Background: an optimization exercise with open tools, aiming at small area. Do not read the settings as production practice. Where RTL was checked, it was by simulation tests only, not by an equivalence proof against the original. Not every run is shown, and edits may drop behaviour that the tests do not exercise. No functional check of the RTL was part of runs 4 to 8.

==> flow/design.v <==
module mul1 (
    input clock,
    input reset,
    input logic FU_unit,
    input [31:0] regA,
    input [31:0] regB,
    input logic [4:0] func,
    input logic rollback,
    input logic [5:0] tag_in,
    output logic [31:0] result,
    output logic [5:0] tag_out,
    output done
);
    localparam logic [4:0] ALU_MUL    = 5'h0a;
    localparam logic [4:0] ALU_MULH   = 5'h0b;
    localparam logic [4:0] ALU_MULHSU = 5'h0c;
    localparam logic [4:0] ALU_MULHU  = 5'h0d;
    logic [5:0] tag_old;
    wire is_mul = (func == ALU_MUL) || (func == ALU_MULH) || (func == ALU_MULHSU) || (func == ALU_MULHU);
    wire start  = is_mul & ((tag_old != tag_in) | (tag_in == 6'd0) | FU_unit);
    wire sign_a = func[1] | ~func[0];    
    wire sign_b = func[1];               
    wire hi_in  = ~func[1] | func[0];    
    logic [31:0] res1, res2, res3, res4;
    logic [5:0]  tag1, tag2, tag3, tag4;
    logic        v1, v2, v3, v4;
    wire [31:0] opa = regA;
    wire [31:0] opb = regB;
    wire a32 = sign_a & regA[31];
    wire b32 = sign_b & regB[31];
    wire hi  = hi_in;
    wire [63:0] prod;
    wire neg0;
    wire one1;
    wire two2;
    wire pp3;
    wire pp4;
    wire pp5;
    wire pp6;
    wire pp7;
    wire pp8;
    wire pp9;
    wire pp10;
    wire pp11;
    wire pp12;
    wire pp13;
    wire pp14;
    wire pp15;
    wire pp16;
    wire pp17;
    wire pp18;
    wire pp19;
    wire pp20;
    wire pp21;
    wire pp22;
    wire pp23;
    wire pp24;
    wire pp25;
    wire pp26;
    wire pp27;
    wire pp28;
    wire pp29;
    wire pp30;
    wire pp31;
    wire pp32;
    wire pp33;
    wire pp34;
    wire pp35;
    wire ppn36;
    wire neg37;
    wire one38;
    wire two39;
    wire pp40;
    wire pp41;
    wire pp42;
    wire pp43;
    wire pp44;
    wire pp45;
    wire pp46;
    wire pp47;
    wire pp48;
    wire pp49;
    wire pp50;
    wire pp51;
    wire pp52;
    wire pp53;
    wire pp54;
    wire pp55;
    wire pp56;
    wire pp57;
    wire pp58;
    wire pp59;
    wire pp60;
    wire pp61;
    wire pp62;
    wire pp63;
    wire pp64;
    wire pp65;
    wire pp66;
    wire pp67;
    wire pp68;
    wire pp69;
    wire pp70;
    wire pp71;
    wire pp72;
    wire ppn73;
    wire neg74;
    wire one75;
    wire two76;
    wire pp77;
    wire pp78;
    wire pp79;
    wire pp80;
    wire pp81;
    wire pp82;
    wire pp83;
    wire pp84;
    wire pp85;
    wire pp86;
    wire pp87;
    wire pp88;
    wire pp89;
    wire pp90;
    wire pp91;
    wire pp92;
    wire pp93;
    wire pp94;
    wire pp95;
    wire pp96;
    wire pp97;
    wire pp98;
    wire pp99;
    wire pp100;
    wire pp101;
    wire pp102;
    wire pp103;
    wire pp104;
    wire pp105;
    wire pp106;
    wire pp107;
    wire pp108;
    wire pp109;
    wire ppn110;
    wire neg111;
    wire one112;
    wire two113;
    wire pp114;
    wire pp115;
    wire pp116;
    wire pp117;
    wire pp118;
    wire pp119;
    wire pp120;
    wire pp121;
    wire pp122;
    wire pp123;
    wire pp124;
    wire pp125;
    wire pp126;
    wire pp127;
    wire pp128;
    wire pp129;
    wire pp130;
    wire pp131;
    wire pp132;
    wire pp133;
    wire pp134;
    wire pp135;
    wire pp136;
    wire pp137;
    wire pp138;
    wire pp139;
    wire pp140;
    wire pp141;
    wire pp142;
    wire pp143;
    wire pp144;
    wire pp145;
    wire pp146;
    wire ppn147;
    wire neg148;
    wire one149;
    wire two150;
    wire pp151;
    wire pp152;
    wire pp153;
    wire pp154;
    wire pp155;
    wire pp156;
    wire pp157;
    wire pp158;
    wire pp159;
    wire pp160;
    wire pp161;
    wire pp162;
    wire pp163;
    wire pp164;
    wire pp165;
    wire pp166;
    wire pp167;
    wire pp168;
    wire pp169;
    wire pp170;
    wire pp171;
    wire pp172;
    wire pp173;
    wire pp174;
    wire pp175;
    wire pp176;
    wire pp177;
    wire pp178;
    wire pp179;
    wire pp180;
    wire pp181;
    wire pp182;
    wire pp183;
    wire ppn184;
    wire neg185;
    wire one186;
    wire two187;
    wire pp188;
    wire pp189;
    wire pp190;
    wire pp191;
    wire pp192;
    wire pp193;
    wire pp194;
    wire pp195;
    wire pp196;
    wire pp197;
    wire pp198;
    wire pp199;
    wire pp200;
    wire pp201;
    wire pp202;
    wire pp203;
    wire pp204;
    wire pp205;
    wire pp206;
    wire pp207;
    wire pp208;
    wire pp209;
    wire pp210;
    wire pp211;
    wire pp212;
    wire pp213;
    wire pp214;
    wire pp215;
    wire pp216;
    wire pp217;
    wire pp218;
    wire pp219;
    wire pp220;
    wire ppn221;
    wire neg222;
    wire one223;
    wire two224;
    wire pp225;
    wire pp226;
    wire pp227;
    wire pp228;
    wire pp229;
    wire pp230;
    wire pp231;
    wire pp232;
    wire pp233;
    wire pp234;
    wire pp235;
    wire pp236;
    wire pp237;
    wire pp238;
    wire pp239;
    wire pp240;
    wire pp241;
    wire pp242;
    wire pp243;
    wire pp244;
    wire pp245;
    wire pp246;
    wire pp247;
    wire pp248;
    wire pp249;
    wire pp250;
    wire pp251;
    wire pp252;
    wire pp253;
    wire pp254;
    wire pp255;
    wire pp256;
    wire pp257;
    wire ppn258;
    wire neg259;
    wire one260;
    wire two261;
    wire pp262;
    wire pp263;
    wire pp264;
    wire pp265;
    wire pp266;
    wire pp267;
    wire pp268;
    wire pp269;
    wire pp270;
    wire pp271;
    wire pp272;
    wire pp273;
    wire pp274;
    wire pp275;
    wire pp276;
    wire pp277;
    wire pp278;
    wire pp279;
    wire pp280;
    wire pp281;
    wire pp282;
    wire pp283;
    wire pp284;
    wire pp285;
    wire pp286;
    wire pp287;
    wire pp288;
    wire pp289;
    wire pp290;
    wire pp291;
    wire pp292;
    wire pp293;
    wire pp294;
    wire ppn295;
    wire neg296;
    wire one297;
    wire two298;
    wire pp299;
    wire pp300;
    wire pp301;
    wire pp302;
    wire pp303;
    wire pp304;
    wire pp305;
    wire pp306;
    wire pp307;
    wire pp308;
    wire pp309;
    wire pp310;
    wire pp311;
    wire pp312;
    wire pp313;
    wire pp314;
    wire pp315;
    wire pp316;
    wire pp317;
    wire pp318;
    wire pp319;
    wire pp320;
    wire pp321;
    wire pp322;
    wire pp323;
    wire pp324;
    wire pp325;
    wire pp326;
    wire pp327;
    wire pp328;
    wire pp329;
    wire pp330;
    wire pp331;
    wire ppn332;
    wire neg333;
    wire one334;
    wire two335;
    wire pp336;
    wire pp337;
    wire pp338;
    wire pp339;
    wire pp340;
    wire pp341;
    wire pp342;
    wire pp343;
    wire pp344;
    wire pp345;
    wire pp346;
    wire pp347;
    wire pp348;
    wire pp349;
    wire pp350;
    wire pp351;
    wire pp352;
    wire pp353;
    wire pp354;
    wire pp355;
    wire pp356;
    wire pp357;
    wire pp358;
    wire pp359;
    wire pp360;
    wire pp361;
    wire pp362;
    wire pp363;
    wire pp364;
    wire pp365;
    wire pp366;
    wire pp367;
    wire pp368;
    wire ppn369;
    wire neg370;
    wire one371;
    wire two372;
    wire pp373;
    wire pp374;
    wire pp375;
    wire pp376;
    wire pp377;
    wire pp378;
    wire pp379;
    wire pp380;
    wire pp381;
    wire pp382;
    wire pp383;
    wire pp384;
    wire pp385;
    wire pp386;
    wire pp387;
    wire pp388;
    wire pp389;
    wire pp390;
    wire pp391;
    wire pp392;
    wire pp393;
    wire pp394;
    wire pp395;
    wire pp396;
    wire pp397;
    wire pp398;
    wire pp399;
    wire pp400;
    wire pp401;
    wire pp402;
    wire pp403;
    wire pp404;
    wire pp405;
    wire ppn406;
    wire neg407;
    wire one408;
    wire two409;
    wire pp410;
    wire pp411;
    wire pp412;
    wire pp413;
    wire pp414;
    wire pp415;
    wire pp416;
    wire pp417;
    wire pp418;
    wire pp419;
    wire pp420;
    wire pp421;
    wire pp422;
    wire pp423;
    wire pp424;
    wire pp425;
    wire pp426;
    wire pp427;
    wire pp428;
    wire pp429;
    wire pp430;
    wire pp431;
    wire pp432;
    wire pp433;
    wire pp434;
    wire pp435;
    wire pp436;
    wire pp437;
    wire pp438;
    wire pp439;
    wire pp440;
    wire pp441;
    wire pp442;
    wire ppn443;
    wire neg444;
    wire one445;
    wire two446;
    wire pp447;
    wire pp448;
    wire pp449;
    wire pp450;
    wire pp451;
    wire pp452;
    wire pp453;
    wire pp454;
    wire pp455;
    wire pp456;
    wire pp457;
    wire pp458;
    wire pp459;
    wire pp460;
    wire pp461;
    wire pp462;
    wire pp463;
    wire pp464;
    wire pp465;
    wire pp466;
    wire pp467;
    wire pp468;
    wire pp469;
    wire pp470;
    wire pp471;
    wire pp472;
    wire pp473;
    wire pp474;
    wire pp475;
    wire pp476;
    wire pp477;
    wire pp478;
    wire pp479;
    wire ppn480;
    wire neg481;
    wire one482;
    wire two483;
    wire pp484;
    wire pp485;
    wire pp486;
    wire pp487;
    wire pp488;
    wire pp489;
    wire pp490;
    wire pp491;
    wire pp492;
    wire pp493;
    wire pp494;
    wire pp495;
    wire pp496;
    wire pp497;
    wire pp498;
    wire pp499;
    wire pp500;
    wire pp501;
    wire pp502;
    wire pp503;
    wire pp504;
    wire pp505;
    wire pp506;
    wire pp507;
    wire pp508;
    wire pp509;
    wire pp510;
    wire pp511;
    wire pp512;
    wire pp513;
    wire pp514;
    wire pp515;
    wire pp516;
    wire ppn517;
    wire neg518;
    wire one519;
    wire two520;
    wire pp521;
    wire pp522;
    wire pp523;
    wire pp524;
    wire pp525;
    wire pp526;
    wire pp527;
    wire pp528;
    wire pp529;
    wire pp530;
    wire pp531;
    wire pp532;
    wire pp533;
    wire pp534;
    wire pp535;
    wire pp536;
    wire pp537;
    wire pp538;
    wire pp539;
    wire pp540;
    wire pp541;
    wire pp542;
    wire pp543;
    wire pp544;
    wire pp545;
    wire pp546;
    wire pp547;
    wire pp548;
    wire pp549;
    wire pp550;
    wire pp551;
    wire pp552;
    wire pp553;
    wire ppn554;
    wire neg555;
    wire one556;
    wire two557;
    wire pp558;
    wire pp559;
    wire pp560;
    wire pp561;
    wire pp562;
    wire pp563;
    wire pp564;
    wire pp565;
    wire pp566;
    wire pp567;
    wire pp568;
    wire pp569;
    wire pp570;
    wire pp571;
    wire pp572;
    wire pp573;
    wire pp574;
    wire pp575;
    wire pp576;
    wire pp577;
    wire pp578;
    wire pp579;
    wire pp580;
    wire pp581;
    wire pp582;
    wire pp583;
    wire pp584;
    wire pp585;
    wire pp586;
    wire pp587;
    wire pp588;
    wire pp589;
    wire pp590;
    wire ppn591;
    wire neg592;
    wire one593;
    wire pp594;
    wire pp595;
    wire pp596;
    wire pp597;
    wire pp598;
    wire pp599;
    wire pp600;
    wire pp601;
    wire pp602;
    wire pp603;
    wire pp604;
    wire pp605;
    wire pp606;
    wire pp607;
    wire pp608;
    wire pp609;
    wire pp610;
    wire pp611;
    wire pp612;
    wire pp613;
    wire pp614;
    wire pp615;
    wire pp616;
    wire pp617;
    wire pp618;
    wire pp619;
    wire pp620;
    wire pp621;
    wire pp622;
    wire pp623;
    wire pp624;
    wire pp625;
    wire inv626;
    wire inv627;
    wire inv628;
    wire inv629;
    wire inv630;
    wire inv631;
    wire inv632;
    wire inv633;
    wire inv634;
    wire inv635;
    wire inv636;
    wire inv637;
    wire inv638;
    wire inv639;
    wire inv640;
    wire inv641;
    wire s642;
    wire c643;
    wire s644;
    wire c645;
    wire s646;
    wire c647;
    wire s648;
    wire c649;
    wire s650;
    wire c651;
    wire s652;
    wire c653;
    wire s654;
    wire c655;
    wire s656;
    wire c657;
    wire s658;
    wire c659;
    wire s660;
    wire c661;
    wire s662;
    wire c663;
    wire s664;
    wire c665;
    wire s666;
    wire c667;
    wire s668;
    wire c669;
    wire s670;
    wire c671;
    wire s672;
    wire c673;
    wire s674;
    wire c675;
    wire s676;
    wire c677;
    wire s678;
    wire c679;
    wire s680;
    wire c681;
    wire s682;
    wire c683;
    wire s684;
    wire c685;
    wire s686;
    wire c687;
    wire s688;
    wire c689;
    wire s690;
    wire c691;
    wire s692;
    wire c693;
    wire s694;
    wire c695;
    wire s696;
    wire c697;
    wire s698;
    wire c699;
    wire s700;
    wire c701;
    wire s702;
    wire c703;
    wire s704;
    wire c705;
    wire s706;
    wire c707;
    wire s708;
    wire c709;
    wire s710;
    wire c711;
    wire s712;
    wire c713;
    wire s714;
    wire c715;
    wire s716;
    wire c717;
    wire s718;
    wire c719;
    wire s720;
    wire c721;
    wire s722;
    wire c723;
    wire s724;
    wire c725;
    wire s726;
    wire c727;
    wire s728;
    wire c729;
    wire s730;
    wire c731;
    wire s732;
    wire c733;
    wire s734;
    wire c735;
    wire s736;
    wire c737;
    wire s738;
    wire c739;
    wire s740;
    wire c741;
    wire s742;
    wire c743;
    wire s744;
    wire c745;
    wire s746;
    wire c747;
    wire s748;
    wire c749;
    wire s750;
    wire c751;
    wire s752;
    wire c753;
    wire s754;
    wire c755;
    wire s756;
    wire c757;
    wire s758;
    wire c759;
    wire s760;
    wire c761;
    wire s762;
    wire c763;
    wire s764;
    wire c765;
    wire s766;
    wire c767;
    wire s768;
    wire c769;
    wire s770;
    wire c771;
    wire s772;
    wire c773;
    wire s774;
    wire c775;
    wire s776;
    wire c777;
    wire s778;
    wire c779;
    wire s780;
    wire c781;
    wire s782;
    wire c783;
    wire s784;
    wire c785;
    wire s786;
    wire c787;
    wire s788;
    wire c789;
    wire s790;
    wire c791;
    wire s792;
    wire c793;
    wire s794;
    wire c795;
    wire s796;
    wire c797;
    wire s798;
    wire c799;
    wire s800;
    wire c801;
    wire s802;
    wire c803;
    wire s804;
    wire c805;
    wire s806;
    wire c807;
    wire s808;
    wire c809;
    wire s810;
    wire c811;
    wire s812;
    wire c813;
    wire s814;
    wire c815;
    wire s816;
    wire c817;
    wire s818;
    wire c819;
    wire s820;
    wire c821;
    wire s822;
    wire c823;
    wire s824;
    wire c825;
    wire s826;
    wire c827;
    wire s828;
    wire c829;
    wire s830;
    wire c831;
    wire s832;
    wire c833;
    wire s834;
    wire c835;
    wire s836;
    wire c837;
    wire s838;
    wire c839;
    wire s840;
    wire c841;
    wire s842;
    wire c843;
    wire s844;
    wire c845;
    wire s846;
    wire c847;
    wire s848;
    wire c849;
    wire s850;
    wire c851;
    wire s852;
    wire c853;
    wire s854;
    wire c855;
    wire s856;
    wire c857;
    wire s858;
    wire c859;
    wire s860;
    wire c861;
    wire s862;
    wire c863;
    wire s864;
    wire c865;
    wire s866;
    wire c867;
    wire s868;
    wire c869;
    wire s870;
    wire c871;
    wire s872;
    wire c873;
    wire s874;
    wire c875;
    wire s876;
    wire c877;
    wire s878;
    wire c879;
    wire s880;
    wire c881;
    wire s882;
    wire c883;
    wire s884;
    wire c885;
    wire s886;
    wire c887;
    wire s888;
    wire c889;
    wire s890;
    wire c891;
    wire s892;
    wire c893;
    wire s894;
    wire c895;
    wire s896;
    wire c897;
    wire s898;
    wire c899;
    wire s900;
    wire c901;
    wire s902;
    wire c903;
    wire s904;
    wire c905;
    wire s906;
    wire c907;
    wire s908;
    wire c909;
    wire s910;
    wire c911;
    wire s912;
    wire c913;
    wire s914;
    wire c915;
    wire s916;
    wire c917;
    wire s918;
    wire c919;
    wire s920;
    wire c921;
    wire s922;
    wire c923;
    wire s924;
    wire c925;
    wire s926;
    wire c927;
    wire s928;
    wire c929;
    wire s930;
    wire c931;
    wire s932;
    wire c933;
    wire s934;
    wire c935;
    wire s936;
    wire c937;
    wire s938;
    wire c939;
    wire s940;
    wire c941;
    wire s942;
    wire c943;
    wire s944;
    wire c945;
    wire s946;
    wire c947;
    wire s948;
    wire c949;
    wire s950;
    wire c951;
    wire s952;
    wire c953;
    wire s954;
    wire c955;
    wire s956;
    wire c957;
    wire s958;
    wire c959;
    wire s960;
    wire c961;
    wire s962;
    wire c963;
    wire s964;
    wire c965;
    wire s966;
    wire c967;
    wire s968;
    wire c969;
    wire s970;
    wire c971;
    wire s972;
    wire c973;
    wire s974;
    wire c975;
    wire s976;
    wire c977;
    wire s978;
    wire c979;
    wire s980;
    wire c981;
    wire s982;
    wire c983;
    wire s984;
    wire c985;
    wire s986;
    wire c987;
    wire s988;
    wire c989;
    wire s990;
    wire c991;
    wire s992;
    wire c993;
    wire s994;
    wire c995;
    wire s996;
    wire c997;
    wire s998;
    wire c999;
    wire s1000;
    wire c1001;
    wire s1002;
    wire c1003;
    wire s1004;
    wire c1005;
    wire s1006;
    wire c1007;
    wire s1008;
    wire c1009;
    wire s1010;
    wire c1011;
    wire s1012;
    wire c1013;
    wire s1014;
    wire c1015;
    wire s1016;
    wire c1017;
    wire s1018;
    wire c1019;
    wire s1020;
    wire c1021;
    wire s1022;
    wire c1023;
    wire s1024;
    wire c1025;
    wire s1026;
    wire c1027;
    wire s1028;
    wire c1029;
    wire s1030;
    wire c1031;
    wire s1032;
    wire c1033;
    wire s1034;
    wire c1035;
    wire s1036;
    wire c1037;
    wire s1038;
    wire c1039;
    wire s1040;
    wire c1041;
    wire s1042;
    wire c1043;
    wire s1044;
    wire c1045;
    wire s1046;
    wire c1047;
    wire s1048;
    wire c1049;
    wire s1050;
    wire c1051;
    wire s1052;
    wire c1053;
    wire s1054;
    wire c1055;
    wire s1056;
    wire c1057;
    wire s1058;
    wire c1059;
    wire s1060;
    wire c1061;
    wire s1062;
    wire c1063;
    wire s1064;
    wire c1065;
    wire s1066;
    wire c1067;
    wire s1068;
    wire c1069;
    wire s1070;
    wire c1071;
    wire s1072;
    wire c1073;
    wire s1074;
    wire c1075;
    wire s1076;
    wire c1077;
    wire s1078;
    wire c1079;
    wire s1080;
    wire c1081;
    wire s1082;
    wire c1083;
    wire s1084;
    wire c1085;
    wire s1086;
    wire c1087;
    wire s1088;
    wire c1089;
    wire s1090;
    wire c1091;
    wire s1092;
    wire c1093;
    wire s1094;
    wire c1095;
    wire s1096;
    wire c1097;
    wire s1098;
    wire c1099;
    wire s1100;
    wire c1101;
    wire s1102;
    wire c1103;
    wire s1104;
    wire c1105;
    wire s1106;
    wire c1107;
    wire s1108;
    wire c1109;
    wire s1110;
    wire c1111;
    wire s1112;
    wire c1113;
    wire s1114;
    wire c1115;
    wire s1116;
    wire c1117;
    wire s1118;
    wire c1119;
    wire s1120;
    wire c1121;
    wire s1122;
    wire c1123;
    wire s1124;
    wire c1125;
    wire s1126;
    wire c1127;
    wire s1128;
    wire c1129;
    wire s1130;
    wire c1131;
    wire s1132;
    wire c1133;
    wire s1134;
    wire c1135;
    wire s1136;
    wire c1137;
    wire s1138;
    wire c1139;
    wire s1140;
    wire c1141;
    wire s1142;
    wire c1143;
    wire s1144;
    wire c1145;
    wire s1146;
    wire c1147;
    wire s1148;
    wire c1149;
    wire s1150;
    wire c1151;
    wire s1152;
    wire c1153;
    wire s1154;
    wire c1155;
    wire s1156;
    wire c1157;
    wire s1158;
    wire c1159;
    wire s1160;
    wire c1161;
    wire s1162;
    wire c1163;
    wire s1164;
    wire c1165;
    wire s1166;
    wire c1167;
    wire s1168;
    wire c1169;
    wire s1170;
    wire c1171;
    wire s1172;
    wire c1173;
    wire s1174;
    wire c1175;
    wire s1176;
    wire c1177;
    wire s1178;
    wire c1179;
    wire s1180;
    wire c1181;
    wire s1182;
    wire c1183;
    wire s1184;
    wire c1185;
    wire s1186;
    wire c1187;
    wire s1188;
    wire c1189;
    wire s1190;
    wire c1191;
    wire s1192;
    wire c1193;
    wire s1194;
    wire c1195;
    wire s1196;
    wire c1197;
    wire s1198;
    wire c1199;
    wire s1200;
    wire c1201;
    wire s1202;
    wire c1203;
    wire s1204;
    wire c1205;
    wire s1206;
    wire c1207;
    wire s1208;
    wire c1209;
    wire s1210;
    wire c1211;
    wire s1212;
    wire c1213;
    wire s1214;
    wire c1215;
    wire s1216;
    wire c1217;
    wire s1218;
    wire c1219;
    wire s1220;
    wire c1221;
    wire s1222;
    wire c1223;
    wire s1224;
    wire c1225;
    wire s1226;
    wire c1227;
    wire s1228;
    wire c1229;
    wire s1230;
    wire c1231;
    wire s1232;
    wire c1233;
    wire s1234;
    wire c1235;
    wire s1236;
    wire c1237;
    wire s1238;
    wire c1239;
    wire s1240;
    wire c1241;
    wire s1242;
    wire c1243;
    wire s1244;
    wire c1245;
    wire s1246;
    wire c1247;
    wire s1248;
    wire c1249;
    wire s1250;
    wire c1251;
    wire s1252;
    wire c1253;
    wire s1254;
    wire c1255;
    wire s1256;
    wire c1257;
    wire s1258;
    wire c1259;
    wire s1260;
    wire c1261;
    wire s1262;
    wire c1263;
    wire s1264;
    wire c1265;
    wire s1266;
    wire c1267;
    wire s1268;
    wire c1269;
    wire s1270;
    wire c1271;
    wire s1272;
    wire c1273;
    wire s1274;
    wire c1275;
    wire s1276;
    wire c1277;
    wire s1278;
    wire c1279;
    wire s1280;
    wire c1281;
    wire s1282;
    wire c1283;
    wire s1284;
    wire c1285;
    wire s1286;
    wire c1287;
    wire s1288;
    wire c1289;
    wire s1290;
    wire c1291;
    wire s1292;
    wire c1293;
    wire s1294;
    wire c1295;
    wire s1296;
    wire c1297;
    wire s1298;
    wire c1299;
    wire s1300;
    wire c1301;
    wire s1302;
    wire c1303;
    wire s1304;
    wire c1305;
    wire s1306;
    wire c1307;
    wire s1308;
    wire c1309;
    wire s1310;
    wire c1311;
    wire s1312;
    wire c1313;
    wire s1314;
    wire c1315;
    wire s1316;
    wire c1317;
    wire s1318;
    wire c1319;
    wire s1320;
    wire c1321;
    wire s1322;
    wire c1323;
    wire s1324;
    wire c1325;
    wire s1326;
    wire c1327;
    wire s1328;
    wire c1329;
    wire s1330;
    wire c1331;
    wire s1332;
    wire c1333;
    wire s1334;
    wire c1335;
    wire s1336;
    wire c1337;
    wire s1338;
    wire c1339;
    wire s1340;
    wire c1341;
    wire s1342;
    wire c1343;
    wire s1344;
    wire c1345;
    wire s1346;
    wire c1347;
    wire s1348;
    wire c1349;
    wire s1350;
    wire c1351;
    wire s1352;
    wire c1353;
    wire s1354;
    wire c1355;
    wire s1356;
    wire c1357;
    wire s1358;
    wire c1359;
    wire s1360;
    wire c1361;
    wire s1362;
    wire c1363;
    wire s1364;
    wire c1365;
    wire s1366;
    wire c1367;
    wire s1368;
    wire c1369;
    wire s1370;
    wire c1371;
    wire s1372;
    wire c1373;
    wire s1374;
    wire c1375;
    wire s1376;
    wire c1377;
    wire s1378;
    wire c1379;
    wire s1380;
    wire c1381;
    wire s1382;
    wire c1383;
    wire s1384;
    wire c1385;
    wire s1386;
    wire c1387;
    wire s1388;
    wire c1389;
    wire s1390;
    wire c1391;
    wire s1392;
    wire c1393;
    wire s1394;
    wire c1395;
    wire s1396;
    wire c1397;
    wire s1398;
    wire c1399;
    wire s1400;
    wire c1401;
    wire s1402;
    wire c1403;
    wire s1404;
    wire c1405;
    wire s1406;
    wire c1407;
    wire s1408;
    wire c1409;
    wire s1410;
    wire c1411;
    wire s1412;
    wire c1413;
    wire s1414;
    wire c1415;
    wire s1416;
    wire c1417;
    wire s1418;
    wire c1419;
    wire s1420;
    wire c1421;
    wire s1422;
    wire c1423;
    wire s1424;
    wire c1425;
    wire s1426;
    wire c1427;
    wire s1428;
    wire c1429;
    wire s1430;
    wire c1431;
    wire s1432;
    wire c1433;
    wire s1434;
    wire c1435;
    wire s1436;
    wire c1437;
    wire s1438;
    wire c1439;
    wire s1440;
    wire c1441;
    wire s1442;
    wire c1443;
    wire s1444;
    wire c1445;
    wire s1446;
    wire c1447;
    wire s1448;
    wire c1449;
    wire s1450;
    wire c1451;
    wire s1452;
    wire c1453;
    wire s1454;
    wire c1455;
    wire s1456;
    wire c1457;
    wire s1458;
    wire c1459;
    wire s1460;
    wire c1461;
    wire s1462;
    wire c1463;
    wire s1464;
    wire c1465;
    wire s1466;
    wire c1467;
    wire s1468;
    wire c1469;
    wire s1470;
    wire c1471;
    wire s1472;
    wire c1473;
    wire s1474;
    wire c1475;
    wire s1476;
    wire c1477;
    wire s1478;
    wire c1479;
    wire s1480;
    wire c1481;
    wire s1482;
    wire c1483;
    wire s1484;
    wire c1485;
    wire s1486;
    wire c1487;
    wire s1488;
    wire c1489;
    wire s1490;
    wire c1491;
    wire s1492;
    wire c1493;
    wire s1494;
    wire c1495;
    wire s1496;
    wire c1497;
    wire s1498;
    wire c1499;
    wire s1500;
    wire c1501;
    wire s1502;
    wire c1503;
    wire s1504;
    wire c1505;
    wire s1506;
    wire c1507;
    wire s1508;
    wire c1509;
    wire s1510;
    wire c1511;
    wire s1512;
    wire c1513;
    wire s1514;
    wire c1515;
    wire s1516;
    wire c1517;
    wire s1518;
    wire c1519;
    wire s1520;
    wire c1521;
    wire s1522;
    wire c1523;
    wire s1524;
    wire c1525;
    wire s1526;
    wire c1527;
    wire s1528;
    wire c1529;
    wire s1530;
    wire c1531;
    wire s1532;
    wire c1533;
    wire s1534;
    wire c1535;
    wire s1536;
    wire c1537;
    wire s1538;
    wire c1539;
    wire s1540;
    wire c1541;
    wire s1542;
    wire c1543;
    wire s1544;
    wire c1545;
    wire s1546;
    wire c1547;
    wire s1548;
    wire c1549;
    wire s1550;
    wire c1551;
    wire s1552;
    wire c1553;
    wire s1554;
    wire c1555;
    wire s1556;
    wire c1557;
    wire s1558;
    wire c1559;
    wire s1560;
    wire c1561;
    wire s1562;
    wire c1563;
    wire s1564;
    wire c1565;
    wire s1566;
    wire c1567;
    wire s1568;
    wire c1569;
    wire s1570;
    wire c1571;
    wire s1572;
    wire c1573;
    wire s1574;
    wire c1575;
    wire s1576;
    wire c1577;
    wire s1578;
    wire c1579;
    wire s1580;
    wire c1581;
    wire s1582;
    wire c1583;
    wire s1584;
    wire c1585;
    wire s1586;
    wire c1587;
    wire s1588;
    wire c1589;
    wire s1590;
    wire c1591;
    wire s1592;
    wire c1593;
    wire s1594;
    wire c1595;
    wire s1596;
    wire c1597;
    wire s1598;
    wire c1599;
    wire s1600;
    wire c1601;
    wire s1602;
    wire c1603;
    wire s1604;
    wire c1605;
    wire s1606;
    wire c1607;
    wire s1608;
    wire c1609;
    wire s1610;
    wire c1611;
    wire s1612;
    wire c1613;
    wire s1614;
    wire c1615;
    wire s1616;
    wire c1617;
    wire s1618;
    wire c1619;
    wire s1620;
    wire c1621;
    wire s1622;
    wire c1623;
    wire s1624;
    wire c1625;
    wire s1626;
    wire c1627;
    wire s1628;
    wire c1629;
    wire s1630;
    wire c1631;
    wire s1632;
    wire c1633;
    wire s1634;
    wire c1635;
    wire s1636;
    wire c1637;
    wire s1638;
    wire c1639;
    wire s1640;
    wire c1641;
    wire s1642;
    wire c1643;
    wire s1644;
    wire c1645;
    wire s1646;
    wire c1647;
    wire s1648;
    wire c1649;
    wire s1650;
    wire c1651;
    wire s1652;
    wire c1653;
    wire s1654;
    wire c1655;
    wire s1656;
    wire c1657;
    wire s1658;
    wire c1659;
    wire s1660;
    wire c1661;
    wire s1662;
    wire c1663;
    wire s1664;
    wire c1665;
    wire s1666;
    wire c1667;
    wire s1668;
    wire c1669;
    wire s1670;
    wire c1671;
    wire s1672;
    wire c1673;
    wire s1674;
    wire c1675;
    wire s1676;
    wire c1677;
    wire s1678;
    wire c1679;
    wire s1680;
    wire c1681;
    wire s1682;
    wire c1683;
    wire s1684;
    wire c1685;
    wire s1686;
    wire c1687;
    wire s1688;
    wire c1689;
    wire s1690;
    wire c1691;
    wire s1692;
    wire c1693;
    wire s1694;
    wire c1695;
    wire s1696;
    wire c1697;
    wire s1698;
    wire c1699;
    wire s1700;
    wire c1701;
    wire s1702;
    wire c1703;
    wire s1704;
    wire c1705;
    wire s1706;
    wire c1707;
    wire s1708;
    wire c1709;
    wire s1710;
    wire c1711;
    wire s1712;
    wire c1713;
    wire s1714;
    wire c1715;
    wire s1716;
    wire c1717;
    wire s1718;
    wire c1719;
    wire s1720;
    wire c1721;
    wire s1722;
    wire c1723;
    wire s1724;
    wire c1725;
    wire g1726;
    wire p1727;
    wire g1728;
    wire p1729;
    wire g1730;
    wire p1731;
    wire g1732;
    wire p1733;
    wire g1734;
    wire p1735;
    wire g1736;
    wire p1737;
    wire g1738;
    wire p1739;
    wire g1740;
    wire p1741;
    wire g1742;
    wire p1743;
    wire g1744;
    wire p1745;
    wire g1746;
    wire p1747;
    wire g1748;
    wire p1749;
    wire g1750;
    wire p1751;
    wire g1752;
    wire p1753;
    wire g1754;
    wire p1755;
    wire g1756;
    wire p1757;
    wire g1758;
    wire p1759;
    wire g1760;
    wire p1761;
    wire g1762;
    wire p1763;
    wire g1764;
    wire p1765;
    wire g1766;
    wire p1767;
    wire g1768;
    wire p1769;
    wire g1770;
    wire p1771;
    wire g1772;
    wire p1773;
    wire g1774;
    wire p1775;
    wire g1776;
    wire p1777;
    wire g1778;
    wire p1779;
    wire g1780;
    wire p1781;
    wire g1782;
    wire p1783;
    wire g1784;
    wire p1785;
    wire g1786;
    wire p1787;
    wire g1788;
    wire p1789;
    wire g1790;
    wire p1791;
    wire g1792;
    wire p1793;
    wire g1794;
    wire p1795;
    wire g1796;
    wire p1797;
    wire g1798;
    wire p1799;
    wire g1800;
    wire p1801;
    wire g1802;
    wire p1803;
    wire g1804;
    wire p1805;
    wire g1806;
    wire p1807;
    wire g1808;
    wire p1809;
    wire g1810;
    wire p1811;
    wire g1812;
    wire p1813;
    wire g1814;
    wire p1815;
    wire g1816;
    wire p1817;
    wire g1818;
    wire p1819;
    wire g1820;
    wire p1821;
    wire g1822;
    wire p1823;
    wire g1824;
    wire p1825;
    wire g1826;
    wire p1827;
    wire g1828;
    wire p1829;
    wire g1830;
    wire p1831;
    wire g1832;
    wire p1833;
    wire g1834;
    wire p1835;
    wire g1836;
    wire p1837;
    wire g1838;
    wire p1839;
    wire g1840;
    wire p1841;
    wire g1842;
    wire p1843;
    wire g1844;
    wire p1845;
    wire g1846;
    wire p1847;
    wire g1848;
    wire p1849;
    wire g1850;
    wire p1851;
    wire g1852;
    wire p1853;
    wire G1854;
    wire P1855;
    wire G1856;
    wire P1857;
    wire G1858;
    wire P1859;
    wire G1860;
    wire P1861;
    wire G1862;
    wire P1863;
    wire G1864;
    wire P1865;
    wire G1866;
    wire P1867;
    wire G1868;
    wire P1869;
    wire G1870;
    wire P1871;
    wire G1872;
    wire P1873;
    wire G1874;
    wire P1875;
    wire G1876;
    wire P1877;
    wire G1878;
    wire P1879;
    wire G1880;
    wire P1881;
    wire G1882;
    wire P1883;
    wire G1884;
    wire P1885;
    wire G1886;
    wire P1887;
    wire G1888;
    wire P1889;
    wire G1890;
    wire P1891;
    wire G1892;
    wire P1893;
    wire G1894;
    wire P1895;
    wire G1896;
    wire P1897;
    wire G1898;
    wire P1899;
    wire G1900;
    wire P1901;
    wire G1902;
    wire P1903;
    wire G1904;
    wire P1905;
    wire G1906;
    wire P1907;
    wire G1908;
    wire P1909;
    wire G1910;
    wire P1911;
    wire G1912;
    wire P1913;
    wire G1914;
    wire P1915;
    wire G1916;
    wire P1917;
    wire G1918;
    wire P1919;
    wire G1920;
    wire P1921;
    wire G1922;
    wire P1923;
    wire G1924;
    wire P1925;
    wire G1926;
    wire P1927;
    wire G1928;
    wire P1929;
    wire G1930;
    wire P1931;
    wire G1932;
    wire P1933;
    wire G1934;
    wire P1935;
    wire G1936;
    wire P1937;
    wire G1938;
    wire P1939;
    wire G1940;
    wire P1941;
    wire G1942;
    wire P1943;
    wire G1944;
    wire P1945;
    wire G1946;
    wire P1947;
    wire G1948;
    wire P1949;
    wire G1950;
    wire P1951;
    wire G1952;
    wire P1953;
    wire G1954;
    wire P1955;
    wire G1956;
    wire P1957;
    wire G1958;
    wire P1959;
    wire G1960;
    wire P1961;
    wire G1962;
    wire P1963;
    wire G1964;
    wire P1965;
    wire G1966;
    wire P1967;
    wire G1968;
    wire P1969;
    wire G1970;
    wire P1971;
    wire G1972;
    wire P1973;
    wire G1974;
    wire P1975;
    wire G1976;
    wire P1977;
    wire G1978;
    wire P1979;
    wire G1980;
    wire P1981;
    wire G1982;
    wire P1983;
    wire G1984;
    wire P1985;
    wire G1986;
    wire P1987;
    wire G1988;
    wire P1989;
    wire G1990;
    wire P1991;
    wire G1992;
    wire P1993;
    wire G1994;
    wire P1995;
    wire G1996;
    wire P1997;
    wire G1998;
    wire P1999;
    wire G2000;
    wire P2001;
    wire G2002;
    wire P2003;
    wire G2004;
    wire P2005;
    wire G2006;
    wire P2007;
    wire G2008;
    wire P2009;
    wire G2010;
    wire P2011;
    wire G2012;
    wire P2013;
    wire G2014;
    wire P2015;
    wire G2016;
    wire P2017;
    wire G2018;
    wire P2019;
    wire G2020;
    wire P2021;
    wire G2022;
    wire P2023;
    wire G2024;
    wire P2025;
    wire G2026;
    wire P2027;
    wire G2028;
    wire P2029;
    wire G2030;
    wire P2031;
    wire G2032;
    wire P2033;
    wire G2034;
    wire P2035;
    wire G2036;
    wire P2037;
    wire G2038;
    wire P2039;
    wire G2040;
    wire P2041;
    wire G2042;
    wire P2043;
    wire G2044;
    wire P2045;
    wire G2046;
    wire P2047;
    wire G2048;
    wire P2049;
    wire G2050;
    wire P2051;
    wire G2052;
    wire P2053;
    wire G2054;
    wire P2055;
    wire G2056;
    wire P2057;
    wire G2058;
    wire P2059;
    wire G2060;
    wire P2061;
    wire G2062;
    wire P2063;
    wire G2064;
    wire P2065;
    wire G2066;
    wire P2067;
    wire G2068;
    wire P2069;
    wire G2070;
    wire P2071;
    wire G2072;
    wire P2073;
    wire G2074;
    wire P2075;
    wire G2076;
    wire P2077;
    wire G2078;
    wire P2079;
    wire G2080;
    wire P2081;
    wire G2082;
    wire P2083;
    wire G2084;
    wire P2085;
    wire G2086;
    wire P2087;
    wire G2088;
    wire P2089;
    wire G2090;
    wire P2091;
    wire G2092;
    wire P2093;
    assign neg0 = opb[1];
    assign one1 = opb[0];
    assign two2 = opb[1] & ~opb[0];
    assign pp3 = ((one1 & opa[0])) ^ neg0;
    assign pp4 = ((one1 & opa[1]) | (two2 & opa[0])) ^ neg0;
    assign pp5 = ((one1 & opa[2]) | (two2 & opa[1])) ^ neg0;
    assign pp6 = ((one1 & opa[3]) | (two2 & opa[2])) ^ neg0;
    assign pp7 = ((one1 & opa[4]) | (two2 & opa[3])) ^ neg0;
    assign pp8 = ((one1 & opa[5]) | (two2 & opa[4])) ^ neg0;
    assign pp9 = ((one1 & opa[6]) | (two2 & opa[5])) ^ neg0;
    assign pp10 = ((one1 & opa[7]) | (two2 & opa[6])) ^ neg0;
    assign pp11 = ((one1 & opa[8]) | (two2 & opa[7])) ^ neg0;
    assign pp12 = ((one1 & opa[9]) | (two2 & opa[8])) ^ neg0;
    assign pp13 = ((one1 & opa[10]) | (two2 & opa[9])) ^ neg0;
    assign pp14 = ((one1 & opa[11]) | (two2 & opa[10])) ^ neg0;
    assign pp15 = ((one1 & opa[12]) | (two2 & opa[11])) ^ neg0;
    assign pp16 = ((one1 & opa[13]) | (two2 & opa[12])) ^ neg0;
    assign pp17 = ((one1 & opa[14]) | (two2 & opa[13])) ^ neg0;
    assign pp18 = ((one1 & opa[15]) | (two2 & opa[14])) ^ neg0;
    assign pp19 = ((one1 & opa[16]) | (two2 & opa[15])) ^ neg0;
    assign pp20 = ((one1 & opa[17]) | (two2 & opa[16])) ^ neg0;
    assign pp21 = ((one1 & opa[18]) | (two2 & opa[17])) ^ neg0;
    assign pp22 = ((one1 & opa[19]) | (two2 & opa[18])) ^ neg0;
    assign pp23 = ((one1 & opa[20]) | (two2 & opa[19])) ^ neg0;
    assign pp24 = ((one1 & opa[21]) | (two2 & opa[20])) ^ neg0;
    assign pp25 = ((one1 & opa[22]) | (two2 & opa[21])) ^ neg0;
    assign pp26 = ((one1 & opa[23]) | (two2 & opa[22])) ^ neg0;
    assign pp27 = ((one1 & opa[24]) | (two2 & opa[23])) ^ neg0;
    assign pp28 = ((one1 & opa[25]) | (two2 & opa[24])) ^ neg0;
    assign pp29 = ((one1 & opa[26]) | (two2 & opa[25])) ^ neg0;
    assign pp30 = ((one1 & opa[27]) | (two2 & opa[26])) ^ neg0;
    assign pp31 = ((one1 & opa[28]) | (two2 & opa[27])) ^ neg0;
    assign pp32 = ((one1 & opa[29]) | (two2 & opa[28])) ^ neg0;
    assign pp33 = ((one1 & opa[30]) | (two2 & opa[29])) ^ neg0;
    assign pp34 = ((one1 & opa[31]) | (two2 & opa[30])) ^ neg0;
    assign pp35 = ((one1 & a32) | (two2 & opa[31])) ^ neg0;
    assign ppn36 = ~(((one1 & a32) | (two2 & a32)) ^ neg0);
    assign neg37 = opb[3];
    assign one38 = opb[2] ^ opb[1];
    assign two39 = (opb[3] & ~opb[2] & ~opb[1]) | (~opb[3] & opb[2] & opb[1]);
    assign pp40 = ((one38 & opa[0])) ^ neg37;
    assign pp41 = ((one38 & opa[1]) | (two39 & opa[0])) ^ neg37;
    assign pp42 = ((one38 & opa[2]) | (two39 & opa[1])) ^ neg37;
    assign pp43 = ((one38 & opa[3]) | (two39 & opa[2])) ^ neg37;
    assign pp44 = ((one38 & opa[4]) | (two39 & opa[3])) ^ neg37;
    assign pp45 = ((one38 & opa[5]) | (two39 & opa[4])) ^ neg37;
    assign pp46 = ((one38 & opa[6]) | (two39 & opa[5])) ^ neg37;
    assign pp47 = ((one38 & opa[7]) | (two39 & opa[6])) ^ neg37;
    assign pp48 = ((one38 & opa[8]) | (two39 & opa[7])) ^ neg37;
    assign pp49 = ((one38 & opa[9]) | (two39 & opa[8])) ^ neg37;
    assign pp50 = ((one38 & opa[10]) | (two39 & opa[9])) ^ neg37;
    assign pp51 = ((one38 & opa[11]) | (two39 & opa[10])) ^ neg37;
    assign pp52 = ((one38 & opa[12]) | (two39 & opa[11])) ^ neg37;
    assign pp53 = ((one38 & opa[13]) | (two39 & opa[12])) ^ neg37;
    assign pp54 = ((one38 & opa[14]) | (two39 & opa[13])) ^ neg37;
    assign pp55 = ((one38 & opa[15]) | (two39 & opa[14])) ^ neg37;
    assign pp56 = ((one38 & opa[16]) | (two39 & opa[15])) ^ neg37;
    assign pp57 = ((one38 & opa[17]) | (two39 & opa[16])) ^ neg37;
    assign pp58 = ((one38 & opa[18]) | (two39 & opa[17])) ^ neg37;
    assign pp59 = ((one38 & opa[19]) | (two39 & opa[18])) ^ neg37;
    assign pp60 = ((one38 & opa[20]) | (two39 & opa[19])) ^ neg37;
    assign pp61 = ((one38 & opa[21]) | (two39 & opa[20])) ^ neg37;
    assign pp62 = ((one38 & opa[22]) | (two39 & opa[21])) ^ neg37;
    assign pp63 = ((one38 & opa[23]) | (two39 & opa[22])) ^ neg37;
    assign pp64 = ((one38 & opa[24]) | (two39 & opa[23])) ^ neg37;
    assign pp65 = ((one38 & opa[25]) | (two39 & opa[24])) ^ neg37;
    assign pp66 = ((one38 & opa[26]) | (two39 & opa[25])) ^ neg37;
    assign pp67 = ((one38 & opa[27]) | (two39 & opa[26])) ^ neg37;
    assign pp68 = ((one38 & opa[28]) | (two39 & opa[27])) ^ neg37;
    assign pp69 = ((one38 & opa[29]) | (two39 & opa[28])) ^ neg37;
    assign pp70 = ((one38 & opa[30]) | (two39 & opa[29])) ^ neg37;
    assign pp71 = ((one38 & opa[31]) | (two39 & opa[30])) ^ neg37;
    assign pp72 = ((one38 & a32) | (two39 & opa[31])) ^ neg37;
    assign ppn73 = ~(((one38 & a32) | (two39 & a32)) ^ neg37);
    assign neg74 = opb[5];
    assign one75 = opb[4] ^ opb[3];
    assign two76 = (opb[5] & ~opb[4] & ~opb[3]) | (~opb[5] & opb[4] & opb[3]);
    assign pp77 = ((one75 & opa[0])) ^ neg74;
    assign pp78 = ((one75 & opa[1]) | (two76 & opa[0])) ^ neg74;
    assign pp79 = ((one75 & opa[2]) | (two76 & opa[1])) ^ neg74;
    assign pp80 = ((one75 & opa[3]) | (two76 & opa[2])) ^ neg74;
    assign pp81 = ((one75 & opa[4]) | (two76 & opa[3])) ^ neg74;
    assign pp82 = ((one75 & opa[5]) | (two76 & opa[4])) ^ neg74;
    assign pp83 = ((one75 & opa[6]) | (two76 & opa[5])) ^ neg74;
    assign pp84 = ((one75 & opa[7]) | (two76 & opa[6])) ^ neg74;
    assign pp85 = ((one75 & opa[8]) | (two76 & opa[7])) ^ neg74;
    assign pp86 = ((one75 & opa[9]) | (two76 & opa[8])) ^ neg74;
    assign pp87 = ((one75 & opa[10]) | (two76 & opa[9])) ^ neg74;
    assign pp88 = ((one75 & opa[11]) | (two76 & opa[10])) ^ neg74;
    assign pp89 = ((one75 & opa[12]) | (two76 & opa[11])) ^ neg74;
    assign pp90 = ((one75 & opa[13]) | (two76 & opa[12])) ^ neg74;
    assign pp91 = ((one75 & opa[14]) | (two76 & opa[13])) ^ neg74;
    assign pp92 = ((one75 & opa[15]) | (two76 & opa[14])) ^ neg74;
    assign pp93 = ((one75 & opa[16]) | (two76 & opa[15])) ^ neg74;
    assign pp94 = ((one75 & opa[17]) | (two76 & opa[16])) ^ neg74;
    assign pp95 = ((one75 & opa[18]) | (two76 & opa[17])) ^ neg74;
    assign pp96 = ((one75 & opa[19]) | (two76 & opa[18])) ^ neg74;
    assign pp97 = ((one75 & opa[20]) | (two76 & opa[19])) ^ neg74;
    assign pp98 = ((one75 & opa[21]) | (two76 & opa[20])) ^ neg74;
    assign pp99 = ((one75 & opa[22]) | (two76 & opa[21])) ^ neg74;
    assign pp100 = ((one75 & opa[23]) | (two76 & opa[22])) ^ neg74;
    assign pp101 = ((one75 & opa[24]) | (two76 & opa[23])) ^ neg74;
    assign pp102 = ((one75 & opa[25]) | (two76 & opa[24])) ^ neg74;
    assign pp103 = ((one75 & opa[26]) | (two76 & opa[25])) ^ neg74;
    assign pp104 = ((one75 & opa[27]) | (two76 & opa[26])) ^ neg74;
    assign pp105 = ((one75 & opa[28]) | (two76 & opa[27])) ^ neg74;
    assign pp106 = ((one75 & opa[29]) | (two76 & opa[28])) ^ neg74;
    assign pp107 = ((one75 & opa[30]) | (two76 & opa[29])) ^ neg74;
    assign pp108 = ((one75 & opa[31]) | (two76 & opa[30])) ^ neg74;
    assign pp109 = ((one75 & a32) | (two76 & opa[31])) ^ neg74;
    assign ppn110 = ~(((one75 & a32) | (two76 & a32)) ^ neg74);
    assign neg111 = opb[7];
    assign one112 = opb[6] ^ opb[5];
    assign two113 = (opb[7] & ~opb[6] & ~opb[5]) | (~opb[7] & opb[6] & opb[5]);
    assign pp114 = ((one112 & opa[0])) ^ neg111;
    assign pp115 = ((one112 & opa[1]) | (two113 & opa[0])) ^ neg111;
    assign pp116 = ((one112 & opa[2]) | (two113 & opa[1])) ^ neg111;
    assign pp117 = ((one112 & opa[3]) | (two113 & opa[2])) ^ neg111;
    assign pp118 = ((one112 & opa[4]) | (two113 & opa[3])) ^ neg111;
    assign pp119 = ((one112 & opa[5]) | (two113 & opa[4])) ^ neg111;
    assign pp120 = ((one112 & opa[6]) | (two113 & opa[5])) ^ neg111;
    assign pp121 = ((one112 & opa[7]) | (two113 & opa[6])) ^ neg111;
    assign pp122 = ((one112 & opa[8]) | (two113 & opa[7])) ^ neg111;
    assign pp123 = ((one112 & opa[9]) | (two113 & opa[8])) ^ neg111;
    assign pp124 = ((one112 & opa[10]) | (two113 & opa[9])) ^ neg111;
    assign pp125 = ((one112 & opa[11]) | (two113 & opa[10])) ^ neg111;
    assign pp126 = ((one112 & opa[12]) | (two113 & opa[11])) ^ neg111;
    assign pp127 = ((one112 & opa[13]) | (two113 & opa[12])) ^ neg111;
    assign pp128 = ((one112 & opa[14]) | (two113 & opa[13])) ^ neg111;
    assign pp129 = ((one112 & opa[15]) | (two113 & opa[14])) ^ neg111;
    assign pp130 = ((one112 & opa[16]) | (two113 & opa[15])) ^ neg111;
    assign pp131 = ((one112 & opa[17]) | (two113 & opa[16])) ^ neg111;
    assign pp132 = ((one112 & opa[18]) | (two113 & opa[17])) ^ neg111;
    assign pp133 = ((one112 & opa[19]) | (two113 & opa[18])) ^ neg111;
    assign pp134 = ((one112 & opa[20]) | (two113 & opa[19])) ^ neg111;
    assign pp135 = ((one112 & opa[21]) | (two113 & opa[20])) ^ neg111;
    assign pp136 = ((one112 & opa[22]) | (two113 & opa[21])) ^ neg111;
    assign pp137 = ((one112 & opa[23]) | (two113 & opa[22])) ^ neg111;
    assign pp138 = ((one112 & opa[24]) | (two113 & opa[23])) ^ neg111;
    assign pp139 = ((one112 & opa[25]) | (two113 & opa[24])) ^ neg111;
    assign pp140 = ((one112 & opa[26]) | (two113 & opa[25])) ^ neg111;
    assign pp141 = ((one112 & opa[27]) | (two113 & opa[26])) ^ neg111;
    assign pp142 = ((one112 & opa[28]) | (two113 & opa[27])) ^ neg111;
    assign pp143 = ((one112 & opa[29]) | (two113 & opa[28])) ^ neg111;
    assign pp144 = ((one112 & opa[30]) | (two113 & opa[29])) ^ neg111;
    assign pp145 = ((one112 & opa[31]) | (two113 & opa[30])) ^ neg111;
    assign pp146 = ((one112 & a32) | (two113 & opa[31])) ^ neg111;
    assign ppn147 = ~(((one112 & a32) | (two113 & a32)) ^ neg111);
    assign neg148 = opb[9];
    assign one149 = opb[8] ^ opb[7];
    assign two150 = (opb[9] & ~opb[8] & ~opb[7]) | (~opb[9] & opb[8] & opb[7]);
    assign pp151 = ((one149 & opa[0])) ^ neg148;
    assign pp152 = ((one149 & opa[1]) | (two150 & opa[0])) ^ neg148;
    assign pp153 = ((one149 & opa[2]) | (two150 & opa[1])) ^ neg148;
    assign pp154 = ((one149 & opa[3]) | (two150 & opa[2])) ^ neg148;
    assign pp155 = ((one149 & opa[4]) | (two150 & opa[3])) ^ neg148;
    assign pp156 = ((one149 & opa[5]) | (two150 & opa[4])) ^ neg148;
    assign pp157 = ((one149 & opa[6]) | (two150 & opa[5])) ^ neg148;
    assign pp158 = ((one149 & opa[7]) | (two150 & opa[6])) ^ neg148;
    assign pp159 = ((one149 & opa[8]) | (two150 & opa[7])) ^ neg148;
    assign pp160 = ((one149 & opa[9]) | (two150 & opa[8])) ^ neg148;
    assign pp161 = ((one149 & opa[10]) | (two150 & opa[9])) ^ neg148;
    assign pp162 = ((one149 & opa[11]) | (two150 & opa[10])) ^ neg148;
    assign pp163 = ((one149 & opa[12]) | (two150 & opa[11])) ^ neg148;
    assign pp164 = ((one149 & opa[13]) | (two150 & opa[12])) ^ neg148;
    assign pp165 = ((one149 & opa[14]) | (two150 & opa[13])) ^ neg148;
    assign pp166 = ((one149 & opa[15]) | (two150 & opa[14])) ^ neg148;
    assign pp167 = ((one149 & opa[16]) | (two150 & opa[15])) ^ neg148;
    assign pp168 = ((one149 & opa[17]) | (two150 & opa[16])) ^ neg148;
    assign pp169 = ((one149 & opa[18]) | (two150 & opa[17])) ^ neg148;
    assign pp170 = ((one149 & opa[19]) | (two150 & opa[18])) ^ neg148;
    assign pp171 = ((one149 & opa[20]) | (two150 & opa[19])) ^ neg148;
    assign pp172 = ((one149 & opa[21]) | (two150 & opa[20])) ^ neg148;
    assign pp173 = ((one149 & opa[22]) | (two150 & opa[21])) ^ neg148;
    assign pp174 = ((one149 & opa[23]) | (two150 & opa[22])) ^ neg148;
    assign pp175 = ((one149 & opa[24]) | (two150 & opa[23])) ^ neg148;
    assign pp176 = ((one149 & opa[25]) | (two150 & opa[24])) ^ neg148;
    assign pp177 = ((one149 & opa[26]) | (two150 & opa[25])) ^ neg148;
    assign pp178 = ((one149 & opa[27]) | (two150 & opa[26])) ^ neg148;
    assign pp179 = ((one149 & opa[28]) | (two150 & opa[27])) ^ neg148;
    assign pp180 = ((one149 & opa[29]) | (two150 & opa[28])) ^ neg148;
    assign pp181 = ((one149 & opa[30]) | (two150 & opa[29])) ^ neg148;
    assign pp182 = ((one149 & opa[31]) | (two150 & opa[30])) ^ neg148;
    assign pp183 = ((one149 & a32) | (two150 & opa[31])) ^ neg148;
    assign ppn184 = ~(((one149 & a32) | (two150 & a32)) ^ neg148);
    assign neg185 = opb[11];
    assign one186 = opb[10] ^ opb[9];
    assign two187 = (opb[11] & ~opb[10] & ~opb[9]) | (~opb[11] & opb[10] & opb[9]);
    assign pp188 = ((one186 & opa[0])) ^ neg185;
    assign pp189 = ((one186 & opa[1]) | (two187 & opa[0])) ^ neg185;
    assign pp190 = ((one186 & opa[2]) | (two187 & opa[1])) ^ neg185;
    assign pp191 = ((one186 & opa[3]) | (two187 & opa[2])) ^ neg185;
    assign pp192 = ((one186 & opa[4]) | (two187 & opa[3])) ^ neg185;
    assign pp193 = ((one186 & opa[5]) | (two187 & opa[4])) ^ neg185;
    assign pp194 = ((one186 & opa[6]) | (two187 & opa[5])) ^ neg185;
    assign pp195 = ((one186 & opa[7]) | (two187 & opa[6])) ^ neg185;
    assign pp196 = ((one186 & opa[8]) | (two187 & opa[7])) ^ neg185;
    assign pp197 = ((one186 & opa[9]) | (two187 & opa[8])) ^ neg185;
    assign pp198 = ((one186 & opa[10]) | (two187 & opa[9])) ^ neg185;
    assign pp199 = ((one186 & opa[11]) | (two187 & opa[10])) ^ neg185;
    assign pp200 = ((one186 & opa[12]) | (two187 & opa[11])) ^ neg185;
    assign pp201 = ((one186 & opa[13]) | (two187 & opa[12])) ^ neg185;
    assign pp202 = ((one186 & opa[14]) | (two187 & opa[13])) ^ neg185;
    assign pp203 = ((one186 & opa[15]) | (two187 & opa[14])) ^ neg185;
    assign pp204 = ((one186 & opa[16]) | (two187 & opa[15])) ^ neg185;
    assign pp205 = ((one186 & opa[17]) | (two187 & opa[16])) ^ neg185;
    assign pp206 = ((one186 & opa[18]) | (two187 & opa[17])) ^ neg185;
    assign pp207 = ((one186 & opa[19]) | (two187 & opa[18])) ^ neg185;
    assign pp208 = ((one186 & opa[20]) | (two187 & opa[19])) ^ neg185;
    assign pp209 = ((one186 & opa[21]) | (two187 & opa[20])) ^ neg185;
    assign pp210 = ((one186 & opa[22]) | (two187 & opa[21])) ^ neg185;
    assign pp211 = ((one186 & opa[23]) | (two187 & opa[22])) ^ neg185;
    assign pp212 = ((one186 & opa[24]) | (two187 & opa[23])) ^ neg185;
    assign pp213 = ((one186 & opa[25]) | (two187 & opa[24])) ^ neg185;
    assign pp214 = ((one186 & opa[26]) | (two187 & opa[25])) ^ neg185;
    assign pp215 = ((one186 & opa[27]) | (two187 & opa[26])) ^ neg185;
    assign pp216 = ((one186 & opa[28]) | (two187 & opa[27])) ^ neg185;
    assign pp217 = ((one186 & opa[29]) | (two187 & opa[28])) ^ neg185;
    assign pp218 = ((one186 & opa[30]) | (two187 & opa[29])) ^ neg185;
    assign pp219 = ((one186 & opa[31]) | (two187 & opa[30])) ^ neg185;
    assign pp220 = ((one186 & a32) | (two187 & opa[31])) ^ neg185;
    assign ppn221 = ~(((one186 & a32) | (two187 & a32)) ^ neg185);
    assign neg222 = opb[13];
    assign one223 = opb[12] ^ opb[11];
    assign two224 = (opb[13] & ~opb[12] & ~opb[11]) | (~opb[13] & opb[12] & opb[11]);
    assign pp225 = ((one223 & opa[0])) ^ neg222;
    assign pp226 = ((one223 & opa[1]) | (two224 & opa[0])) ^ neg222;
    assign pp227 = ((one223 & opa[2]) | (two224 & opa[1])) ^ neg222;
    assign pp228 = ((one223 & opa[3]) | (two224 & opa[2])) ^ neg222;
    assign pp229 = ((one223 & opa[4]) | (two224 & opa[3])) ^ neg222;
    assign pp230 = ((one223 & opa[5]) | (two224 & opa[4])) ^ neg222;
    assign pp231 = ((one223 & opa[6]) | (two224 & opa[5])) ^ neg222;
    assign pp232 = ((one223 & opa[7]) | (two224 & opa[6])) ^ neg222;
    assign pp233 = ((one223 & opa[8]) | (two224 & opa[7])) ^ neg222;
    assign pp234 = ((one223 & opa[9]) | (two224 & opa[8])) ^ neg222;
    assign pp235 = ((one223 & opa[10]) | (two224 & opa[9])) ^ neg222;
    assign pp236 = ((one223 & opa[11]) | (two224 & opa[10])) ^ neg222;
    assign pp237 = ((one223 & opa[12]) | (two224 & opa[11])) ^ neg222;
    assign pp238 = ((one223 & opa[13]) | (two224 & opa[12])) ^ neg222;
    assign pp239 = ((one223 & opa[14]) | (two224 & opa[13])) ^ neg222;
    assign pp240 = ((one223 & opa[15]) | (two224 & opa[14])) ^ neg222;
    assign pp241 = ((one223 & opa[16]) | (two224 & opa[15])) ^ neg222;
    assign pp242 = ((one223 & opa[17]) | (two224 & opa[16])) ^ neg222;
    assign pp243 = ((one223 & opa[18]) | (two224 & opa[17])) ^ neg222;
    assign pp244 = ((one223 & opa[19]) | (two224 & opa[18])) ^ neg222;
    assign pp245 = ((one223 & opa[20]) | (two224 & opa[19])) ^ neg222;
    assign pp246 = ((one223 & opa[21]) | (two224 & opa[20])) ^ neg222;
    assign pp247 = ((one223 & opa[22]) | (two224 & opa[21])) ^ neg222;
    assign pp248 = ((one223 & opa[23]) | (two224 & opa[22])) ^ neg222;
    assign pp249 = ((one223 & opa[24]) | (two224 & opa[23])) ^ neg222;
    assign pp250 = ((one223 & opa[25]) | (two224 & opa[24])) ^ neg222;
    assign pp251 = ((one223 & opa[26]) | (two224 & opa[25])) ^ neg222;
    assign pp252 = ((one223 & opa[27]) | (two224 & opa[26])) ^ neg222;
    assign pp253 = ((one223 & opa[28]) | (two224 & opa[27])) ^ neg222;
    assign pp254 = ((one223 & opa[29]) | (two224 & opa[28])) ^ neg222;
    assign pp255 = ((one223 & opa[30]) | (two224 & opa[29])) ^ neg222;
    assign pp256 = ((one223 & opa[31]) | (two224 & opa[30])) ^ neg222;
    assign pp257 = ((one223 & a32) | (two224 & opa[31])) ^ neg222;
    assign ppn258 = ~(((one223 & a32) | (two224 & a32)) ^ neg222);
    assign neg259 = opb[15];
    assign one260 = opb[14] ^ opb[13];
    assign two261 = (opb[15] & ~opb[14] & ~opb[13]) | (~opb[15] & opb[14] & opb[13]);
    assign pp262 = ((one260 & opa[0])) ^ neg259;
    assign pp263 = ((one260 & opa[1]) | (two261 & opa[0])) ^ neg259;
    assign pp264 = ((one260 & opa[2]) | (two261 & opa[1])) ^ neg259;
    assign pp265 = ((one260 & opa[3]) | (two261 & opa[2])) ^ neg259;
    assign pp266 = ((one260 & opa[4]) | (two261 & opa[3])) ^ neg259;
    assign pp267 = ((one260 & opa[5]) | (two261 & opa[4])) ^ neg259;
    assign pp268 = ((one260 & opa[6]) | (two261 & opa[5])) ^ neg259;
    assign pp269 = ((one260 & opa[7]) | (two261 & opa[6])) ^ neg259;
    assign pp270 = ((one260 & opa[8]) | (two261 & opa[7])) ^ neg259;
    assign pp271 = ((one260 & opa[9]) | (two261 & opa[8])) ^ neg259;
    assign pp272 = ((one260 & opa[10]) | (two261 & opa[9])) ^ neg259;
    assign pp273 = ((one260 & opa[11]) | (two261 & opa[10])) ^ neg259;
    assign pp274 = ((one260 & opa[12]) | (two261 & opa[11])) ^ neg259;
    assign pp275 = ((one260 & opa[13]) | (two261 & opa[12])) ^ neg259;
    assign pp276 = ((one260 & opa[14]) | (two261 & opa[13])) ^ neg259;
    assign pp277 = ((one260 & opa[15]) | (two261 & opa[14])) ^ neg259;
    assign pp278 = ((one260 & opa[16]) | (two261 & opa[15])) ^ neg259;
    assign pp279 = ((one260 & opa[17]) | (two261 & opa[16])) ^ neg259;
    assign pp280 = ((one260 & opa[18]) | (two261 & opa[17])) ^ neg259;
    assign pp281 = ((one260 & opa[19]) | (two261 & opa[18])) ^ neg259;
    assign pp282 = ((one260 & opa[20]) | (two261 & opa[19])) ^ neg259;
    assign pp283 = ((one260 & opa[21]) | (two261 & opa[20])) ^ neg259;
    assign pp284 = ((one260 & opa[22]) | (two261 & opa[21])) ^ neg259;
    assign pp285 = ((one260 & opa[23]) | (two261 & opa[22])) ^ neg259;
    assign pp286 = ((one260 & opa[24]) | (two261 & opa[23])) ^ neg259;
    assign pp287 = ((one260 & opa[25]) | (two261 & opa[24])) ^ neg259;
    assign pp288 = ((one260 & opa[26]) | (two261 & opa[25])) ^ neg259;
    assign pp289 = ((one260 & opa[27]) | (two261 & opa[26])) ^ neg259;
    assign pp290 = ((one260 & opa[28]) | (two261 & opa[27])) ^ neg259;
    assign pp291 = ((one260 & opa[29]) | (two261 & opa[28])) ^ neg259;
    assign pp292 = ((one260 & opa[30]) | (two261 & opa[29])) ^ neg259;
    assign pp293 = ((one260 & opa[31]) | (two261 & opa[30])) ^ neg259;
    assign pp294 = ((one260 & a32) | (two261 & opa[31])) ^ neg259;
    assign ppn295 = ~(((one260 & a32) | (two261 & a32)) ^ neg259);
    assign neg296 = opb[17];
    assign one297 = opb[16] ^ opb[15];
    assign two298 = (opb[17] & ~opb[16] & ~opb[15]) | (~opb[17] & opb[16] & opb[15]);
    assign pp299 = ((one297 & opa[0])) ^ neg296;
    assign pp300 = ((one297 & opa[1]) | (two298 & opa[0])) ^ neg296;
    assign pp301 = ((one297 & opa[2]) | (two298 & opa[1])) ^ neg296;
    assign pp302 = ((one297 & opa[3]) | (two298 & opa[2])) ^ neg296;
    assign pp303 = ((one297 & opa[4]) | (two298 & opa[3])) ^ neg296;
    assign pp304 = ((one297 & opa[5]) | (two298 & opa[4])) ^ neg296;
    assign pp305 = ((one297 & opa[6]) | (two298 & opa[5])) ^ neg296;
    assign pp306 = ((one297 & opa[7]) | (two298 & opa[6])) ^ neg296;
    assign pp307 = ((one297 & opa[8]) | (two298 & opa[7])) ^ neg296;
    assign pp308 = ((one297 & opa[9]) | (two298 & opa[8])) ^ neg296;
    assign pp309 = ((one297 & opa[10]) | (two298 & opa[9])) ^ neg296;
    assign pp310 = ((one297 & opa[11]) | (two298 & opa[10])) ^ neg296;
    assign pp311 = ((one297 & opa[12]) | (two298 & opa[11])) ^ neg296;
    assign pp312 = ((one297 & opa[13]) | (two298 & opa[12])) ^ neg296;
    assign pp313 = ((one297 & opa[14]) | (two298 & opa[13])) ^ neg296;
    assign pp314 = ((one297 & opa[15]) | (two298 & opa[14])) ^ neg296;
    assign pp315 = ((one297 & opa[16]) | (two298 & opa[15])) ^ neg296;
    assign pp316 = ((one297 & opa[17]) | (two298 & opa[16])) ^ neg296;
    assign pp317 = ((one297 & opa[18]) | (two298 & opa[17])) ^ neg296;
    assign pp318 = ((one297 & opa[19]) | (two298 & opa[18])) ^ neg296;
    assign pp319 = ((one297 & opa[20]) | (two298 & opa[19])) ^ neg296;
    assign pp320 = ((one297 & opa[21]) | (two298 & opa[20])) ^ neg296;
    assign pp321 = ((one297 & opa[22]) | (two298 & opa[21])) ^ neg296;
    assign pp322 = ((one297 & opa[23]) | (two298 & opa[22])) ^ neg296;
    assign pp323 = ((one297 & opa[24]) | (two298 & opa[23])) ^ neg296;
    assign pp324 = ((one297 & opa[25]) | (two298 & opa[24])) ^ neg296;
    assign pp325 = ((one297 & opa[26]) | (two298 & opa[25])) ^ neg296;
    assign pp326 = ((one297 & opa[27]) | (two298 & opa[26])) ^ neg296;
    assign pp327 = ((one297 & opa[28]) | (two298 & opa[27])) ^ neg296;
    assign pp328 = ((one297 & opa[29]) | (two298 & opa[28])) ^ neg296;
    assign pp329 = ((one297 & opa[30]) | (two298 & opa[29])) ^ neg296;
    assign pp330 = ((one297 & opa[31]) | (two298 & opa[30])) ^ neg296;
    assign pp331 = ((one297 & a32) | (two298 & opa[31])) ^ neg296;
    assign ppn332 = ~(((one297 & a32) | (two298 & a32)) ^ neg296);
    assign neg333 = opb[19];
    assign one334 = opb[18] ^ opb[17];
    assign two335 = (opb[19] & ~opb[18] & ~opb[17]) | (~opb[19] & opb[18] & opb[17]);
    assign pp336 = ((one334 & opa[0])) ^ neg333;
    assign pp337 = ((one334 & opa[1]) | (two335 & opa[0])) ^ neg333;
    assign pp338 = ((one334 & opa[2]) | (two335 & opa[1])) ^ neg333;
    assign pp339 = ((one334 & opa[3]) | (two335 & opa[2])) ^ neg333;
    assign pp340 = ((one334 & opa[4]) | (two335 & opa[3])) ^ neg333;
    assign pp341 = ((one334 & opa[5]) | (two335 & opa[4])) ^ neg333;
    assign pp342 = ((one334 & opa[6]) | (two335 & opa[5])) ^ neg333;
    assign pp343 = ((one334 & opa[7]) | (two335 & opa[6])) ^ neg333;
    assign pp344 = ((one334 & opa[8]) | (two335 & opa[7])) ^ neg333;
    assign pp345 = ((one334 & opa[9]) | (two335 & opa[8])) ^ neg333;
    assign pp346 = ((one334 & opa[10]) | (two335 & opa[9])) ^ neg333;
    assign pp347 = ((one334 & opa[11]) | (two335 & opa[10])) ^ neg333;
    assign pp348 = ((one334 & opa[12]) | (two335 & opa[11])) ^ neg333;
    assign pp349 = ((one334 & opa[13]) | (two335 & opa[12])) ^ neg333;
    assign pp350 = ((one334 & opa[14]) | (two335 & opa[13])) ^ neg333;
    assign pp351 = ((one334 & opa[15]) | (two335 & opa[14])) ^ neg333;
    assign pp352 = ((one334 & opa[16]) | (two335 & opa[15])) ^ neg333;
    assign pp353 = ((one334 & opa[17]) | (two335 & opa[16])) ^ neg333;
    assign pp354 = ((one334 & opa[18]) | (two335 & opa[17])) ^ neg333;
    assign pp355 = ((one334 & opa[19]) | (two335 & opa[18])) ^ neg333;
    assign pp356 = ((one334 & opa[20]) | (two335 & opa[19])) ^ neg333;
    assign pp357 = ((one334 & opa[21]) | (two335 & opa[20])) ^ neg333;
    assign pp358 = ((one334 & opa[22]) | (two335 & opa[21])) ^ neg333;
    assign pp359 = ((one334 & opa[23]) | (two335 & opa[22])) ^ neg333;
    assign pp360 = ((one334 & opa[24]) | (two335 & opa[23])) ^ neg333;
    assign pp361 = ((one334 & opa[25]) | (two335 & opa[24])) ^ neg333;
    assign pp362 = ((one334 & opa[26]) | (two335 & opa[25])) ^ neg333;
    assign pp363 = ((one334 & opa[27]) | (two335 & opa[26])) ^ neg333;
    assign pp364 = ((one334 & opa[28]) | (two335 & opa[27])) ^ neg333;
    assign pp365 = ((one334 & opa[29]) | (two335 & opa[28])) ^ neg333;
    assign pp366 = ((one334 & opa[30]) | (two335 & opa[29])) ^ neg333;
    assign pp367 = ((one334 & opa[31]) | (two335 & opa[30])) ^ neg333;
    assign pp368 = ((one334 & a32) | (two335 & opa[31])) ^ neg333;
    assign ppn369 = ~(((one334 & a32) | (two335 & a32)) ^ neg333);
    assign neg370 = opb[21];
    assign one371 = opb[20] ^ opb[19];
    assign two372 = (opb[21] & ~opb[20] & ~opb[19]) | (~opb[21] & opb[20] & opb[19]);
    assign pp373 = ((one371 & opa[0])) ^ neg370;
    assign pp374 = ((one371 & opa[1]) | (two372 & opa[0])) ^ neg370;
    assign pp375 = ((one371 & opa[2]) | (two372 & opa[1])) ^ neg370;
    assign pp376 = ((one371 & opa[3]) | (two372 & opa[2])) ^ neg370;
    assign pp377 = ((one371 & opa[4]) | (two372 & opa[3])) ^ neg370;
    assign pp378 = ((one371 & opa[5]) | (two372 & opa[4])) ^ neg370;
    assign pp379 = ((one371 & opa[6]) | (two372 & opa[5])) ^ neg370;
    assign pp380 = ((one371 & opa[7]) | (two372 & opa[6])) ^ neg370;
    assign pp381 = ((one371 & opa[8]) | (two372 & opa[7])) ^ neg370;
    assign pp382 = ((one371 & opa[9]) | (two372 & opa[8])) ^ neg370;
    assign pp383 = ((one371 & opa[10]) | (two372 & opa[9])) ^ neg370;
    assign pp384 = ((one371 & opa[11]) | (two372 & opa[10])) ^ neg370;
    assign pp385 = ((one371 & opa[12]) | (two372 & opa[11])) ^ neg370;
    assign pp386 = ((one371 & opa[13]) | (two372 & opa[12])) ^ neg370;
    assign pp387 = ((one371 & opa[14]) | (two372 & opa[13])) ^ neg370;
    assign pp388 = ((one371 & opa[15]) | (two372 & opa[14])) ^ neg370;
    assign pp389 = ((one371 & opa[16]) | (two372 & opa[15])) ^ neg370;
    assign pp390 = ((one371 & opa[17]) | (two372 & opa[16])) ^ neg370;
    assign pp391 = ((one371 & opa[18]) | (two372 & opa[17])) ^ neg370;
    assign pp392 = ((one371 & opa[19]) | (two372 & opa[18])) ^ neg370;
    assign pp393 = ((one371 & opa[20]) | (two372 & opa[19])) ^ neg370;
    assign pp394 = ((one371 & opa[21]) | (two372 & opa[20])) ^ neg370;
    assign pp395 = ((one371 & opa[22]) | (two372 & opa[21])) ^ neg370;
    assign pp396 = ((one371 & opa[23]) | (two372 & opa[22])) ^ neg370;
    assign pp397 = ((one371 & opa[24]) | (two372 & opa[23])) ^ neg370;
    assign pp398 = ((one371 & opa[25]) | (two372 & opa[24])) ^ neg370;
    assign pp399 = ((one371 & opa[26]) | (two372 & opa[25])) ^ neg370;
    assign pp400 = ((one371 & opa[27]) | (two372 & opa[26])) ^ neg370;
    assign pp401 = ((one371 & opa[28]) | (two372 & opa[27])) ^ neg370;
    assign pp402 = ((one371 & opa[29]) | (two372 & opa[28])) ^ neg370;
    assign pp403 = ((one371 & opa[30]) | (two372 & opa[29])) ^ neg370;
    assign pp404 = ((one371 & opa[31]) | (two372 & opa[30])) ^ neg370;
    assign pp405 = ((one371 & a32) | (two372 & opa[31])) ^ neg370;
    assign ppn406 = ~(((one371 & a32) | (two372 & a32)) ^ neg370);
    assign neg407 = opb[23];
    assign one408 = opb[22] ^ opb[21];
    assign two409 = (opb[23] & ~opb[22] & ~opb[21]) | (~opb[23] & opb[22] & opb[21]);
    assign pp410 = ((one408 & opa[0])) ^ neg407;
    assign pp411 = ((one408 & opa[1]) | (two409 & opa[0])) ^ neg407;
    assign pp412 = ((one408 & opa[2]) | (two409 & opa[1])) ^ neg407;
    assign pp413 = ((one408 & opa[3]) | (two409 & opa[2])) ^ neg407;
    assign pp414 = ((one408 & opa[4]) | (two409 & opa[3])) ^ neg407;
    assign pp415 = ((one408 & opa[5]) | (two409 & opa[4])) ^ neg407;
    assign pp416 = ((one408 & opa[6]) | (two409 & opa[5])) ^ neg407;
    assign pp417 = ((one408 & opa[7]) | (two409 & opa[6])) ^ neg407;
    assign pp418 = ((one408 & opa[8]) | (two409 & opa[7])) ^ neg407;
    assign pp419 = ((one408 & opa[9]) | (two409 & opa[8])) ^ neg407;
    assign pp420 = ((one408 & opa[10]) | (two409 & opa[9])) ^ neg407;
    assign pp421 = ((one408 & opa[11]) | (two409 & opa[10])) ^ neg407;
    assign pp422 = ((one408 & opa[12]) | (two409 & opa[11])) ^ neg407;
    assign pp423 = ((one408 & opa[13]) | (two409 & opa[12])) ^ neg407;
    assign pp424 = ((one408 & opa[14]) | (two409 & opa[13])) ^ neg407;
    assign pp425 = ((one408 & opa[15]) | (two409 & opa[14])) ^ neg407;
    assign pp426 = ((one408 & opa[16]) | (two409 & opa[15])) ^ neg407;
    assign pp427 = ((one408 & opa[17]) | (two409 & opa[16])) ^ neg407;
    assign pp428 = ((one408 & opa[18]) | (two409 & opa[17])) ^ neg407;
    assign pp429 = ((one408 & opa[19]) | (two409 & opa[18])) ^ neg407;
    assign pp430 = ((one408 & opa[20]) | (two409 & opa[19])) ^ neg407;
    assign pp431 = ((one408 & opa[21]) | (two409 & opa[20])) ^ neg407;
    assign pp432 = ((one408 & opa[22]) | (two409 & opa[21])) ^ neg407;
    assign pp433 = ((one408 & opa[23]) | (two409 & opa[22])) ^ neg407;
    assign pp434 = ((one408 & opa[24]) | (two409 & opa[23])) ^ neg407;
    assign pp435 = ((one408 & opa[25]) | (two409 & opa[24])) ^ neg407;
    assign pp436 = ((one408 & opa[26]) | (two409 & opa[25])) ^ neg407;
    assign pp437 = ((one408 & opa[27]) | (two409 & opa[26])) ^ neg407;
    assign pp438 = ((one408 & opa[28]) | (two409 & opa[27])) ^ neg407;
    assign pp439 = ((one408 & opa[29]) | (two409 & opa[28])) ^ neg407;
    assign pp440 = ((one408 & opa[30]) | (two409 & opa[29])) ^ neg407;
    assign pp441 = ((one408 & opa[31]) | (two409 & opa[30])) ^ neg407;
    assign pp442 = ((one408 & a32) | (two409 & opa[31])) ^ neg407;
    assign ppn443 = ~(((one408 & a32) | (two409 & a32)) ^ neg407);
    assign neg444 = opb[25];
    assign one445 = opb[24] ^ opb[23];
    assign two446 = (opb[25] & ~opb[24] & ~opb[23]) | (~opb[25] & opb[24] & opb[23]);
    assign pp447 = ((one445 & opa[0])) ^ neg444;
    assign pp448 = ((one445 & opa[1]) | (two446 & opa[0])) ^ neg444;
    assign pp449 = ((one445 & opa[2]) | (two446 & opa[1])) ^ neg444;
    assign pp450 = ((one445 & opa[3]) | (two446 & opa[2])) ^ neg444;
    assign pp451 = ((one445 & opa[4]) | (two446 & opa[3])) ^ neg444;
    assign pp452 = ((one445 & opa[5]) | (two446 & opa[4])) ^ neg444;
    assign pp453 = ((one445 & opa[6]) | (two446 & opa[5])) ^ neg444;
    assign pp454 = ((one445 & opa[7]) | (two446 & opa[6])) ^ neg444;
    assign pp455 = ((one445 & opa[8]) | (two446 & opa[7])) ^ neg444;
    assign pp456 = ((one445 & opa[9]) | (two446 & opa[8])) ^ neg444;
    assign pp457 = ((one445 & opa[10]) | (two446 & opa[9])) ^ neg444;
    assign pp458 = ((one445 & opa[11]) | (two446 & opa[10])) ^ neg444;
    assign pp459 = ((one445 & opa[12]) | (two446 & opa[11])) ^ neg444;
    assign pp460 = ((one445 & opa[13]) | (two446 & opa[12])) ^ neg444;
    assign pp461 = ((one445 & opa[14]) | (two446 & opa[13])) ^ neg444;
    assign pp462 = ((one445 & opa[15]) | (two446 & opa[14])) ^ neg444;
    assign pp463 = ((one445 & opa[16]) | (two446 & opa[15])) ^ neg444;
    assign pp464 = ((one445 & opa[17]) | (two446 & opa[16])) ^ neg444;
    assign pp465 = ((one445 & opa[18]) | (two446 & opa[17])) ^ neg444;
    assign pp466 = ((one445 & opa[19]) | (two446 & opa[18])) ^ neg444;
    assign pp467 = ((one445 & opa[20]) | (two446 & opa[19])) ^ neg444;
    assign pp468 = ((one445 & opa[21]) | (two446 & opa[20])) ^ neg444;
    assign pp469 = ((one445 & opa[22]) | (two446 & opa[21])) ^ neg444;
    assign pp470 = ((one445 & opa[23]) | (two446 & opa[22])) ^ neg444;
    assign pp471 = ((one445 & opa[24]) | (two446 & opa[23])) ^ neg444;
    assign pp472 = ((one445 & opa[25]) | (two446 & opa[24])) ^ neg444;
    assign pp473 = ((one445 & opa[26]) | (two446 & opa[25])) ^ neg444;
    assign pp474 = ((one445 & opa[27]) | (two446 & opa[26])) ^ neg444;
    assign pp475 = ((one445 & opa[28]) | (two446 & opa[27])) ^ neg444;
    assign pp476 = ((one445 & opa[29]) | (two446 & opa[28])) ^ neg444;
    assign pp477 = ((one445 & opa[30]) | (two446 & opa[29])) ^ neg444;
    assign pp478 = ((one445 & opa[31]) | (two446 & opa[30])) ^ neg444;
    assign pp479 = ((one445 & a32) | (two446 & opa[31])) ^ neg444;
    assign ppn480 = ~(((one445 & a32) | (two446 & a32)) ^ neg444);
    assign neg481 = opb[27];
    assign one482 = opb[26] ^ opb[25];
    assign two483 = (opb[27] & ~opb[26] & ~opb[25]) | (~opb[27] & opb[26] & opb[25]);
    assign pp484 = ((one482 & opa[0])) ^ neg481;
    assign pp485 = ((one482 & opa[1]) | (two483 & opa[0])) ^ neg481;
    assign pp486 = ((one482 & opa[2]) | (two483 & opa[1])) ^ neg481;
    assign pp487 = ((one482 & opa[3]) | (two483 & opa[2])) ^ neg481;
    assign pp488 = ((one482 & opa[4]) | (two483 & opa[3])) ^ neg481;
    assign pp489 = ((one482 & opa[5]) | (two483 & opa[4])) ^ neg481;
    assign pp490 = ((one482 & opa[6]) | (two483 & opa[5])) ^ neg481;
    assign pp491 = ((one482 & opa[7]) | (two483 & opa[6])) ^ neg481;
    assign pp492 = ((one482 & opa[8]) | (two483 & opa[7])) ^ neg481;
    assign pp493 = ((one482 & opa[9]) | (two483 & opa[8])) ^ neg481;
    assign pp494 = ((one482 & opa[10]) | (two483 & opa[9])) ^ neg481;
    assign pp495 = ((one482 & opa[11]) | (two483 & opa[10])) ^ neg481;
    assign pp496 = ((one482 & opa[12]) | (two483 & opa[11])) ^ neg481;
    assign pp497 = ((one482 & opa[13]) | (two483 & opa[12])) ^ neg481;
    assign pp498 = ((one482 & opa[14]) | (two483 & opa[13])) ^ neg481;
    assign pp499 = ((one482 & opa[15]) | (two483 & opa[14])) ^ neg481;
    assign pp500 = ((one482 & opa[16]) | (two483 & opa[15])) ^ neg481;
    assign pp501 = ((one482 & opa[17]) | (two483 & opa[16])) ^ neg481;
    assign pp502 = ((one482 & opa[18]) | (two483 & opa[17])) ^ neg481;
    assign pp503 = ((one482 & opa[19]) | (two483 & opa[18])) ^ neg481;
    assign pp504 = ((one482 & opa[20]) | (two483 & opa[19])) ^ neg481;
    assign pp505 = ((one482 & opa[21]) | (two483 & opa[20])) ^ neg481;
    assign pp506 = ((one482 & opa[22]) | (two483 & opa[21])) ^ neg481;
    assign pp507 = ((one482 & opa[23]) | (two483 & opa[22])) ^ neg481;
    assign pp508 = ((one482 & opa[24]) | (two483 & opa[23])) ^ neg481;
    assign pp509 = ((one482 & opa[25]) | (two483 & opa[24])) ^ neg481;
    assign pp510 = ((one482 & opa[26]) | (two483 & opa[25])) ^ neg481;
    assign pp511 = ((one482 & opa[27]) | (two483 & opa[26])) ^ neg481;
    assign pp512 = ((one482 & opa[28]) | (two483 & opa[27])) ^ neg481;
    assign pp513 = ((one482 & opa[29]) | (two483 & opa[28])) ^ neg481;
    assign pp514 = ((one482 & opa[30]) | (two483 & opa[29])) ^ neg481;
    assign pp515 = ((one482 & opa[31]) | (two483 & opa[30])) ^ neg481;
    assign pp516 = ((one482 & a32) | (two483 & opa[31])) ^ neg481;
    assign ppn517 = ~(((one482 & a32) | (two483 & a32)) ^ neg481);
    assign neg518 = opb[29];
    assign one519 = opb[28] ^ opb[27];
    assign two520 = (opb[29] & ~opb[28] & ~opb[27]) | (~opb[29] & opb[28] & opb[27]);
    assign pp521 = ((one519 & opa[0])) ^ neg518;
    assign pp522 = ((one519 & opa[1]) | (two520 & opa[0])) ^ neg518;
    assign pp523 = ((one519 & opa[2]) | (two520 & opa[1])) ^ neg518;
    assign pp524 = ((one519 & opa[3]) | (two520 & opa[2])) ^ neg518;
    assign pp525 = ((one519 & opa[4]) | (two520 & opa[3])) ^ neg518;
    assign pp526 = ((one519 & opa[5]) | (two520 & opa[4])) ^ neg518;
    assign pp527 = ((one519 & opa[6]) | (two520 & opa[5])) ^ neg518;
    assign pp528 = ((one519 & opa[7]) | (two520 & opa[6])) ^ neg518;
    assign pp529 = ((one519 & opa[8]) | (two520 & opa[7])) ^ neg518;
    assign pp530 = ((one519 & opa[9]) | (two520 & opa[8])) ^ neg518;
    assign pp531 = ((one519 & opa[10]) | (two520 & opa[9])) ^ neg518;
    assign pp532 = ((one519 & opa[11]) | (two520 & opa[10])) ^ neg518;
    assign pp533 = ((one519 & opa[12]) | (two520 & opa[11])) ^ neg518;
    assign pp534 = ((one519 & opa[13]) | (two520 & opa[12])) ^ neg518;
    assign pp535 = ((one519 & opa[14]) | (two520 & opa[13])) ^ neg518;
    assign pp536 = ((one519 & opa[15]) | (two520 & opa[14])) ^ neg518;
    assign pp537 = ((one519 & opa[16]) | (two520 & opa[15])) ^ neg518;
    assign pp538 = ((one519 & opa[17]) | (two520 & opa[16])) ^ neg518;
    assign pp539 = ((one519 & opa[18]) | (two520 & opa[17])) ^ neg518;
    assign pp540 = ((one519 & opa[19]) | (two520 & opa[18])) ^ neg518;
    assign pp541 = ((one519 & opa[20]) | (two520 & opa[19])) ^ neg518;
    assign pp542 = ((one519 & opa[21]) | (two520 & opa[20])) ^ neg518;
    assign pp543 = ((one519 & opa[22]) | (two520 & opa[21])) ^ neg518;
    assign pp544 = ((one519 & opa[23]) | (two520 & opa[22])) ^ neg518;
    assign pp545 = ((one519 & opa[24]) | (two520 & opa[23])) ^ neg518;
    assign pp546 = ((one519 & opa[25]) | (two520 & opa[24])) ^ neg518;
    assign pp547 = ((one519 & opa[26]) | (two520 & opa[25])) ^ neg518;
    assign pp548 = ((one519 & opa[27]) | (two520 & opa[26])) ^ neg518;
    assign pp549 = ((one519 & opa[28]) | (two520 & opa[27])) ^ neg518;
    assign pp550 = ((one519 & opa[29]) | (two520 & opa[28])) ^ neg518;
    assign pp551 = ((one519 & opa[30]) | (two520 & opa[29])) ^ neg518;
    assign pp552 = ((one519 & opa[31]) | (two520 & opa[30])) ^ neg518;
    assign pp553 = ((one519 & a32) | (two520 & opa[31])) ^ neg518;
    assign ppn554 = ~(((one519 & a32) | (two520 & a32)) ^ neg518);
    assign neg555 = opb[31];
    assign one556 = opb[30] ^ opb[29];
    assign two557 = (opb[31] & ~opb[30] & ~opb[29]) | (~opb[31] & opb[30] & opb[29]);
    assign pp558 = ((one556 & opa[0])) ^ neg555;
    assign pp559 = ((one556 & opa[1]) | (two557 & opa[0])) ^ neg555;
    assign pp560 = ((one556 & opa[2]) | (two557 & opa[1])) ^ neg555;
    assign pp561 = ((one556 & opa[3]) | (two557 & opa[2])) ^ neg555;
    assign pp562 = ((one556 & opa[4]) | (two557 & opa[3])) ^ neg555;
    assign pp563 = ((one556 & opa[5]) | (two557 & opa[4])) ^ neg555;
    assign pp564 = ((one556 & opa[6]) | (two557 & opa[5])) ^ neg555;
    assign pp565 = ((one556 & opa[7]) | (two557 & opa[6])) ^ neg555;
    assign pp566 = ((one556 & opa[8]) | (two557 & opa[7])) ^ neg555;
    assign pp567 = ((one556 & opa[9]) | (two557 & opa[8])) ^ neg555;
    assign pp568 = ((one556 & opa[10]) | (two557 & opa[9])) ^ neg555;
    assign pp569 = ((one556 & opa[11]) | (two557 & opa[10])) ^ neg555;
    assign pp570 = ((one556 & opa[12]) | (two557 & opa[11])) ^ neg555;
    assign pp571 = ((one556 & opa[13]) | (two557 & opa[12])) ^ neg555;
    assign pp572 = ((one556 & opa[14]) | (two557 & opa[13])) ^ neg555;
    assign pp573 = ((one556 & opa[15]) | (two557 & opa[14])) ^ neg555;
    assign pp574 = ((one556 & opa[16]) | (two557 & opa[15])) ^ neg555;
    assign pp575 = ((one556 & opa[17]) | (two557 & opa[16])) ^ neg555;
    assign pp576 = ((one556 & opa[18]) | (two557 & opa[17])) ^ neg555;
    assign pp577 = ((one556 & opa[19]) | (two557 & opa[18])) ^ neg555;
    assign pp578 = ((one556 & opa[20]) | (two557 & opa[19])) ^ neg555;
    assign pp579 = ((one556 & opa[21]) | (two557 & opa[20])) ^ neg555;
    assign pp580 = ((one556 & opa[22]) | (two557 & opa[21])) ^ neg555;
    assign pp581 = ((one556 & opa[23]) | (two557 & opa[22])) ^ neg555;
    assign pp582 = ((one556 & opa[24]) | (two557 & opa[23])) ^ neg555;
    assign pp583 = ((one556 & opa[25]) | (two557 & opa[24])) ^ neg555;
    assign pp584 = ((one556 & opa[26]) | (two557 & opa[25])) ^ neg555;
    assign pp585 = ((one556 & opa[27]) | (two557 & opa[26])) ^ neg555;
    assign pp586 = ((one556 & opa[28]) | (two557 & opa[27])) ^ neg555;
    assign pp587 = ((one556 & opa[29]) | (two557 & opa[28])) ^ neg555;
    assign pp588 = ((one556 & opa[30]) | (two557 & opa[29])) ^ neg555;
    assign pp589 = ((one556 & opa[31]) | (two557 & opa[30])) ^ neg555;
    assign pp590 = ((one556 & a32) | (two557 & opa[31])) ^ neg555;
    assign ppn591 = ~(((one556 & a32) | (two557 & a32)) ^ neg555);
    assign neg592 = b32 & ~opb[31];
    assign one593 = b32 ^ opb[31];
    assign pp594 = ((one593 & opa[0])) ^ neg592;
    assign pp595 = ((one593 & opa[1])) ^ neg592;
    assign pp596 = ((one593 & opa[2])) ^ neg592;
    assign pp597 = ((one593 & opa[3])) ^ neg592;
    assign pp598 = ((one593 & opa[4])) ^ neg592;
    assign pp599 = ((one593 & opa[5])) ^ neg592;
    assign pp600 = ((one593 & opa[6])) ^ neg592;
    assign pp601 = ((one593 & opa[7])) ^ neg592;
    assign pp602 = ((one593 & opa[8])) ^ neg592;
    assign pp603 = ((one593 & opa[9])) ^ neg592;
    assign pp604 = ((one593 & opa[10])) ^ neg592;
    assign pp605 = ((one593 & opa[11])) ^ neg592;
    assign pp606 = ((one593 & opa[12])) ^ neg592;
    assign pp607 = ((one593 & opa[13])) ^ neg592;
    assign pp608 = ((one593 & opa[14])) ^ neg592;
    assign pp609 = ((one593 & opa[15])) ^ neg592;
    assign pp610 = ((one593 & opa[16])) ^ neg592;
    assign pp611 = ((one593 & opa[17])) ^ neg592;
    assign pp612 = ((one593 & opa[18])) ^ neg592;
    assign pp613 = ((one593 & opa[19])) ^ neg592;
    assign pp614 = ((one593 & opa[20])) ^ neg592;
    assign pp615 = ((one593 & opa[21])) ^ neg592;
    assign pp616 = ((one593 & opa[22])) ^ neg592;
    assign pp617 = ((one593 & opa[23])) ^ neg592;
    assign pp618 = ((one593 & opa[24])) ^ neg592;
    assign pp619 = ((one593 & opa[25])) ^ neg592;
    assign pp620 = ((one593 & opa[26])) ^ neg592;
    assign pp621 = ((one593 & opa[27])) ^ neg592;
    assign pp622 = ((one593 & opa[28])) ^ neg592;
    assign pp623 = ((one593 & opa[29])) ^ neg592;
    assign pp624 = ((one593 & opa[30])) ^ neg592;
    assign pp625 = ((one593 & opa[31])) ^ neg592;
    assign inv626 = ~pp106;
    assign inv627 = ~pp106;
    assign inv628 = ~pp109;
    assign inv629 = ~pp146;
    assign inv630 = ~pp183;
    assign inv631 = ~pp220;
    assign inv632 = ~pp257;
    assign inv633 = ~pp294;
    assign inv634 = ~pp331;
    assign inv635 = ~pp368;
    assign inv636 = ~pp405;
    assign inv637 = ~pp442;
    assign inv638 = ~pp479;
    assign inv639 = ~pp516;
    assign inv640 = ~pp553;
    assign inv641 = ~pp590;
    mul1_ha u_s642 (.a(neg37), .b(pp40), .s(s642), .co(c643));
    mul1_ha u_s644 (.a(pp41), .b(pp6), .s(s644), .co(c645));
    mul1_fa u_s646 (.a(neg74), .b(pp42), .c(pp7), .s(s646), .co(c647));
    mul1_ha u_s648 (.a(pp77), .b(c645), .s(s648), .co(c649));
    mul1_fa u_s650 (.a(pp43), .b(pp78), .c(pp8), .s(s650), .co(c651));
    mul1_ha u_s652 (.a(c647), .b(s650), .s(s652), .co(c653));
    mul1_fa u_s654 (.a(neg111), .b(pp114), .c(pp44), .s(s654), .co(c655));
    mul1_fa u_s656 (.a(pp79), .b(pp9), .c(c651), .s(s656), .co(c657));
    mul1_ha u_s658 (.a(s654), .b(c653), .s(s658), .co(c659));
    mul1_fa u_s660 (.a(pp10), .b(pp115), .c(pp45), .s(s660), .co(c661));
    mul1_fa u_s662 (.a(pp80), .b(c655), .c(s660), .s(s662), .co(c663));
    mul1_ha u_s664 (.a(c657), .b(s662), .s(s664), .co(c665));
    mul1_fa u_s666 (.a(neg148), .b(pp11), .c(pp116), .s(s666), .co(c667));
    mul1_fa u_s668 (.a(pp151), .b(pp46), .c(pp81), .s(s668), .co(c669));
    mul1_fa u_s670 (.a(c661), .b(s666), .c(s668), .s(s670), .co(c671));
    mul1_ha u_s672 (.a(c663), .b(s670), .s(s672), .co(c673));
    mul1_fa u_s674 (.a(pp117), .b(pp12), .c(pp152), .s(s674), .co(c675));
    mul1_fa u_s676 (.a(pp47), .b(pp82), .c(c667), .s(s676), .co(c677));
    mul1_fa u_s678 (.a(c669), .b(s674), .c(c671), .s(s678), .co(c679));
    mul1_ha u_s680 (.a(s676), .b(c673), .s(s680), .co(c681));
    mul1_fa u_s682 (.a(neg185), .b(pp118), .c(pp13), .s(s682), .co(c683));
    mul1_fa u_s684 (.a(pp153), .b(pp188), .c(pp48), .s(s684), .co(c685));
    mul1_fa u_s686 (.a(pp83), .b(c675), .c(s682), .s(s686), .co(c687));
    mul1_fa u_s688 (.a(s684), .b(c677), .c(s686), .s(s688), .co(c689));
    mul1_ha u_s690 (.a(c679), .b(s688), .s(s690), .co(c691));
    mul1_fa u_s692 (.a(pp119), .b(pp14), .c(pp154), .s(s692), .co(c693));
    mul1_fa u_s694 (.a(pp189), .b(pp49), .c(pp84), .s(s694), .co(c695));
    mul1_fa u_s696 (.a(c683), .b(c685), .c(s692), .s(s696), .co(c697));
    mul1_fa u_s698 (.a(s694), .b(c687), .c(s696), .s(s698), .co(c699));
    mul1_ha u_s700 (.a(c689), .b(s698), .s(s700), .co(c701));
    mul1_fa u_s702 (.a(neg222), .b(pp120), .c(pp15), .s(s702), .co(c703));
    mul1_fa u_s704 (.a(pp155), .b(pp190), .c(pp225), .s(s704), .co(c705));
    mul1_fa u_s706 (.a(pp50), .b(pp85), .c(c693), .s(s706), .co(c707));
    mul1_fa u_s708 (.a(c695), .b(s702), .c(s704), .s(s708), .co(c709));
    mul1_fa u_s710 (.a(c697), .b(s706), .c(s708), .s(s710), .co(c711));
    mul1_ha u_s712 (.a(c699), .b(s710), .s(s712), .co(c713));
    mul1_fa u_s714 (.a(pp121), .b(pp156), .c(pp16), .s(s714), .co(c715));
    mul1_fa u_s716 (.a(pp191), .b(pp226), .c(pp51), .s(s716), .co(c717));
    mul1_fa u_s718 (.a(pp86), .b(c703), .c(c705), .s(s718), .co(c719));
    mul1_fa u_s720 (.a(s714), .b(s716), .c(c707), .s(s720), .co(c721));
    mul1_fa u_s722 (.a(c709), .b(s718), .c(s720), .s(s722), .co(c723));
    mul1_ha u_s724 (.a(c711), .b(c713), .s(s724), .co(c725));
    mul1_fa u_s726 (.a(neg259), .b(pp122), .c(pp157), .s(s726), .co(c727));
    mul1_fa u_s728 (.a(pp17), .b(pp192), .c(pp227), .s(s728), .co(c729));
    mul1_fa u_s730 (.a(pp262), .b(pp52), .c(pp87), .s(s730), .co(c731));
    mul1_fa u_s732 (.a(c715), .b(c717), .c(s726), .s(s732), .co(c733));
    mul1_fa u_s734 (.a(s728), .b(s730), .c(c719), .s(s734), .co(c735));
    mul1_fa u_s736 (.a(s732), .b(c721), .c(s734), .s(s736), .co(c737));
    mul1_ha u_s738 (.a(c723), .b(s736), .s(s738), .co(c739));
    mul1_fa u_s740 (.a(pp123), .b(pp158), .c(pp18), .s(s740), .co(c741));
    mul1_fa u_s742 (.a(pp193), .b(pp228), .c(pp263), .s(s742), .co(c743));
    mul1_fa u_s744 (.a(pp53), .b(pp88), .c(c727), .s(s744), .co(c745));
    mul1_fa u_s746 (.a(c729), .b(c731), .c(s740), .s(s746), .co(c747));
    mul1_fa u_s748 (.a(s742), .b(c733), .c(s744), .s(s748), .co(c749));
    mul1_fa u_s750 (.a(s746), .b(c735), .c(s748), .s(s750), .co(c751));
    mul1_ha u_s752 (.a(c737), .b(s750), .s(s752), .co(c753));
    mul1_fa u_s754 (.a(neg296), .b(pp124), .c(pp159), .s(s754), .co(c755));
    mul1_fa u_s756 (.a(pp19), .b(pp194), .c(pp229), .s(s756), .co(c757));
    mul1_fa u_s758 (.a(pp264), .b(pp299), .c(pp54), .s(s758), .co(c759));
    mul1_fa u_s760 (.a(pp89), .b(c741), .c(c743), .s(s760), .co(c761));
    mul1_fa u_s762 (.a(s754), .b(s756), .c(s758), .s(s762), .co(c763));
    mul1_fa u_s764 (.a(c745), .b(c747), .c(s760), .s(s764), .co(c765));
    mul1_fa u_s766 (.a(s762), .b(c749), .c(s764), .s(s766), .co(c767));
    mul1_ha u_s768 (.a(c751), .b(s766), .s(s768), .co(c769));
    mul1_fa u_s770 (.a(pp125), .b(pp160), .c(pp195), .s(s770), .co(c771));
    mul1_fa u_s772 (.a(pp20), .b(pp230), .c(pp265), .s(s772), .co(c773));
    mul1_fa u_s774 (.a(pp300), .b(pp55), .c(pp90), .s(s774), .co(c775));
    mul1_fa u_s776 (.a(c755), .b(c757), .c(c759), .s(s776), .co(c777));
    mul1_fa u_s778 (.a(s770), .b(s772), .c(s774), .s(s778), .co(c779));
    mul1_fa u_s780 (.a(c761), .b(c763), .c(s776), .s(s780), .co(c781));
    mul1_fa u_s782 (.a(s778), .b(c765), .c(s780), .s(s782), .co(c783));
    mul1_ha u_s784 (.a(c767), .b(s782), .s(s784), .co(c785));
    mul1_fa u_s786 (.a(neg333), .b(pp126), .c(pp161), .s(s786), .co(c787));
    mul1_fa u_s788 (.a(pp196), .b(pp21), .c(pp231), .s(s788), .co(c789));
    mul1_fa u_s790 (.a(pp266), .b(pp301), .c(pp336), .s(s790), .co(c791));
    mul1_fa u_s792 (.a(pp56), .b(pp91), .c(c771), .s(s792), .co(c793));
    mul1_fa u_s794 (.a(c773), .b(c775), .c(s786), .s(s794), .co(c795));
    mul1_fa u_s796 (.a(s788), .b(s790), .c(c777), .s(s796), .co(c797));
    mul1_fa u_s798 (.a(c779), .b(s792), .c(s794), .s(s798), .co(c799));
    mul1_fa u_s800 (.a(c781), .b(s796), .c(s798), .s(s800), .co(c801));
    mul1_ha u_s802 (.a(c783), .b(s800), .s(s802), .co(c803));
    mul1_fa u_s804 (.a(pp127), .b(pp162), .c(pp197), .s(s804), .co(c805));
    mul1_fa u_s806 (.a(pp22), .b(pp232), .c(pp267), .s(s806), .co(c807));
    mul1_fa u_s808 (.a(pp302), .b(pp337), .c(pp57), .s(s808), .co(c809));
    mul1_fa u_s810 (.a(pp92), .b(c787), .c(c789), .s(s810), .co(c811));
    mul1_fa u_s812 (.a(c791), .b(s804), .c(s806), .s(s812), .co(c813));
    mul1_fa u_s814 (.a(s808), .b(c793), .c(c795), .s(s814), .co(c815));
    mul1_fa u_s816 (.a(s810), .b(s812), .c(c797), .s(s816), .co(c817));
    mul1_fa u_s818 (.a(c799), .b(s814), .c(s816), .s(s818), .co(c819));
    mul1_ha u_s820 (.a(c801), .b(c803), .s(s820), .co(c821));
    mul1_fa u_s822 (.a(neg370), .b(pp128), .c(pp163), .s(s822), .co(c823));
    mul1_fa u_s824 (.a(pp198), .b(pp23), .c(pp233), .s(s824), .co(c825));
    mul1_fa u_s826 (.a(pp268), .b(pp303), .c(pp338), .s(s826), .co(c827));
    mul1_fa u_s828 (.a(pp373), .b(pp58), .c(pp93), .s(s828), .co(c829));
    mul1_fa u_s830 (.a(c805), .b(c807), .c(c809), .s(s830), .co(c831));
    mul1_fa u_s832 (.a(s822), .b(s824), .c(s826), .s(s832), .co(c833));
    mul1_fa u_s834 (.a(s828), .b(c811), .c(c813), .s(s834), .co(c835));
    mul1_fa u_s836 (.a(s830), .b(s832), .c(c815), .s(s836), .co(c837));
    mul1_fa u_s838 (.a(s834), .b(c817), .c(s836), .s(s838), .co(c839));
    mul1_ha u_s840 (.a(c819), .b(s838), .s(s840), .co(c841));
    mul1_fa u_s842 (.a(pp129), .b(pp164), .c(pp199), .s(s842), .co(c843));
    mul1_fa u_s844 (.a(pp234), .b(pp24), .c(pp269), .s(s844), .co(c845));
    mul1_fa u_s846 (.a(pp304), .b(pp339), .c(pp374), .s(s846), .co(c847));
    mul1_fa u_s848 (.a(pp59), .b(pp94), .c(c823), .s(s848), .co(c849));
    mul1_fa u_s850 (.a(c825), .b(c827), .c(c829), .s(s850), .co(c851));
    mul1_fa u_s852 (.a(s842), .b(s844), .c(s846), .s(s852), .co(c853));
    mul1_fa u_s854 (.a(c831), .b(c833), .c(s848), .s(s854), .co(c855));
    mul1_fa u_s856 (.a(s850), .b(s852), .c(c835), .s(s856), .co(c857));
    mul1_fa u_s858 (.a(s854), .b(c837), .c(s856), .s(s858), .co(c859));
    mul1_ha u_s860 (.a(c839), .b(s858), .s(s860), .co(c861));
    mul1_fa u_s862 (.a(neg407), .b(pp130), .c(pp165), .s(s862), .co(c863));
    mul1_fa u_s864 (.a(pp200), .b(pp235), .c(pp25), .s(s864), .co(c865));
    mul1_fa u_s866 (.a(pp270), .b(pp305), .c(pp340), .s(s866), .co(c867));
    mul1_fa u_s868 (.a(pp375), .b(pp410), .c(pp60), .s(s868), .co(c869));
    mul1_fa u_s870 (.a(pp95), .b(c843), .c(c845), .s(s870), .co(c871));
    mul1_fa u_s872 (.a(c847), .b(s862), .c(s864), .s(s872), .co(c873));
    mul1_fa u_s874 (.a(s866), .b(s868), .c(c849), .s(s874), .co(c875));
    mul1_fa u_s876 (.a(c851), .b(c853), .c(s870), .s(s876), .co(c877));
    mul1_fa u_s878 (.a(s872), .b(c855), .c(s874), .s(s878), .co(c879));
    mul1_fa u_s880 (.a(s876), .b(c857), .c(s878), .s(s880), .co(c881));
    mul1_ha u_s882 (.a(c859), .b(s880), .s(s882), .co(c883));
    mul1_fa u_s884 (.a(pp131), .b(pp166), .c(pp201), .s(s884), .co(c885));
    mul1_fa u_s886 (.a(pp236), .b(pp26), .c(pp271), .s(s886), .co(c887));
    mul1_fa u_s888 (.a(pp306), .b(pp341), .c(pp376), .s(s888), .co(c889));
    mul1_fa u_s890 (.a(pp411), .b(pp61), .c(pp96), .s(s890), .co(c891));
    mul1_fa u_s892 (.a(c863), .b(c865), .c(c867), .s(s892), .co(c893));
    mul1_fa u_s894 (.a(c869), .b(s884), .c(s886), .s(s894), .co(c895));
    mul1_fa u_s896 (.a(s888), .b(s890), .c(c871), .s(s896), .co(c897));
    mul1_fa u_s898 (.a(c873), .b(s892), .c(s894), .s(s898), .co(c899));
    mul1_fa u_s900 (.a(c875), .b(c877), .c(s896), .s(s900), .co(c901));
    mul1_fa u_s902 (.a(s898), .b(c879), .c(s900), .s(s902), .co(c903));
    mul1_ha u_s904 (.a(c881), .b(s902), .s(s904), .co(c905));
    mul1_fa u_s906 (.a(neg444), .b(pp132), .c(pp167), .s(s906), .co(c907));
    mul1_fa u_s908 (.a(pp202), .b(pp237), .c(pp27), .s(s908), .co(c909));
    mul1_fa u_s910 (.a(pp272), .b(pp307), .c(pp342), .s(s910), .co(c911));
    mul1_fa u_s912 (.a(pp377), .b(pp412), .c(pp447), .s(s912), .co(c913));
    mul1_fa u_s914 (.a(pp62), .b(pp97), .c(c885), .s(s914), .co(c915));
    mul1_fa u_s916 (.a(c887), .b(c889), .c(c891), .s(s916), .co(c917));
    mul1_fa u_s918 (.a(s906), .b(s908), .c(s910), .s(s918), .co(c919));
    mul1_fa u_s920 (.a(s912), .b(c893), .c(c895), .s(s920), .co(c921));
    mul1_fa u_s922 (.a(s914), .b(s916), .c(s918), .s(s922), .co(c923));
    mul1_fa u_s924 (.a(c897), .b(c899), .c(s920), .s(s924), .co(c925));
    mul1_fa u_s926 (.a(s922), .b(c901), .c(s924), .s(s926), .co(c927));
    mul1_ha u_s928 (.a(c903), .b(s926), .s(s928), .co(c929));
    mul1_fa u_s930 (.a(pp133), .b(pp168), .c(pp203), .s(s930), .co(c931));
    mul1_fa u_s932 (.a(pp238), .b(pp273), .c(pp28), .s(s932), .co(c933));
    mul1_fa u_s934 (.a(pp308), .b(pp343), .c(pp378), .s(s934), .co(c935));
    mul1_fa u_s936 (.a(pp413), .b(pp448), .c(pp63), .s(s936), .co(c937));
    mul1_fa u_s938 (.a(pp98), .b(c907), .c(c909), .s(s938), .co(c939));
    mul1_fa u_s940 (.a(c911), .b(c913), .c(s930), .s(s940), .co(c941));
    mul1_fa u_s942 (.a(s932), .b(s934), .c(s936), .s(s942), .co(c943));
    mul1_fa u_s944 (.a(c915), .b(c917), .c(c919), .s(s944), .co(c945));
    mul1_fa u_s946 (.a(s938), .b(s940), .c(s942), .s(s946), .co(c947));
    mul1_fa u_s948 (.a(c921), .b(c923), .c(s944), .s(s948), .co(c949));
    mul1_fa u_s950 (.a(s946), .b(c925), .c(s948), .s(s950), .co(c951));
    mul1_ha u_s952 (.a(c927), .b(s950), .s(s952), .co(c953));
    mul1_fa u_s954 (.a(neg481), .b(pp134), .c(pp169), .s(s954), .co(c955));
    mul1_fa u_s956 (.a(pp204), .b(pp239), .c(pp274), .s(s956), .co(c957));
    mul1_fa u_s958 (.a(pp29), .b(pp309), .c(pp344), .s(s958), .co(c959));
    mul1_fa u_s960 (.a(pp379), .b(pp414), .c(pp449), .s(s960), .co(c961));
    mul1_fa u_s962 (.a(pp484), .b(pp64), .c(pp99), .s(s962), .co(c963));
    mul1_fa u_s964 (.a(c931), .b(c933), .c(c935), .s(s964), .co(c965));
    mul1_fa u_s966 (.a(c937), .b(s954), .c(s956), .s(s966), .co(c967));
    mul1_fa u_s968 (.a(s958), .b(s960), .c(s962), .s(s968), .co(c969));
    mul1_fa u_s970 (.a(c939), .b(c941), .c(c943), .s(s970), .co(c971));
    mul1_fa u_s972 (.a(s964), .b(s966), .c(s968), .s(s972), .co(c973));
    mul1_fa u_s974 (.a(c945), .b(c947), .c(s970), .s(s974), .co(c975));
    mul1_fa u_s976 (.a(s972), .b(c949), .c(s974), .s(s976), .co(c977));
    mul1_ha u_s978 (.a(c951), .b(s976), .s(s978), .co(c979));
    mul1_fa u_s980 (.a(pp100), .b(pp135), .c(pp170), .s(s980), .co(c981));
    mul1_fa u_s982 (.a(pp205), .b(pp240), .c(pp275), .s(s982), .co(c983));
    mul1_fa u_s984 (.a(pp30), .b(pp310), .c(pp345), .s(s984), .co(c985));
    mul1_fa u_s986 (.a(pp380), .b(pp415), .c(pp450), .s(s986), .co(c987));
    mul1_fa u_s988 (.a(pp485), .b(pp65), .c(c955), .s(s988), .co(c989));
    mul1_fa u_s990 (.a(c957), .b(c959), .c(c961), .s(s990), .co(c991));
    mul1_fa u_s992 (.a(c963), .b(s980), .c(s982), .s(s992), .co(c993));
    mul1_fa u_s994 (.a(s984), .b(s986), .c(c965), .s(s994), .co(c995));
    mul1_fa u_s996 (.a(c967), .b(c969), .c(s988), .s(s996), .co(c997));
    mul1_fa u_s998 (.a(s990), .b(s992), .c(c971), .s(s998), .co(c999));
    mul1_fa u_s1000 (.a(s994), .b(c973), .c(s996), .s(s1000), .co(c1001));
    mul1_fa u_s1002 (.a(s998), .b(c975), .c(s1000), .s(s1002), .co(c1003));
    mul1_ha u_s1004 (.a(c977), .b(s1002), .s(s1004), .co(c1005));
    mul1_fa u_s1006 (.a(neg518), .b(pp101), .c(pp136), .s(s1006), .co(c1007));
    mul1_fa u_s1008 (.a(pp171), .b(pp206), .c(pp241), .s(s1008), .co(c1009));
    mul1_fa u_s1010 (.a(pp276), .b(pp31), .c(pp311), .s(s1010), .co(c1011));
    mul1_fa u_s1012 (.a(pp346), .b(pp381), .c(pp416), .s(s1012), .co(c1013));
    mul1_fa u_s1014 (.a(pp451), .b(pp486), .c(pp521), .s(s1014), .co(c1015));
    mul1_fa u_s1016 (.a(pp66), .b(c981), .c(c983), .s(s1016), .co(c1017));
    mul1_fa u_s1018 (.a(c985), .b(c987), .c(s1006), .s(s1018), .co(c1019));
    mul1_fa u_s1020 (.a(s1008), .b(s1010), .c(s1012), .s(s1020), .co(c1021));
    mul1_fa u_s1022 (.a(s1014), .b(c989), .c(c991), .s(s1022), .co(c1023));
    mul1_fa u_s1024 (.a(c993), .b(s1016), .c(s1018), .s(s1024), .co(c1025));
    mul1_fa u_s1026 (.a(s1020), .b(c995), .c(c997), .s(s1026), .co(c1027));
    mul1_fa u_s1028 (.a(s1022), .b(s1024), .c(c999), .s(s1028), .co(c1029));
    mul1_fa u_s1030 (.a(s1026), .b(c1001), .c(s1028), .s(s1030), .co(c1031));
    mul1_ha u_s1032 (.a(c1003), .b(c1005), .s(s1032), .co(c1033));
    mul1_fa u_s1034 (.a(pp102), .b(pp137), .c(pp172), .s(s1034), .co(c1035));
    mul1_fa u_s1036 (.a(pp207), .b(pp242), .c(pp277), .s(s1036), .co(c1037));
    mul1_fa u_s1038 (.a(pp312), .b(pp32), .c(pp347), .s(s1038), .co(c1039));
    mul1_fa u_s1040 (.a(pp382), .b(pp417), .c(pp452), .s(s1040), .co(c1041));
    mul1_fa u_s1042 (.a(pp487), .b(pp522), .c(pp67), .s(s1042), .co(c1043));
    mul1_fa u_s1044 (.a(c1007), .b(c1009), .c(c1011), .s(s1044), .co(c1045));
    mul1_fa u_s1046 (.a(c1013), .b(c1015), .c(s1034), .s(s1046), .co(c1047));
    mul1_fa u_s1048 (.a(s1036), .b(s1038), .c(s1040), .s(s1048), .co(c1049));
    mul1_fa u_s1050 (.a(s1042), .b(c1017), .c(c1019), .s(s1050), .co(c1051));
    mul1_fa u_s1052 (.a(c1021), .b(s1044), .c(s1046), .s(s1052), .co(c1053));
    mul1_fa u_s1054 (.a(s1048), .b(c1023), .c(c1025), .s(s1054), .co(c1055));
    mul1_fa u_s1056 (.a(s1050), .b(s1052), .c(c1027), .s(s1056), .co(c1057));
    mul1_fa u_s1058 (.a(s1054), .b(c1029), .c(s1056), .s(s1058), .co(c1059));
    mul1_ha u_s1060 (.a(c1031), .b(s1058), .s(s1060), .co(c1061));
    mul1_fa u_s1062 (.a(neg555), .b(pp103), .c(pp138), .s(s1062), .co(c1063));
    mul1_fa u_s1064 (.a(pp173), .b(pp208), .c(pp243), .s(s1064), .co(c1065));
    mul1_fa u_s1066 (.a(pp278), .b(pp313), .c(pp33), .s(s1066), .co(c1067));
    mul1_fa u_s1068 (.a(pp348), .b(pp383), .c(pp418), .s(s1068), .co(c1069));
    mul1_fa u_s1070 (.a(pp453), .b(pp488), .c(pp523), .s(s1070), .co(c1071));
    mul1_fa u_s1072 (.a(pp558), .b(pp68), .c(c1035), .s(s1072), .co(c1073));
    mul1_fa u_s1074 (.a(c1037), .b(c1039), .c(c1041), .s(s1074), .co(c1075));
    mul1_fa u_s1076 (.a(c1043), .b(s1062), .c(s1064), .s(s1076), .co(c1077));
    mul1_fa u_s1078 (.a(s1066), .b(s1068), .c(s1070), .s(s1078), .co(c1079));
    mul1_fa u_s1080 (.a(c1045), .b(c1047), .c(c1049), .s(s1080), .co(c1081));
    mul1_fa u_s1082 (.a(s1072), .b(s1074), .c(s1076), .s(s1082), .co(c1083));
    mul1_fa u_s1084 (.a(s1078), .b(c1051), .c(c1053), .s(s1084), .co(c1085));
    mul1_fa u_s1086 (.a(s1080), .b(s1082), .c(c1055), .s(s1086), .co(c1087));
    mul1_fa u_s1088 (.a(s1084), .b(c1057), .c(s1086), .s(s1088), .co(c1089));
    mul1_ha u_s1090 (.a(c1059), .b(s1088), .s(s1090), .co(c1091));
    mul1_fa u_s1092 (.a(pp104), .b(pp139), .c(pp174), .s(s1092), .co(c1093));
    mul1_fa u_s1094 (.a(pp209), .b(pp244), .c(pp279), .s(s1094), .co(c1095));
    mul1_fa u_s1096 (.a(pp314), .b(pp34), .c(pp349), .s(s1096), .co(c1097));
    mul1_fa u_s1098 (.a(pp384), .b(pp419), .c(pp454), .s(s1098), .co(c1099));
    mul1_fa u_s1100 (.a(pp489), .b(pp524), .c(pp559), .s(s1100), .co(c1101));
    mul1_fa u_s1102 (.a(pp69), .b(c1063), .c(c1065), .s(s1102), .co(c1103));
    mul1_fa u_s1104 (.a(c1067), .b(c1069), .c(c1071), .s(s1104), .co(c1105));
    mul1_fa u_s1106 (.a(s1092), .b(s1094), .c(s1096), .s(s1106), .co(c1107));
    mul1_fa u_s1108 (.a(s1098), .b(s1100), .c(c1073), .s(s1108), .co(c1109));
    mul1_fa u_s1110 (.a(c1075), .b(c1077), .c(c1079), .s(s1110), .co(c1111));
    mul1_fa u_s1112 (.a(s1102), .b(s1104), .c(s1106), .s(s1112), .co(c1113));
    mul1_fa u_s1114 (.a(c1081), .b(s1108), .c(c1083), .s(s1114), .co(c1115));
    mul1_fa u_s1116 (.a(s1110), .b(s1112), .c(c1085), .s(s1116), .co(c1117));
    mul1_fa u_s1118 (.a(s1114), .b(c1087), .c(s1116), .s(s1118), .co(c1119));
    mul1_ha u_s1120 (.a(c1089), .b(s1118), .s(s1120), .co(c1121));
    mul1_fa u_s1122 (.a(neg592), .b(pp105), .c(pp140), .s(s1122), .co(c1123));
    mul1_fa u_s1124 (.a(pp175), .b(pp210), .c(pp245), .s(s1124), .co(c1125));
    mul1_fa u_s1126 (.a(pp280), .b(pp315), .c(pp35), .s(s1126), .co(c1127));
    mul1_fa u_s1128 (.a(pp350), .b(pp385), .c(pp420), .s(s1128), .co(c1129));
    mul1_fa u_s1130 (.a(pp455), .b(pp490), .c(pp525), .s(s1130), .co(c1131));
    mul1_fa u_s1132 (.a(pp560), .b(pp594), .c(pp70), .s(s1132), .co(c1133));
    mul1_fa u_s1134 (.a(c1093), .b(c1095), .c(c1097), .s(s1134), .co(c1135));
    mul1_fa u_s1136 (.a(c1099), .b(c1101), .c(s1122), .s(s1136), .co(c1137));
    mul1_fa u_s1138 (.a(s1124), .b(s1126), .c(s1128), .s(s1138), .co(c1139));
    mul1_fa u_s1140 (.a(s1130), .b(s1132), .c(c1103), .s(s1140), .co(c1141));
    mul1_fa u_s1142 (.a(c1105), .b(c1107), .c(s1134), .s(s1142), .co(c1143));
    mul1_fa u_s1144 (.a(s1136), .b(s1138), .c(c1109), .s(s1144), .co(c1145));
    mul1_fa u_s1146 (.a(c1111), .b(s1140), .c(c1113), .s(s1146), .co(c1147));
    mul1_fa u_s1148 (.a(s1142), .b(s1144), .c(c1115), .s(s1148), .co(c1149));
    mul1_fa u_s1150 (.a(s1146), .b(c1117), .c(s1148), .s(s1150), .co(c1151));
    mul1_ha u_s1152 (.a(c1119), .b(s1150), .s(s1152), .co(c1153));
    mul1_fa u_s1154 (.a(pp141), .b(pp176), .c(pp211), .s(s1154), .co(c1155));
    mul1_fa u_s1156 (.a(pp246), .b(pp281), .c(pp316), .s(s1156), .co(c1157));
    mul1_fa u_s1158 (.a(pp351), .b(pp386), .c(pp421), .s(s1158), .co(c1159));
    mul1_fa u_s1160 (.a(pp456), .b(pp491), .c(pp526), .s(s1160), .co(c1161));
    mul1_fa u_s1162 (.a(pp561), .b(pp595), .c(pp71), .s(s1162), .co(c1163));
    mul1_fa u_s1164 (.a(ppn36), .b(inv626), .c(c1123), .s(s1164), .co(c1165));
    mul1_fa u_s1166 (.a(c1125), .b(c1127), .c(c1129), .s(s1166), .co(c1167));
    mul1_fa u_s1168 (.a(c1131), .b(c1133), .c(s1154), .s(s1168), .co(c1169));
    mul1_fa u_s1170 (.a(s1156), .b(s1158), .c(s1160), .s(s1170), .co(c1171));
    mul1_fa u_s1172 (.a(s1162), .b(c1135), .c(c1137), .s(s1172), .co(c1173));
    mul1_fa u_s1174 (.a(c1139), .b(s1164), .c(s1166), .s(s1174), .co(c1175));
    mul1_fa u_s1176 (.a(s1168), .b(s1170), .c(c1141), .s(s1176), .co(c1177));
    mul1_fa u_s1178 (.a(c1143), .b(s1172), .c(s1174), .s(s1178), .co(c1179));
    mul1_fa u_s1180 (.a(c1145), .b(s1176), .c(c1147), .s(s1180), .co(c1181));
    mul1_fa u_s1182 (.a(s1178), .b(c1149), .c(s1180), .s(s1182), .co(c1183));
    mul1_ha u_s1184 (.a(c1151), .b(s1182), .s(s1184), .co(c1185));
    mul1_fa u_s1186 (.a(pp107), .b(pp142), .c(pp177), .s(s1186), .co(c1187));
    mul1_fa u_s1188 (.a(pp212), .b(pp247), .c(pp282), .s(s1188), .co(c1189));
    mul1_fa u_s1190 (.a(pp317), .b(pp352), .c(pp387), .s(s1190), .co(c1191));
    mul1_fa u_s1192 (.a(pp422), .b(pp457), .c(pp492), .s(s1192), .co(c1193));
    mul1_fa u_s1194 (.a(pp527), .b(pp562), .c(pp596), .s(s1194), .co(c1195));
    mul1_fa u_s1196 (.a(pp72), .b(inv627), .c(c1155), .s(s1196), .co(c1197));
    mul1_fa u_s1198 (.a(c1157), .b(c1159), .c(c1161), .s(s1198), .co(c1199));
    mul1_fa u_s1200 (.a(c1163), .b(s1186), .c(s1188), .s(s1200), .co(c1201));
    mul1_fa u_s1202 (.a(s1190), .b(s1192), .c(s1194), .s(s1202), .co(c1203));
    mul1_fa u_s1204 (.a(c1165), .b(c1167), .c(c1169), .s(s1204), .co(c1205));
    mul1_fa u_s1206 (.a(c1171), .b(s1196), .c(s1198), .s(s1206), .co(c1207));
    mul1_fa u_s1208 (.a(s1200), .b(s1202), .c(c1173), .s(s1208), .co(c1209));
    mul1_fa u_s1210 (.a(c1175), .b(s1204), .c(s1206), .s(s1210), .co(c1211));
    mul1_fa u_s1212 (.a(c1177), .b(s1208), .c(c1179), .s(s1212), .co(c1213));
    mul1_fa u_s1214 (.a(s1210), .b(c1181), .c(s1212), .s(s1214), .co(c1215));
    mul1_ha u_s1216 (.a(c1183), .b(s1214), .s(s1216), .co(c1217));
    mul1_fa u_s1218 (.a(pp106), .b(pp108), .c(pp143), .s(s1218), .co(c1219));
    mul1_fa u_s1220 (.a(pp178), .b(pp213), .c(pp248), .s(s1220), .co(c1221));
    mul1_fa u_s1222 (.a(pp283), .b(pp318), .c(pp353), .s(s1222), .co(c1223));
    mul1_fa u_s1224 (.a(pp388), .b(pp423), .c(pp458), .s(s1224), .co(c1225));
    mul1_fa u_s1226 (.a(pp493), .b(pp528), .c(pp563), .s(s1226), .co(c1227));
    mul1_fa u_s1228 (.a(pp597), .b(ppn73), .c(c1187), .s(s1228), .co(c1229));
    mul1_fa u_s1230 (.a(c1189), .b(c1191), .c(c1193), .s(s1230), .co(c1231));
    mul1_fa u_s1232 (.a(c1195), .b(s1218), .c(s1220), .s(s1232), .co(c1233));
    mul1_fa u_s1234 (.a(s1222), .b(s1224), .c(s1226), .s(s1234), .co(c1235));
    mul1_fa u_s1236 (.a(c1197), .b(c1199), .c(c1201), .s(s1236), .co(c1237));
    mul1_fa u_s1238 (.a(c1203), .b(s1228), .c(s1230), .s(s1238), .co(c1239));
    mul1_fa u_s1240 (.a(s1232), .b(s1234), .c(c1205), .s(s1240), .co(c1241));
    mul1_fa u_s1242 (.a(c1207), .b(s1236), .c(s1238), .s(s1242), .co(c1243));
    mul1_fa u_s1244 (.a(c1209), .b(s1240), .c(c1211), .s(s1244), .co(c1245));
    mul1_fa u_s1246 (.a(s1242), .b(c1213), .c(s1244), .s(s1246), .co(c1247));
    mul1_ha u_s1248 (.a(c1215), .b(s1246), .s(s1248), .co(c1249));
    mul1_fa u_s1250 (.a(pp144), .b(pp179), .c(pp214), .s(s1250), .co(c1251));
    mul1_fa u_s1252 (.a(pp249), .b(pp284), .c(pp319), .s(s1252), .co(c1253));
    mul1_fa u_s1254 (.a(pp354), .b(pp389), .c(pp424), .s(s1254), .co(c1255));
    mul1_fa u_s1256 (.a(pp459), .b(pp494), .c(pp529), .s(s1256), .co(c1257));
    mul1_fa u_s1258 (.a(pp564), .b(pp598), .c(inv628), .s(s1258), .co(c1259));
    mul1_fa u_s1260 (.a(c1219), .b(c1221), .c(c1223), .s(s1260), .co(c1261));
    mul1_fa u_s1262 (.a(c1225), .b(c1227), .c(s1250), .s(s1262), .co(c1263));
    mul1_fa u_s1264 (.a(s1252), .b(s1254), .c(s1256), .s(s1264), .co(c1265));
    mul1_fa u_s1266 (.a(s1258), .b(c1229), .c(c1231), .s(s1266), .co(c1267));
    mul1_fa u_s1268 (.a(c1233), .b(c1235), .c(s1260), .s(s1268), .co(c1269));
    mul1_fa u_s1270 (.a(s1262), .b(s1264), .c(c1237), .s(s1270), .co(c1271));
    mul1_fa u_s1272 (.a(c1239), .b(s1266), .c(s1268), .s(s1272), .co(c1273));
    mul1_fa u_s1274 (.a(c1241), .b(s1270), .c(c1243), .s(s1274), .co(c1275));
    mul1_fa u_s1276 (.a(s1272), .b(c1245), .c(s1274), .s(s1276), .co(c1277));
    mul1_ha u_s1278 (.a(c1247), .b(s1276), .s(s1278), .co(c1279));
    mul1_fa u_s1280 (.a(pp109), .b(pp145), .c(pp180), .s(s1280), .co(c1281));
    mul1_fa u_s1282 (.a(pp215), .b(pp250), .c(pp285), .s(s1282), .co(c1283));
    mul1_fa u_s1284 (.a(pp320), .b(pp355), .c(pp390), .s(s1284), .co(c1285));
    mul1_fa u_s1286 (.a(pp425), .b(pp460), .c(pp495), .s(s1286), .co(c1287));
    mul1_fa u_s1288 (.a(pp530), .b(pp565), .c(pp599), .s(s1288), .co(c1289));
    mul1_fa u_s1290 (.a(ppn110), .b(c1251), .c(c1253), .s(s1290), .co(c1291));
    mul1_fa u_s1292 (.a(c1255), .b(c1257), .c(c1259), .s(s1292), .co(c1293));
    mul1_fa u_s1294 (.a(s1280), .b(s1282), .c(s1284), .s(s1294), .co(c1295));
    mul1_fa u_s1296 (.a(s1286), .b(s1288), .c(c1261), .s(s1296), .co(c1297));
    mul1_fa u_s1298 (.a(c1263), .b(c1265), .c(s1290), .s(s1298), .co(c1299));
    mul1_fa u_s1300 (.a(s1292), .b(s1294), .c(c1267), .s(s1300), .co(c1301));
    mul1_fa u_s1302 (.a(c1269), .b(s1296), .c(s1298), .s(s1302), .co(c1303));
    mul1_fa u_s1304 (.a(c1271), .b(s1300), .c(c1273), .s(s1304), .co(c1305));
    mul1_fa u_s1306 (.a(s1302), .b(c1275), .c(s1304), .s(s1306), .co(c1307));
    mul1_ha u_s1308 (.a(c1277), .b(s1306), .s(s1308), .co(c1309));
    mul1_fa u_s1310 (.a(pp181), .b(pp216), .c(pp251), .s(s1310), .co(c1311));
    mul1_fa u_s1312 (.a(pp286), .b(pp321), .c(pp356), .s(s1312), .co(c1313));
    mul1_fa u_s1314 (.a(pp391), .b(pp426), .c(pp461), .s(s1314), .co(c1315));
    mul1_fa u_s1316 (.a(pp496), .b(pp531), .c(pp566), .s(s1316), .co(c1317));
    mul1_fa u_s1318 (.a(pp600), .b(inv629), .c(c1281), .s(s1318), .co(c1319));
    mul1_fa u_s1320 (.a(c1283), .b(c1285), .c(c1287), .s(s1320), .co(c1321));
    mul1_fa u_s1322 (.a(c1289), .b(s1310), .c(s1312), .s(s1322), .co(c1323));
    mul1_fa u_s1324 (.a(s1314), .b(s1316), .c(c1291), .s(s1324), .co(c1325));
    mul1_fa u_s1326 (.a(c1293), .b(c1295), .c(s1318), .s(s1326), .co(c1327));
    mul1_fa u_s1328 (.a(s1320), .b(s1322), .c(c1297), .s(s1328), .co(c1329));
    mul1_fa u_s1330 (.a(c1299), .b(s1324), .c(s1326), .s(s1330), .co(c1331));
    mul1_fa u_s1332 (.a(c1301), .b(s1328), .c(c1303), .s(s1332), .co(c1333));
    mul1_fa u_s1334 (.a(s1330), .b(c1305), .c(s1332), .s(s1334), .co(c1335));
    mul1_ha u_s1336 (.a(c1307), .b(s1334), .s(s1336), .co(c1337));
    mul1_fa u_s1338 (.a(pp146), .b(pp182), .c(pp217), .s(s1338), .co(c1339));
    mul1_fa u_s1340 (.a(pp252), .b(pp287), .c(pp322), .s(s1340), .co(c1341));
    mul1_fa u_s1342 (.a(pp357), .b(pp392), .c(pp427), .s(s1342), .co(c1343));
    mul1_fa u_s1344 (.a(pp462), .b(pp497), .c(pp532), .s(s1344), .co(c1345));
    mul1_fa u_s1346 (.a(pp567), .b(pp601), .c(ppn147), .s(s1346), .co(c1347));
    mul1_fa u_s1348 (.a(c1311), .b(c1313), .c(c1315), .s(s1348), .co(c1349));
    mul1_fa u_s1350 (.a(c1317), .b(s1338), .c(s1340), .s(s1350), .co(c1351));
    mul1_fa u_s1352 (.a(s1342), .b(s1344), .c(s1346), .s(s1352), .co(c1353));
    mul1_fa u_s1354 (.a(c1319), .b(c1321), .c(c1323), .s(s1354), .co(c1355));
    mul1_fa u_s1356 (.a(s1348), .b(s1350), .c(s1352), .s(s1356), .co(c1357));
    mul1_fa u_s1358 (.a(c1325), .b(c1327), .c(s1354), .s(s1358), .co(c1359));
    mul1_fa u_s1360 (.a(s1356), .b(c1329), .c(c1331), .s(s1360), .co(c1361));
    mul1_fa u_s1362 (.a(s1358), .b(c1333), .c(s1360), .s(s1362), .co(c1363));
    mul1_ha u_s1364 (.a(c1335), .b(s1362), .s(s1364), .co(c1365));
    mul1_fa u_s1366 (.a(pp218), .b(pp253), .c(pp288), .s(s1366), .co(c1367));
    mul1_fa u_s1368 (.a(pp323), .b(pp358), .c(pp393), .s(s1368), .co(c1369));
    mul1_fa u_s1370 (.a(pp428), .b(pp463), .c(pp498), .s(s1370), .co(c1371));
    mul1_fa u_s1372 (.a(pp533), .b(pp568), .c(pp602), .s(s1372), .co(c1373));
    mul1_fa u_s1374 (.a(inv630), .b(c1339), .c(c1341), .s(s1374), .co(c1375));
    mul1_fa u_s1376 (.a(c1343), .b(c1345), .c(c1347), .s(s1376), .co(c1377));
    mul1_fa u_s1378 (.a(s1366), .b(s1368), .c(s1370), .s(s1378), .co(c1379));
    mul1_fa u_s1380 (.a(s1372), .b(c1349), .c(c1351), .s(s1380), .co(c1381));
    mul1_fa u_s1382 (.a(c1353), .b(s1374), .c(s1376), .s(s1382), .co(c1383));
    mul1_fa u_s1384 (.a(s1378), .b(c1355), .c(c1357), .s(s1384), .co(c1385));
    mul1_fa u_s1386 (.a(s1380), .b(s1382), .c(c1359), .s(s1386), .co(c1387));
    mul1_fa u_s1388 (.a(s1384), .b(c1361), .c(s1386), .s(s1388), .co(c1389));
    mul1_ha u_s1390 (.a(c1363), .b(s1388), .s(s1390), .co(c1391));
    mul1_fa u_s1392 (.a(pp183), .b(pp219), .c(pp254), .s(s1392), .co(c1393));
    mul1_fa u_s1394 (.a(pp289), .b(pp324), .c(pp359), .s(s1394), .co(c1395));
    mul1_fa u_s1396 (.a(pp394), .b(pp429), .c(pp464), .s(s1396), .co(c1397));
    mul1_fa u_s1398 (.a(pp499), .b(pp534), .c(pp569), .s(s1398), .co(c1399));
    mul1_fa u_s1400 (.a(pp603), .b(ppn184), .c(c1367), .s(s1400), .co(c1401));
    mul1_fa u_s1402 (.a(c1369), .b(c1371), .c(c1373), .s(s1402), .co(c1403));
    mul1_fa u_s1404 (.a(s1392), .b(s1394), .c(s1396), .s(s1404), .co(c1405));
    mul1_fa u_s1406 (.a(s1398), .b(c1375), .c(c1377), .s(s1406), .co(c1407));
    mul1_fa u_s1408 (.a(c1379), .b(s1400), .c(s1402), .s(s1408), .co(c1409));
    mul1_fa u_s1410 (.a(s1404), .b(c1381), .c(c1383), .s(s1410), .co(c1411));
    mul1_fa u_s1412 (.a(s1406), .b(s1408), .c(s1410), .s(s1412), .co(c1413));
    mul1_fa u_s1414 (.a(c1385), .b(c1387), .c(s1412), .s(s1414), .co(c1415));
    mul1_ha u_s1416 (.a(c1389), .b(s1414), .s(s1416), .co(c1417));
    mul1_fa u_s1418 (.a(pp255), .b(pp290), .c(pp325), .s(s1418), .co(c1419));
    mul1_fa u_s1420 (.a(pp360), .b(pp395), .c(pp430), .s(s1420), .co(c1421));
    mul1_fa u_s1422 (.a(pp465), .b(pp500), .c(pp535), .s(s1422), .co(c1423));
    mul1_fa u_s1424 (.a(pp570), .b(pp604), .c(inv631), .s(s1424), .co(c1425));
    mul1_fa u_s1426 (.a(c1393), .b(c1395), .c(c1397), .s(s1426), .co(c1427));
    mul1_fa u_s1428 (.a(c1399), .b(s1418), .c(s1420), .s(s1428), .co(c1429));
    mul1_fa u_s1430 (.a(s1422), .b(s1424), .c(c1401), .s(s1430), .co(c1431));
    mul1_fa u_s1432 (.a(c1403), .b(c1405), .c(s1426), .s(s1432), .co(c1433));
    mul1_fa u_s1434 (.a(s1428), .b(c1407), .c(c1409), .s(s1434), .co(c1435));
    mul1_fa u_s1436 (.a(s1430), .b(s1432), .c(c1411), .s(s1436), .co(c1437));
    mul1_fa u_s1438 (.a(s1434), .b(c1413), .c(s1436), .s(s1438), .co(c1439));
    mul1_ha u_s1440 (.a(c1415), .b(s1438), .s(s1440), .co(c1441));
    mul1_fa u_s1442 (.a(pp220), .b(pp256), .c(pp291), .s(s1442), .co(c1443));
    mul1_fa u_s1444 (.a(pp326), .b(pp361), .c(pp396), .s(s1444), .co(c1445));
    mul1_fa u_s1446 (.a(pp431), .b(pp466), .c(pp501), .s(s1446), .co(c1447));
    mul1_fa u_s1448 (.a(pp536), .b(pp571), .c(pp605), .s(s1448), .co(c1449));
    mul1_fa u_s1450 (.a(ppn221), .b(c1419), .c(c1421), .s(s1450), .co(c1451));
    mul1_fa u_s1452 (.a(c1423), .b(c1425), .c(s1442), .s(s1452), .co(c1453));
    mul1_fa u_s1454 (.a(s1444), .b(s1446), .c(s1448), .s(s1454), .co(c1455));
    mul1_fa u_s1456 (.a(c1427), .b(c1429), .c(s1450), .s(s1456), .co(c1457));
    mul1_fa u_s1458 (.a(s1452), .b(s1454), .c(c1431), .s(s1458), .co(c1459));
    mul1_fa u_s1460 (.a(c1433), .b(s1456), .c(c1435), .s(s1460), .co(c1461));
    mul1_fa u_s1462 (.a(s1458), .b(c1437), .c(s1460), .s(s1462), .co(c1463));
    mul1_ha u_s1464 (.a(c1439), .b(s1462), .s(s1464), .co(c1465));
    mul1_fa u_s1466 (.a(pp292), .b(pp327), .c(pp362), .s(s1466), .co(c1467));
    mul1_fa u_s1468 (.a(pp397), .b(pp432), .c(pp467), .s(s1468), .co(c1469));
    mul1_fa u_s1470 (.a(pp502), .b(pp537), .c(pp572), .s(s1470), .co(c1471));
    mul1_fa u_s1472 (.a(pp606), .b(inv632), .c(c1443), .s(s1472), .co(c1473));
    mul1_fa u_s1474 (.a(c1445), .b(c1447), .c(c1449), .s(s1474), .co(c1475));
    mul1_fa u_s1476 (.a(s1466), .b(s1468), .c(s1470), .s(s1476), .co(c1477));
    mul1_fa u_s1478 (.a(c1451), .b(c1453), .c(c1455), .s(s1478), .co(c1479));
    mul1_fa u_s1480 (.a(s1472), .b(s1474), .c(s1476), .s(s1480), .co(c1481));
    mul1_fa u_s1482 (.a(c1457), .b(s1478), .c(s1480), .s(s1482), .co(c1483));
    mul1_fa u_s1484 (.a(c1459), .b(s1482), .c(c1461), .s(s1484), .co(c1485));
    mul1_ha u_s1486 (.a(c1463), .b(s1484), .s(s1486), .co(c1487));
    mul1_fa u_s1488 (.a(pp257), .b(pp293), .c(pp328), .s(s1488), .co(c1489));
    mul1_fa u_s1490 (.a(pp363), .b(pp398), .c(pp433), .s(s1490), .co(c1491));
    mul1_fa u_s1492 (.a(pp468), .b(pp503), .c(pp538), .s(s1492), .co(c1493));
    mul1_fa u_s1494 (.a(pp573), .b(pp607), .c(ppn258), .s(s1494), .co(c1495));
    mul1_fa u_s1496 (.a(c1467), .b(c1469), .c(c1471), .s(s1496), .co(c1497));
    mul1_fa u_s1498 (.a(s1488), .b(s1490), .c(s1492), .s(s1498), .co(c1499));
    mul1_fa u_s1500 (.a(s1494), .b(c1473), .c(c1475), .s(s1500), .co(c1501));
    mul1_fa u_s1502 (.a(c1477), .b(s1496), .c(s1498), .s(s1502), .co(c1503));
    mul1_fa u_s1504 (.a(c1479), .b(s1500), .c(c1481), .s(s1504), .co(c1505));
    mul1_fa u_s1506 (.a(s1502), .b(c1483), .c(s1504), .s(s1506), .co(c1507));
    mul1_ha u_s1508 (.a(s1506), .b(c1485), .s(s1508), .co(c1509));
    mul1_fa u_s1510 (.a(pp329), .b(pp364), .c(pp399), .s(s1510), .co(c1511));
    mul1_fa u_s1512 (.a(pp434), .b(pp469), .c(pp504), .s(s1512), .co(c1513));
    mul1_fa u_s1514 (.a(pp539), .b(pp574), .c(pp608), .s(s1514), .co(c1515));
    mul1_fa u_s1516 (.a(inv633), .b(c1489), .c(c1491), .s(s1516), .co(c1517));
    mul1_fa u_s1518 (.a(c1493), .b(c1495), .c(s1510), .s(s1518), .co(c1519));
    mul1_fa u_s1520 (.a(s1512), .b(s1514), .c(c1497), .s(s1520), .co(c1521));
    mul1_fa u_s1522 (.a(c1499), .b(s1516), .c(s1518), .s(s1522), .co(c1523));
    mul1_fa u_s1524 (.a(c1501), .b(s1520), .c(c1503), .s(s1524), .co(c1525));
    mul1_fa u_s1526 (.a(s1522), .b(c1505), .c(s1524), .s(s1526), .co(c1527));
    mul1_ha u_s1528 (.a(c1507), .b(s1526), .s(s1528), .co(c1529));
    mul1_fa u_s1530 (.a(pp294), .b(pp330), .c(pp365), .s(s1530), .co(c1531));
    mul1_fa u_s1532 (.a(pp400), .b(pp435), .c(pp470), .s(s1532), .co(c1533));
    mul1_fa u_s1534 (.a(pp505), .b(pp540), .c(pp575), .s(s1534), .co(c1535));
    mul1_fa u_s1536 (.a(pp609), .b(ppn295), .c(c1511), .s(s1536), .co(c1537));
    mul1_fa u_s1538 (.a(c1513), .b(c1515), .c(s1530), .s(s1538), .co(c1539));
    mul1_fa u_s1540 (.a(s1532), .b(s1534), .c(c1517), .s(s1540), .co(c1541));
    mul1_fa u_s1542 (.a(c1519), .b(s1536), .c(s1538), .s(s1542), .co(c1543));
    mul1_fa u_s1544 (.a(c1521), .b(s1540), .c(c1523), .s(s1544), .co(c1545));
    mul1_fa u_s1546 (.a(s1542), .b(c1525), .c(s1544), .s(s1546), .co(c1547));
    mul1_ha u_s1548 (.a(c1527), .b(s1546), .s(s1548), .co(c1549));
    mul1_fa u_s1550 (.a(pp366), .b(pp401), .c(pp436), .s(s1550), .co(c1551));
    mul1_fa u_s1552 (.a(pp471), .b(pp506), .c(pp541), .s(s1552), .co(c1553));
    mul1_fa u_s1554 (.a(pp576), .b(pp610), .c(inv634), .s(s1554), .co(c1555));
    mul1_fa u_s1556 (.a(c1531), .b(c1533), .c(c1535), .s(s1556), .co(c1557));
    mul1_fa u_s1558 (.a(s1550), .b(s1552), .c(s1554), .s(s1558), .co(c1559));
    mul1_fa u_s1560 (.a(c1537), .b(c1539), .c(s1556), .s(s1560), .co(c1561));
    mul1_fa u_s1562 (.a(s1558), .b(c1541), .c(c1543), .s(s1562), .co(c1563));
    mul1_fa u_s1564 (.a(s1560), .b(c1545), .c(s1562), .s(s1564), .co(c1565));
    mul1_ha u_s1566 (.a(c1547), .b(s1564), .s(s1566), .co(c1567));
    mul1_fa u_s1568 (.a(pp331), .b(pp367), .c(pp402), .s(s1568), .co(c1569));
    mul1_fa u_s1570 (.a(pp437), .b(pp472), .c(pp507), .s(s1570), .co(c1571));
    mul1_fa u_s1572 (.a(pp542), .b(pp577), .c(pp611), .s(s1572), .co(c1573));
    mul1_fa u_s1574 (.a(ppn332), .b(c1551), .c(c1553), .s(s1574), .co(c1575));
    mul1_fa u_s1576 (.a(c1555), .b(s1568), .c(s1570), .s(s1576), .co(c1577));
    mul1_fa u_s1578 (.a(s1572), .b(c1557), .c(s1574), .s(s1578), .co(c1579));
    mul1_fa u_s1580 (.a(c1559), .b(s1576), .c(c1561), .s(s1580), .co(c1581));
    mul1_fa u_s1582 (.a(s1578), .b(s1580), .c(c1563), .s(s1582), .co(c1583));
    mul1_ha u_s1584 (.a(c1565), .b(s1582), .s(s1584), .co(c1585));
    mul1_fa u_s1586 (.a(pp403), .b(pp438), .c(pp473), .s(s1586), .co(c1587));
    mul1_fa u_s1588 (.a(pp508), .b(pp543), .c(pp578), .s(s1588), .co(c1589));
    mul1_fa u_s1590 (.a(pp612), .b(inv635), .c(c1569), .s(s1590), .co(c1591));
    mul1_fa u_s1592 (.a(c1571), .b(c1573), .c(s1586), .s(s1592), .co(c1593));
    mul1_fa u_s1594 (.a(s1588), .b(c1575), .c(c1577), .s(s1594), .co(c1595));
    mul1_fa u_s1596 (.a(s1590), .b(s1592), .c(c1579), .s(s1596), .co(c1597));
    mul1_fa u_s1598 (.a(s1594), .b(c1581), .c(s1596), .s(s1598), .co(c1599));
    mul1_ha u_s1600 (.a(c1583), .b(s1598), .s(s1600), .co(c1601));
    mul1_fa u_s1602 (.a(pp368), .b(pp404), .c(pp439), .s(s1602), .co(c1603));
    mul1_fa u_s1604 (.a(pp474), .b(pp509), .c(pp544), .s(s1604), .co(c1605));
    mul1_fa u_s1606 (.a(pp579), .b(pp613), .c(ppn369), .s(s1606), .co(c1607));
    mul1_fa u_s1608 (.a(c1587), .b(c1589), .c(s1602), .s(s1608), .co(c1609));
    mul1_fa u_s1610 (.a(s1604), .b(s1606), .c(c1591), .s(s1610), .co(c1611));
    mul1_fa u_s1612 (.a(c1593), .b(s1608), .c(c1595), .s(s1612), .co(c1613));
    mul1_fa u_s1614 (.a(s1610), .b(c1597), .c(s1612), .s(s1614), .co(c1615));
    mul1_ha u_s1616 (.a(c1599), .b(s1614), .s(s1616), .co(c1617));
    mul1_fa u_s1618 (.a(pp440), .b(pp475), .c(pp510), .s(s1618), .co(c1619));
    mul1_fa u_s1620 (.a(pp545), .b(pp580), .c(pp614), .s(s1620), .co(c1621));
    mul1_fa u_s1622 (.a(inv636), .b(c1603), .c(c1605), .s(s1622), .co(c1623));
    mul1_fa u_s1624 (.a(c1607), .b(s1618), .c(s1620), .s(s1624), .co(c1625));
    mul1_fa u_s1626 (.a(c1609), .b(s1622), .c(s1624), .s(s1626), .co(c1627));
    mul1_fa u_s1628 (.a(c1611), .b(s1626), .c(c1613), .s(s1628), .co(c1629));
    mul1_ha u_s1630 (.a(c1615), .b(s1628), .s(s1630), .co(c1631));
    mul1_fa u_s1632 (.a(pp405), .b(pp441), .c(pp476), .s(s1632), .co(c1633));
    mul1_fa u_s1634 (.a(pp511), .b(pp546), .c(pp581), .s(s1634), .co(c1635));
    mul1_fa u_s1636 (.a(pp615), .b(ppn406), .c(c1619), .s(s1636), .co(c1637));
    mul1_fa u_s1638 (.a(c1621), .b(s1632), .c(s1634), .s(s1638), .co(c1639));
    mul1_fa u_s1640 (.a(c1623), .b(c1625), .c(s1636), .s(s1640), .co(c1641));
    mul1_fa u_s1642 (.a(s1638), .b(c1627), .c(s1640), .s(s1642), .co(c1643));
    mul1_ha u_s1644 (.a(s1642), .b(c1629), .s(s1644), .co(c1645));
    mul1_fa u_s1646 (.a(pp477), .b(pp512), .c(pp547), .s(s1646), .co(c1647));
    mul1_fa u_s1648 (.a(pp582), .b(pp616), .c(inv637), .s(s1648), .co(c1649));
    mul1_fa u_s1650 (.a(c1633), .b(c1635), .c(s1646), .s(s1650), .co(c1651));
    mul1_fa u_s1652 (.a(s1648), .b(c1637), .c(c1639), .s(s1652), .co(c1653));
    mul1_fa u_s1654 (.a(s1650), .b(c1641), .c(s1652), .s(s1654), .co(c1655));
    mul1_ha u_s1656 (.a(c1643), .b(s1654), .s(s1656), .co(c1657));
    mul1_fa u_s1658 (.a(pp442), .b(pp478), .c(pp513), .s(s1658), .co(c1659));
    mul1_fa u_s1660 (.a(pp548), .b(pp583), .c(pp617), .s(s1660), .co(c1661));
    mul1_fa u_s1662 (.a(ppn443), .b(c1647), .c(c1649), .s(s1662), .co(c1663));
    mul1_fa u_s1664 (.a(s1658), .b(s1660), .c(c1651), .s(s1664), .co(c1665));
    mul1_fa u_s1666 (.a(s1662), .b(c1653), .c(s1664), .s(s1666), .co(c1667));
    mul1_ha u_s1668 (.a(c1655), .b(s1666), .s(s1668), .co(c1669));
    mul1_fa u_s1670 (.a(pp514), .b(pp549), .c(pp584), .s(s1670), .co(c1671));
    mul1_fa u_s1672 (.a(pp618), .b(inv638), .c(c1659), .s(s1672), .co(c1673));
    mul1_fa u_s1674 (.a(c1661), .b(s1670), .c(c1663), .s(s1674), .co(c1675));
    mul1_fa u_s1676 (.a(s1672), .b(c1665), .c(s1674), .s(s1676), .co(c1677));
    mul1_ha u_s1678 (.a(c1667), .b(s1676), .s(s1678), .co(c1679));
    mul1_fa u_s1680 (.a(pp479), .b(pp515), .c(pp550), .s(s1680), .co(c1681));
    mul1_fa u_s1682 (.a(pp585), .b(pp619), .c(ppn480), .s(s1682), .co(c1683));
    mul1_fa u_s1684 (.a(c1671), .b(s1680), .c(s1682), .s(s1684), .co(c1685));
    mul1_fa u_s1686 (.a(c1673), .b(s1684), .c(c1675), .s(s1686), .co(c1687));
    mul1_ha u_s1688 (.a(s1686), .b(c1677), .s(s1688), .co(c1689));
    mul1_fa u_s1690 (.a(pp551), .b(pp586), .c(pp620), .s(s1690), .co(c1691));
    mul1_fa u_s1692 (.a(inv639), .b(c1681), .c(c1683), .s(s1692), .co(c1693));
    mul1_fa u_s1694 (.a(s1690), .b(c1685), .c(s1692), .s(s1694), .co(c1695));
    mul1_ha u_s1696 (.a(s1694), .b(c1687), .s(s1696), .co(c1697));
    mul1_fa u_s1698 (.a(pp516), .b(pp552), .c(pp587), .s(s1698), .co(c1699));
    mul1_fa u_s1700 (.a(pp621), .b(ppn517), .c(c1691), .s(s1700), .co(c1701));
    mul1_fa u_s1702 (.a(s1698), .b(c1693), .c(s1700), .s(s1702), .co(c1703));
    mul1_ha u_s1704 (.a(c1695), .b(s1702), .s(s1704), .co(c1705));
    mul1_fa u_s1706 (.a(pp588), .b(pp622), .c(inv640), .s(s1706), .co(c1707));
    mul1_fa u_s1708 (.a(c1699), .b(s1706), .c(c1701), .s(s1708), .co(c1709));
    mul1_ha u_s1710 (.a(c1703), .b(s1708), .s(s1710), .co(c1711));
    mul1_fa u_s1712 (.a(pp553), .b(pp589), .c(pp623), .s(s1712), .co(c1713));
    mul1_fa u_s1714 (.a(ppn554), .b(c1707), .c(s1712), .s(s1714), .co(c1715));
    mul1_ha u_s1716 (.a(s1714), .b(c1709), .s(s1716), .co(c1717));
    mul1_fa u_s1718 (.a(pp624), .b(inv641), .c(c1713), .s(s1718), .co(c1719));
    mul1_ha u_s1720 (.a(c1715), .b(s1718), .s(s1720), .co(c1721));
    mul1_fa u_s1722 (.a(pp590), .b(pp625), .c(ppn591), .s(s1722), .co(c1723));
    mul1_ha u_s1724 (.a(s1722), .b(c1719), .s(s1724), .co(c1725));
    assign g1726 = neg0 & pp3;
    assign p1727 = neg0 ^ pp3;
    assign g1728 = pp4 & 1'b0;
    assign p1729 = pp4 ^ 1'b0;
    assign g1730 = pp5 & s642;
    assign p1731 = pp5 ^ s642;
    assign g1732 = c643 & s644;
    assign p1733 = c643 ^ s644;
    assign g1734 = s646 & s648;
    assign p1735 = s646 ^ s648;
    assign g1736 = c649 & s652;
    assign p1737 = c649 ^ s652;
    assign g1738 = s656 & s658;
    assign p1739 = s656 ^ s658;
    assign g1740 = c659 & s664;
    assign p1741 = c659 ^ s664;
    assign g1742 = c665 & s672;
    assign p1743 = c665 ^ s672;
    assign g1744 = s678 & s680;
    assign p1745 = s678 ^ s680;
    assign g1746 = c681 & s690;
    assign p1747 = c681 ^ s690;
    assign g1748 = c691 & s700;
    assign p1749 = c691 ^ s700;
    assign g1750 = c701 & s712;
    assign p1751 = c701 ^ s712;
    assign g1752 = s722 & s724;
    assign p1753 = s722 ^ s724;
    assign g1754 = c725 & s738;
    assign p1755 = c725 ^ s738;
    assign g1756 = c739 & s752;
    assign p1757 = c739 ^ s752;
    assign g1758 = c753 & s768;
    assign p1759 = c753 ^ s768;
    assign g1760 = c769 & s784;
    assign p1761 = c769 ^ s784;
    assign g1762 = c785 & s802;
    assign p1763 = c785 ^ s802;
    assign g1764 = s818 & s820;
    assign p1765 = s818 ^ s820;
    assign g1766 = c821 & s840;
    assign p1767 = c821 ^ s840;
    assign g1768 = c841 & s860;
    assign p1769 = c841 ^ s860;
    assign g1770 = c861 & s882;
    assign p1771 = c861 ^ s882;
    assign g1772 = c883 & s904;
    assign p1773 = c883 ^ s904;
    assign g1774 = c905 & s928;
    assign p1775 = c905 ^ s928;
    assign g1776 = c929 & s952;
    assign p1777 = c929 ^ s952;
    assign g1778 = c953 & s978;
    assign p1779 = c953 ^ s978;
    assign g1780 = c979 & s1004;
    assign p1781 = c979 ^ s1004;
    assign g1782 = s1030 & s1032;
    assign p1783 = s1030 ^ s1032;
    assign g1784 = c1033 & s1060;
    assign p1785 = c1033 ^ s1060;
    assign g1786 = c1061 & s1090;
    assign p1787 = c1061 ^ s1090;
    assign g1788 = c1091 & s1120;
    assign p1789 = c1091 ^ s1120;
    assign g1790 = c1121 & s1152;
    assign p1791 = c1121 ^ s1152;
    assign g1792 = c1153 & s1184;
    assign p1793 = c1153 ^ s1184;
    assign g1794 = c1185 & s1216;
    assign p1795 = c1185 ^ s1216;
    assign g1796 = c1217 & s1248;
    assign p1797 = c1217 ^ s1248;
    assign g1798 = c1249 & s1278;
    assign p1799 = c1249 ^ s1278;
    assign g1800 = c1279 & s1308;
    assign p1801 = c1279 ^ s1308;
    assign g1802 = c1309 & s1336;
    assign p1803 = c1309 ^ s1336;
    assign g1804 = c1337 & s1364;
    assign p1805 = c1337 ^ s1364;
    assign g1806 = c1365 & s1390;
    assign p1807 = c1365 ^ s1390;
    assign g1808 = c1391 & s1416;
    assign p1809 = c1391 ^ s1416;
    assign g1810 = c1417 & s1440;
    assign p1811 = c1417 ^ s1440;
    assign g1812 = c1441 & s1464;
    assign p1813 = c1441 ^ s1464;
    assign g1814 = c1465 & s1486;
    assign p1815 = c1465 ^ s1486;
    assign g1816 = c1487 & s1508;
    assign p1817 = c1487 ^ s1508;
    assign g1818 = s1528 & c1509;
    assign p1819 = s1528 ^ c1509;
    assign g1820 = c1529 & s1548;
    assign p1821 = c1529 ^ s1548;
    assign g1822 = c1549 & s1566;
    assign p1823 = c1549 ^ s1566;
    assign g1824 = c1567 & s1584;
    assign p1825 = c1567 ^ s1584;
    assign g1826 = c1585 & s1600;
    assign p1827 = c1585 ^ s1600;
    assign g1828 = c1601 & s1616;
    assign p1829 = c1601 ^ s1616;
    assign g1830 = c1617 & s1630;
    assign p1831 = c1617 ^ s1630;
    assign g1832 = c1631 & s1644;
    assign p1833 = c1631 ^ s1644;
    assign g1834 = s1656 & c1645;
    assign p1835 = s1656 ^ c1645;
    assign g1836 = c1657 & s1668;
    assign p1837 = c1657 ^ s1668;
    assign g1838 = c1669 & s1678;
    assign p1839 = c1669 ^ s1678;
    assign g1840 = c1679 & s1688;
    assign p1841 = c1679 ^ s1688;
    assign g1842 = c1689 & s1696;
    assign p1843 = c1689 ^ s1696;
    assign g1844 = s1704 & c1697;
    assign p1845 = s1704 ^ c1697;
    assign g1846 = c1705 & s1710;
    assign p1847 = c1705 ^ s1710;
    assign g1848 = c1711 & s1716;
    assign p1849 = c1711 ^ s1716;
    assign g1850 = s1720 & c1717;
    assign p1851 = s1720 ^ c1717;
    assign g1852 = c1721 & s1724;
    assign p1853 = c1721 ^ s1724;
    assign G1854 = g1728 | (p1729 & g1726);
    assign P1855 = p1729 & p1727;
    assign G1856 = g1732 | (p1733 & g1730);
    assign P1857 = p1733 & p1731;
    assign G1858 = g1736 | (p1737 & g1734);
    assign P1859 = p1737 & p1735;
    assign G1860 = g1740 | (p1741 & g1738);
    assign P1861 = p1741 & p1739;
    assign G1862 = g1744 | (p1745 & g1742);
    assign P1863 = p1745 & p1743;
    assign G1864 = g1748 | (p1749 & g1746);
    assign P1865 = p1749 & p1747;
    assign G1866 = g1752 | (p1753 & g1750);
    assign P1867 = p1753 & p1751;
    assign G1868 = g1756 | (p1757 & g1754);
    assign P1869 = p1757 & p1755;
    assign G1870 = g1760 | (p1761 & g1758);
    assign P1871 = p1761 & p1759;
    assign G1872 = g1764 | (p1765 & g1762);
    assign P1873 = p1765 & p1763;
    assign G1874 = g1768 | (p1769 & g1766);
    assign P1875 = p1769 & p1767;
    assign G1876 = g1772 | (p1773 & g1770);
    assign P1877 = p1773 & p1771;
    assign G1878 = g1776 | (p1777 & g1774);
    assign P1879 = p1777 & p1775;
    assign G1880 = g1780 | (p1781 & g1778);
    assign P1881 = p1781 & p1779;
    assign G1882 = g1784 | (p1785 & g1782);
    assign P1883 = p1785 & p1783;
    assign G1884 = g1788 | (p1789 & g1786);
    assign P1885 = p1789 & p1787;
    assign G1886 = g1792 | (p1793 & g1790);
    assign P1887 = p1793 & p1791;
    assign G1888 = g1796 | (p1797 & g1794);
    assign P1889 = p1797 & p1795;
    assign G1890 = g1800 | (p1801 & g1798);
    assign P1891 = p1801 & p1799;
    assign G1892 = g1804 | (p1805 & g1802);
    assign P1893 = p1805 & p1803;
    assign G1894 = g1808 | (p1809 & g1806);
    assign P1895 = p1809 & p1807;
    assign G1896 = g1812 | (p1813 & g1810);
    assign P1897 = p1813 & p1811;
    assign G1898 = g1816 | (p1817 & g1814);
    assign P1899 = p1817 & p1815;
    assign G1900 = g1820 | (p1821 & g1818);
    assign P1901 = p1821 & p1819;
    assign G1902 = g1824 | (p1825 & g1822);
    assign P1903 = p1825 & p1823;
    assign G1904 = g1828 | (p1829 & g1826);
    assign P1905 = p1829 & p1827;
    assign G1906 = g1832 | (p1833 & g1830);
    assign P1907 = p1833 & p1831;
    assign G1908 = g1836 | (p1837 & g1834);
    assign P1909 = p1837 & p1835;
    assign G1910 = g1840 | (p1841 & g1838);
    assign P1911 = p1841 & p1839;
    assign G1912 = g1844 | (p1845 & g1842);
    assign P1913 = p1845 & p1843;
    assign G1914 = g1848 | (p1849 & g1846);
    assign P1915 = p1849 & p1847;
    assign G1916 = g1852 | (p1853 & g1850);
    assign P1917 = p1853 & p1851;
    assign G1918 = G1856 | (P1857 & G1854);
    assign P1919 = P1857 & P1855;
    assign G1920 = G1860 | (P1861 & G1858);
    assign P1921 = P1861 & P1859;
    assign G1922 = G1864 | (P1865 & G1862);
    assign P1923 = P1865 & P1863;
    assign G1924 = G1868 | (P1869 & G1866);
    assign P1925 = P1869 & P1867;
    assign G1926 = G1872 | (P1873 & G1870);
    assign P1927 = P1873 & P1871;
    assign G1928 = G1876 | (P1877 & G1874);
    assign P1929 = P1877 & P1875;
    assign G1930 = G1880 | (P1881 & G1878);
    assign P1931 = P1881 & P1879;
    assign G1932 = G1884 | (P1885 & G1882);
    assign P1933 = P1885 & P1883;
    assign G1934 = G1888 | (P1889 & G1886);
    assign P1935 = P1889 & P1887;
    assign G1936 = G1892 | (P1893 & G1890);
    assign P1937 = P1893 & P1891;
    assign G1938 = G1896 | (P1897 & G1894);
    assign P1939 = P1897 & P1895;
    assign G1940 = G1900 | (P1901 & G1898);
    assign P1941 = P1901 & P1899;
    assign G1942 = G1904 | (P1905 & G1902);
    assign P1943 = P1905 & P1903;
    assign G1944 = G1908 | (P1909 & G1906);
    assign P1945 = P1909 & P1907;
    assign G1946 = G1912 | (P1913 & G1910);
    assign P1947 = P1913 & P1911;
    assign G1948 = G1916 | (P1917 & G1914);
    assign P1949 = P1917 & P1915;
    assign G1950 = G1920 | (P1921 & G1918);
    assign P1951 = P1921 & P1919;
    assign G1952 = G1924 | (P1925 & G1922);
    assign P1953 = P1925 & P1923;
    assign G1954 = G1928 | (P1929 & G1926);
    assign P1955 = P1929 & P1927;
    assign G1956 = G1932 | (P1933 & G1930);
    assign P1957 = P1933 & P1931;
    assign G1958 = G1936 | (P1937 & G1934);
    assign P1959 = P1937 & P1935;
    assign G1960 = G1940 | (P1941 & G1938);
    assign P1961 = P1941 & P1939;
    assign G1962 = G1944 | (P1945 & G1942);
    assign P1963 = P1945 & P1943;
    assign G1964 = G1948 | (P1949 & G1946);
    assign P1965 = P1949 & P1947;
    assign G1966 = G1952 | (P1953 & G1950);
    assign P1967 = P1953 & P1951;
    assign G1968 = G1956 | (P1957 & G1954);
    assign P1969 = P1957 & P1955;
    assign G1970 = G1960 | (P1961 & G1958);
    assign P1971 = P1961 & P1959;
    assign G1972 = G1964 | (P1965 & G1962);
    assign P1973 = P1965 & P1963;
    assign G1974 = G1968 | (P1969 & G1966);
    assign P1975 = P1969 & P1967;
    assign G1976 = G1972 | (P1973 & G1970);
    assign P1977 = P1973 & P1971;
    assign G1978 = G1976 | (P1977 & G1974);
    assign P1979 = P1977 & P1975;
    assign G1980 = G1970 | (P1971 & G1974);
    assign P1981 = P1971 & P1975;
    assign G1982 = G1954 | (P1955 & G1966);
    assign P1983 = P1955 & P1967;
    assign G1984 = G1958 | (P1959 & G1974);
    assign P1985 = P1959 & P1975;
    assign G1986 = G1962 | (P1963 & G1980);
    assign P1987 = P1963 & P1981;
    assign G1988 = G1922 | (P1923 & G1950);
    assign P1989 = P1923 & P1951;
    assign G1990 = G1926 | (P1927 & G1966);
    assign P1991 = P1927 & P1967;
    assign G1992 = G1930 | (P1931 & G1982);
    assign P1993 = P1931 & P1983;
    assign G1994 = G1934 | (P1935 & G1974);
    assign P1995 = P1935 & P1975;
    assign G1996 = G1938 | (P1939 & G1984);
    assign P1997 = P1939 & P1985;
    assign G1998 = G1942 | (P1943 & G1980);
    assign P1999 = P1943 & P1981;
    assign G2000 = G1946 | (P1947 & G1986);
    assign P2001 = P1947 & P1987;
    assign G2002 = G1858 | (P1859 & G1918);
    assign P2003 = P1859 & P1919;
    assign G2004 = G1862 | (P1863 & G1950);
    assign P2005 = P1863 & P1951;
    assign G2006 = G1866 | (P1867 & G1988);
    assign P2007 = P1867 & P1989;
    assign G2008 = G1870 | (P1871 & G1966);
    assign P2009 = P1871 & P1967;
    assign G2010 = G1874 | (P1875 & G1990);
    assign P2011 = P1875 & P1991;
    assign G2012 = G1878 | (P1879 & G1982);
    assign P2013 = P1879 & P1983;
    assign G2014 = G1882 | (P1883 & G1992);
    assign P2015 = P1883 & P1993;
    assign G2016 = G1886 | (P1887 & G1974);
    assign P2017 = P1887 & P1975;
    assign G2018 = G1890 | (P1891 & G1994);
    assign P2019 = P1891 & P1995;
    assign G2020 = G1894 | (P1895 & G1984);
    assign P2021 = P1895 & P1985;
    assign G2022 = G1898 | (P1899 & G1996);
    assign P2023 = P1899 & P1997;
    assign G2024 = G1902 | (P1903 & G1980);
    assign P2025 = P1903 & P1981;
    assign G2026 = G1906 | (P1907 & G1998);
    assign P2027 = P1907 & P1999;
    assign G2028 = G1910 | (P1911 & G1986);
    assign P2029 = P1911 & P1987;
    assign G2030 = G1914 | (P1915 & G2000);
    assign P2031 = P1915 & P2001;
    assign G2032 = g1730 | (p1731 & G1854);
    assign P2033 = p1731 & P1855;
    assign G2034 = g1734 | (p1735 & G1918);
    assign P2035 = p1735 & P1919;
    assign G2036 = g1738 | (p1739 & G2002);
    assign P2037 = p1739 & P2003;
    assign G2038 = g1742 | (p1743 & G1950);
    assign P2039 = p1743 & P1951;
    assign G2040 = g1746 | (p1747 & G2004);
    assign P2041 = p1747 & P2005;
    assign G2042 = g1750 | (p1751 & G1988);
    assign P2043 = p1751 & P1989;
    assign G2044 = g1754 | (p1755 & G2006);
    assign P2045 = p1755 & P2007;
    assign G2046 = g1758 | (p1759 & G1966);
    assign P2047 = p1759 & P1967;
    assign G2048 = g1762 | (p1763 & G2008);
    assign P2049 = p1763 & P2009;
    assign G2050 = g1766 | (p1767 & G1990);
    assign P2051 = p1767 & P1991;
    assign G2052 = g1770 | (p1771 & G2010);
    assign P2053 = p1771 & P2011;
    assign G2054 = g1774 | (p1775 & G1982);
    assign P2055 = p1775 & P1983;
    assign G2056 = g1778 | (p1779 & G2012);
    assign P2057 = p1779 & P2013;
    assign G2058 = g1782 | (p1783 & G1992);
    assign P2059 = p1783 & P1993;
    assign G2060 = g1786 | (p1787 & G2014);
    assign P2061 = p1787 & P2015;
    assign G2062 = g1790 | (p1791 & G1974);
    assign P2063 = p1791 & P1975;
    assign G2064 = g1794 | (p1795 & G2016);
    assign P2065 = p1795 & P2017;
    assign G2066 = g1798 | (p1799 & G1994);
    assign P2067 = p1799 & P1995;
    assign G2068 = g1802 | (p1803 & G2018);
    assign P2069 = p1803 & P2019;
    assign G2070 = g1806 | (p1807 & G1984);
    assign P2071 = p1807 & P1985;
    assign G2072 = g1810 | (p1811 & G2020);
    assign P2073 = p1811 & P2021;
    assign G2074 = g1814 | (p1815 & G1996);
    assign P2075 = p1815 & P1997;
    assign G2076 = g1818 | (p1819 & G2022);
    assign P2077 = p1819 & P2023;
    assign G2078 = g1822 | (p1823 & G1980);
    assign P2079 = p1823 & P1981;
    assign G2080 = g1826 | (p1827 & G2024);
    assign P2081 = p1827 & P2025;
    assign G2082 = g1830 | (p1831 & G1998);
    assign P2083 = p1831 & P1999;
    assign G2084 = g1834 | (p1835 & G2026);
    assign P2085 = p1835 & P2027;
    assign G2086 = g1838 | (p1839 & G1986);
    assign P2087 = p1839 & P1987;
    assign G2088 = g1842 | (p1843 & G2028);
    assign P2089 = p1843 & P2029;
    assign G2090 = g1846 | (p1847 & G2000);
    assign P2091 = p1847 & P2001;
    assign G2092 = g1850 | (p1851 & G2030);
    assign P2093 = p1851 & P2031;
    assign prod[0] = p1727;
    assign prod[1] = p1729 ^ g1726;
    assign prod[2] = p1731 ^ G1854;
    assign prod[3] = p1733 ^ G2032;
    assign prod[4] = p1735 ^ G1918;
    assign prod[5] = p1737 ^ G2034;
    assign prod[6] = p1739 ^ G2002;
    assign prod[7] = p1741 ^ G2036;
    assign prod[8] = p1743 ^ G1950;
    assign prod[9] = p1745 ^ G2038;
    assign prod[10] = p1747 ^ G2004;
    assign prod[11] = p1749 ^ G2040;
    assign prod[12] = p1751 ^ G1988;
    assign prod[13] = p1753 ^ G2042;
    assign prod[14] = p1755 ^ G2006;
    assign prod[15] = p1757 ^ G2044;
    assign prod[16] = p1759 ^ G1966;
    assign prod[17] = p1761 ^ G2046;
    assign prod[18] = p1763 ^ G2008;
    assign prod[19] = p1765 ^ G2048;
    assign prod[20] = p1767 ^ G1990;
    assign prod[21] = p1769 ^ G2050;
    assign prod[22] = p1771 ^ G2010;
    assign prod[23] = p1773 ^ G2052;
    assign prod[24] = p1775 ^ G1982;
    assign prod[25] = p1777 ^ G2054;
    assign prod[26] = p1779 ^ G2012;
    assign prod[27] = p1781 ^ G2056;
    assign prod[28] = p1783 ^ G1992;
    assign prod[29] = p1785 ^ G2058;
    assign prod[30] = p1787 ^ G2014;
    assign prod[31] = p1789 ^ G2060;
    assign prod[32] = p1791 ^ G1974;
    assign prod[33] = p1793 ^ G2062;
    assign prod[34] = p1795 ^ G2016;
    assign prod[35] = p1797 ^ G2064;
    assign prod[36] = p1799 ^ G1994;
    assign prod[37] = p1801 ^ G2066;
    assign prod[38] = p1803 ^ G2018;
    assign prod[39] = p1805 ^ G2068;
    assign prod[40] = p1807 ^ G1984;
    assign prod[41] = p1809 ^ G2070;
    assign prod[42] = p1811 ^ G2020;
    assign prod[43] = p1813 ^ G2072;
    assign prod[44] = p1815 ^ G1996;
    assign prod[45] = p1817 ^ G2074;
    assign prod[46] = p1819 ^ G2022;
    assign prod[47] = p1821 ^ G2076;
    assign prod[48] = p1823 ^ G1980;
    assign prod[49] = p1825 ^ G2078;
    assign prod[50] = p1827 ^ G2024;
    assign prod[51] = p1829 ^ G2080;
    assign prod[52] = p1831 ^ G1998;
    assign prod[53] = p1833 ^ G2082;
    assign prod[54] = p1835 ^ G2026;
    assign prod[55] = p1837 ^ G2084;
    assign prod[56] = p1839 ^ G1986;
    assign prod[57] = p1841 ^ G2086;
    assign prod[58] = p1843 ^ G2028;
    assign prod[59] = p1845 ^ G2088;
    assign prod[60] = p1847 ^ G2000;
    assign prod[61] = p1849 ^ G2090;
    assign prod[62] = p1851 ^ G2030;
    assign prod[63] = p1853 ^ G2092;
    wire [31:0] r0 = hi ? prod[63:32] : prod[31:0];
    always_ff @(posedge clock) begin
        tag1 <= tag_in; tag2 <= tag1; tag3 <= tag2; tag4 <= tag3;
    end
    always_ff @(posedge clock) begin
        res1 <= r0; res2 <= res1; res3 <= res2; res4 <= res3;
    end
    always_ff @(posedge clock) begin
        if (reset) begin
            v1 <= 1'b0; v2 <= 1'b0; v3 <= 1'b0; v4 <= 1'b0;
        end else begin
            v1 <= start;
            v2 <= v1 & ~rollback;
            v3 <= v2 & ~rollback;
            v4 <= v3 & ~rollback;
        end
    end
    always_ff @(posedge clock) begin
        if (reset)
            tag_old <= 6'h3f;
        else if (FU_unit)
            tag_old <= tag_in;
    end
    assign result  = res4;
    assign tag_out = tag4;
    assign done    = v4;
endmodule
module mul1_fa (input a, input b, input c, output s, output co);
    assign s  = a ^ b ^ c;
    assign co = (a & b) | (a & c) | (b & c);
endmodule
module mul1_ha (input a, input b, output s, output co);
    assign s  = a ^ b;
    assign co = a & b;
endmodule
module mul1_bsel (input one, input two, input neg, input a0, input a1, output pp);
    assign pp = ((one & a0) | (two & a1)) ^ neg;
endmodule
module mul1_bseln (input one, input two, input neg, input a0, input a1, output pp);
    assign pp = ~(((one & a0) | (two & a1)) ^ neg);
endmodule
==> flow/run.sh <==
#!/bin/bash
# synth_recipe.tcl (not shown) runs the flow's synth.tcl, then flattens the netlist and writes it again
# the make line also repeats each setting of config.mk as NAME=value (left out here)
make -C /OpenROAD-flow-scripts/flow DESIGN_CONFIG=/design/flow/config.mk WORK_HOME=/design/flow/orfs CLKGATE_MAP_FILE= SYNTH_SCRIPT=/design/flow/synth_recipe.tcl finish
==> flow/config.mk <==
export PLATFORM = sky130hd
export DESIGN_NAME = mul1
export DESIGN_NICKNAME = mul1
export VERILOG_FILES = /design/flow/design.v
export SDC_FILE = /design/flow/constraint.sdc
export NUM_CORES = 4
export LEC_CHECK = 0
export ABC_AREA = 1
export CAP_MARGIN = 20
export CORE_MARGIN = 2
export CORE_UTILIZATION = 45
export PLACE_DENSITY = 0.6
export SLEW_MARGIN = 20
export SYNTH_HIERARCHICAL = 1
export SYNTH_MINIMUM_KEEP_SIZE = 0
==> flow/constraint.sdc <==
create_clock -name core_clock -period 10.0 [get_ports {clock}]
set_input_delay 2.0000 -clock core_clock [delete_from_list [all_inputs] [get_ports {clock}]]
set_output_delay 2.0000 -clock core_clock [all_outputs]
set_load 0.01 [all_outputs]
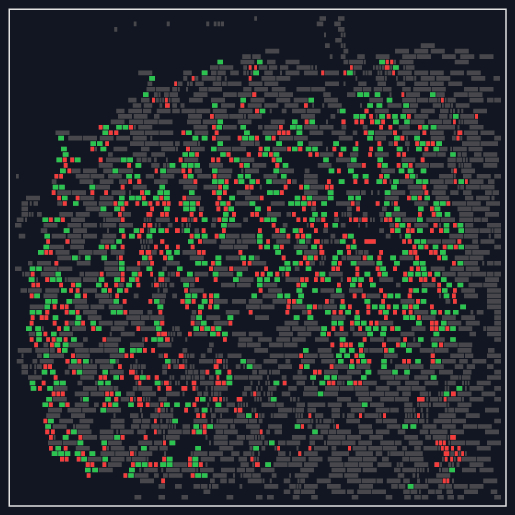
(run_1/gate_families.png)
(2 px per um)
inverting AOI/OAI gates: in red, cells 625. XOR/XNOR gates: in green, cells 561.

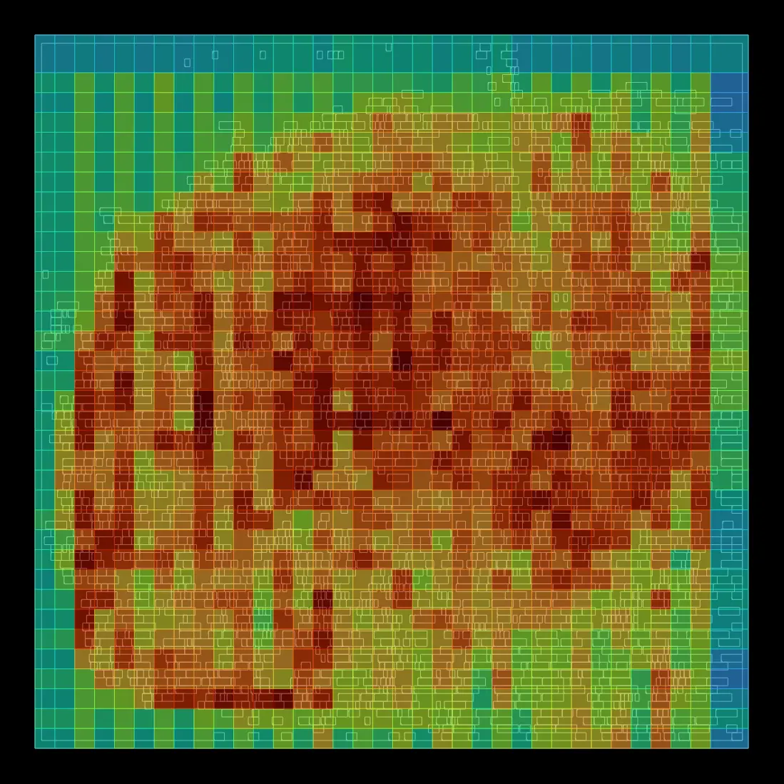
(run_1/final_congestion.png)
busiest layer in global routing: met2
met3 global-route usage: 7.62%
final core utilization: 50.3%

==> impl_metrics.json, run 1 <==
{
  "critPathLaunch": "regB[8]",
  "total_of_warnings_raised_by_yosys": 7,
  "synthArstFlopShare_pct": 0,
  "cts-htree-levels": 4,
  "post-synth-top-area-cell": "fa_1",
  "clock_tree.buffer_depth": 2,
  "crit_buf_inv": 4,
  "complex_gate_fraction_of_the_synthesized_area_pct": 14.8,
  "timing.hold.worst_path_depth": 0,
  "postCtsSetupRepairBufs": 0,
  "r2r_end": "v1$_SDFF_PP0_",
  "hold_violations": 0,
  "final_critical_delay_including_setup_and_external_delays_ns": 9.34,
  "use_met1_pct": 43.3,
  "seq_share_pct": 10.9,
  "postSynthRegisterBits": 162,
  "worst-path-max-fanout": 15,
  "report.final.setup_viol": 0,
  "synth_seq_area_share_pct": 12.1,
  "insertedDiodeCount": 1,
  "post_synth_top_area_share_pct": 38.3,
  "clock_insertion_delay_worst_skew_ns": 0.45,
  "crit_path_top_delay_cell": "xor2_1",
  "floorplan.rows": 89,
  "filler_cell_count": 5344,
  "worst-slew-pin-transition_ns": 0.934,
  "proportion_of_cell_area_occupied_by_multi_input_gates_pct": 74.1,
  "first_global_vias": 23600,
  "syn_nets": 3380,
  "synth_area_mm2": 0.0267,
  "relSlewSlack_pct": 37.6,
  "crit-reg2reg-launch": "tag_old[1]$_SDFFE_PP1P_",
  "coreArea_mm2": 0.0589,
  "timing.critical_path.required_ns": 10.35,
  "drive_gt1_share_pct": 9.56,
  "vias": 22300,
  "cpMostUsedCell": "fa_1",
  "run_status": "complete, no violations",
  "cts_resized": 0,
  "area_taken_by_flip_flops_and_latches_mm2": 0.00324,
  "antenna_found_initial": 4,
  "crit_family": "adder cells",
  "layout.clock.cell_area_share_pct": 1.99,
  "grt_start_max_net_pins": 53,
  "synth_enable_flop_cells": 0,
  "placed_instance_area_mm2": 0.0291,
  "hold_ws_ns": 0.313,
  "depth_of_the_worst_register_to_register_path": 6,
  "multi_input_gates": 2112,
  "buffer_share_of_cell_area_pct": 8.17,
  "globalRouteOverflowTotal": 0,
  "cts_inserted_buffers": 17,
  "final.signal_inverter_count": 123,
  "wl_met1_um": 38600,
  "die_width_um": 248,
  "clock.fmax_ghz": 0.107,
  "post-route-cell-area_mm2": 0.0296,
  "wl_met3_um": 11000,
  "wire_length_of_the_first_global_routing_pass_um": 150000,
  "port_buffers": 117,
  "gp_congestion": 0.995,
  "critPathKind": "input pin to flop",
  "dominantRegCellSynth": "dfxtp_1",
  "design.die.area_mm2": 0.0613,
  "timing.max_cap.violations": 0,
  "layout_common_cells": "xor2_1 (545), o22ai_1 (513), fa_1 (511)",
  "regToRegSetupSlack_ns": 8.85,
  "place.detailed.instances": 3441,
  "dr.first_iter.drc_count": 2523,
  "rsz0062_at_grt": "no",
  "drt-total-wl_um": 100000,
  "postRouteAntennaNets": 0,
  "yosys-top-cells-area": "fa_1 (38%), xor2_1 (18%), dfxtp_1 (12%), o22ai_1 (12%), ha_1 (5.8%)",
  "synth_top_family_by_area": "adder cells",
  "grtUsageTotal_pct": 33.1,
  "cts_hold_repair.buffers": 0,
  "syn2layout_area_growth_pct": 10.9
}
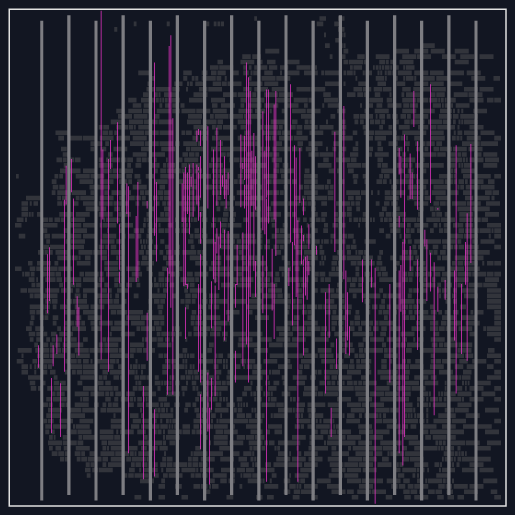
(run_1/met4.png)
(2 px per um) Supply wires on this layer in gray. Cells faint in the background.
The wires run mostly vertical. The longest straight run is 174 um. The layer holds 6.2% of the routed length. 121 nets have wire on it.

==> inputs of run 2 (changes only) <==
--- a/flow/config.mk
+++ b/flow/config.mk
@@ -6,10 +6,10 @@
 export NUM_CORES = 4
 export LEC_CHECK = 0
 export ABC_AREA = 1
-export CAP_MARGIN = 20
+export CAP_MARGIN = 0
 export CORE_MARGIN = 2
 export CORE_UTILIZATION = 45
 export PLACE_DENSITY = 0.6
-export SLEW_MARGIN = 20
+export SLEW_MARGIN = 0
 export SYNTH_HIERARCHICAL = 1
 export SYNTH_MINIMUM_KEEP_SIZE = 0
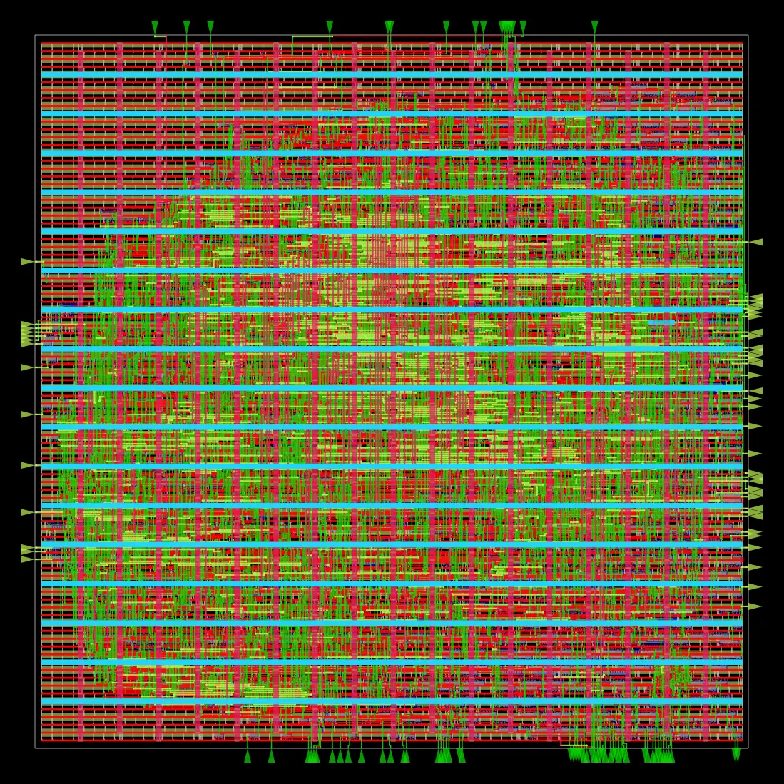
(run_2/final_all.png)
Post-Route WL: 100000 um
Horiz. Die Dim: 248 um
number of ports placed on the die boundary: 118
Non-Filler Instances: 3474
Die ar.: 0.0613 mm^2

==> run 2 against run 1 <==
Register-to-register slack is essentially flat. Sequential share of layout area is the same. Clock-buffer cell count is the same. Via count is the same. Non-clock buffer count is the same. Largest cell class unchanged. Routed wire length is the same. Cell count is the same. Synthesized cell count is the same. Critical path depth is the same. Global-route usage is the same. Utilization is the same. Critical path type unchanged.
==> impl_metrics.json, run 2 <==
{
  "antenna_found_initial": 4,
  "syn2layout_area_growth_pct": 10.9,
  "placed_instance_area_mm2": 0.0291,
  "first_global_vias": 23600,
  "post-route-period-util_pct": 93.4,
  "crit-reg2reg-launch": "tag_old[1]$_SDFFE_PP1P_",
  "grtUsageTotal_pct": 33.1,
  "sort_of_element_at_the_end_of_the_critical_path": "flop",
  "postRouteAntennaNets": 0,
  "use_met1_pct": 43.3,
  "floorplan.rows": 89,
  "hold_violations": 0,
  "post-route-cell-area_mm2": 0.0296,
  "coreArea_mm2": 0.0589,
  "relSlewSlack_pct": 37.6,
  "synth_top_family_by_area": "adder cells",
  "port_buffers": 117,
  "crit_family": "adder cells",
  "layout.core_utilization_pct": 50.3,
  "postSynthRegisterBits": 162,
  "gp_congestion": 0.995,
  "area_taken_by_flip_flops_and_latches_mm2": 0.00324,
  "insertedDiodeCount": 1,
  "crit_buf_inv": 4,
  "critPathKind": "input pin to flop",
  "worst-slew-pin-transition_ns": 0.934,
  "total_of_warnings_raised_by_yosys": 7,
  "synth_xor_xnor_area_share_pct": 18.4,
  "clock_insertion_delay_worst_skew_ns": 0.45,
  "report.final.setup_viol": 0,
  "buffer_share_of_cell_area_pct": 8.17,
  "clock_tree.buffer_depth": 2,
  "globalRouteOverflowTotal": 0,
  "r2r_end": "v1$_SDFF_PP0_",
  "wl_met1_um": 38600,
  "worst-path-max-fanout": 15,
  "grt_util_met3_pct": 7.62,
  "rsz0062_at_grt": "no",
  "synth_enable_flop_cells": 0,
  "hold_ws_ns": 0.313,
  "crit_path_top_delay_cell": "xor2_1",
  "layout_common_cells": "xor2_1 (545), o22ai_1 (513), fa_1 (511)",
  "clock.fmax_ghz": 0.107,
  "synth_seq_area_share_pct": 12.1,
  "critPathLaunch": "regB[8]",
  "timing.critical_path.required_ns": 10.35,
  "post_synth_top_area_share_pct": 38.3,
  "timing.hold.worst_path_depth": 0,
  "complex_gate_fraction_of_the_synthesized_area_pct": 14.8,
  "run_status": "complete, no violations",
  "wl_met3_um": 11000,
  "postCtsSetupRepairBufs": 0,
  "vias": 22300,
  "place.detailed.instances": 3441,
  "setup.worst_path.end": "res1[15]$_DFF_P_",
  "dr.first_iter.drc_count": 2523,
  "wire_length_of_the_first_global_routing_pass_um": 150000,
  "timing.max_cap.violations": 0,
  "dominantRegCellSynth": "dfxtp_1",
  "multi_input_gates": 2112,
  "cpMostUsedCell": "fa_1",
  "cts-htree-levels": 4,
  "seq_share_pct": 10.9,
  "cts_resized": 0,
  "cts_inserted_buffers": 17,
  "post-synth-top-area-cell": "fa_1",
  "cts_hold_repair.buffers": 0,
  "synthArstFlopShare_pct": 0,
  "grt_start_max_net_pins": 53,
  "final.signal_inverter_count": 123,
  "filler_cell_count": 5344,
  "layout.clock.cell_area_share_pct": 1.99,
  "drive_gt1_share_pct": 9.56,
  "multiInputGateArea_mm2": 0.0220,
  "synth_area_mm2": 0.0267,
  "grt.busiest_layer": "met2",
  "yosys-top-cells-area": "fa_1 (38%), xor2_1 (18%), dfxtp_1 (12%), o22ai_1 (12%), ha_1 (5.8%)"
}
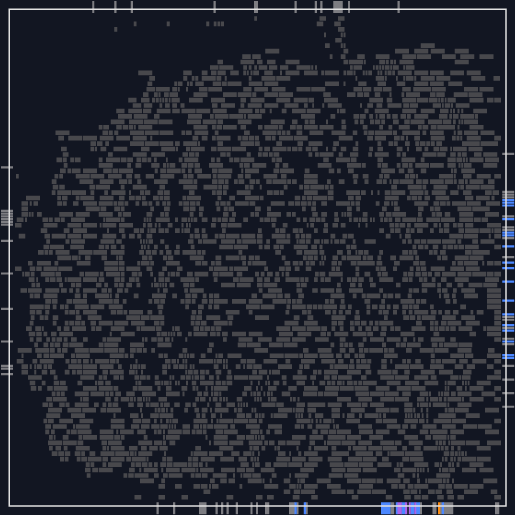
(run_2/pins.png)
(2 px per um) Pins as bars across the die edge, other pins in gray.
`func`: in purple, pins 5, direction input, edge bottom. `FU_unit`: in orange, pins 1, direction input, edge bottom. `result`: in blue, pins 32, direction output, edge 17 right, 15 bottom.

==> run_2/met1.png <==
(1.5 px per um) Supply wires on this layer in gray. Cells faint in the background.
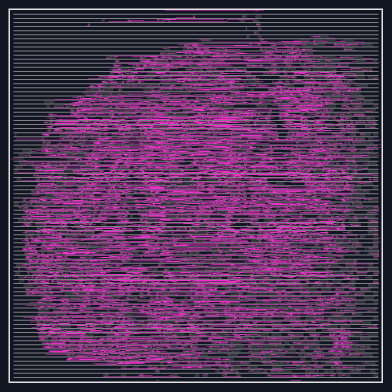

==> inputs of run 3 (changes only) <==
==> flow/config.mk (replaced) <==
export PLATFORM = sky130hd
export DESIGN_NAME = mul1
export DESIGN_NICKNAME = mul1
export VERILOG_FILES = /design/flow/design.v
export SDC_FILE = /design/flow/constraint.sdc
export NUM_CORES = 4
export LEC_CHECK = 0
export ABC_AREA = 1
export CAP_MARGIN = 20
export CORE_MARGIN = 2
export CORE_UTILIZATION = 70
export PLACE_DENSITY = 0.8
export SLEW_MARGIN = 20
export SYNTH_HIERARCHICAL = 1
export SYNTH_MINIMUM_KEEP_SIZE = 0
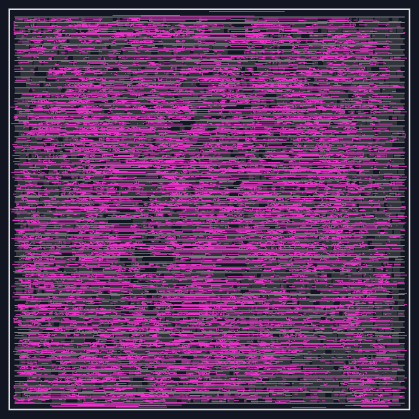
(run_3/met1.png)
(2 px per um) Supply wires on this layer in gray. Cells faint in the background.
The longest straight run is 91.1 um. The layer carries 33.0 mm of wire. 3108 nets have wire on it. The layer holds 33% of the routed length. The wires run mostly horizontal.

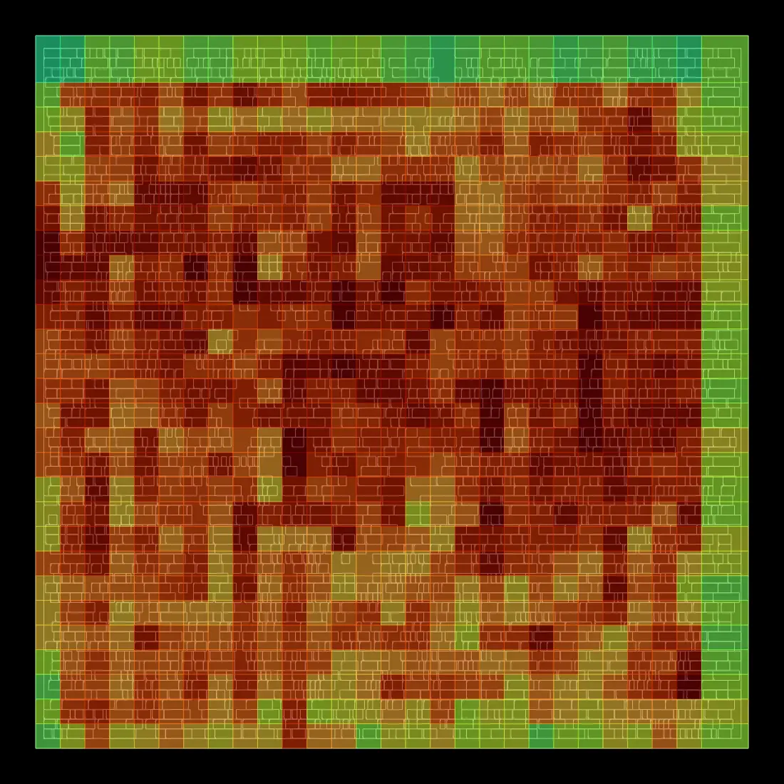
(run_3/final_congestion.png)
met2 Track Usage GR: 75.6%
detail-routed net length per standard cell: 31.0 um
final core utilization: 77.3%

==> run 3 against run 2 <==
Global-route usage up 18 points. Still clean. Critical path depth down 5. Routed wire length down 0.66%. Non-clock buffer count down 12. Worst hold slack better by 0.0029 ns. Die area down 35%. Cell count down 7.8%. First-iteration DRC count up 35%. Largest cell class unchanged.
==> impl_metrics.json, run 3 <==
{
  "run_status": "complete, no violations",
  "synthArstFlopShare_pct": 0,
  "first_global_vias": 24800,
  "number_of_ports_placed_on_the_die_boundary": 118,
  "cts_resized": 0,
  "crit_buf_inv": 3,
  "clock_insertion_delay_worst_skew_ns": 0.44,
  "multiInputGateArea_mm2": 0.0220,
  "cpMostUsedCell": "fa_1",
  "area_taken_by_flip_flops_and_latches_mm2": 0.00324,
  "synth_area_mm2": 0.0267,
  "drive_gt1_share_pct": 9.11,
  "post_synth_top_area_share_pct": 38.3,
  "filler_cell_count": 2518,
  "dr.first_iter.drc_count": 3407,
  "crit-reg2reg-launch": "tag_old[4]$_SDFFE_PP1P_",
  "vias": 23500,
  "synth_enable_flop_cells": 0,
  "cts_inserted_buffers": 17,
  "crit_path_top_delay_cell": "xor2_1",
  "design.die.area_mm2": 0.0398,
  "buffer_share_of_cell_area_pct": 7.54,
  "complex_gate_fraction_of_the_synthesized_area_pct": 14.8,
  "report.final.setup_viol": 0,
  "cts-htree-levels": 4,
  "globalRouteOverflowTotal": 0,
  "layout.clock.cell_area_share_pct": 2.06,
  "post-synth-top-area-cell": "fa_1",
  "worst-slew-pin-transition_ns": 1.11,
  "dominantRegCellSynth": "dfxtp_1",
  "gp_congestion": 1.05,
  "crit_family": "adder cells",
  "post-route-period-util_pct": 97.8,
  "final.signal_inverter_count": 123,
  "use_met1_pct": 61.2,
  "relSlewSlack_pct": 25.4,
  "port_buffers": 117,
  "sort_of_element_at_the_end_of_the_critical_path": "flop",
  "stdcell_count": 3204,
  "post-route-cell-area_mm2": 0.0291,
  "hold_ws_ns": 0.315,
  "postRouteAntennaNets": 0,
  "critPathKind": "input pin to flop",
  "seq_share_pct": 11.1,
  "place.detailed.instances": 3167,
  "timing.hold.worst_path_depth": 0,
  "cts_hold_repair.buffers": 0,
  "timing.max_cap.violations": 0,
  "wire_length_of_the_first_global_routing_pass_um": 148000,
  "worst-path-max-fanout": 9,
  "hold_violations": 0,
  "clock_tree.buffer_depth": 2,
  "yosys-top-cells-area": "fa_1 (38%), xor2_1 (18%), dfxtp_1 (12%), o22ai_1 (12%), ha_1 (5.8%)",
  "coreArea_mm2": 0.0377,
  "drt-total-wl_um": 99500,
  "synth_seq_area_share_pct": 12.1,
  "critPathLaunch": "regB[24]",
  "grt_start_max_net_pins": 53
}
==> run_3/met4.png <==
(2 px per um) Supply wires on this layer in gray. Cells faint in the background.
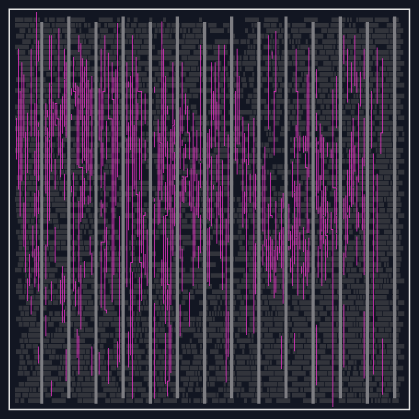

==> inputs of run 4 (changes only) <==
--- a/flow/design.v
+++ b/flow/design.v
@@ -24,11 +24,15 @@
     logic [31:0] res1, res2, res3, res4;
     logic [5:0]  tag1, tag2, tag3, tag4;
     logic        v1, v2, v3, v4;
-    wire [31:0] opa = regA;
-    wire [31:0] opb = regB;
-    wire a32 = sign_a & regA[31];
-    wire b32 = sign_b & regB[31];
-    wire hi  = hi_in;
+    logic [31:0] opa, opb;
+    logic a32, b32, hi;
+    always_ff @(posedge clock) begin
+        opa <= regA;
+        opb <= regB;
+        a32 <= sign_a & regA[31];
+        b32 <= sign_b & regB[31];
+        hi  <= hi_in;
+    end
     wire [63:0] prod;
     wire neg0;
     wire one1;
@@ -3745,7 +3749,7 @@
         tag1 <= tag_in; tag2 <= tag1; tag3 <= tag2; tag4 <= tag3;
     end
     always_ff @(posedge clock) begin
-        res1 <= r0; res2 <= res1; res3 <= res2; res4 <= res3;
+        res2 <= r0; res3 <= res2; res4 <= res3;
     end
     always_ff @(posedge clock) begin
         if (reset) begin
--- a/flow/config.mk
+++ b/flow/config.mk
@@ -8,8 +8,8 @@
 export ABC_AREA = 1
 export CAP_MARGIN = 20
 export CORE_MARGIN = 2
-export CORE_UTILIZATION = 70
-export PLACE_DENSITY = 0.8
+export CORE_UTILIZATION = 45
+export PLACE_DENSITY = 0.6
 export SLEW_MARGIN = 20
 export SYNTH_HIERARCHICAL = 1
 export SYNTH_MINIMUM_KEEP_SIZE = 0
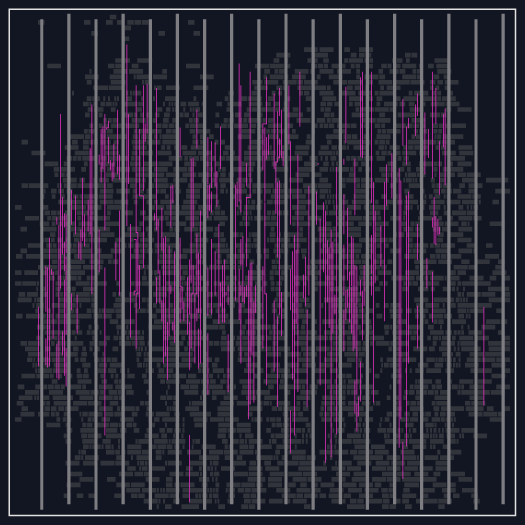
(run_4/met4.png)
(2 px per um) Supply wires on this layer in gray. Cells faint in the background.
The layer holds 7.1% of the routed length. The layer carries 7590 um of wire. The longest straight run is 139 um. 146 nets have wire on it. The wires run mostly vertical.

==> run 4 against run 3 <==
Non-clock buffer count is 56 lower. Via count is 0.93% lower. Cell count is 9.8% higher. Setup slack better by 1.6 ns. Critical path depth is 1 higher. Utilization is 28 points lower. Die area is 60% higher. Clock-buffer cell count is 1 lower. Register-to-register slack worse by 6.9 ns. Critical endpoint is now res2[19]$_DFF_P_.
==> impl_metrics.json, run 4 <==
{
  "timing.hold.worst_path_depth": 0,
  "stdcell_count": 3519,
  "top_area_cell_class": "multi-input gates",
  "hp-class": "flop to flop",
  "place.detailed.hpwl_um": 74600,
  "hold_violations": 0,
  "worst_slack_after_detailed_placement_ns": 2.12,
  "worstSetupPathDepth": 27,
  "drt_drc_violations_left": 0,
  "area_taken_by_flip_flops_and_latches_mm2": 0.00396,
  "yosys.area_share.simple_pct": 4.72,
  "floorplan.rows": 91,
  "adder_and_majority_cell_fraction_of_the_synthesized_area_pct": 42.5,
  "post-route-period-util_pct": 81.7,
  "total_of_warnings_raised_by_yosys": 7,
  "drv_slew": 0,
  "critPathLaunch": "opb[5]$_DFF_P_",
  "proportion_of_cell_area_occupied_by_multi_input_gates_pct": 74.1,
  "place.detailed.instances": 3486,
  "design.die.area_mm2": 0.0637,
  "number_of_ports_placed_on_the_die_boundary": 118,
  "layout.nets": 3430,
  "gp_congestion": 1.04,
  "syn_nets": 3481,
  "n_clock_buffer": 17,
  "filler_cell_count": 5526,
  "vias_per_cell": 6.61,
  "buffer_share_of_cell_area_pct": 6.02,
  "multi_input_gates": 2176,
  "crit-reg2reg-launch": "opb[5]$_DFF_P_",
  "syn-mean-instance-area_um2": 10.0,
  "wl_met1_um": 39400,
  "regToRegSetupSlack_ns": 1.83,
  "clock_insertion_delay_worst_skew_ns": 0.50,
  "tapCellCount": 790,
  "yosys-top-cells-area": "fa_1 (37%), xor2_1 (18%), dfxtp_1 (14%), o22ai_1 (12%), ha_1 (5.6%)",
  "post_synth_num_cell_types": 37,
  "dominantRegCellSynth": "dfxtp_1",
  "final.signal_inverter_count": 120,
  "met2WireLength_um": 46800,
  "hold_ws_ns": 0.311,
  "drive_gt1_share_pct": 7.33,
  "critPathKind": "flop to flop",
  "run_status": "complete, no violations",
  "worst-path-max-fanout": 15,
  "seq_cell_count": 197,
  "die_width_um": 252,
  "coreArea_mm2": 0.0614,
  "nonClockBufferCount": 203,
  "grt.busiest_layer": "met2",
  "final_critical_delay_including_setup_and_external_delays_ns": 8.17,
  "timing.critical_path.required_ns": 10.42,
  "initial_utilization_pct": 45.2,
  "first_global_vias": 24800,
  "cts.root.buffer_cell": "clkbuf_16",
  "global_route.usage.met2_pct": 50.9,
  "depth_of_the_worst_register_to_register_path": 27,
  "cts_tree": "done",
  "worst_setup_hold_path_clk_slew_ns": 0.09,
  "seq_share_pct": 13.1,
  "clock.fmax_ghz": 0.122,
  "cts_resized": 0,
  "post_synth_top_area_share_pct": 36.9,
  "layout.clock.cell_area_share_pct": 2.01,
  "insertedDiodeCount": 1,
  "port_buffers": 117,
  "synth_seq_area_share_pct": 14.2,
  "worst_setup_path_start_kind": "flop",
  "synth_enable_flop_cells": 0,
  "syn2layout_area_growth_pct": 8.71,
  "complex_gate_fraction_of_the_synthesized_area_pct": 14.0,
  "crit_buf_inv": 2,
  "grt_start_max_net_pins": 46,
  "crit_path_top_delay_cell": "dfxtp_2",
  "yosysMostFrequentCell": "xor2_1",
  "multiInputGateArea_mm2": 0.0223,
  "timing.setup.tns_ns": 0,
  "clock_tree.buffer_depth": 2,
  "globalRouteOverflowTotal": 0,
  "placed_instance_area_mm2": 0.0296,
  "synth_xor_xnor_area_share_pct": 18.9,
  "finalClockSkew_ns": 0.0224,
  "timing.critical_path.arrival_ns": 8.59,
  "final_common_cell": "xor2_1",
  "synth_area_mm2": 0.0278,
  "clock_sink_count": 197,
  "wl_met3_um": 13400,
  "report.final.setup_viol": 0,
  "floorplan.die.height_um": 252,
  "cpMostUsedCell": "fa_1",
  "crit_family": "adder cells",
  "r2r_end": "res2[19]$_DFF_P_",
  "worst-slew-pin-transition_ns": 1.05,
  "detailed_routing_iterations_pass_1": 5,
  "rsz0062_at_grt": "no",
  "relSlewSlack_pct": 30.1,
  "sort_of_element_at_the_end_of_the_critical_path": "flop",
  "post-route-cell-area_mm2": 0.0302,
  "setup_slack_of_the_critical_path_after_layout_ns": 1.83,
  "cts-htree-levels": 4,
  "wire_length_of_the_first_global_routing_pass_um": 157000,
  "post-synth-top-area-cell": "fa_1",
  "vias": 23300,
  "postCtsSetupRepairBufs": 0,
  "cts_hold_repair.buffers": 0,
  "synth.area.mux_share_pct": 0,
  "min_delay_worst_endpoint": "tag2[2]$_DFF_P_",
  "routed.top_layer": "met5",
  "synthArstFlopShare_pct": 0,
  "dr.first_iter.drc_count": 2666,
  "synthesis.instances": 2766,
  "timing.max_cap.violations": 0,
  "synth_top_family_by_area": "adder cells",
  "drt-total-wl_um": 107000,
  "min-delay-start": "tag1[2]$_DFF_P_",
  "highest_cell_delay_on_the_worst_timing_path_ns": 0.71,
  "cts_inserted_buffers": 17,
  "layout_common_cells": "xor2_1 (574), o22ai_1 (511), fa_1 (511)",
  "postRouteAntennaNets": 0,
  "grtUsageTotal_pct": 33.9,
  "antenna_found_initial": 3,
  "setup.worst_path.end": "res2[19]$_DFF_P_",
  "synth_commonest_cells": "xor2_1 (574), fa_1 (511), o22ai_1 (511), nand2_1 (219), dfxtp_1 (197)",
  "postSynthRegisterBits": 197
}
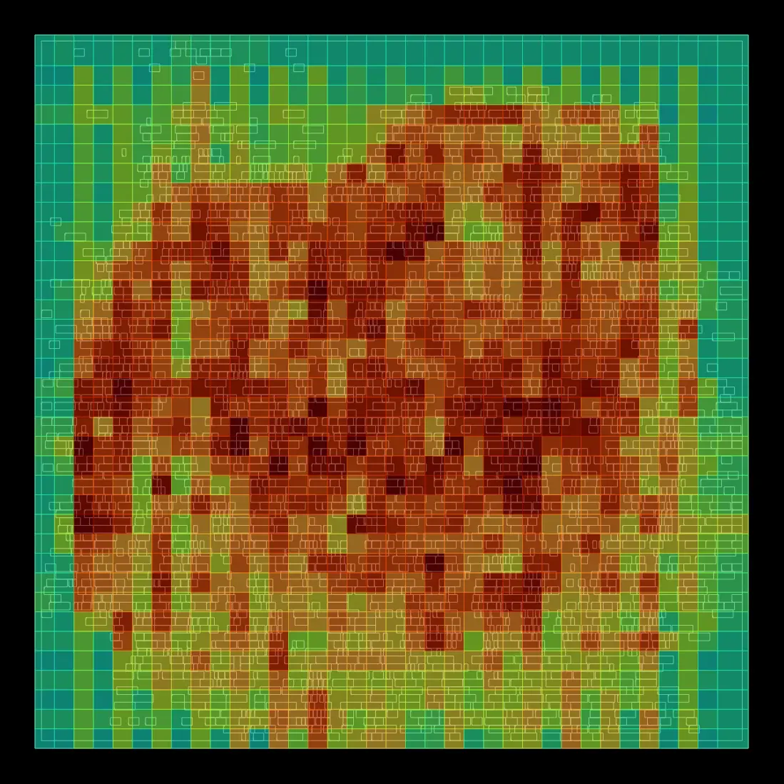
(run_4/final_congestion.png)
met3 global-route usage: 11.1%
GR Layer Usage met1: 42.0%
detail-routed net length per standard cell: 30.5 um
final core utilization: 49.2%

==> run_4/final_all.png <==
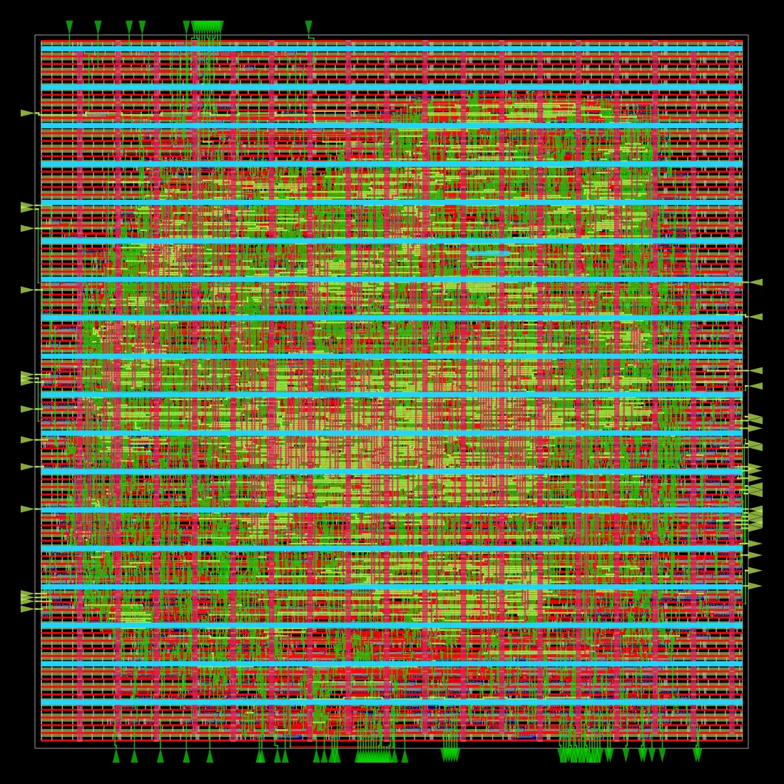

## Run 5: files that changed since run 4, shown whole
==> flow/design.v <==
`timescale 1ns/100ps
module mul1 (
    input clock,
    input reset,
    input logic FU_unit,
    input [32-1:0]regA,
    input [32-1:0]regB,
    input logic [4:0] func,
    input logic rollback,
    input logic [$clog2(64)-1:0] tag_in,
    output logic [32-1:0]result,
    output logic [$clog2(64)-1:0] tag_out,
    output done
);
    localparam logic [4:0] ALU_MUL    = 5'h0a;
    localparam logic [4:0] ALU_MULH   = 5'h0b;
    localparam logic [4:0] ALU_MULHSU = 5'h0c;
    localparam logic [4:0] ALU_MULHU  = 5'h0d;
    logic start;
    logic changed_tag;
    logic [4:0] func_out;
    logic [5:0] tag_old;
    wire [63:0] result1;
    assign changed_tag = (tag_old != tag_in);
    assign start  = ((changed_tag||(tag_in==6'd0|FU_unit)) & (func == ALU_MUL || func == ALU_MULH || func == ALU_MULHSU || func == ALU_MULHU)) ? 1 : 0;
    wire [63:0] opA, opB;
    assign opA = (func == ALU_MUL || func == ALU_MULH || func == ALU_MULHSU) ? {{32{regA[31]}},regA}: {{32{1'b0}},regA};  	
	assign opB = (func == ALU_MUL || func == ALU_MULH ) ? {{32{regB[31]}},regB}: {{32{1'b0}},regB} ; 
    logic [63:0] mcand_out, mplier_out;
    logic [((4-1)*64)-1 :0] internal_products, internal_mcands, internal_mpliers;
    logic [(4-2):0] internal_dones, tinternal_dones; 
    assign tinternal_dones = (rollback) ? 0: internal_dones; 
    logic [17:0] internal_tags;
    logic [14:0] internal_funcs; 
    mult_stage2 mstage2 [3:0](
        .clock(clock),
        .reset(reset),
        .func_in({internal_funcs, func}),
        .func_out({func_out, internal_funcs}),
        .product_in({internal_products,64'h0}),
        .mplier_in({internal_mpliers,opB}),
        .mcand_in({internal_mcands,opA}),
        .start({tinternal_dones,start}),
        .product_out({result1,internal_products}),
        .mplier_out({mplier_out,internal_mpliers}),
        .mcand_out({mcand_out,internal_mcands}),
        .done({done,internal_dones}),
        .tag_in({internal_tags, tag_in}),
        .tag_out({tag_out, internal_tags})
    );
    assign result = ((func_out == ALU_MULH) || (func_out == ALU_MULHSU) || (func_out == ALU_MULHU) ) ? result1[63 : 32 ] : result1 [32 - 1: 0] ;
    always_ff@(posedge clock) begin
        if(reset)
            tag_old <= -1;
        else if(FU_unit) begin
            tag_old <= tag_in;
        end
    end
endmodule
module mult_stage2 (
    input clock,
    input reset,
    input start,
    input logic [4:0] func_in,
    output logic [4:0] func_out,
    input [63:0]product_in, mplier_in, mcand_in,
    input  logic [$clog2(64)-1:0] tag_in,
    output logic [$clog2(64)-1:0] tag_out,
    output logic done,
    output logic [63:0] product_out, mplier_out, mcand_out
);
    logic [63:0] prod_in_reg, partial_prod_reg;
    logic [63:0] partial_product, next_mplier, next_mcand;
    assign product_out = prod_in_reg + partial_prod_reg;
    assign partial_product = mplier_in[(64/4 -1):0] * mcand_in;
    assign next_mplier = mplier_in >>(64/4);
    assign next_mcand  = mcand_in <<(64/4);
    always_ff @(posedge clock) begin
        prod_in_reg      <= product_in;
        partial_prod_reg <= partial_product;
        mplier_out       <= next_mplier;
        mcand_out        <= next_mcand;
    end
    always_ff @(posedge clock) begin
        if(reset) begin
            done <=  1'b0;
            tag_out <= 6'b0;
            func_out <= 0;
        end
        else begin
            done <= start;
            tag_out <= tag_in;
            func_out <= func_in;
        end
    end
endmodule
==> flow/config.mk <==
export PLATFORM = sky130hd
export DESIGN_NAME = mul1
export DESIGN_NICKNAME = mul1
export VERILOG_FILES = /design/flow/design.v
export SDC_FILE = /design/flow/constraint.sdc
export NUM_CORES = 4
export LEC_CHECK = 0
export CAP_MARGIN = 20
export CORE_MARGIN = 2
export CORE_UTILIZATION = 45
export PLACE_DENSITY = 0.6
export SLEW_MARGIN = 20
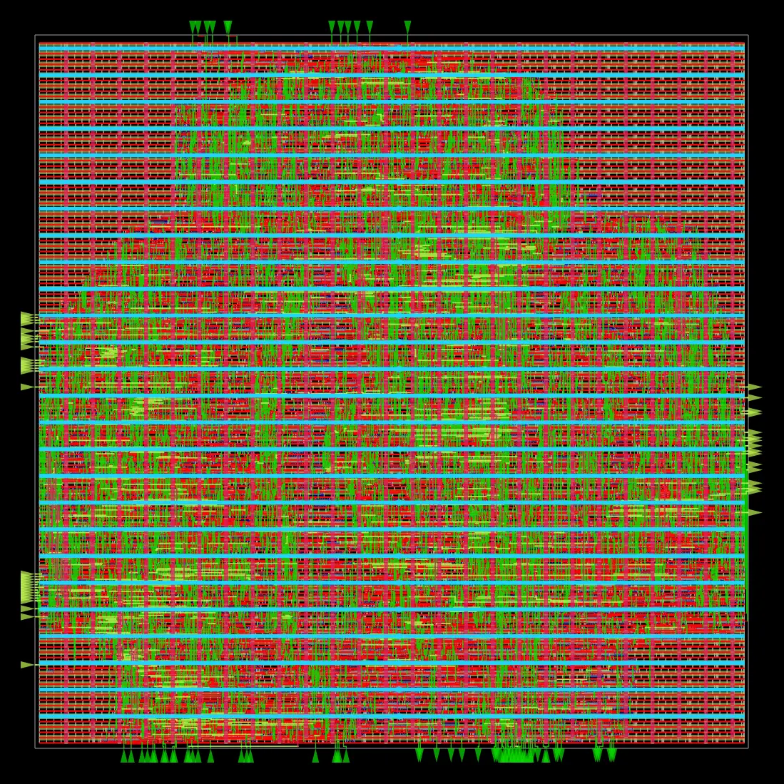
(run_5/final_all.png)
final core utilization: 49.5%
post-route cell area: 0.0633 mm^2
Die ar.: 0.132 mm^2

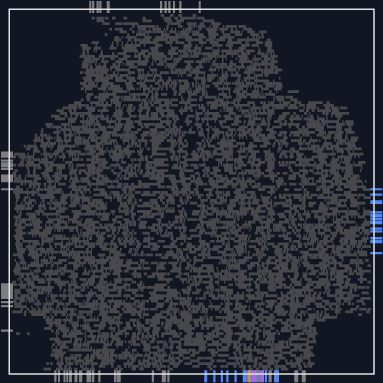
(run_5/pins.png)
(1 px per um) Pins as bars across the die edge, other pins in gray.
`result`: in blue, pins 32, direction output, edge 16 right, 16 bottom. `func`: in purple, pins 5, direction input, edge bottom. `FU_unit`: in orange, pins 1, direction input, edge bottom.
All pins by edge: 61 bottom, 29 left, 16 right, 12 top.

==> run 5 against run 4 <==
Register-to-register slack better by 0.36 ns. Highest routed layer is now met4. Design area is 110% higher. Clock-buffer cell count is 56 higher. Critical path depth is 1 lower. Sequential share of layout area is 2.9 points higher. Critical endpoint is now mstage2[0].partial_prod_reg[61]$_DFF_P_. Still clean. Global-route usage is 9.7 points lower. Cell count is 120% higher. Critical path type is now input pin to flop. Synthesized cell count is 120% higher. Via count is 73% higher. Worst hold slack worse by 0.012 ns.
==> impl_metrics.json, run 5 <==
{
  "synthArstFlopShare_pct": 0,
  "regToRegSetupSlack_ns": 2.19,
  "met2WireLength_um": 72900,
  "stdcell_count": 7779,
  "synth_enable_flop_cells": 0,
  "timing.setup.tns_ns": 0,
  "layout.nets": 7687,
  "post_synth_top_area_share_pct": 42.0,
  "crit_family": "adder cells",
  "yosys-top-cells-area": "fa_1 (42%), dfxtp_1 (17%), inv_1 (7.8%), ha_1 (6.9%), nand2_1 (5.7%)",
  "worst-path-max-fanout": 17,
  "timing.hold.worst_path_depth": 0,
  "worst_setup_hold_path_clk_slew_ns": 0.07,
  "cts_inserted_buffers": 54,
  "clock_sink_count": 506,
  "grt_util_met3_pct": 3.28,
  "timing.max_cap.violations": 0,
  "setup.worst_path.end": "mstage2[0].partial_prod_reg[61]$_DFF_P_",
  "synth_commonest_cells": "fa_1 (1219), inv_1 (1208), nand2_1 (879), dfxtp_1 (506), and2_1 (329)",
  "antenna_found_initial": 12,
  "total_of_warnings_raised_by_yosys": 2,
  "yosysMostFrequentCell": "fa_1",
  "cts_tree": "done",
  "wl_met1_um": 69400,
  "wl_met3_um": 8900,
  "syn_nets": 7612,
  "dominantRegCellSynth": "dfxtp_1",
  "nonClockBufferCount": 233,
  "final_common_cell": "fa_1",
  "layout_common_cells": "fa_1 (1219), inv_1 (1208), nand2_1 (879)",
  "place.detailed.hpwl_um": 128000,
  "grtUsageTotal_pct": 24.2,
  "use_met1_pct": 33.8,
  "first_global_vias": 43000,
  "post-synth-top-area-cell": "fa_1",
  "depth_of_the_worst_register_to_register_path": 21,
  "initial_utilization_pct": 45.4,
  "number_of_ports_placed_on_the_die_boundary": 118,
  "drt-wirelength-per-cell_um": 19.9,
  "drt_drc_violations_left": 0,
  "cts_hold_repair.buffers": 0,
  "vias": 40200,
  "cts-htree-levels": 2,
  "clock_insertion_delay_worst_skew_ns": 0.65,
  "drt-total-wl_um": 155000,
  "crit_buf_inv": 8,
  "gp_congestion": 0.900,
  "synthesis.instances": 5994,
  "postCtsSetupRepairBufs": 0,
  "worstSetupPathDepth": 26,
  "grt_start_max_net_pins": 53,
  "synth_xor_xnor_area_share_pct": 3.56,
  "cts_resized": 0,
  "rsz0062_at_grt": "no",
  "global_route.usage.met2_pct": 40.0,
  "dr.first_iter.drc_count": 2597,
  "n_clock_buffer": 73,
  "syn-mean-instance-area_um2": 9.68,
  "proportion_of_cell_area_occupied_by_multi_input_gates_pct": 67.3,
  "drive_gt1_share_pct": 4.35,
  "vias_per_cell": 5.17,
  "die_width_um": 363,
  "crit-reg2reg-launch": "mstage2[0].mplier_out[2]$_DFF_P_",
  "globalRouteOverflowTotal": 0,
  "final.signal_inverter_count": 1209,
  "sort_of_element_at_the_end_of_the_critical_path": "flop",
  "hold_ws_ns": 0.300,
  "post-route-period-util_pct": 92.0,
  "synth_top_family_by_area": "adder cells",
  "hp-class": "flop to flop",
  "cts.root.buffer_cell": "clkbuf_16",
  "clock.fmax_ghz": 0.109,
  "min_delay_worst_endpoint": "mstage2[3].prod_in_reg[12]$_DFF_P_",
  "buffer_share_of_cell_area_pct": 3.24,
  "floorplan.rows": 131,
  "place.detailed.instances": 7675,
  "tapCellCount": 1662,
  "timing.critical_path.required_ns": 10.48,
  "hold_violations": 0,
  "top_area_cell_class": "multi-input gates",
  "area_taken_by_flip_flops_and_latches_mm2": 0.0101,
  "worst_setup_path_start_kind": "input pin",
  "drv_slew": 0,
  "floorplan.die.height_um": 363,
  "seq_cell_count": 506,
  "timing.critical_path.arrival_ns": 9.68,
  "min-delay-start": "mstage2[2].prod_in_reg[12]$_DFF_P_",
  "routed.top_layer": "met4",
  "port_buffers": 117,
  "syn2layout_area_growth_pct": 9.05,
  "critPathKind": "input pin to flop",
  "layout.clock.cell_area_share_pct": 3.01,
  "cpMostUsedCell": "fa_1",
  "synth.area.mux_share_pct": 0.457,
  "synth_area_mm2": 0.0580,
  "adder_and_majority_cell_fraction_of_the_synthesized_area_pct": 48.9,
  "yosys.area_share.simple_pct": 13.3,
  "post_synth_num_cell_types": 81,
  "finalClockSkew_ns": 0.0634,
  "final_critical_delay_including_setup_and_external_delays_ns": 9.20,
  "filler_cell_count": 11900,
  "grt.busiest_layer": "met2",
  "coreArea_mm2": 0.128,
  "crit_path_top_delay_cell": "a21oi_1",
  "worst_slack_after_detailed_placement_ns": 0.198,
  "multi_input_gates": 4065,
  "seq_share_pct": 16.0,
  "report.final.setup_viol": 0,
  "synth_seq_area_share_pct": 17.5,
  "wire_length_of_the_first_global_routing_pass_um": 247000,
  "run_status": "complete, no violations",
  "insertedDiodeCount": 3,
  "critPathLaunch": "func[2]",
  "r2r_end": "mstage2[1].partial_prod_reg[61]$_DFF_P_"
}
==> run_5/final_congestion.png <==
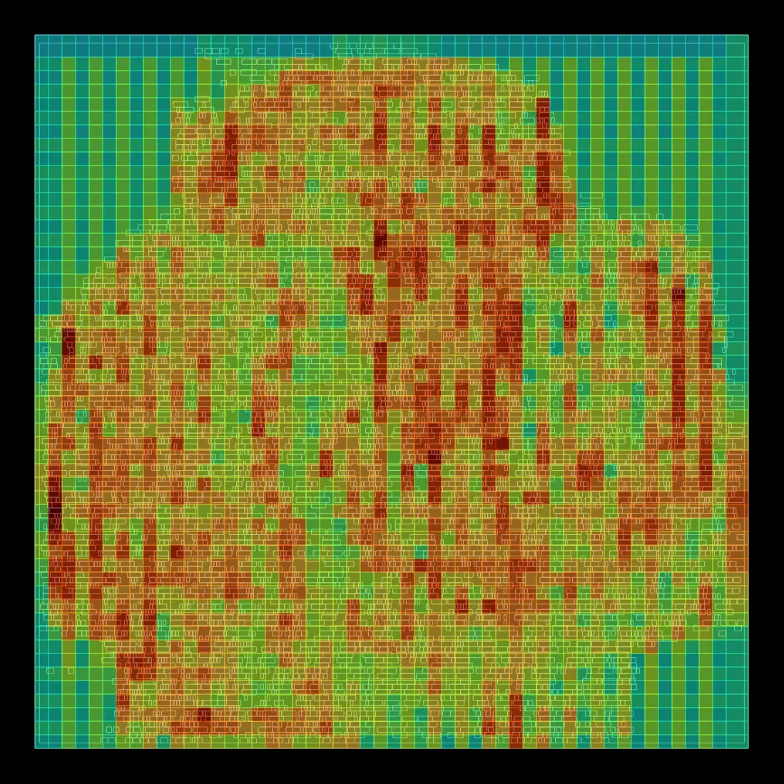

==> run 6: too many edits to list; what changed since run 5 <==
flow/design.v: 96 -> 3717 lines; modules unchanged: 0
  mul1: edited, 58 -> 3703 lines
  mul1_fa: new, 4 lines
  mul1_ha: new, 4 lines
  mul1_bsel: new, 3 lines
  mul1_bseln: new, 3 lines
  removed: mult_stage2
==> module mul1_bsel as of run 6 <==
module mul1_bsel (input one, input two, input neg, input a0, input a1, output pp);
    assign pp = ((one & a0) | (two & a1)) ^ neg;
endmodule
==> module mul1_fa as of run 6 <==
module mul1_fa (input a, input b, input c, output s, output co);
    assign s  = a ^ b ^ c;
    assign co = (a & b) | (a & c) | (b & c);
endmodule
==> module mul1_ha as of run 6 <==
module mul1_ha (input a, input b, output s, output co);
    assign s  = a ^ b;
    assign co = a & b;
endmodule
==> module mul1_bseln as of run 6 <==
module mul1_bseln (input one, input two, input neg, input a0, input a1, output pp);
    assign pp = ~(((one & a0) | (two & a1)) ^ neg);
endmodule
==> flow/flow/run.sh (new file) <==
#!/bin/bash
# Standard ORFS layout (standard.sh, standard synthesis unchanged) with
# minimum-size port buffers and power/area recovery after global routing.
set -euo pipefail
bash standard.sh BUFFER_PORTS_ARGS="-buffer_cell sky130_fd_sc_hd__buf_1" RECOVER_POWER=100 finish > standard.log 2>&1
==> flow/standard.sh (new file) <==
#!/bin/bash
# synth_recipe.tcl (not shown) runs the flow's synth.tcl, then flattens the netlist and writes it again
# the make line also repeats each setting of config.mk as NAME=value (left out here)
make -C /OpenROAD-flow-scripts/flow DESIGN_CONFIG=/design/flow/config.mk WORK_HOME=/design/flow/orfs CLKGATE_MAP_FILE= SYNTH_SCRIPT=/design/flow/synth_recipe.tcl "${@:-finish}"
--- a/flow/config.mk
+++ b/flow/config.mk
@@ -6,7 +6,10 @@
 export NUM_CORES = 4
 export LEC_CHECK = 0
+export ABC_AREA = 1
 export CAP_MARGIN = 20
 export CORE_MARGIN = 2
-export CORE_UTILIZATION = 45
-export PLACE_DENSITY = 0.6
+export CORE_UTILIZATION = 70
+export PLACE_DENSITY = 0.8
 export SLEW_MARGIN = 20
+export SYNTH_HIERARCHICAL = 1
+export SYNTH_MINIMUM_KEEP_SIZE = 0
removed: flow/run.sh
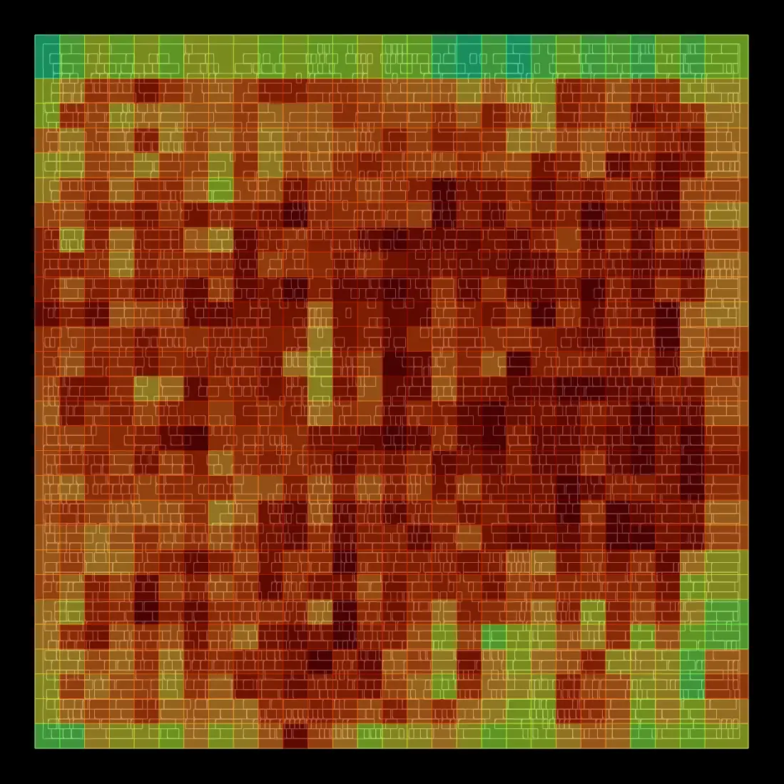
(run_6/final_congestion.png)
Total Routing Usage GR: 55.7%
GR Layer Usage met1: 63.4%

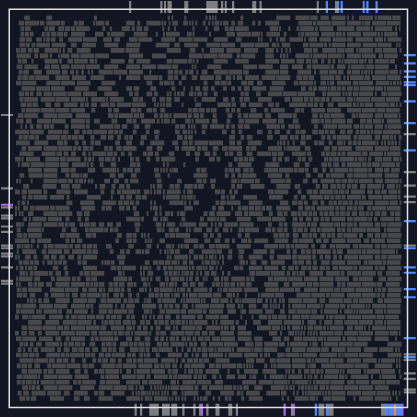
(run_6/pins.png)
(2 px per um) Pins as bars across the die edge, other pins in gray.
`result`: in blue, pins 32, direction output, edge 17 right, 9 bottom, 6 top. `FU_unit`: in orange, pins 1, direction input, edge bottom. `func`: in purple, pins 5, direction input, edge 4 bottom, 1 left.

==> run 6 against run 5 <==
Still clean on timing, DRC and antenna. Maximum frequency shrank 4.1%. Clock-buffer cell count down 55. Synthesized cell count decreased by 55%. Routed wire length is 32% lower. Setup slack worse by 0.39 ns. Sequential share of layout area shrank 4.6 points. Cell count decreased by 59%. Critical endpoint is now res1[7]$_DFF_P_.
==> impl_metrics.json, run 6 <==
{
  "run_status": "complete, no violations",
  "vias_per_cell": 7.37,
  "multi_input_gates": 2098,
  "initial_utilization_pct": 70.7,
  "synthesis.instances": 2678,
  "cts.root.buffer_cell": "clkbuf_16",
  "finalClockSkew_ns": 0.0158,
  "worst-path-max-fanout": 21,
  "final_critical_delay_including_setup_and_external_delays_ns": 9.59,
  "critPathLaunch": "regB[5]",
  "crit_family": "adder cells",
  "antenna_found_initial": 12,
  "clock_insertion_delay_worst_skew_ns": 0.46,
  "place.detailed.instances": 3181,
  "setup.worst_path.end": "res1[7]$_DFF_P_",
  "wire_length_of_the_first_global_routing_pass_um": 156000,
  "yosys.area_share.simple_pct": 4.31,
  "r2r_end": "v1$_SDFF_PP0_",
  "grt_util_met3_pct": 27.0,
  "timing.hold.worst_path_depth": 0,
  "worstSetupPathDepth": 27,
  "floorplan.rows": 71,
  "wl_met1_um": 33200,
  "hold_violations": 0,
  "syn2layout_area_growth_pct": 6.99,
  "cpMostUsedCell": "fa_1",
  "post-synth-top-area-cell": "fa_1",
  "timing.critical_path.required_ns": 10.34,
  "dr.first_iter.drc_count": 3765,
  "depth_of_the_worst_register_to_register_path": 5,
  "critPathKind": "input pin to flop",
  "layout_common_cells": "xor2_1 (549), o22ai_1 (511), fa_1 (495)",
  "layout.nets": 3387,
  "seq_cell_count": 162,
  "post_synth_num_cell_types": 35,
  "crit_path_top_delay_cell": "inv_1",
  "drt-wirelength-per-cell_um": 32.5,
  "tapCellCount": 511,
  "insertedDiodeCount": 11,
  "worst_slack_after_detailed_placement_ns": 0.343,
  "syn-mean-instance-area_um2": 9.87,
  "globalRouteOverflowTotal": 0,
  "report.final.setup_viol": 0,
  "hp-class": "flop to flop",
  "grt_start_max_net_pins": 53,
  "hold_ws_ns": 0.324,
  "total_of_warnings_raised_by_yosys": 7,
  "filler_cell_count": 2539,
  "area_taken_by_flip_flops_and_latches_mm2": 0.00324,
  "sort_of_element_at_the_end_of_the_critical_path": "flop",
  "floorplan.die.height_um": 198,
  "drt_drc_violations_left": 0,
  "drt-total-wl_um": 105000,
  "cts_resized": 0,
  "post-route-cell-area_mm2": 0.0283,
  "post_synth_top_area_share_pct": 37.5,
  "met2WireLength_um": 43500,
  "final_common_cell": "xor2_1",
  "multiInputGateArea_mm2": 0.0216,
  "seq_share_pct": 11.5,
  "worst_setup_hold_path_clk_slew_ns": 0.07,
  "layout.clock.cell_area_share_pct": 2.13,
  "cts-htree-levels": 4,
  "worst_setup_path_start_kind": "input pin",
  "gp_congestion": 1.06,
  "buffer_share_of_cell_area_pct": 5.71,
  "cts_hold_repair.buffers": 0,
  "n_clock_buffer": 18,
  "timing.setup.tns_ns": 0,
  "cts_inserted_buffers": 17,
  "synth_area_mm2": 0.0264,
  "syn_nets": 3376,
  "clock.fmax_ghz": 0.104,
  "place.detailed.hpwl_um": 73600,
  "clock_sink_count": 162,
  "timing.critical_path.arrival_ns": 9.93,
  "top_area_cell_class": "multi-input gates",
  "timing.max_cap.violations": 0,
  "proportion_of_cell_area_occupied_by_multi_input_gates_pct": 76.4,
  "vias": 23800,
  "min-delay-start": "res3[28]$_DFF_P_",
  "synth_seq_area_share_pct": 12.3,
  "port_buffers": 117,
  "number_of_ports_placed_on_the_die_boundary": 118,
  "postCtsSetupRepairBufs": 0,
  "rsz0062_at_grt": "no",
  "design.die.area_mm2": 0.0393,
  "grt.busiest_layer": "met2",
  "crit-reg2reg-launch": "tag_old[3]$_SDFFE_PP1P_",
  "layout.core_utilization_pct": 75.6,
  "synth.area.mux_share_pct": 0.511,
  "cts_tree": "done",
  "adder_and_majority_cell_fraction_of_the_synthesized_area_pct": 43.3,
  "coreArea_mm2": 0.0374,
  "crit_buf_inv": 4,
  "synth_enable_flop_cells": 0,
  "drv_slew": 0,
  "synthArstFlopShare_pct": 0,
  "drive_gt1_share_pct": 8.59,
  "global_route.usage.met2_pct": 78.7,
  "regToRegSetupSlack_ns": 8.82,
  "nonClockBufferCount": 261,
  "first_global_vias": 24800,
  "synth_commonest_cells": "xor2_1 (549), o22ai_1 (511), fa_1 (495), dfxtp_1 (162), nand2_1 (149)",
  "wl_met3_um": 16500,
  "stdcell_count": 3224,
  "final.signal_inverter_count": 149,
  "die_width_um": 198,
  "routed.top_layer": "met5",
  "yosys-top-cells-area": "fa_1 (37%), xor2_1 (18%), dfxtp_1 (12%), o22ai_1 (12%), ha_1 (5.9%)",
  "dominantRegCellSynth": "dfxtp_1",
  "yosysMostFrequentCell": "xor2_1",
  "synth_xor_xnor_area_share_pct": 18.7,
  "min_delay_worst_endpoint": "res4[28]$_DFF_P_",
  "synth_top_family_by_area": "adder cells"
}
==> run_6/met1.png <==
(2 px per um) Supply wires on this layer in gray. Cells faint in the background.
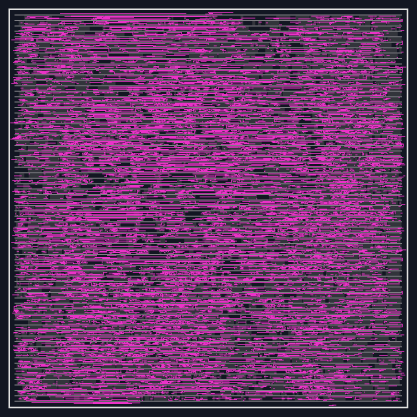

==> inputs of run 7 (changes only) <==
--- a/flow/config.mk
+++ b/flow/config.mk
@@ -8,8 +8,9 @@
 export ABC_AREA = 1
 export CAP_MARGIN = 20
 export CORE_MARGIN = 2
-export CORE_UTILIZATION = 70
-export PLACE_DENSITY = 0.8
+export CORE_UTILIZATION = 45
+export CTS_BUF_LIST = sky130_fd_sc_hd__clkbuf_8
+export PLACE_DENSITY = 0.6
 export SLEW_MARGIN = 20
 export SYNTH_HIERARCHICAL = 1
 export SYNTH_MINIMUM_KEEP_SIZE = 0
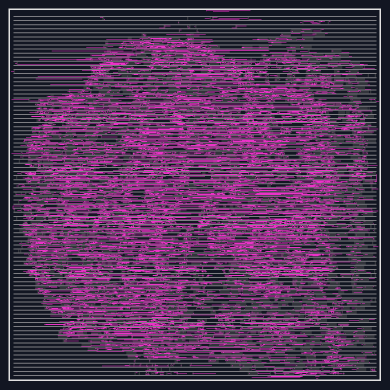
(run_7/met1.png)
(1.5 px per um) Supply wires on this layer in gray. Cells faint in the background.
The longest straight run is 113 um. The wires run mostly horizontal. 3103 nets have wire on it. The layer holds 38% of the routed length.

==> run 7 against run 6 <==
Sequential share of layout area down 0.12 points. Non-clock buffer count up 37. Synthesized cell count unchanged. First-iteration DRC count down 37%. Critical path type unchanged. Critical endpoint is now res1[31]$_DFF_P_.
==> impl_metrics.json, run 7 <==
{
  "insertedDiodeCount": 3,
  "hp-class": "flop to flop",
  "worstSetupPathDepth": 31,
  "cts_hold_repair.buffers": 0,
  "hold_ws_ns": 0.320,
  "globalRouteOverflowTotal": 0,
  "synthArstFlopShare_pct": 0,
  "vias": 21900,
  "final_common_cell": "xor2_1",
  "layout.core_utilization_pct": 49.4,
  "depth_of_the_worst_register_to_register_path": 5,
  "total_of_warnings_raised_by_yosys": 7,
  "synth_area_mm2": 0.0264,
  "post_synth_num_cell_types": 35,
  "cts_inserted_buffers": 17,
  "cts_resized": 0,
  "dominantRegCellSynth": "dfxtp_1",
  "grt_start_max_net_pins": 53,
  "timing.hold.worst_path_depth": 0,
  "number_of_ports_placed_on_the_die_boundary": 118,
  "drt-total-wl_um": 98100,
  "layout_common_cells": "xor2_1 (549), o22ai_1 (511), fa_1 (495)",
  "use_met1_pct": 42.2,
  "syn-mean-instance-area_um2": 9.87,
  "timing.max_cap.violations": 0,
  "synth_seq_area_share_pct": 12.3,
  "proportion_of_cell_area_occupied_by_multi_input_gates_pct": 75.5,
  "drv_slew": 0,
  "seq_cell_count": 162,
  "die_width_um": 246,
  "min_delay_worst_endpoint": "res3[11]$_DFF_P_",
  "final_critical_delay_including_setup_and_external_delays_ns": 9.37,
  "regToRegSetupSlack_ns": 8.78,
  "sort_of_element_at_the_end_of_the_critical_path": "flop",
  "stdcell_count": 3507,
  "yosysMostFrequentCell": "xor2_1",
  "design.die.area_mm2": 0.0607,
  "report.final.setup_viol": 0,
  "yosys-top-cells-area": "fa_1 (37%), xor2_1 (18%), dfxtp_1 (12%), o22ai_1 (12%), ha_1 (5.9%)",
  "synthesis.instances": 2678,
  "worst_slack_after_detailed_placement_ns": 0.418,
  "setup.worst_path.end": "res1[31]$_DFF_P_",
  "tapCellCount": 765,
  "synth.area.mux_share_pct": 0.511,
  "clock_sink_count": 162,
  "critPathKind": "input pin to flop",
  "place.detailed.hpwl_um": 78000,
  "critPathLaunch": "regB[11]",
  "initial_utilization_pct": 45.7,
  "adder_and_majority_cell_fraction_of_the_synthesized_area_pct": 43.3,
  "filler_cell_count": 5483,
  "post_synth_top_area_share_pct": 37.5,
  "routed.top_layer": "met5",
  "crit-reg2reg-launch": "tag_old[3]$_SDFFE_PP1P_",
  "run_status": "complete, no violations",
  "timing.setup.tns_ns": 0,
  "place.detailed.instances": 3472,
  "floorplan.die.height_um": 246,
  "worst_setup_path_start_kind": "input pin",
  "wl_met3_um": 10200,
  "post-synth-top-area-cell": "fa_1",
  "post-route-cell-area_mm2": 0.0286,
  "port_buffers": 117,
  "synth_commonest_cells": "xor2_1 (549), o22ai_1 (511), fa_1 (495), dfxtp_1 (162), nand2_1 (149)",
  "grt_util_met3_pct": 7.96,
  "coreArea_mm2": 0.0579,
  "crit_family": "adder cells",
  "dr.first_iter.drc_count": 2357,
  "vias_per_cell": 6.23,
  "drive_gt1_share_pct": 9.82
}
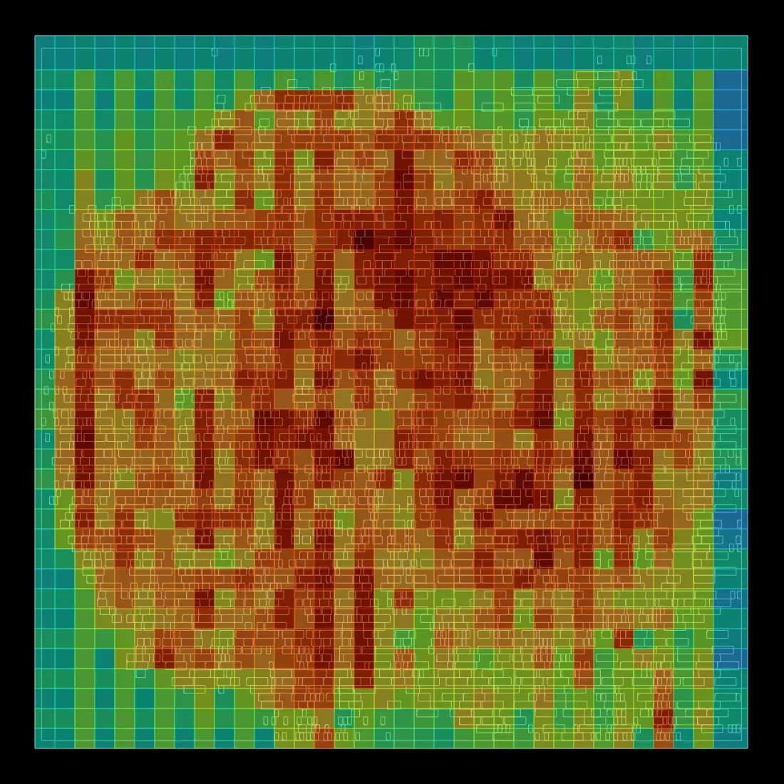
(run_7/final_congestion.png)
Total Routing Usage GR: 32.7%
detail-routed net length per standard cell: 28.0 um

==> run_7/pins.png <==
(2 px per um) Pins as bars across the die edge, other pins in gray.
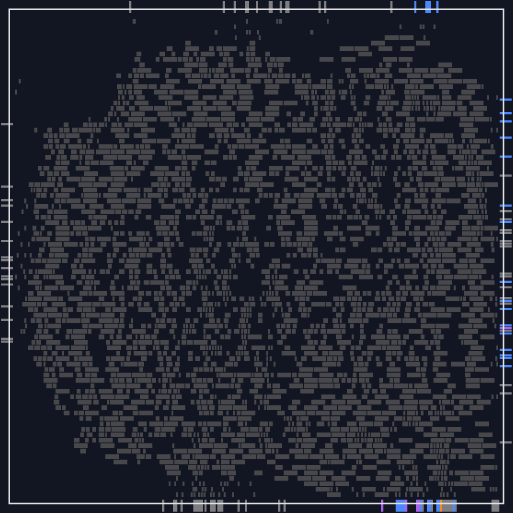

==> inputs of run 8 (changes only) <==
==> flow/run.sh (new file) <==
#!/bin/bash
# synth_recipe.tcl (not shown) runs the flow's synth.tcl, then flattens the netlist and writes it again
# the make line also repeats each setting of config.mk as NAME=value (left out here)
make -C /OpenROAD-flow-scripts/flow DESIGN_CONFIG=/design/flow/config.mk WORK_HOME=/design/flow/orfs CLKGATE_MAP_FILE= SYNTH_SCRIPT=/design/flow/synth_recipe.tcl finish
removed: flow/flow/run.sh
removed: flow/standard.sh
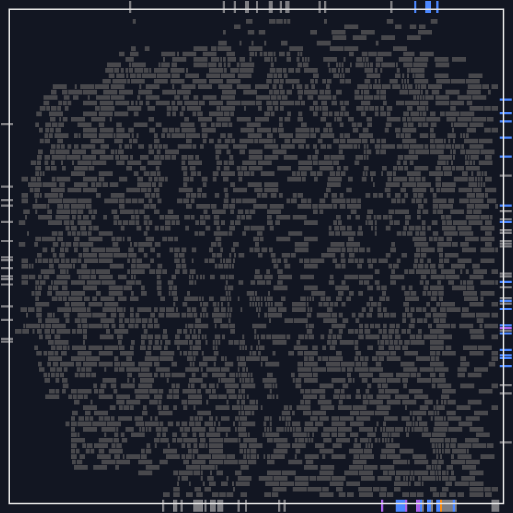
(run_8/pins.png)
(2 px per um) Pins as bars across the die edge, other pins in gray.
`result`: in blue, pins 32, direction output, edge 16 right, 11 bottom, 5 top. `func`: in purple, pins 5, direction input, edge 4 bottom, 1 right. `FU_unit`: in orange, pins 1, direction input, edge bottom.
All pins by edge: 49 bottom, 34 right, 19 top, 16 left.

==> run 8 against run 7 <==
Design area grew 2.7%. Non-clock buffer count grew 1. Routed wire length grew 4.0%. Synthesized cell count is the same. Setup slack lost 0.083 ns. Worst hold slack lost 0.0010 ns. Flip-flop and latch count is the same. Maximum frequency shrank 0.88%. Critical path depth shrank 1. Largest cell class unchanged. Highest routed layer is now met4.
==> impl_metrics.json, run 8 <==
{
  "postRouteAntennaNets": 0,
  "die_width_um": 246,
  "wl_met3_um": 10200,
  "synth.area.mux_share_pct": 0.511,
  "routed.top_layer": "met4",
  "regToRegSetupSlack_ns": 8.78,
  "multiInputGateArea_mm2": 0.0216,
  "clock.fmax_ghz": 0.106,
  "grt.busiest_layer": "met2",
  "buffer_share_of_cell_area_pct": 8.83,
  "setup.worst_path.end": "res1[31]$_DFF_P_",
  "drt-total-wl_um": 102000,
  "clock_insertion_delay_worst_skew_ns": 0.50,
  "total_of_warnings_raised_by_yosys": 7,
  "insertedDiodeCount": 0,
  "coreArea_mm2": 0.0579,
  "synth_xor_xnor_area_share_pct": 18.7,
  "final_critical_delay_including_setup_and_external_delays_ns": 9.46,
  "hp-class": "flop to flop",
  "syn-mean-instance-area_um2": 9.87,
  "critPathKind": "input pin to flop",
  "seq_cell_count": 162,
  "crit_path_top_delay_cell": "clkdlybuf4s50_1",
  "cts_resized": 0,
  "dominantRegCellSynth": "dfxtp_1",
  "stdcell_count": 3505,
  "postCtsSetupRepairBufs": 0,
  "worstSetupPathDepth": 30,
  "layout_common_cells": "xor2_1 (549), o22ai_1 (511), fa_1 (495)",
  "post-route-period-util_pct": 94.6,
  "finalClockSkew_ns": 0.0155,
  "final_common_cell": "xor2_1",
  "multi_input_gates": 2098,
  "synth_top_family_by_area": "adder cells",
  "timing.setup.tns_ns": 0,
  "filler_cell_count": 5342,
  "wl_met1_um": 39200,
  "hold_violations": 0,
  "synthesis.instances": 2678,
  "worst_setup_path_start_kind": "input pin",
  "cts_inserted_buffers": 17,
  "cts_hold_repair.buffers": 0,
  "gp_congestion": 0.993,
  "hold_ws_ns": 0.319,
  "nonClockBufferCount": 299,
  "setup_slack_of_the_critical_path_after_layout_ns": 0.544,
  "r2r_end": "v1$_SDFF_PP0_",
  "antenna_found_initial": 2,
  "floorplan.die.height_um": 246,
  "globalRouteOverflowTotal": 0,
  "synth_enable_flop_cells": 0,
  "n_clock_buffer": 17,
  "report.final.setup_viol": 0,
  "synth_area_mm2": 0.0264,
  "drv_slew": 0,
  "drive_gt1_share_pct": 10.2,
  "crit-reg2reg-launch": "tag_old[3]$_SDFFE_PP1P_",
  "grt_start_max_net_pins": 34,
  "timing.hold.worst_path_depth": 0,
  "vias_per_cell": 6.32,
  "place.detailed.instances": 3473,
  "grtUsageTotal_pct": 33.9,
  "drt_drc_violations_left": 0,
  "post-synth-top-area-cell": "fa_1",
  "sort_of_element_at_the_end_of_the_critical_path": "flop",
  "layout.nets": 3425,
  "first_global_vias": 23300,
  "depth_of_the_worst_register_to_register_path": 5,
  "yosys-top-cells-area": "fa_1 (37%), xor2_1 (18%), dfxtp_1 (12%), o22ai_1 (12%), ha_1 (5.9%)",
  "post_synth_top_area_share_pct": 37.5,
  "tapCellCount": 765,
  "min-delay-start": "res3[27]$_DFF_P_",
  "clock_sink_count": 162,
  "layout.clock.cell_area_share_pct": 1.36,
  "yosys.area_share.simple_pct": 4.31,
  "synthArstFlopShare_pct": 0,
  "drt-wirelength-per-cell_um": 29.1,
  "worst_slack_after_detailed_placement_ns": 0.172,
  "initial_utilization_pct": 45.7,
  "area_taken_by_flip_flops_and_latches_mm2": 0.00324,
  "post_synth_num_cell_types": 35,
  "critPathLaunch": "regB[20]",
  "yosysMostFrequentCell": "xor2_1",
  "vias": 22100,
  "crit_family": "adder cells",
  "number_of_ports_placed_on_the_die_boundary": 118,
  "port_buffers": 117,
  "seq_share_pct": 11.0,
  "crit_buf_inv": 3,
  "timing.max_cap.violations": 0,
  "min_delay_worst_endpoint": "res4[27]$_DFF_P_",
  "clock_tree.buffer_depth": 2,
  "place.detailed.hpwl_um": 78200,
  "design.die.area_mm2": 0.0607,
  "adder_and_majority_cell_fraction_of_the_synthesized_area_pct": 43.3,
  "worst-path-max-fanout": 18,
  "dr.first_iter.drc_count": 2304,
  "proportion_of_cell_area_occupied_by_multi_input_gates_pct": 73.6,
  "timing.critical_path.arrival_ns": 9.82,
  "wire_length_of_the_first_global_routing_pass_um": 151000,
  "run_status": "complete, no violations",
  "final.signal_inverter_count": 149,
  "post-route-cell-area_mm2": 0.0294,
  "synth_commonest_cells": "xor2_1 (549), o22ai_1 (511), fa_1 (495), dfxtp_1 (162), nand2_1 (149)",
  "synth_seq_area_share_pct": 12.3,
  "relSlewSlack_pct": 19.3
}
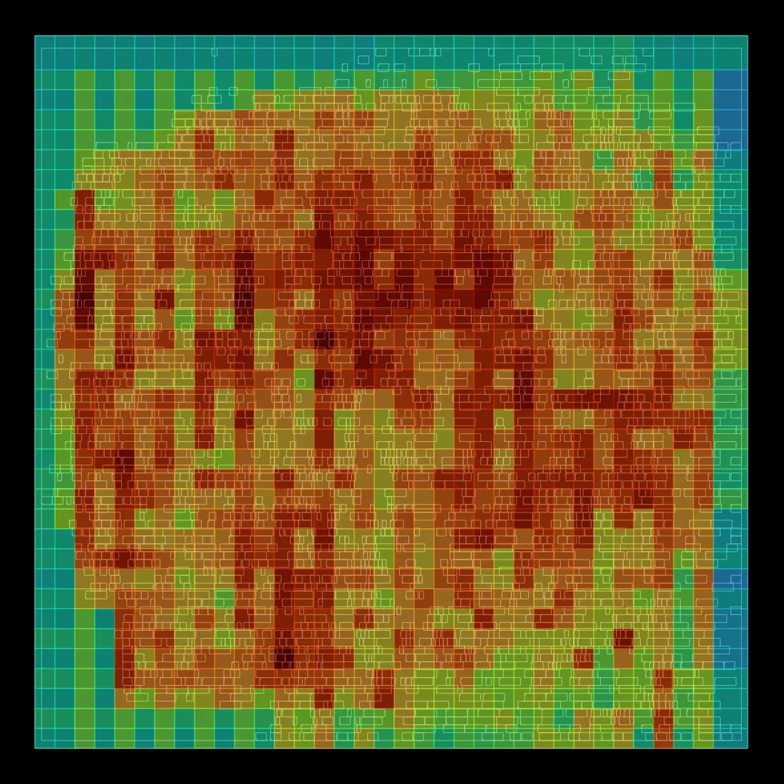
(run_8/final_congestion.png)
GR Layer Usage met1: 43.2%
met3 global-route usage: 7.75%
final core utilization: 50.7%

==> run_8/met1.png <==
(1.5 px per um) Supply wires on this layer in gray. Cells faint in the background.
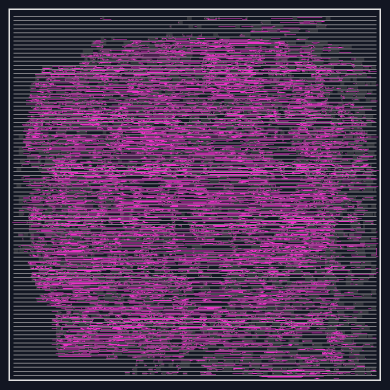

## Run 9: large edit since run 8, in outline
flow/design.v: 3717 -> 3717 lines; modules unchanged: 4
  mul1: edited, 3703 -> 3703 lines
==> flow/flow/run.sh (new file) <==
#!/bin/bash
# Standard ORFS layout (standard.sh, standard synthesis unchanged) with
# minimum-size port buffers and power/area recovery after global routing.
set -euo pipefail
bash standard.sh BUFFER_PORTS_ARGS="-buffer_cell sky130_fd_sc_hd__buf_1" RECOVER_POWER=100 finish > standard.log 2>&1
==> flow/standard.sh (new file) <==
#!/bin/bash
# synth_recipe.tcl (not shown) runs the flow's synth.tcl, then flattens the netlist and writes it again
# the make line also repeats each setting of config.mk as NAME=value (left out here)
make -C /OpenROAD-flow-scripts/flow DESIGN_CONFIG=/design/flow/config.mk WORK_HOME=/design/flow/orfs CLKGATE_MAP_FILE= SYNTH_SCRIPT=/design/flow/synth_recipe.tcl "${@:-finish}"
--- a/flow/config.mk
+++ b/flow/config.mk
@@ -9,7 +9,7 @@
 export CAP_MARGIN = 20
 export CORE_MARGIN = 2
-export CORE_UTILIZATION = 45
+export CORE_UTILIZATION = 60
 export CTS_BUF_LIST = sky130_fd_sc_hd__clkbuf_8
-export PLACE_DENSITY = 0.6
+export PLACE_DENSITY = 0.7
 export SLEW_MARGIN = 20
 export SYNTH_HIERARCHICAL = 1
removed: flow/run.sh
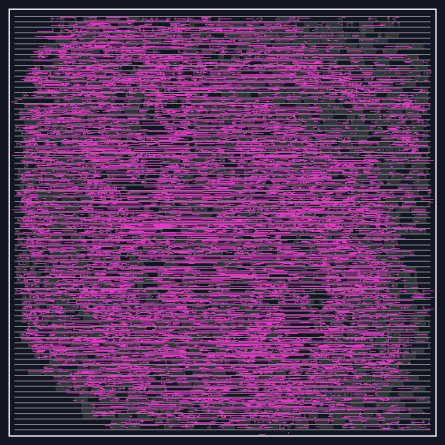
(run_9/met1.png)
(2 px per um) Supply wires on this layer in gray. Cells faint in the background.
3020 nets have wire on it. The layer carries 32.7 mm of wire.

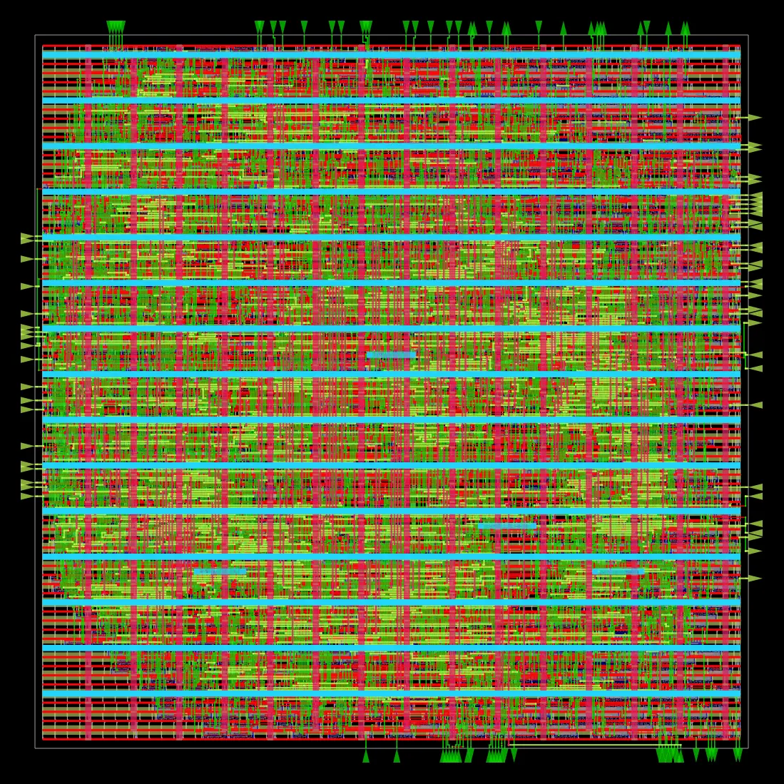
(run_9/final_all.png)
Horiz. Die Dim: 213 um
die height: 213 um

==> run 9 against run 8 <==
Still clean. Clock-buffer cell count did not move. Flip-flop and latch count did not move. Synthesized cell count fell by 1.2%. Non-clock buffer count fell by 37. Maximum frequency rose by 0.23%. Cell count fell by 7.1%.
==> impl_metrics.json, run 9 <==
{
  "run_status": "complete, no violations",
  "clock_sink_count": 162,
  "top_area_cell_class": "multi-input gates",
  "critPathLaunch": "regB[11]",
  "seq_share_pct": 11.7,
  "finalClockSkew_ns": 0.0248,
  "synth_enable_flop_cells": 0,
  "drv_slew": 0,
  "sort_of_element_at_the_end_of_the_critical_path": "flop",
  "crit_buf_inv": 3,
  "synthesis.instances": 2646,
  "placed_instance_area_mm2": 0.0274,
  "coreArea_mm2": 0.0430,
  "timing.critical_path.arrival_ns": 9.80,
  "wl_met1_um": 32700,
  "synth.area.mux_share_pct": 0,
  "cts-htree-levels": 4,
  "post-route-cell-area_mm2": 0.0278,
  "setup_slack_of_the_critical_path_after_layout_ns": 0.566,
  "synth_xor_xnor_area_share_pct": 18.9,
  "globalRouteOverflowTotal": 0,
  "cts.root.buffer_cell": "clkbuf_8",
  "floorplan.rows": 76,
  "postCtsSetupRepairBufs": 0,
  "final.signal_inverter_count": 151,
  "insertedDiodeCount": 1,
  "first_global_vias": 22600,
  "design.die.area_mm2": 0.0452,
  "dominantRegCellSynth": "dfxtp_1",
  "worst_setup_hold_path_clk_slew_ns": 0.11,
  "layout.nets": 3328,
  "wl_met3_um": 11800,
  "detailed_routing_iterations_pass_1": 8,
  "timing.hold.worst_path_depth": 0,
  "postSynthRegisterBits": 162,
  "cpMostUsedCell": "nand2_1",
  "vias_per_cell": 6.71,
  "synthArstFlopShare_pct": 0,
  "nonClockBufferCount": 262,
  "complex_gate_fraction_of_the_synthesized_area_pct": 14.6,
  "drt-wirelength-per-cell_um": 27.8,
  "depth_of_the_worst_register_to_register_path": 4,
  "cts_inserted_buffers": 17,
  "drive_gt1_share_pct": 9.02,
  "worstSetupPathDepth": 34,
  "use_met1_pct": 52.2,
  "grt.busiest_layer": "met2",
  "cts_hold_repair.buffers": 0,
  "cts_resized": 0,
  "stdcell_count": 3257,
  "hold_violations": 0,
  "final_common_cell": "xor2_1",
  "yosysMostFrequentCell": "xor2_1",
  "post-synth-top-area-cell": "fa_1",
  "timing.setup.tns_ns": 0,
  "critPathKind": "input pin to flop",
  "regToRegSetupSlack_ns": 8.84,
  "synth_seq_area_share_pct": 12.4,
  "cts_tree": "done",
  "adder_and_majority_cell_fraction_of_the_synthesized_area_pct": 42.7,
  "layout.clock.cell_area_share_pct": 1.57,
  "r2r_end": "v1$_SDFF_PP0_",
  "layout.core_utilization_pct": 64.7,
  "timing.critical_path.required_ns": 10.37,
  "multiInputGateArea_mm2": 0.0212,
  "crit-reg2reg-launch": "tag_old[2]$_SDFFE_PP1P_",
  "clock.fmax_ghz": 0.106,
  "rsz0062_at_grt": "no",
  "filler_cell_count": 3590,
  "worst_setup_path_start_kind": "input pin",
  "initial_utilization_pct": 60.8,
  "syn-mean-instance-area_um2": 9.87,
  "proportion_of_cell_area_occupied_by_multi_input_gates_pct": 76.3,
  "crit_family": "adder cells",
  "final_critical_delay_including_setup_and_external_delays_ns": 9.43,
  "drt_drc_violations_left": 0,
  "relSlewSlack_pct": 34.0,
  "vias": 21900,
  "crit_path_top_delay_cell": "inv_1",
  "antenna_found_initial": 6,
  "worst-slew-pin-transition_ns": 0.990,
  "postRouteAntennaNets": 0,
  "yosys-top-cells-area": "fa_1 (38%), xor2_1 (18%), dfxtp_1 (12%), o22ai_1 (12%), ha_1 (4.3%)",
  "synth_top_family_by_area": "adder cells",
  "area_taken_by_flip_flops_and_latches_mm2": 0.00324,
  "gp_congestion": 1.00,
  "worst-path-max-fanout": 19,
  "post_synth_top_area_share_pct": 38.4,
  "number_of_ports_placed_on_the_die_boundary": 118,
  "seq_cell_count": 162,
  "synth_area_mm2": 0.0261,
  "min-delay-start": "res3[21]$_DFF_P_",
  "layout_common_cells": "xor2_1 (541), o22ai_1 (512), fa_1 (501)",
  "tapCellCount": 585,
  "drt-total-wl_um": 90600,
  "setup.worst_path.end": "res1[31]$_DFF_P_",
  "syn2layout_area_growth_pct": 6.47,
  "routed.top_layer": "met5",
  "multi_input_gates": 2064,
  "clock_insertion_delay_worst_skew_ns": 0.50,
  "synth_commonest_cells": "xor2_1 (541), o22ai_1 (512), fa_1 (501), nand2_1 (171), dfxtp_1 (162)",
  "dr.first_iter.drc_count": 2411,
  "global_route.usage.met2_pct": 62.3,
  "yosys.area_share.simple_pct": 4.85,
  "grtUsageTotal_pct": 41.1,
  "place.detailed.instances": 3224,
  "wire_length_of_the_first_global_routing_pass_um": 136000,
  "timing.max_cap.violations": 0,
  "report.final.setup_viol": 0,
  "port_buffers": 117,
  "place.detailed.hpwl_um": 68000,
  "total_of_warnings_raised_by_yosys": 7,
  "grt_util_met3_pct": 12.5,
  "buffer_share_of_cell_area_pct": 5.83,
  "hold_ws_ns": 0.322,
  "worst_slack_after_detailed_placement_ns": 0.412,
  "n_clock_buffer": 17,
  "clock_tree.buffer_depth": 2,
  "post-route-period-util_pct": 94.3,
  "grt_start_max_net_pins": 39,
  "post_synth_num_cell_types": 39,
  "hp-class": "flop to flop",
  "min_delay_worst_endpoint": "res4[21]$_DFF_P_"
}
==> run_9/gate_families.png <==
(2 px per um)
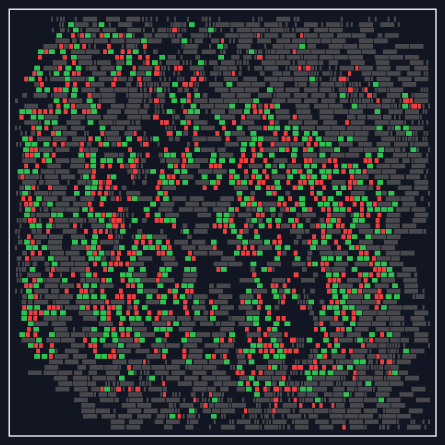

==> inputs of run 10 (changes only) <==
--- a/flow/config.mk
+++ b/flow/config.mk
@@ -8,9 +8,9 @@
 export ABC_AREA = 1
 export CAP_MARGIN = 20
 export CORE_MARGIN = 2
-export CORE_UTILIZATION = 60
+export CORE_UTILIZATION = 45
 export CTS_BUF_LIST = sky130_fd_sc_hd__clkbuf_8
-export PLACE_DENSITY = 0.7
+export PLACE_DENSITY = 0.6
 export SLEW_MARGIN = 20
 export SYNTH_HIERARCHICAL = 1
 export SYNTH_MINIMUM_KEEP_SIZE = 0
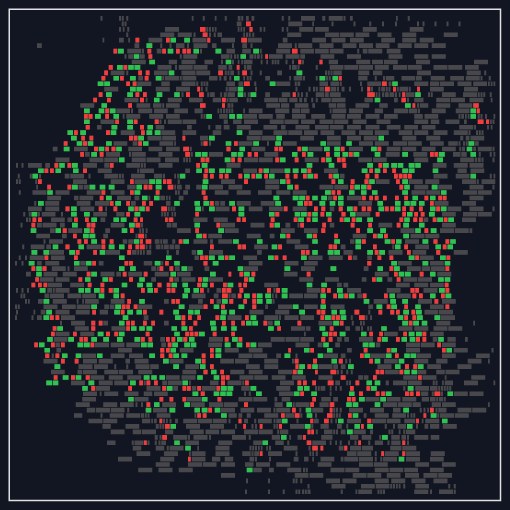
(run_10/gate_families.png)
(2 px per um)
XOR/XNOR gates: in green, cells 564. inverting AOI/OAI gates: in red, cells 605.

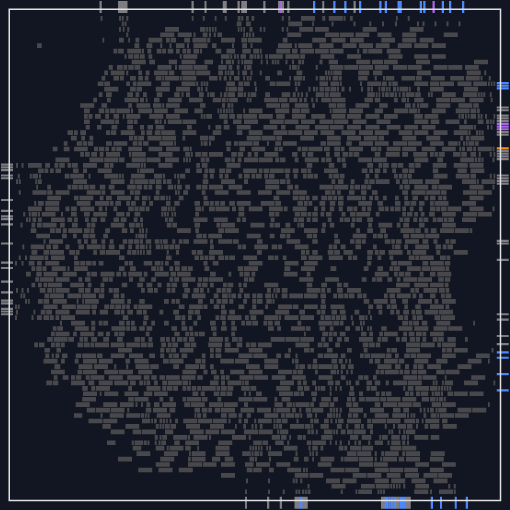
(run_10/pins.png)
(2 px per um) Pins as bars across the die edge, other pins in gray.
`func`: in purple, pins 5, direction input, edge 3 right, 2 top. `FU_unit`: in orange, pins 1, direction input, edge right. `result`: in blue, pins 32, direction output, edge 13 top, 12 bottom, 7 right.
All pins by edge: 35 top, 33 right, 30 bottom, 20 left.

==> run 10 against run 9 <==
Clock-buffer cell count stayed put. Routed wire length is 6.0% higher. Global-route usage is 8.9 points lower. Synthesized cell count stayed put. Still clean. First-iteration DRC count is 11% higher. Register-to-register slack worse by 0.04 ns. Flip-flop and latch count stayed put. Maximum frequency is 0.23% lower. Setup slack worse by 0.021 ns. Non-clock buffer count is 12 higher. Critical endpoint unchanged. Critical path type unchanged.
==> impl_metrics.json, run 10 <==
{
  "dr.first_iter.drc_count": 2676,
  "final_common_cell": "xor2_1",
  "timing.hold.worst_path_depth": 0,
  "multiInputGateArea_mm2": 0.0212,
  "wl_met1_um": 37100,
  "postSynthRegisterBits": 162,
  "hp-class": "flop to flop",
  "r2r_end": "v1$_SDFF_PP0_",
  "synth.area.mux_share_pct": 0,
  "worst-slew-pin-transition_ns": 1.10,
  "synth_seq_area_share_pct": 12.4,
  "globalRouteOverflowTotal": 0,
  "critPathLaunch": "regB[12]",
  "clock_tree.buffer_depth": 2,
  "detailed_routing_iterations_pass_1": 8,
  "synth_top_family_by_area": "adder cells",
  "layout.core_utilization_pct": 48.8,
  "vias": 21700,
  "layout.clock.cell_area_share_pct": 1.57,
  "drt-total-wl_um": 96000,
  "dominantRegCellSynth": "dfxtp_1",
  "routed.top_layer": "met5",
  "relSlewSlack_pct": 26.4,
  "yosys-top-cells-area": "fa_1 (38%), xor2_1 (18%), dfxtp_1 (12%), o22ai_1 (12%), ha_1 (4.3%)",
  "die_width_um": 245,
  "vias_per_cell": 6.29,
  "total_of_warnings_raised_by_yosys": 7,
  "worst_setup_hold_path_clk_slew_ns": 0.12,
  "layout_common_cells": "xor2_1 (541), o22ai_1 (512), fa_1 (501)",
  "postRouteAntennaNets": 0,
  "worst_slack_after_detailed_placement_ns": 0.556,
  "grtUsageTotal_pct": 32.2,
  "timing.critical_path.required_ns": 10.38,
  "synth_commonest_cells": "xor2_1 (541), o22ai_1 (512), fa_1 (501), nand2_1 (171), dfxtp_1 (162)",
  "nonClockBufferCount": 274,
  "critPathKind": "input pin to flop",
  "cts-htree-levels": 4,
  "place.detailed.instances": 3416,
  "report.final.setup_viol": 0,
  "antenna_found_initial": 7,
  "worstSetupPathDepth": 36,
  "setup.worst_path.end": "res1[31]$_DFF_P_",
  "grt.busiest_layer": "met2",
  "crit_path_top_delay_cell": "fa_1",
  "crit_buf_inv": 5,
  "use_met1_pct": 42.7,
  "buffer_share_of_cell_area_pct": 6.05,
  "first_global_vias": 22600,
  "placed_instance_area_mm2": 0.0277,
  "syn-mean-instance-area_um2": 9.87,
  "post_synth_num_cell_types": 39,
  "tapCellCount": 765,
  "coreArea_mm2": 0.0576,
  "clock.fmax_ghz": 0.106,
  "hold_ws_ns": 0.320,
  "run_status": "complete, no violations",
  "n_clock_buffer": 17,
  "clock_insertion_delay_worst_skew_ns": 0.50,
  "timing.max_cap.violations": 0,
  "initial_utilization_pct": 45.4,
  "synth_xor_xnor_area_share_pct": 18.9,
  "post-route-period-util_pct": 94.6,
  "sort_of_element_at_the_end_of_the_critical_path": "flop",
  "grt_util_met3_pct": 7.49,
  "cts_resized": 0,
  "cpMostUsedCell": "nand2_1",
  "worst_setup_path_start_kind": "input pin",
  "top_area_cell_class": "multi-input gates",
  "postCtsSetupRepairBufs": 0,
  "floorplan.die.height_um": 245,
  "hold_violations": 0,
  "clock_sink_count": 162,
  "post_synth_top_area_share_pct": 38.4,
  "syn2layout_area_growth_pct": 7.68,
  "place.detailed.hpwl_um": 72100,
  "number_of_ports_placed_on_the_die_boundary": 118,
  "synth_enable_flop_cells": 0,
  "yosys.area_share.simple_pct": 4.85,
  "worst-path-max-fanout": 15,
  "regToRegSetupSlack_ns": 8.80,
  "post-synth-top-area-cell": "fa_1",
  "seq_share_pct": 11.5,
  "min-delay-start": "res3[6]$_DFF_P_",
  "final.signal_inverter_count": 151,
  "synth_area_mm2": 0.0261,
  "gp_congestion": 0.988,
  "crit-reg2reg-launch": "tag_old[3]$_SDFFE_PP1P_",
  "drv_slew": 0,
  "floorplan.rows": 88,
  "proportion_of_cell_area_occupied_by_multi_input_gates_pct": 75.4,
  "area_taken_by_flip_flops_and_latches_mm2": 0.00324,
  "setup_slack_of_the_critical_path_after_layout_ns": 0.545,
  "synthesis.instances": 2646,
  "global_route.usage.met2_pct": 48.7,
  "crit_family": "adder cells",
  "complex_gate_fraction_of_the_synthesized_area_pct": 14.6,
  "final_critical_delay_including_setup_and_external_delays_ns": 9.46,
  "cts_hold_repair.buffers": 0,
  "multi_input_gates": 2064,
  "cts_inserted_buffers": 17,
  "yosysMostFrequentCell": "xor2_1",
  "drt_drc_violations_left": 0,
  "rsz0062_at_grt": "no",
  "wire_length_of_the_first_global_routing_pass_um": 143000,
  "drive_gt1_share_pct": 9.54,
  "layout.nets": 3340,
  "synthArstFlopShare_pct": 0,
  "timing.critical_path.arrival_ns": 9.83,
  "post-route-cell-area_mm2": 0.0281,
  "grt_start_max_net_pins": 35,
  "adder_and_majority_cell_fraction_of_the_synthesized_area_pct": 42.7,
  "filler_cell_count": 5330,
  "stdcell_count": 3450,
  "finalClockSkew_ns": 0.0188,
  "design.die.area_mm2": 0.0600,
  "timing.setup.tns_ns": 0,
  "cts.root.buffer_cell": "clkbuf_8",
  "depth_of_the_worst_register_to_register_path": 4,
  "wl_met3_um": 10800,
  "seq_cell_count": 162,
  "drt-wirelength-per-cell_um": 27.8,
  "cts_tree": "done"
}

==> gallery <==
Gate-type map.
(2 px per um)
(a)
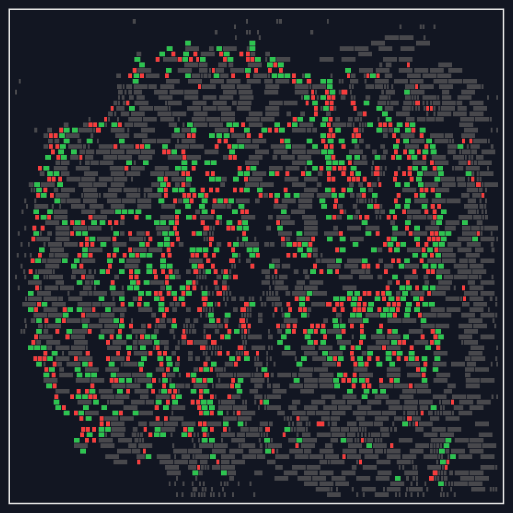
(b)
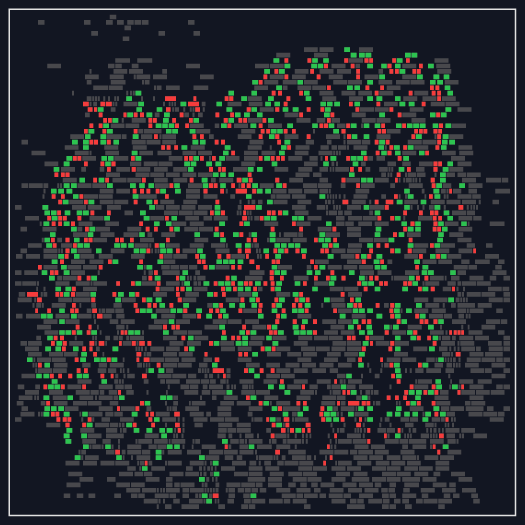
(c)
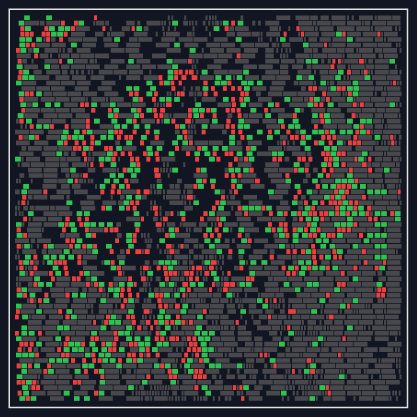
(d)
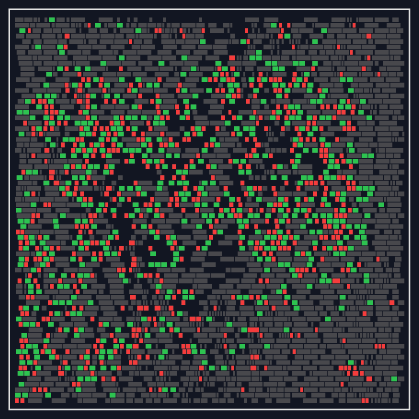
run 4 -> (b)
run 6 -> (c)
run 7 -> (a)
run 3 -> (d)

Key to (a):
XOR/XNOR gates: in green, cells 564. inverting AOI/OAI gates: in red, cells 613.

separate check: timing with driven ports:
How much do the figures lean on ideal ports? The routed layouts below were timed once more, with nothing changed but the port constraints. Step 1 assumes that a clkbuf_16 drives the clock port and a buf_2 every other input. Step 2 moves the port delays by t, midway between the first and last clock arrival at a register: inputs arrive t later, outputs are due t later. That takes back most of the time a late clock gives input paths. a / b / c = ideal / step 1 / step 2; a / b = the first two.
run	t (ns)	slack for setup (ns)	pins driven straight from the clock port
run 1	0.491	0.662 / 0.692 / 0.201	1
run 2	0.491	0.662 / 0.692 / 0.201	1
run 3	0.482	0.223 / 0.240 / -0.243	1
run 4	0.552	1.832 / 1.832 / 1.832	1
run 5	0.691	0.800 / 0.844 / 0.153	1
run 6	0.509	0.406 / 0.441 / -0.068	1
run 7	0.508	0.627 / 0.546 / 0.037	1
run 8	0.531	0.544 / 0.559 / 0.028	1
run 9	0.538	0.566 / 0.584 / 0.046	1
run 10	0.538	0.545 / 0.564 / 0.025	1
With both steps, setup timing fails in run 3 and run 6, where it was met with ideal ports. For run 5, which loses most, drivers alone change the setup slack by +0.044 ns; drivers and shift together by -0.647 ns.
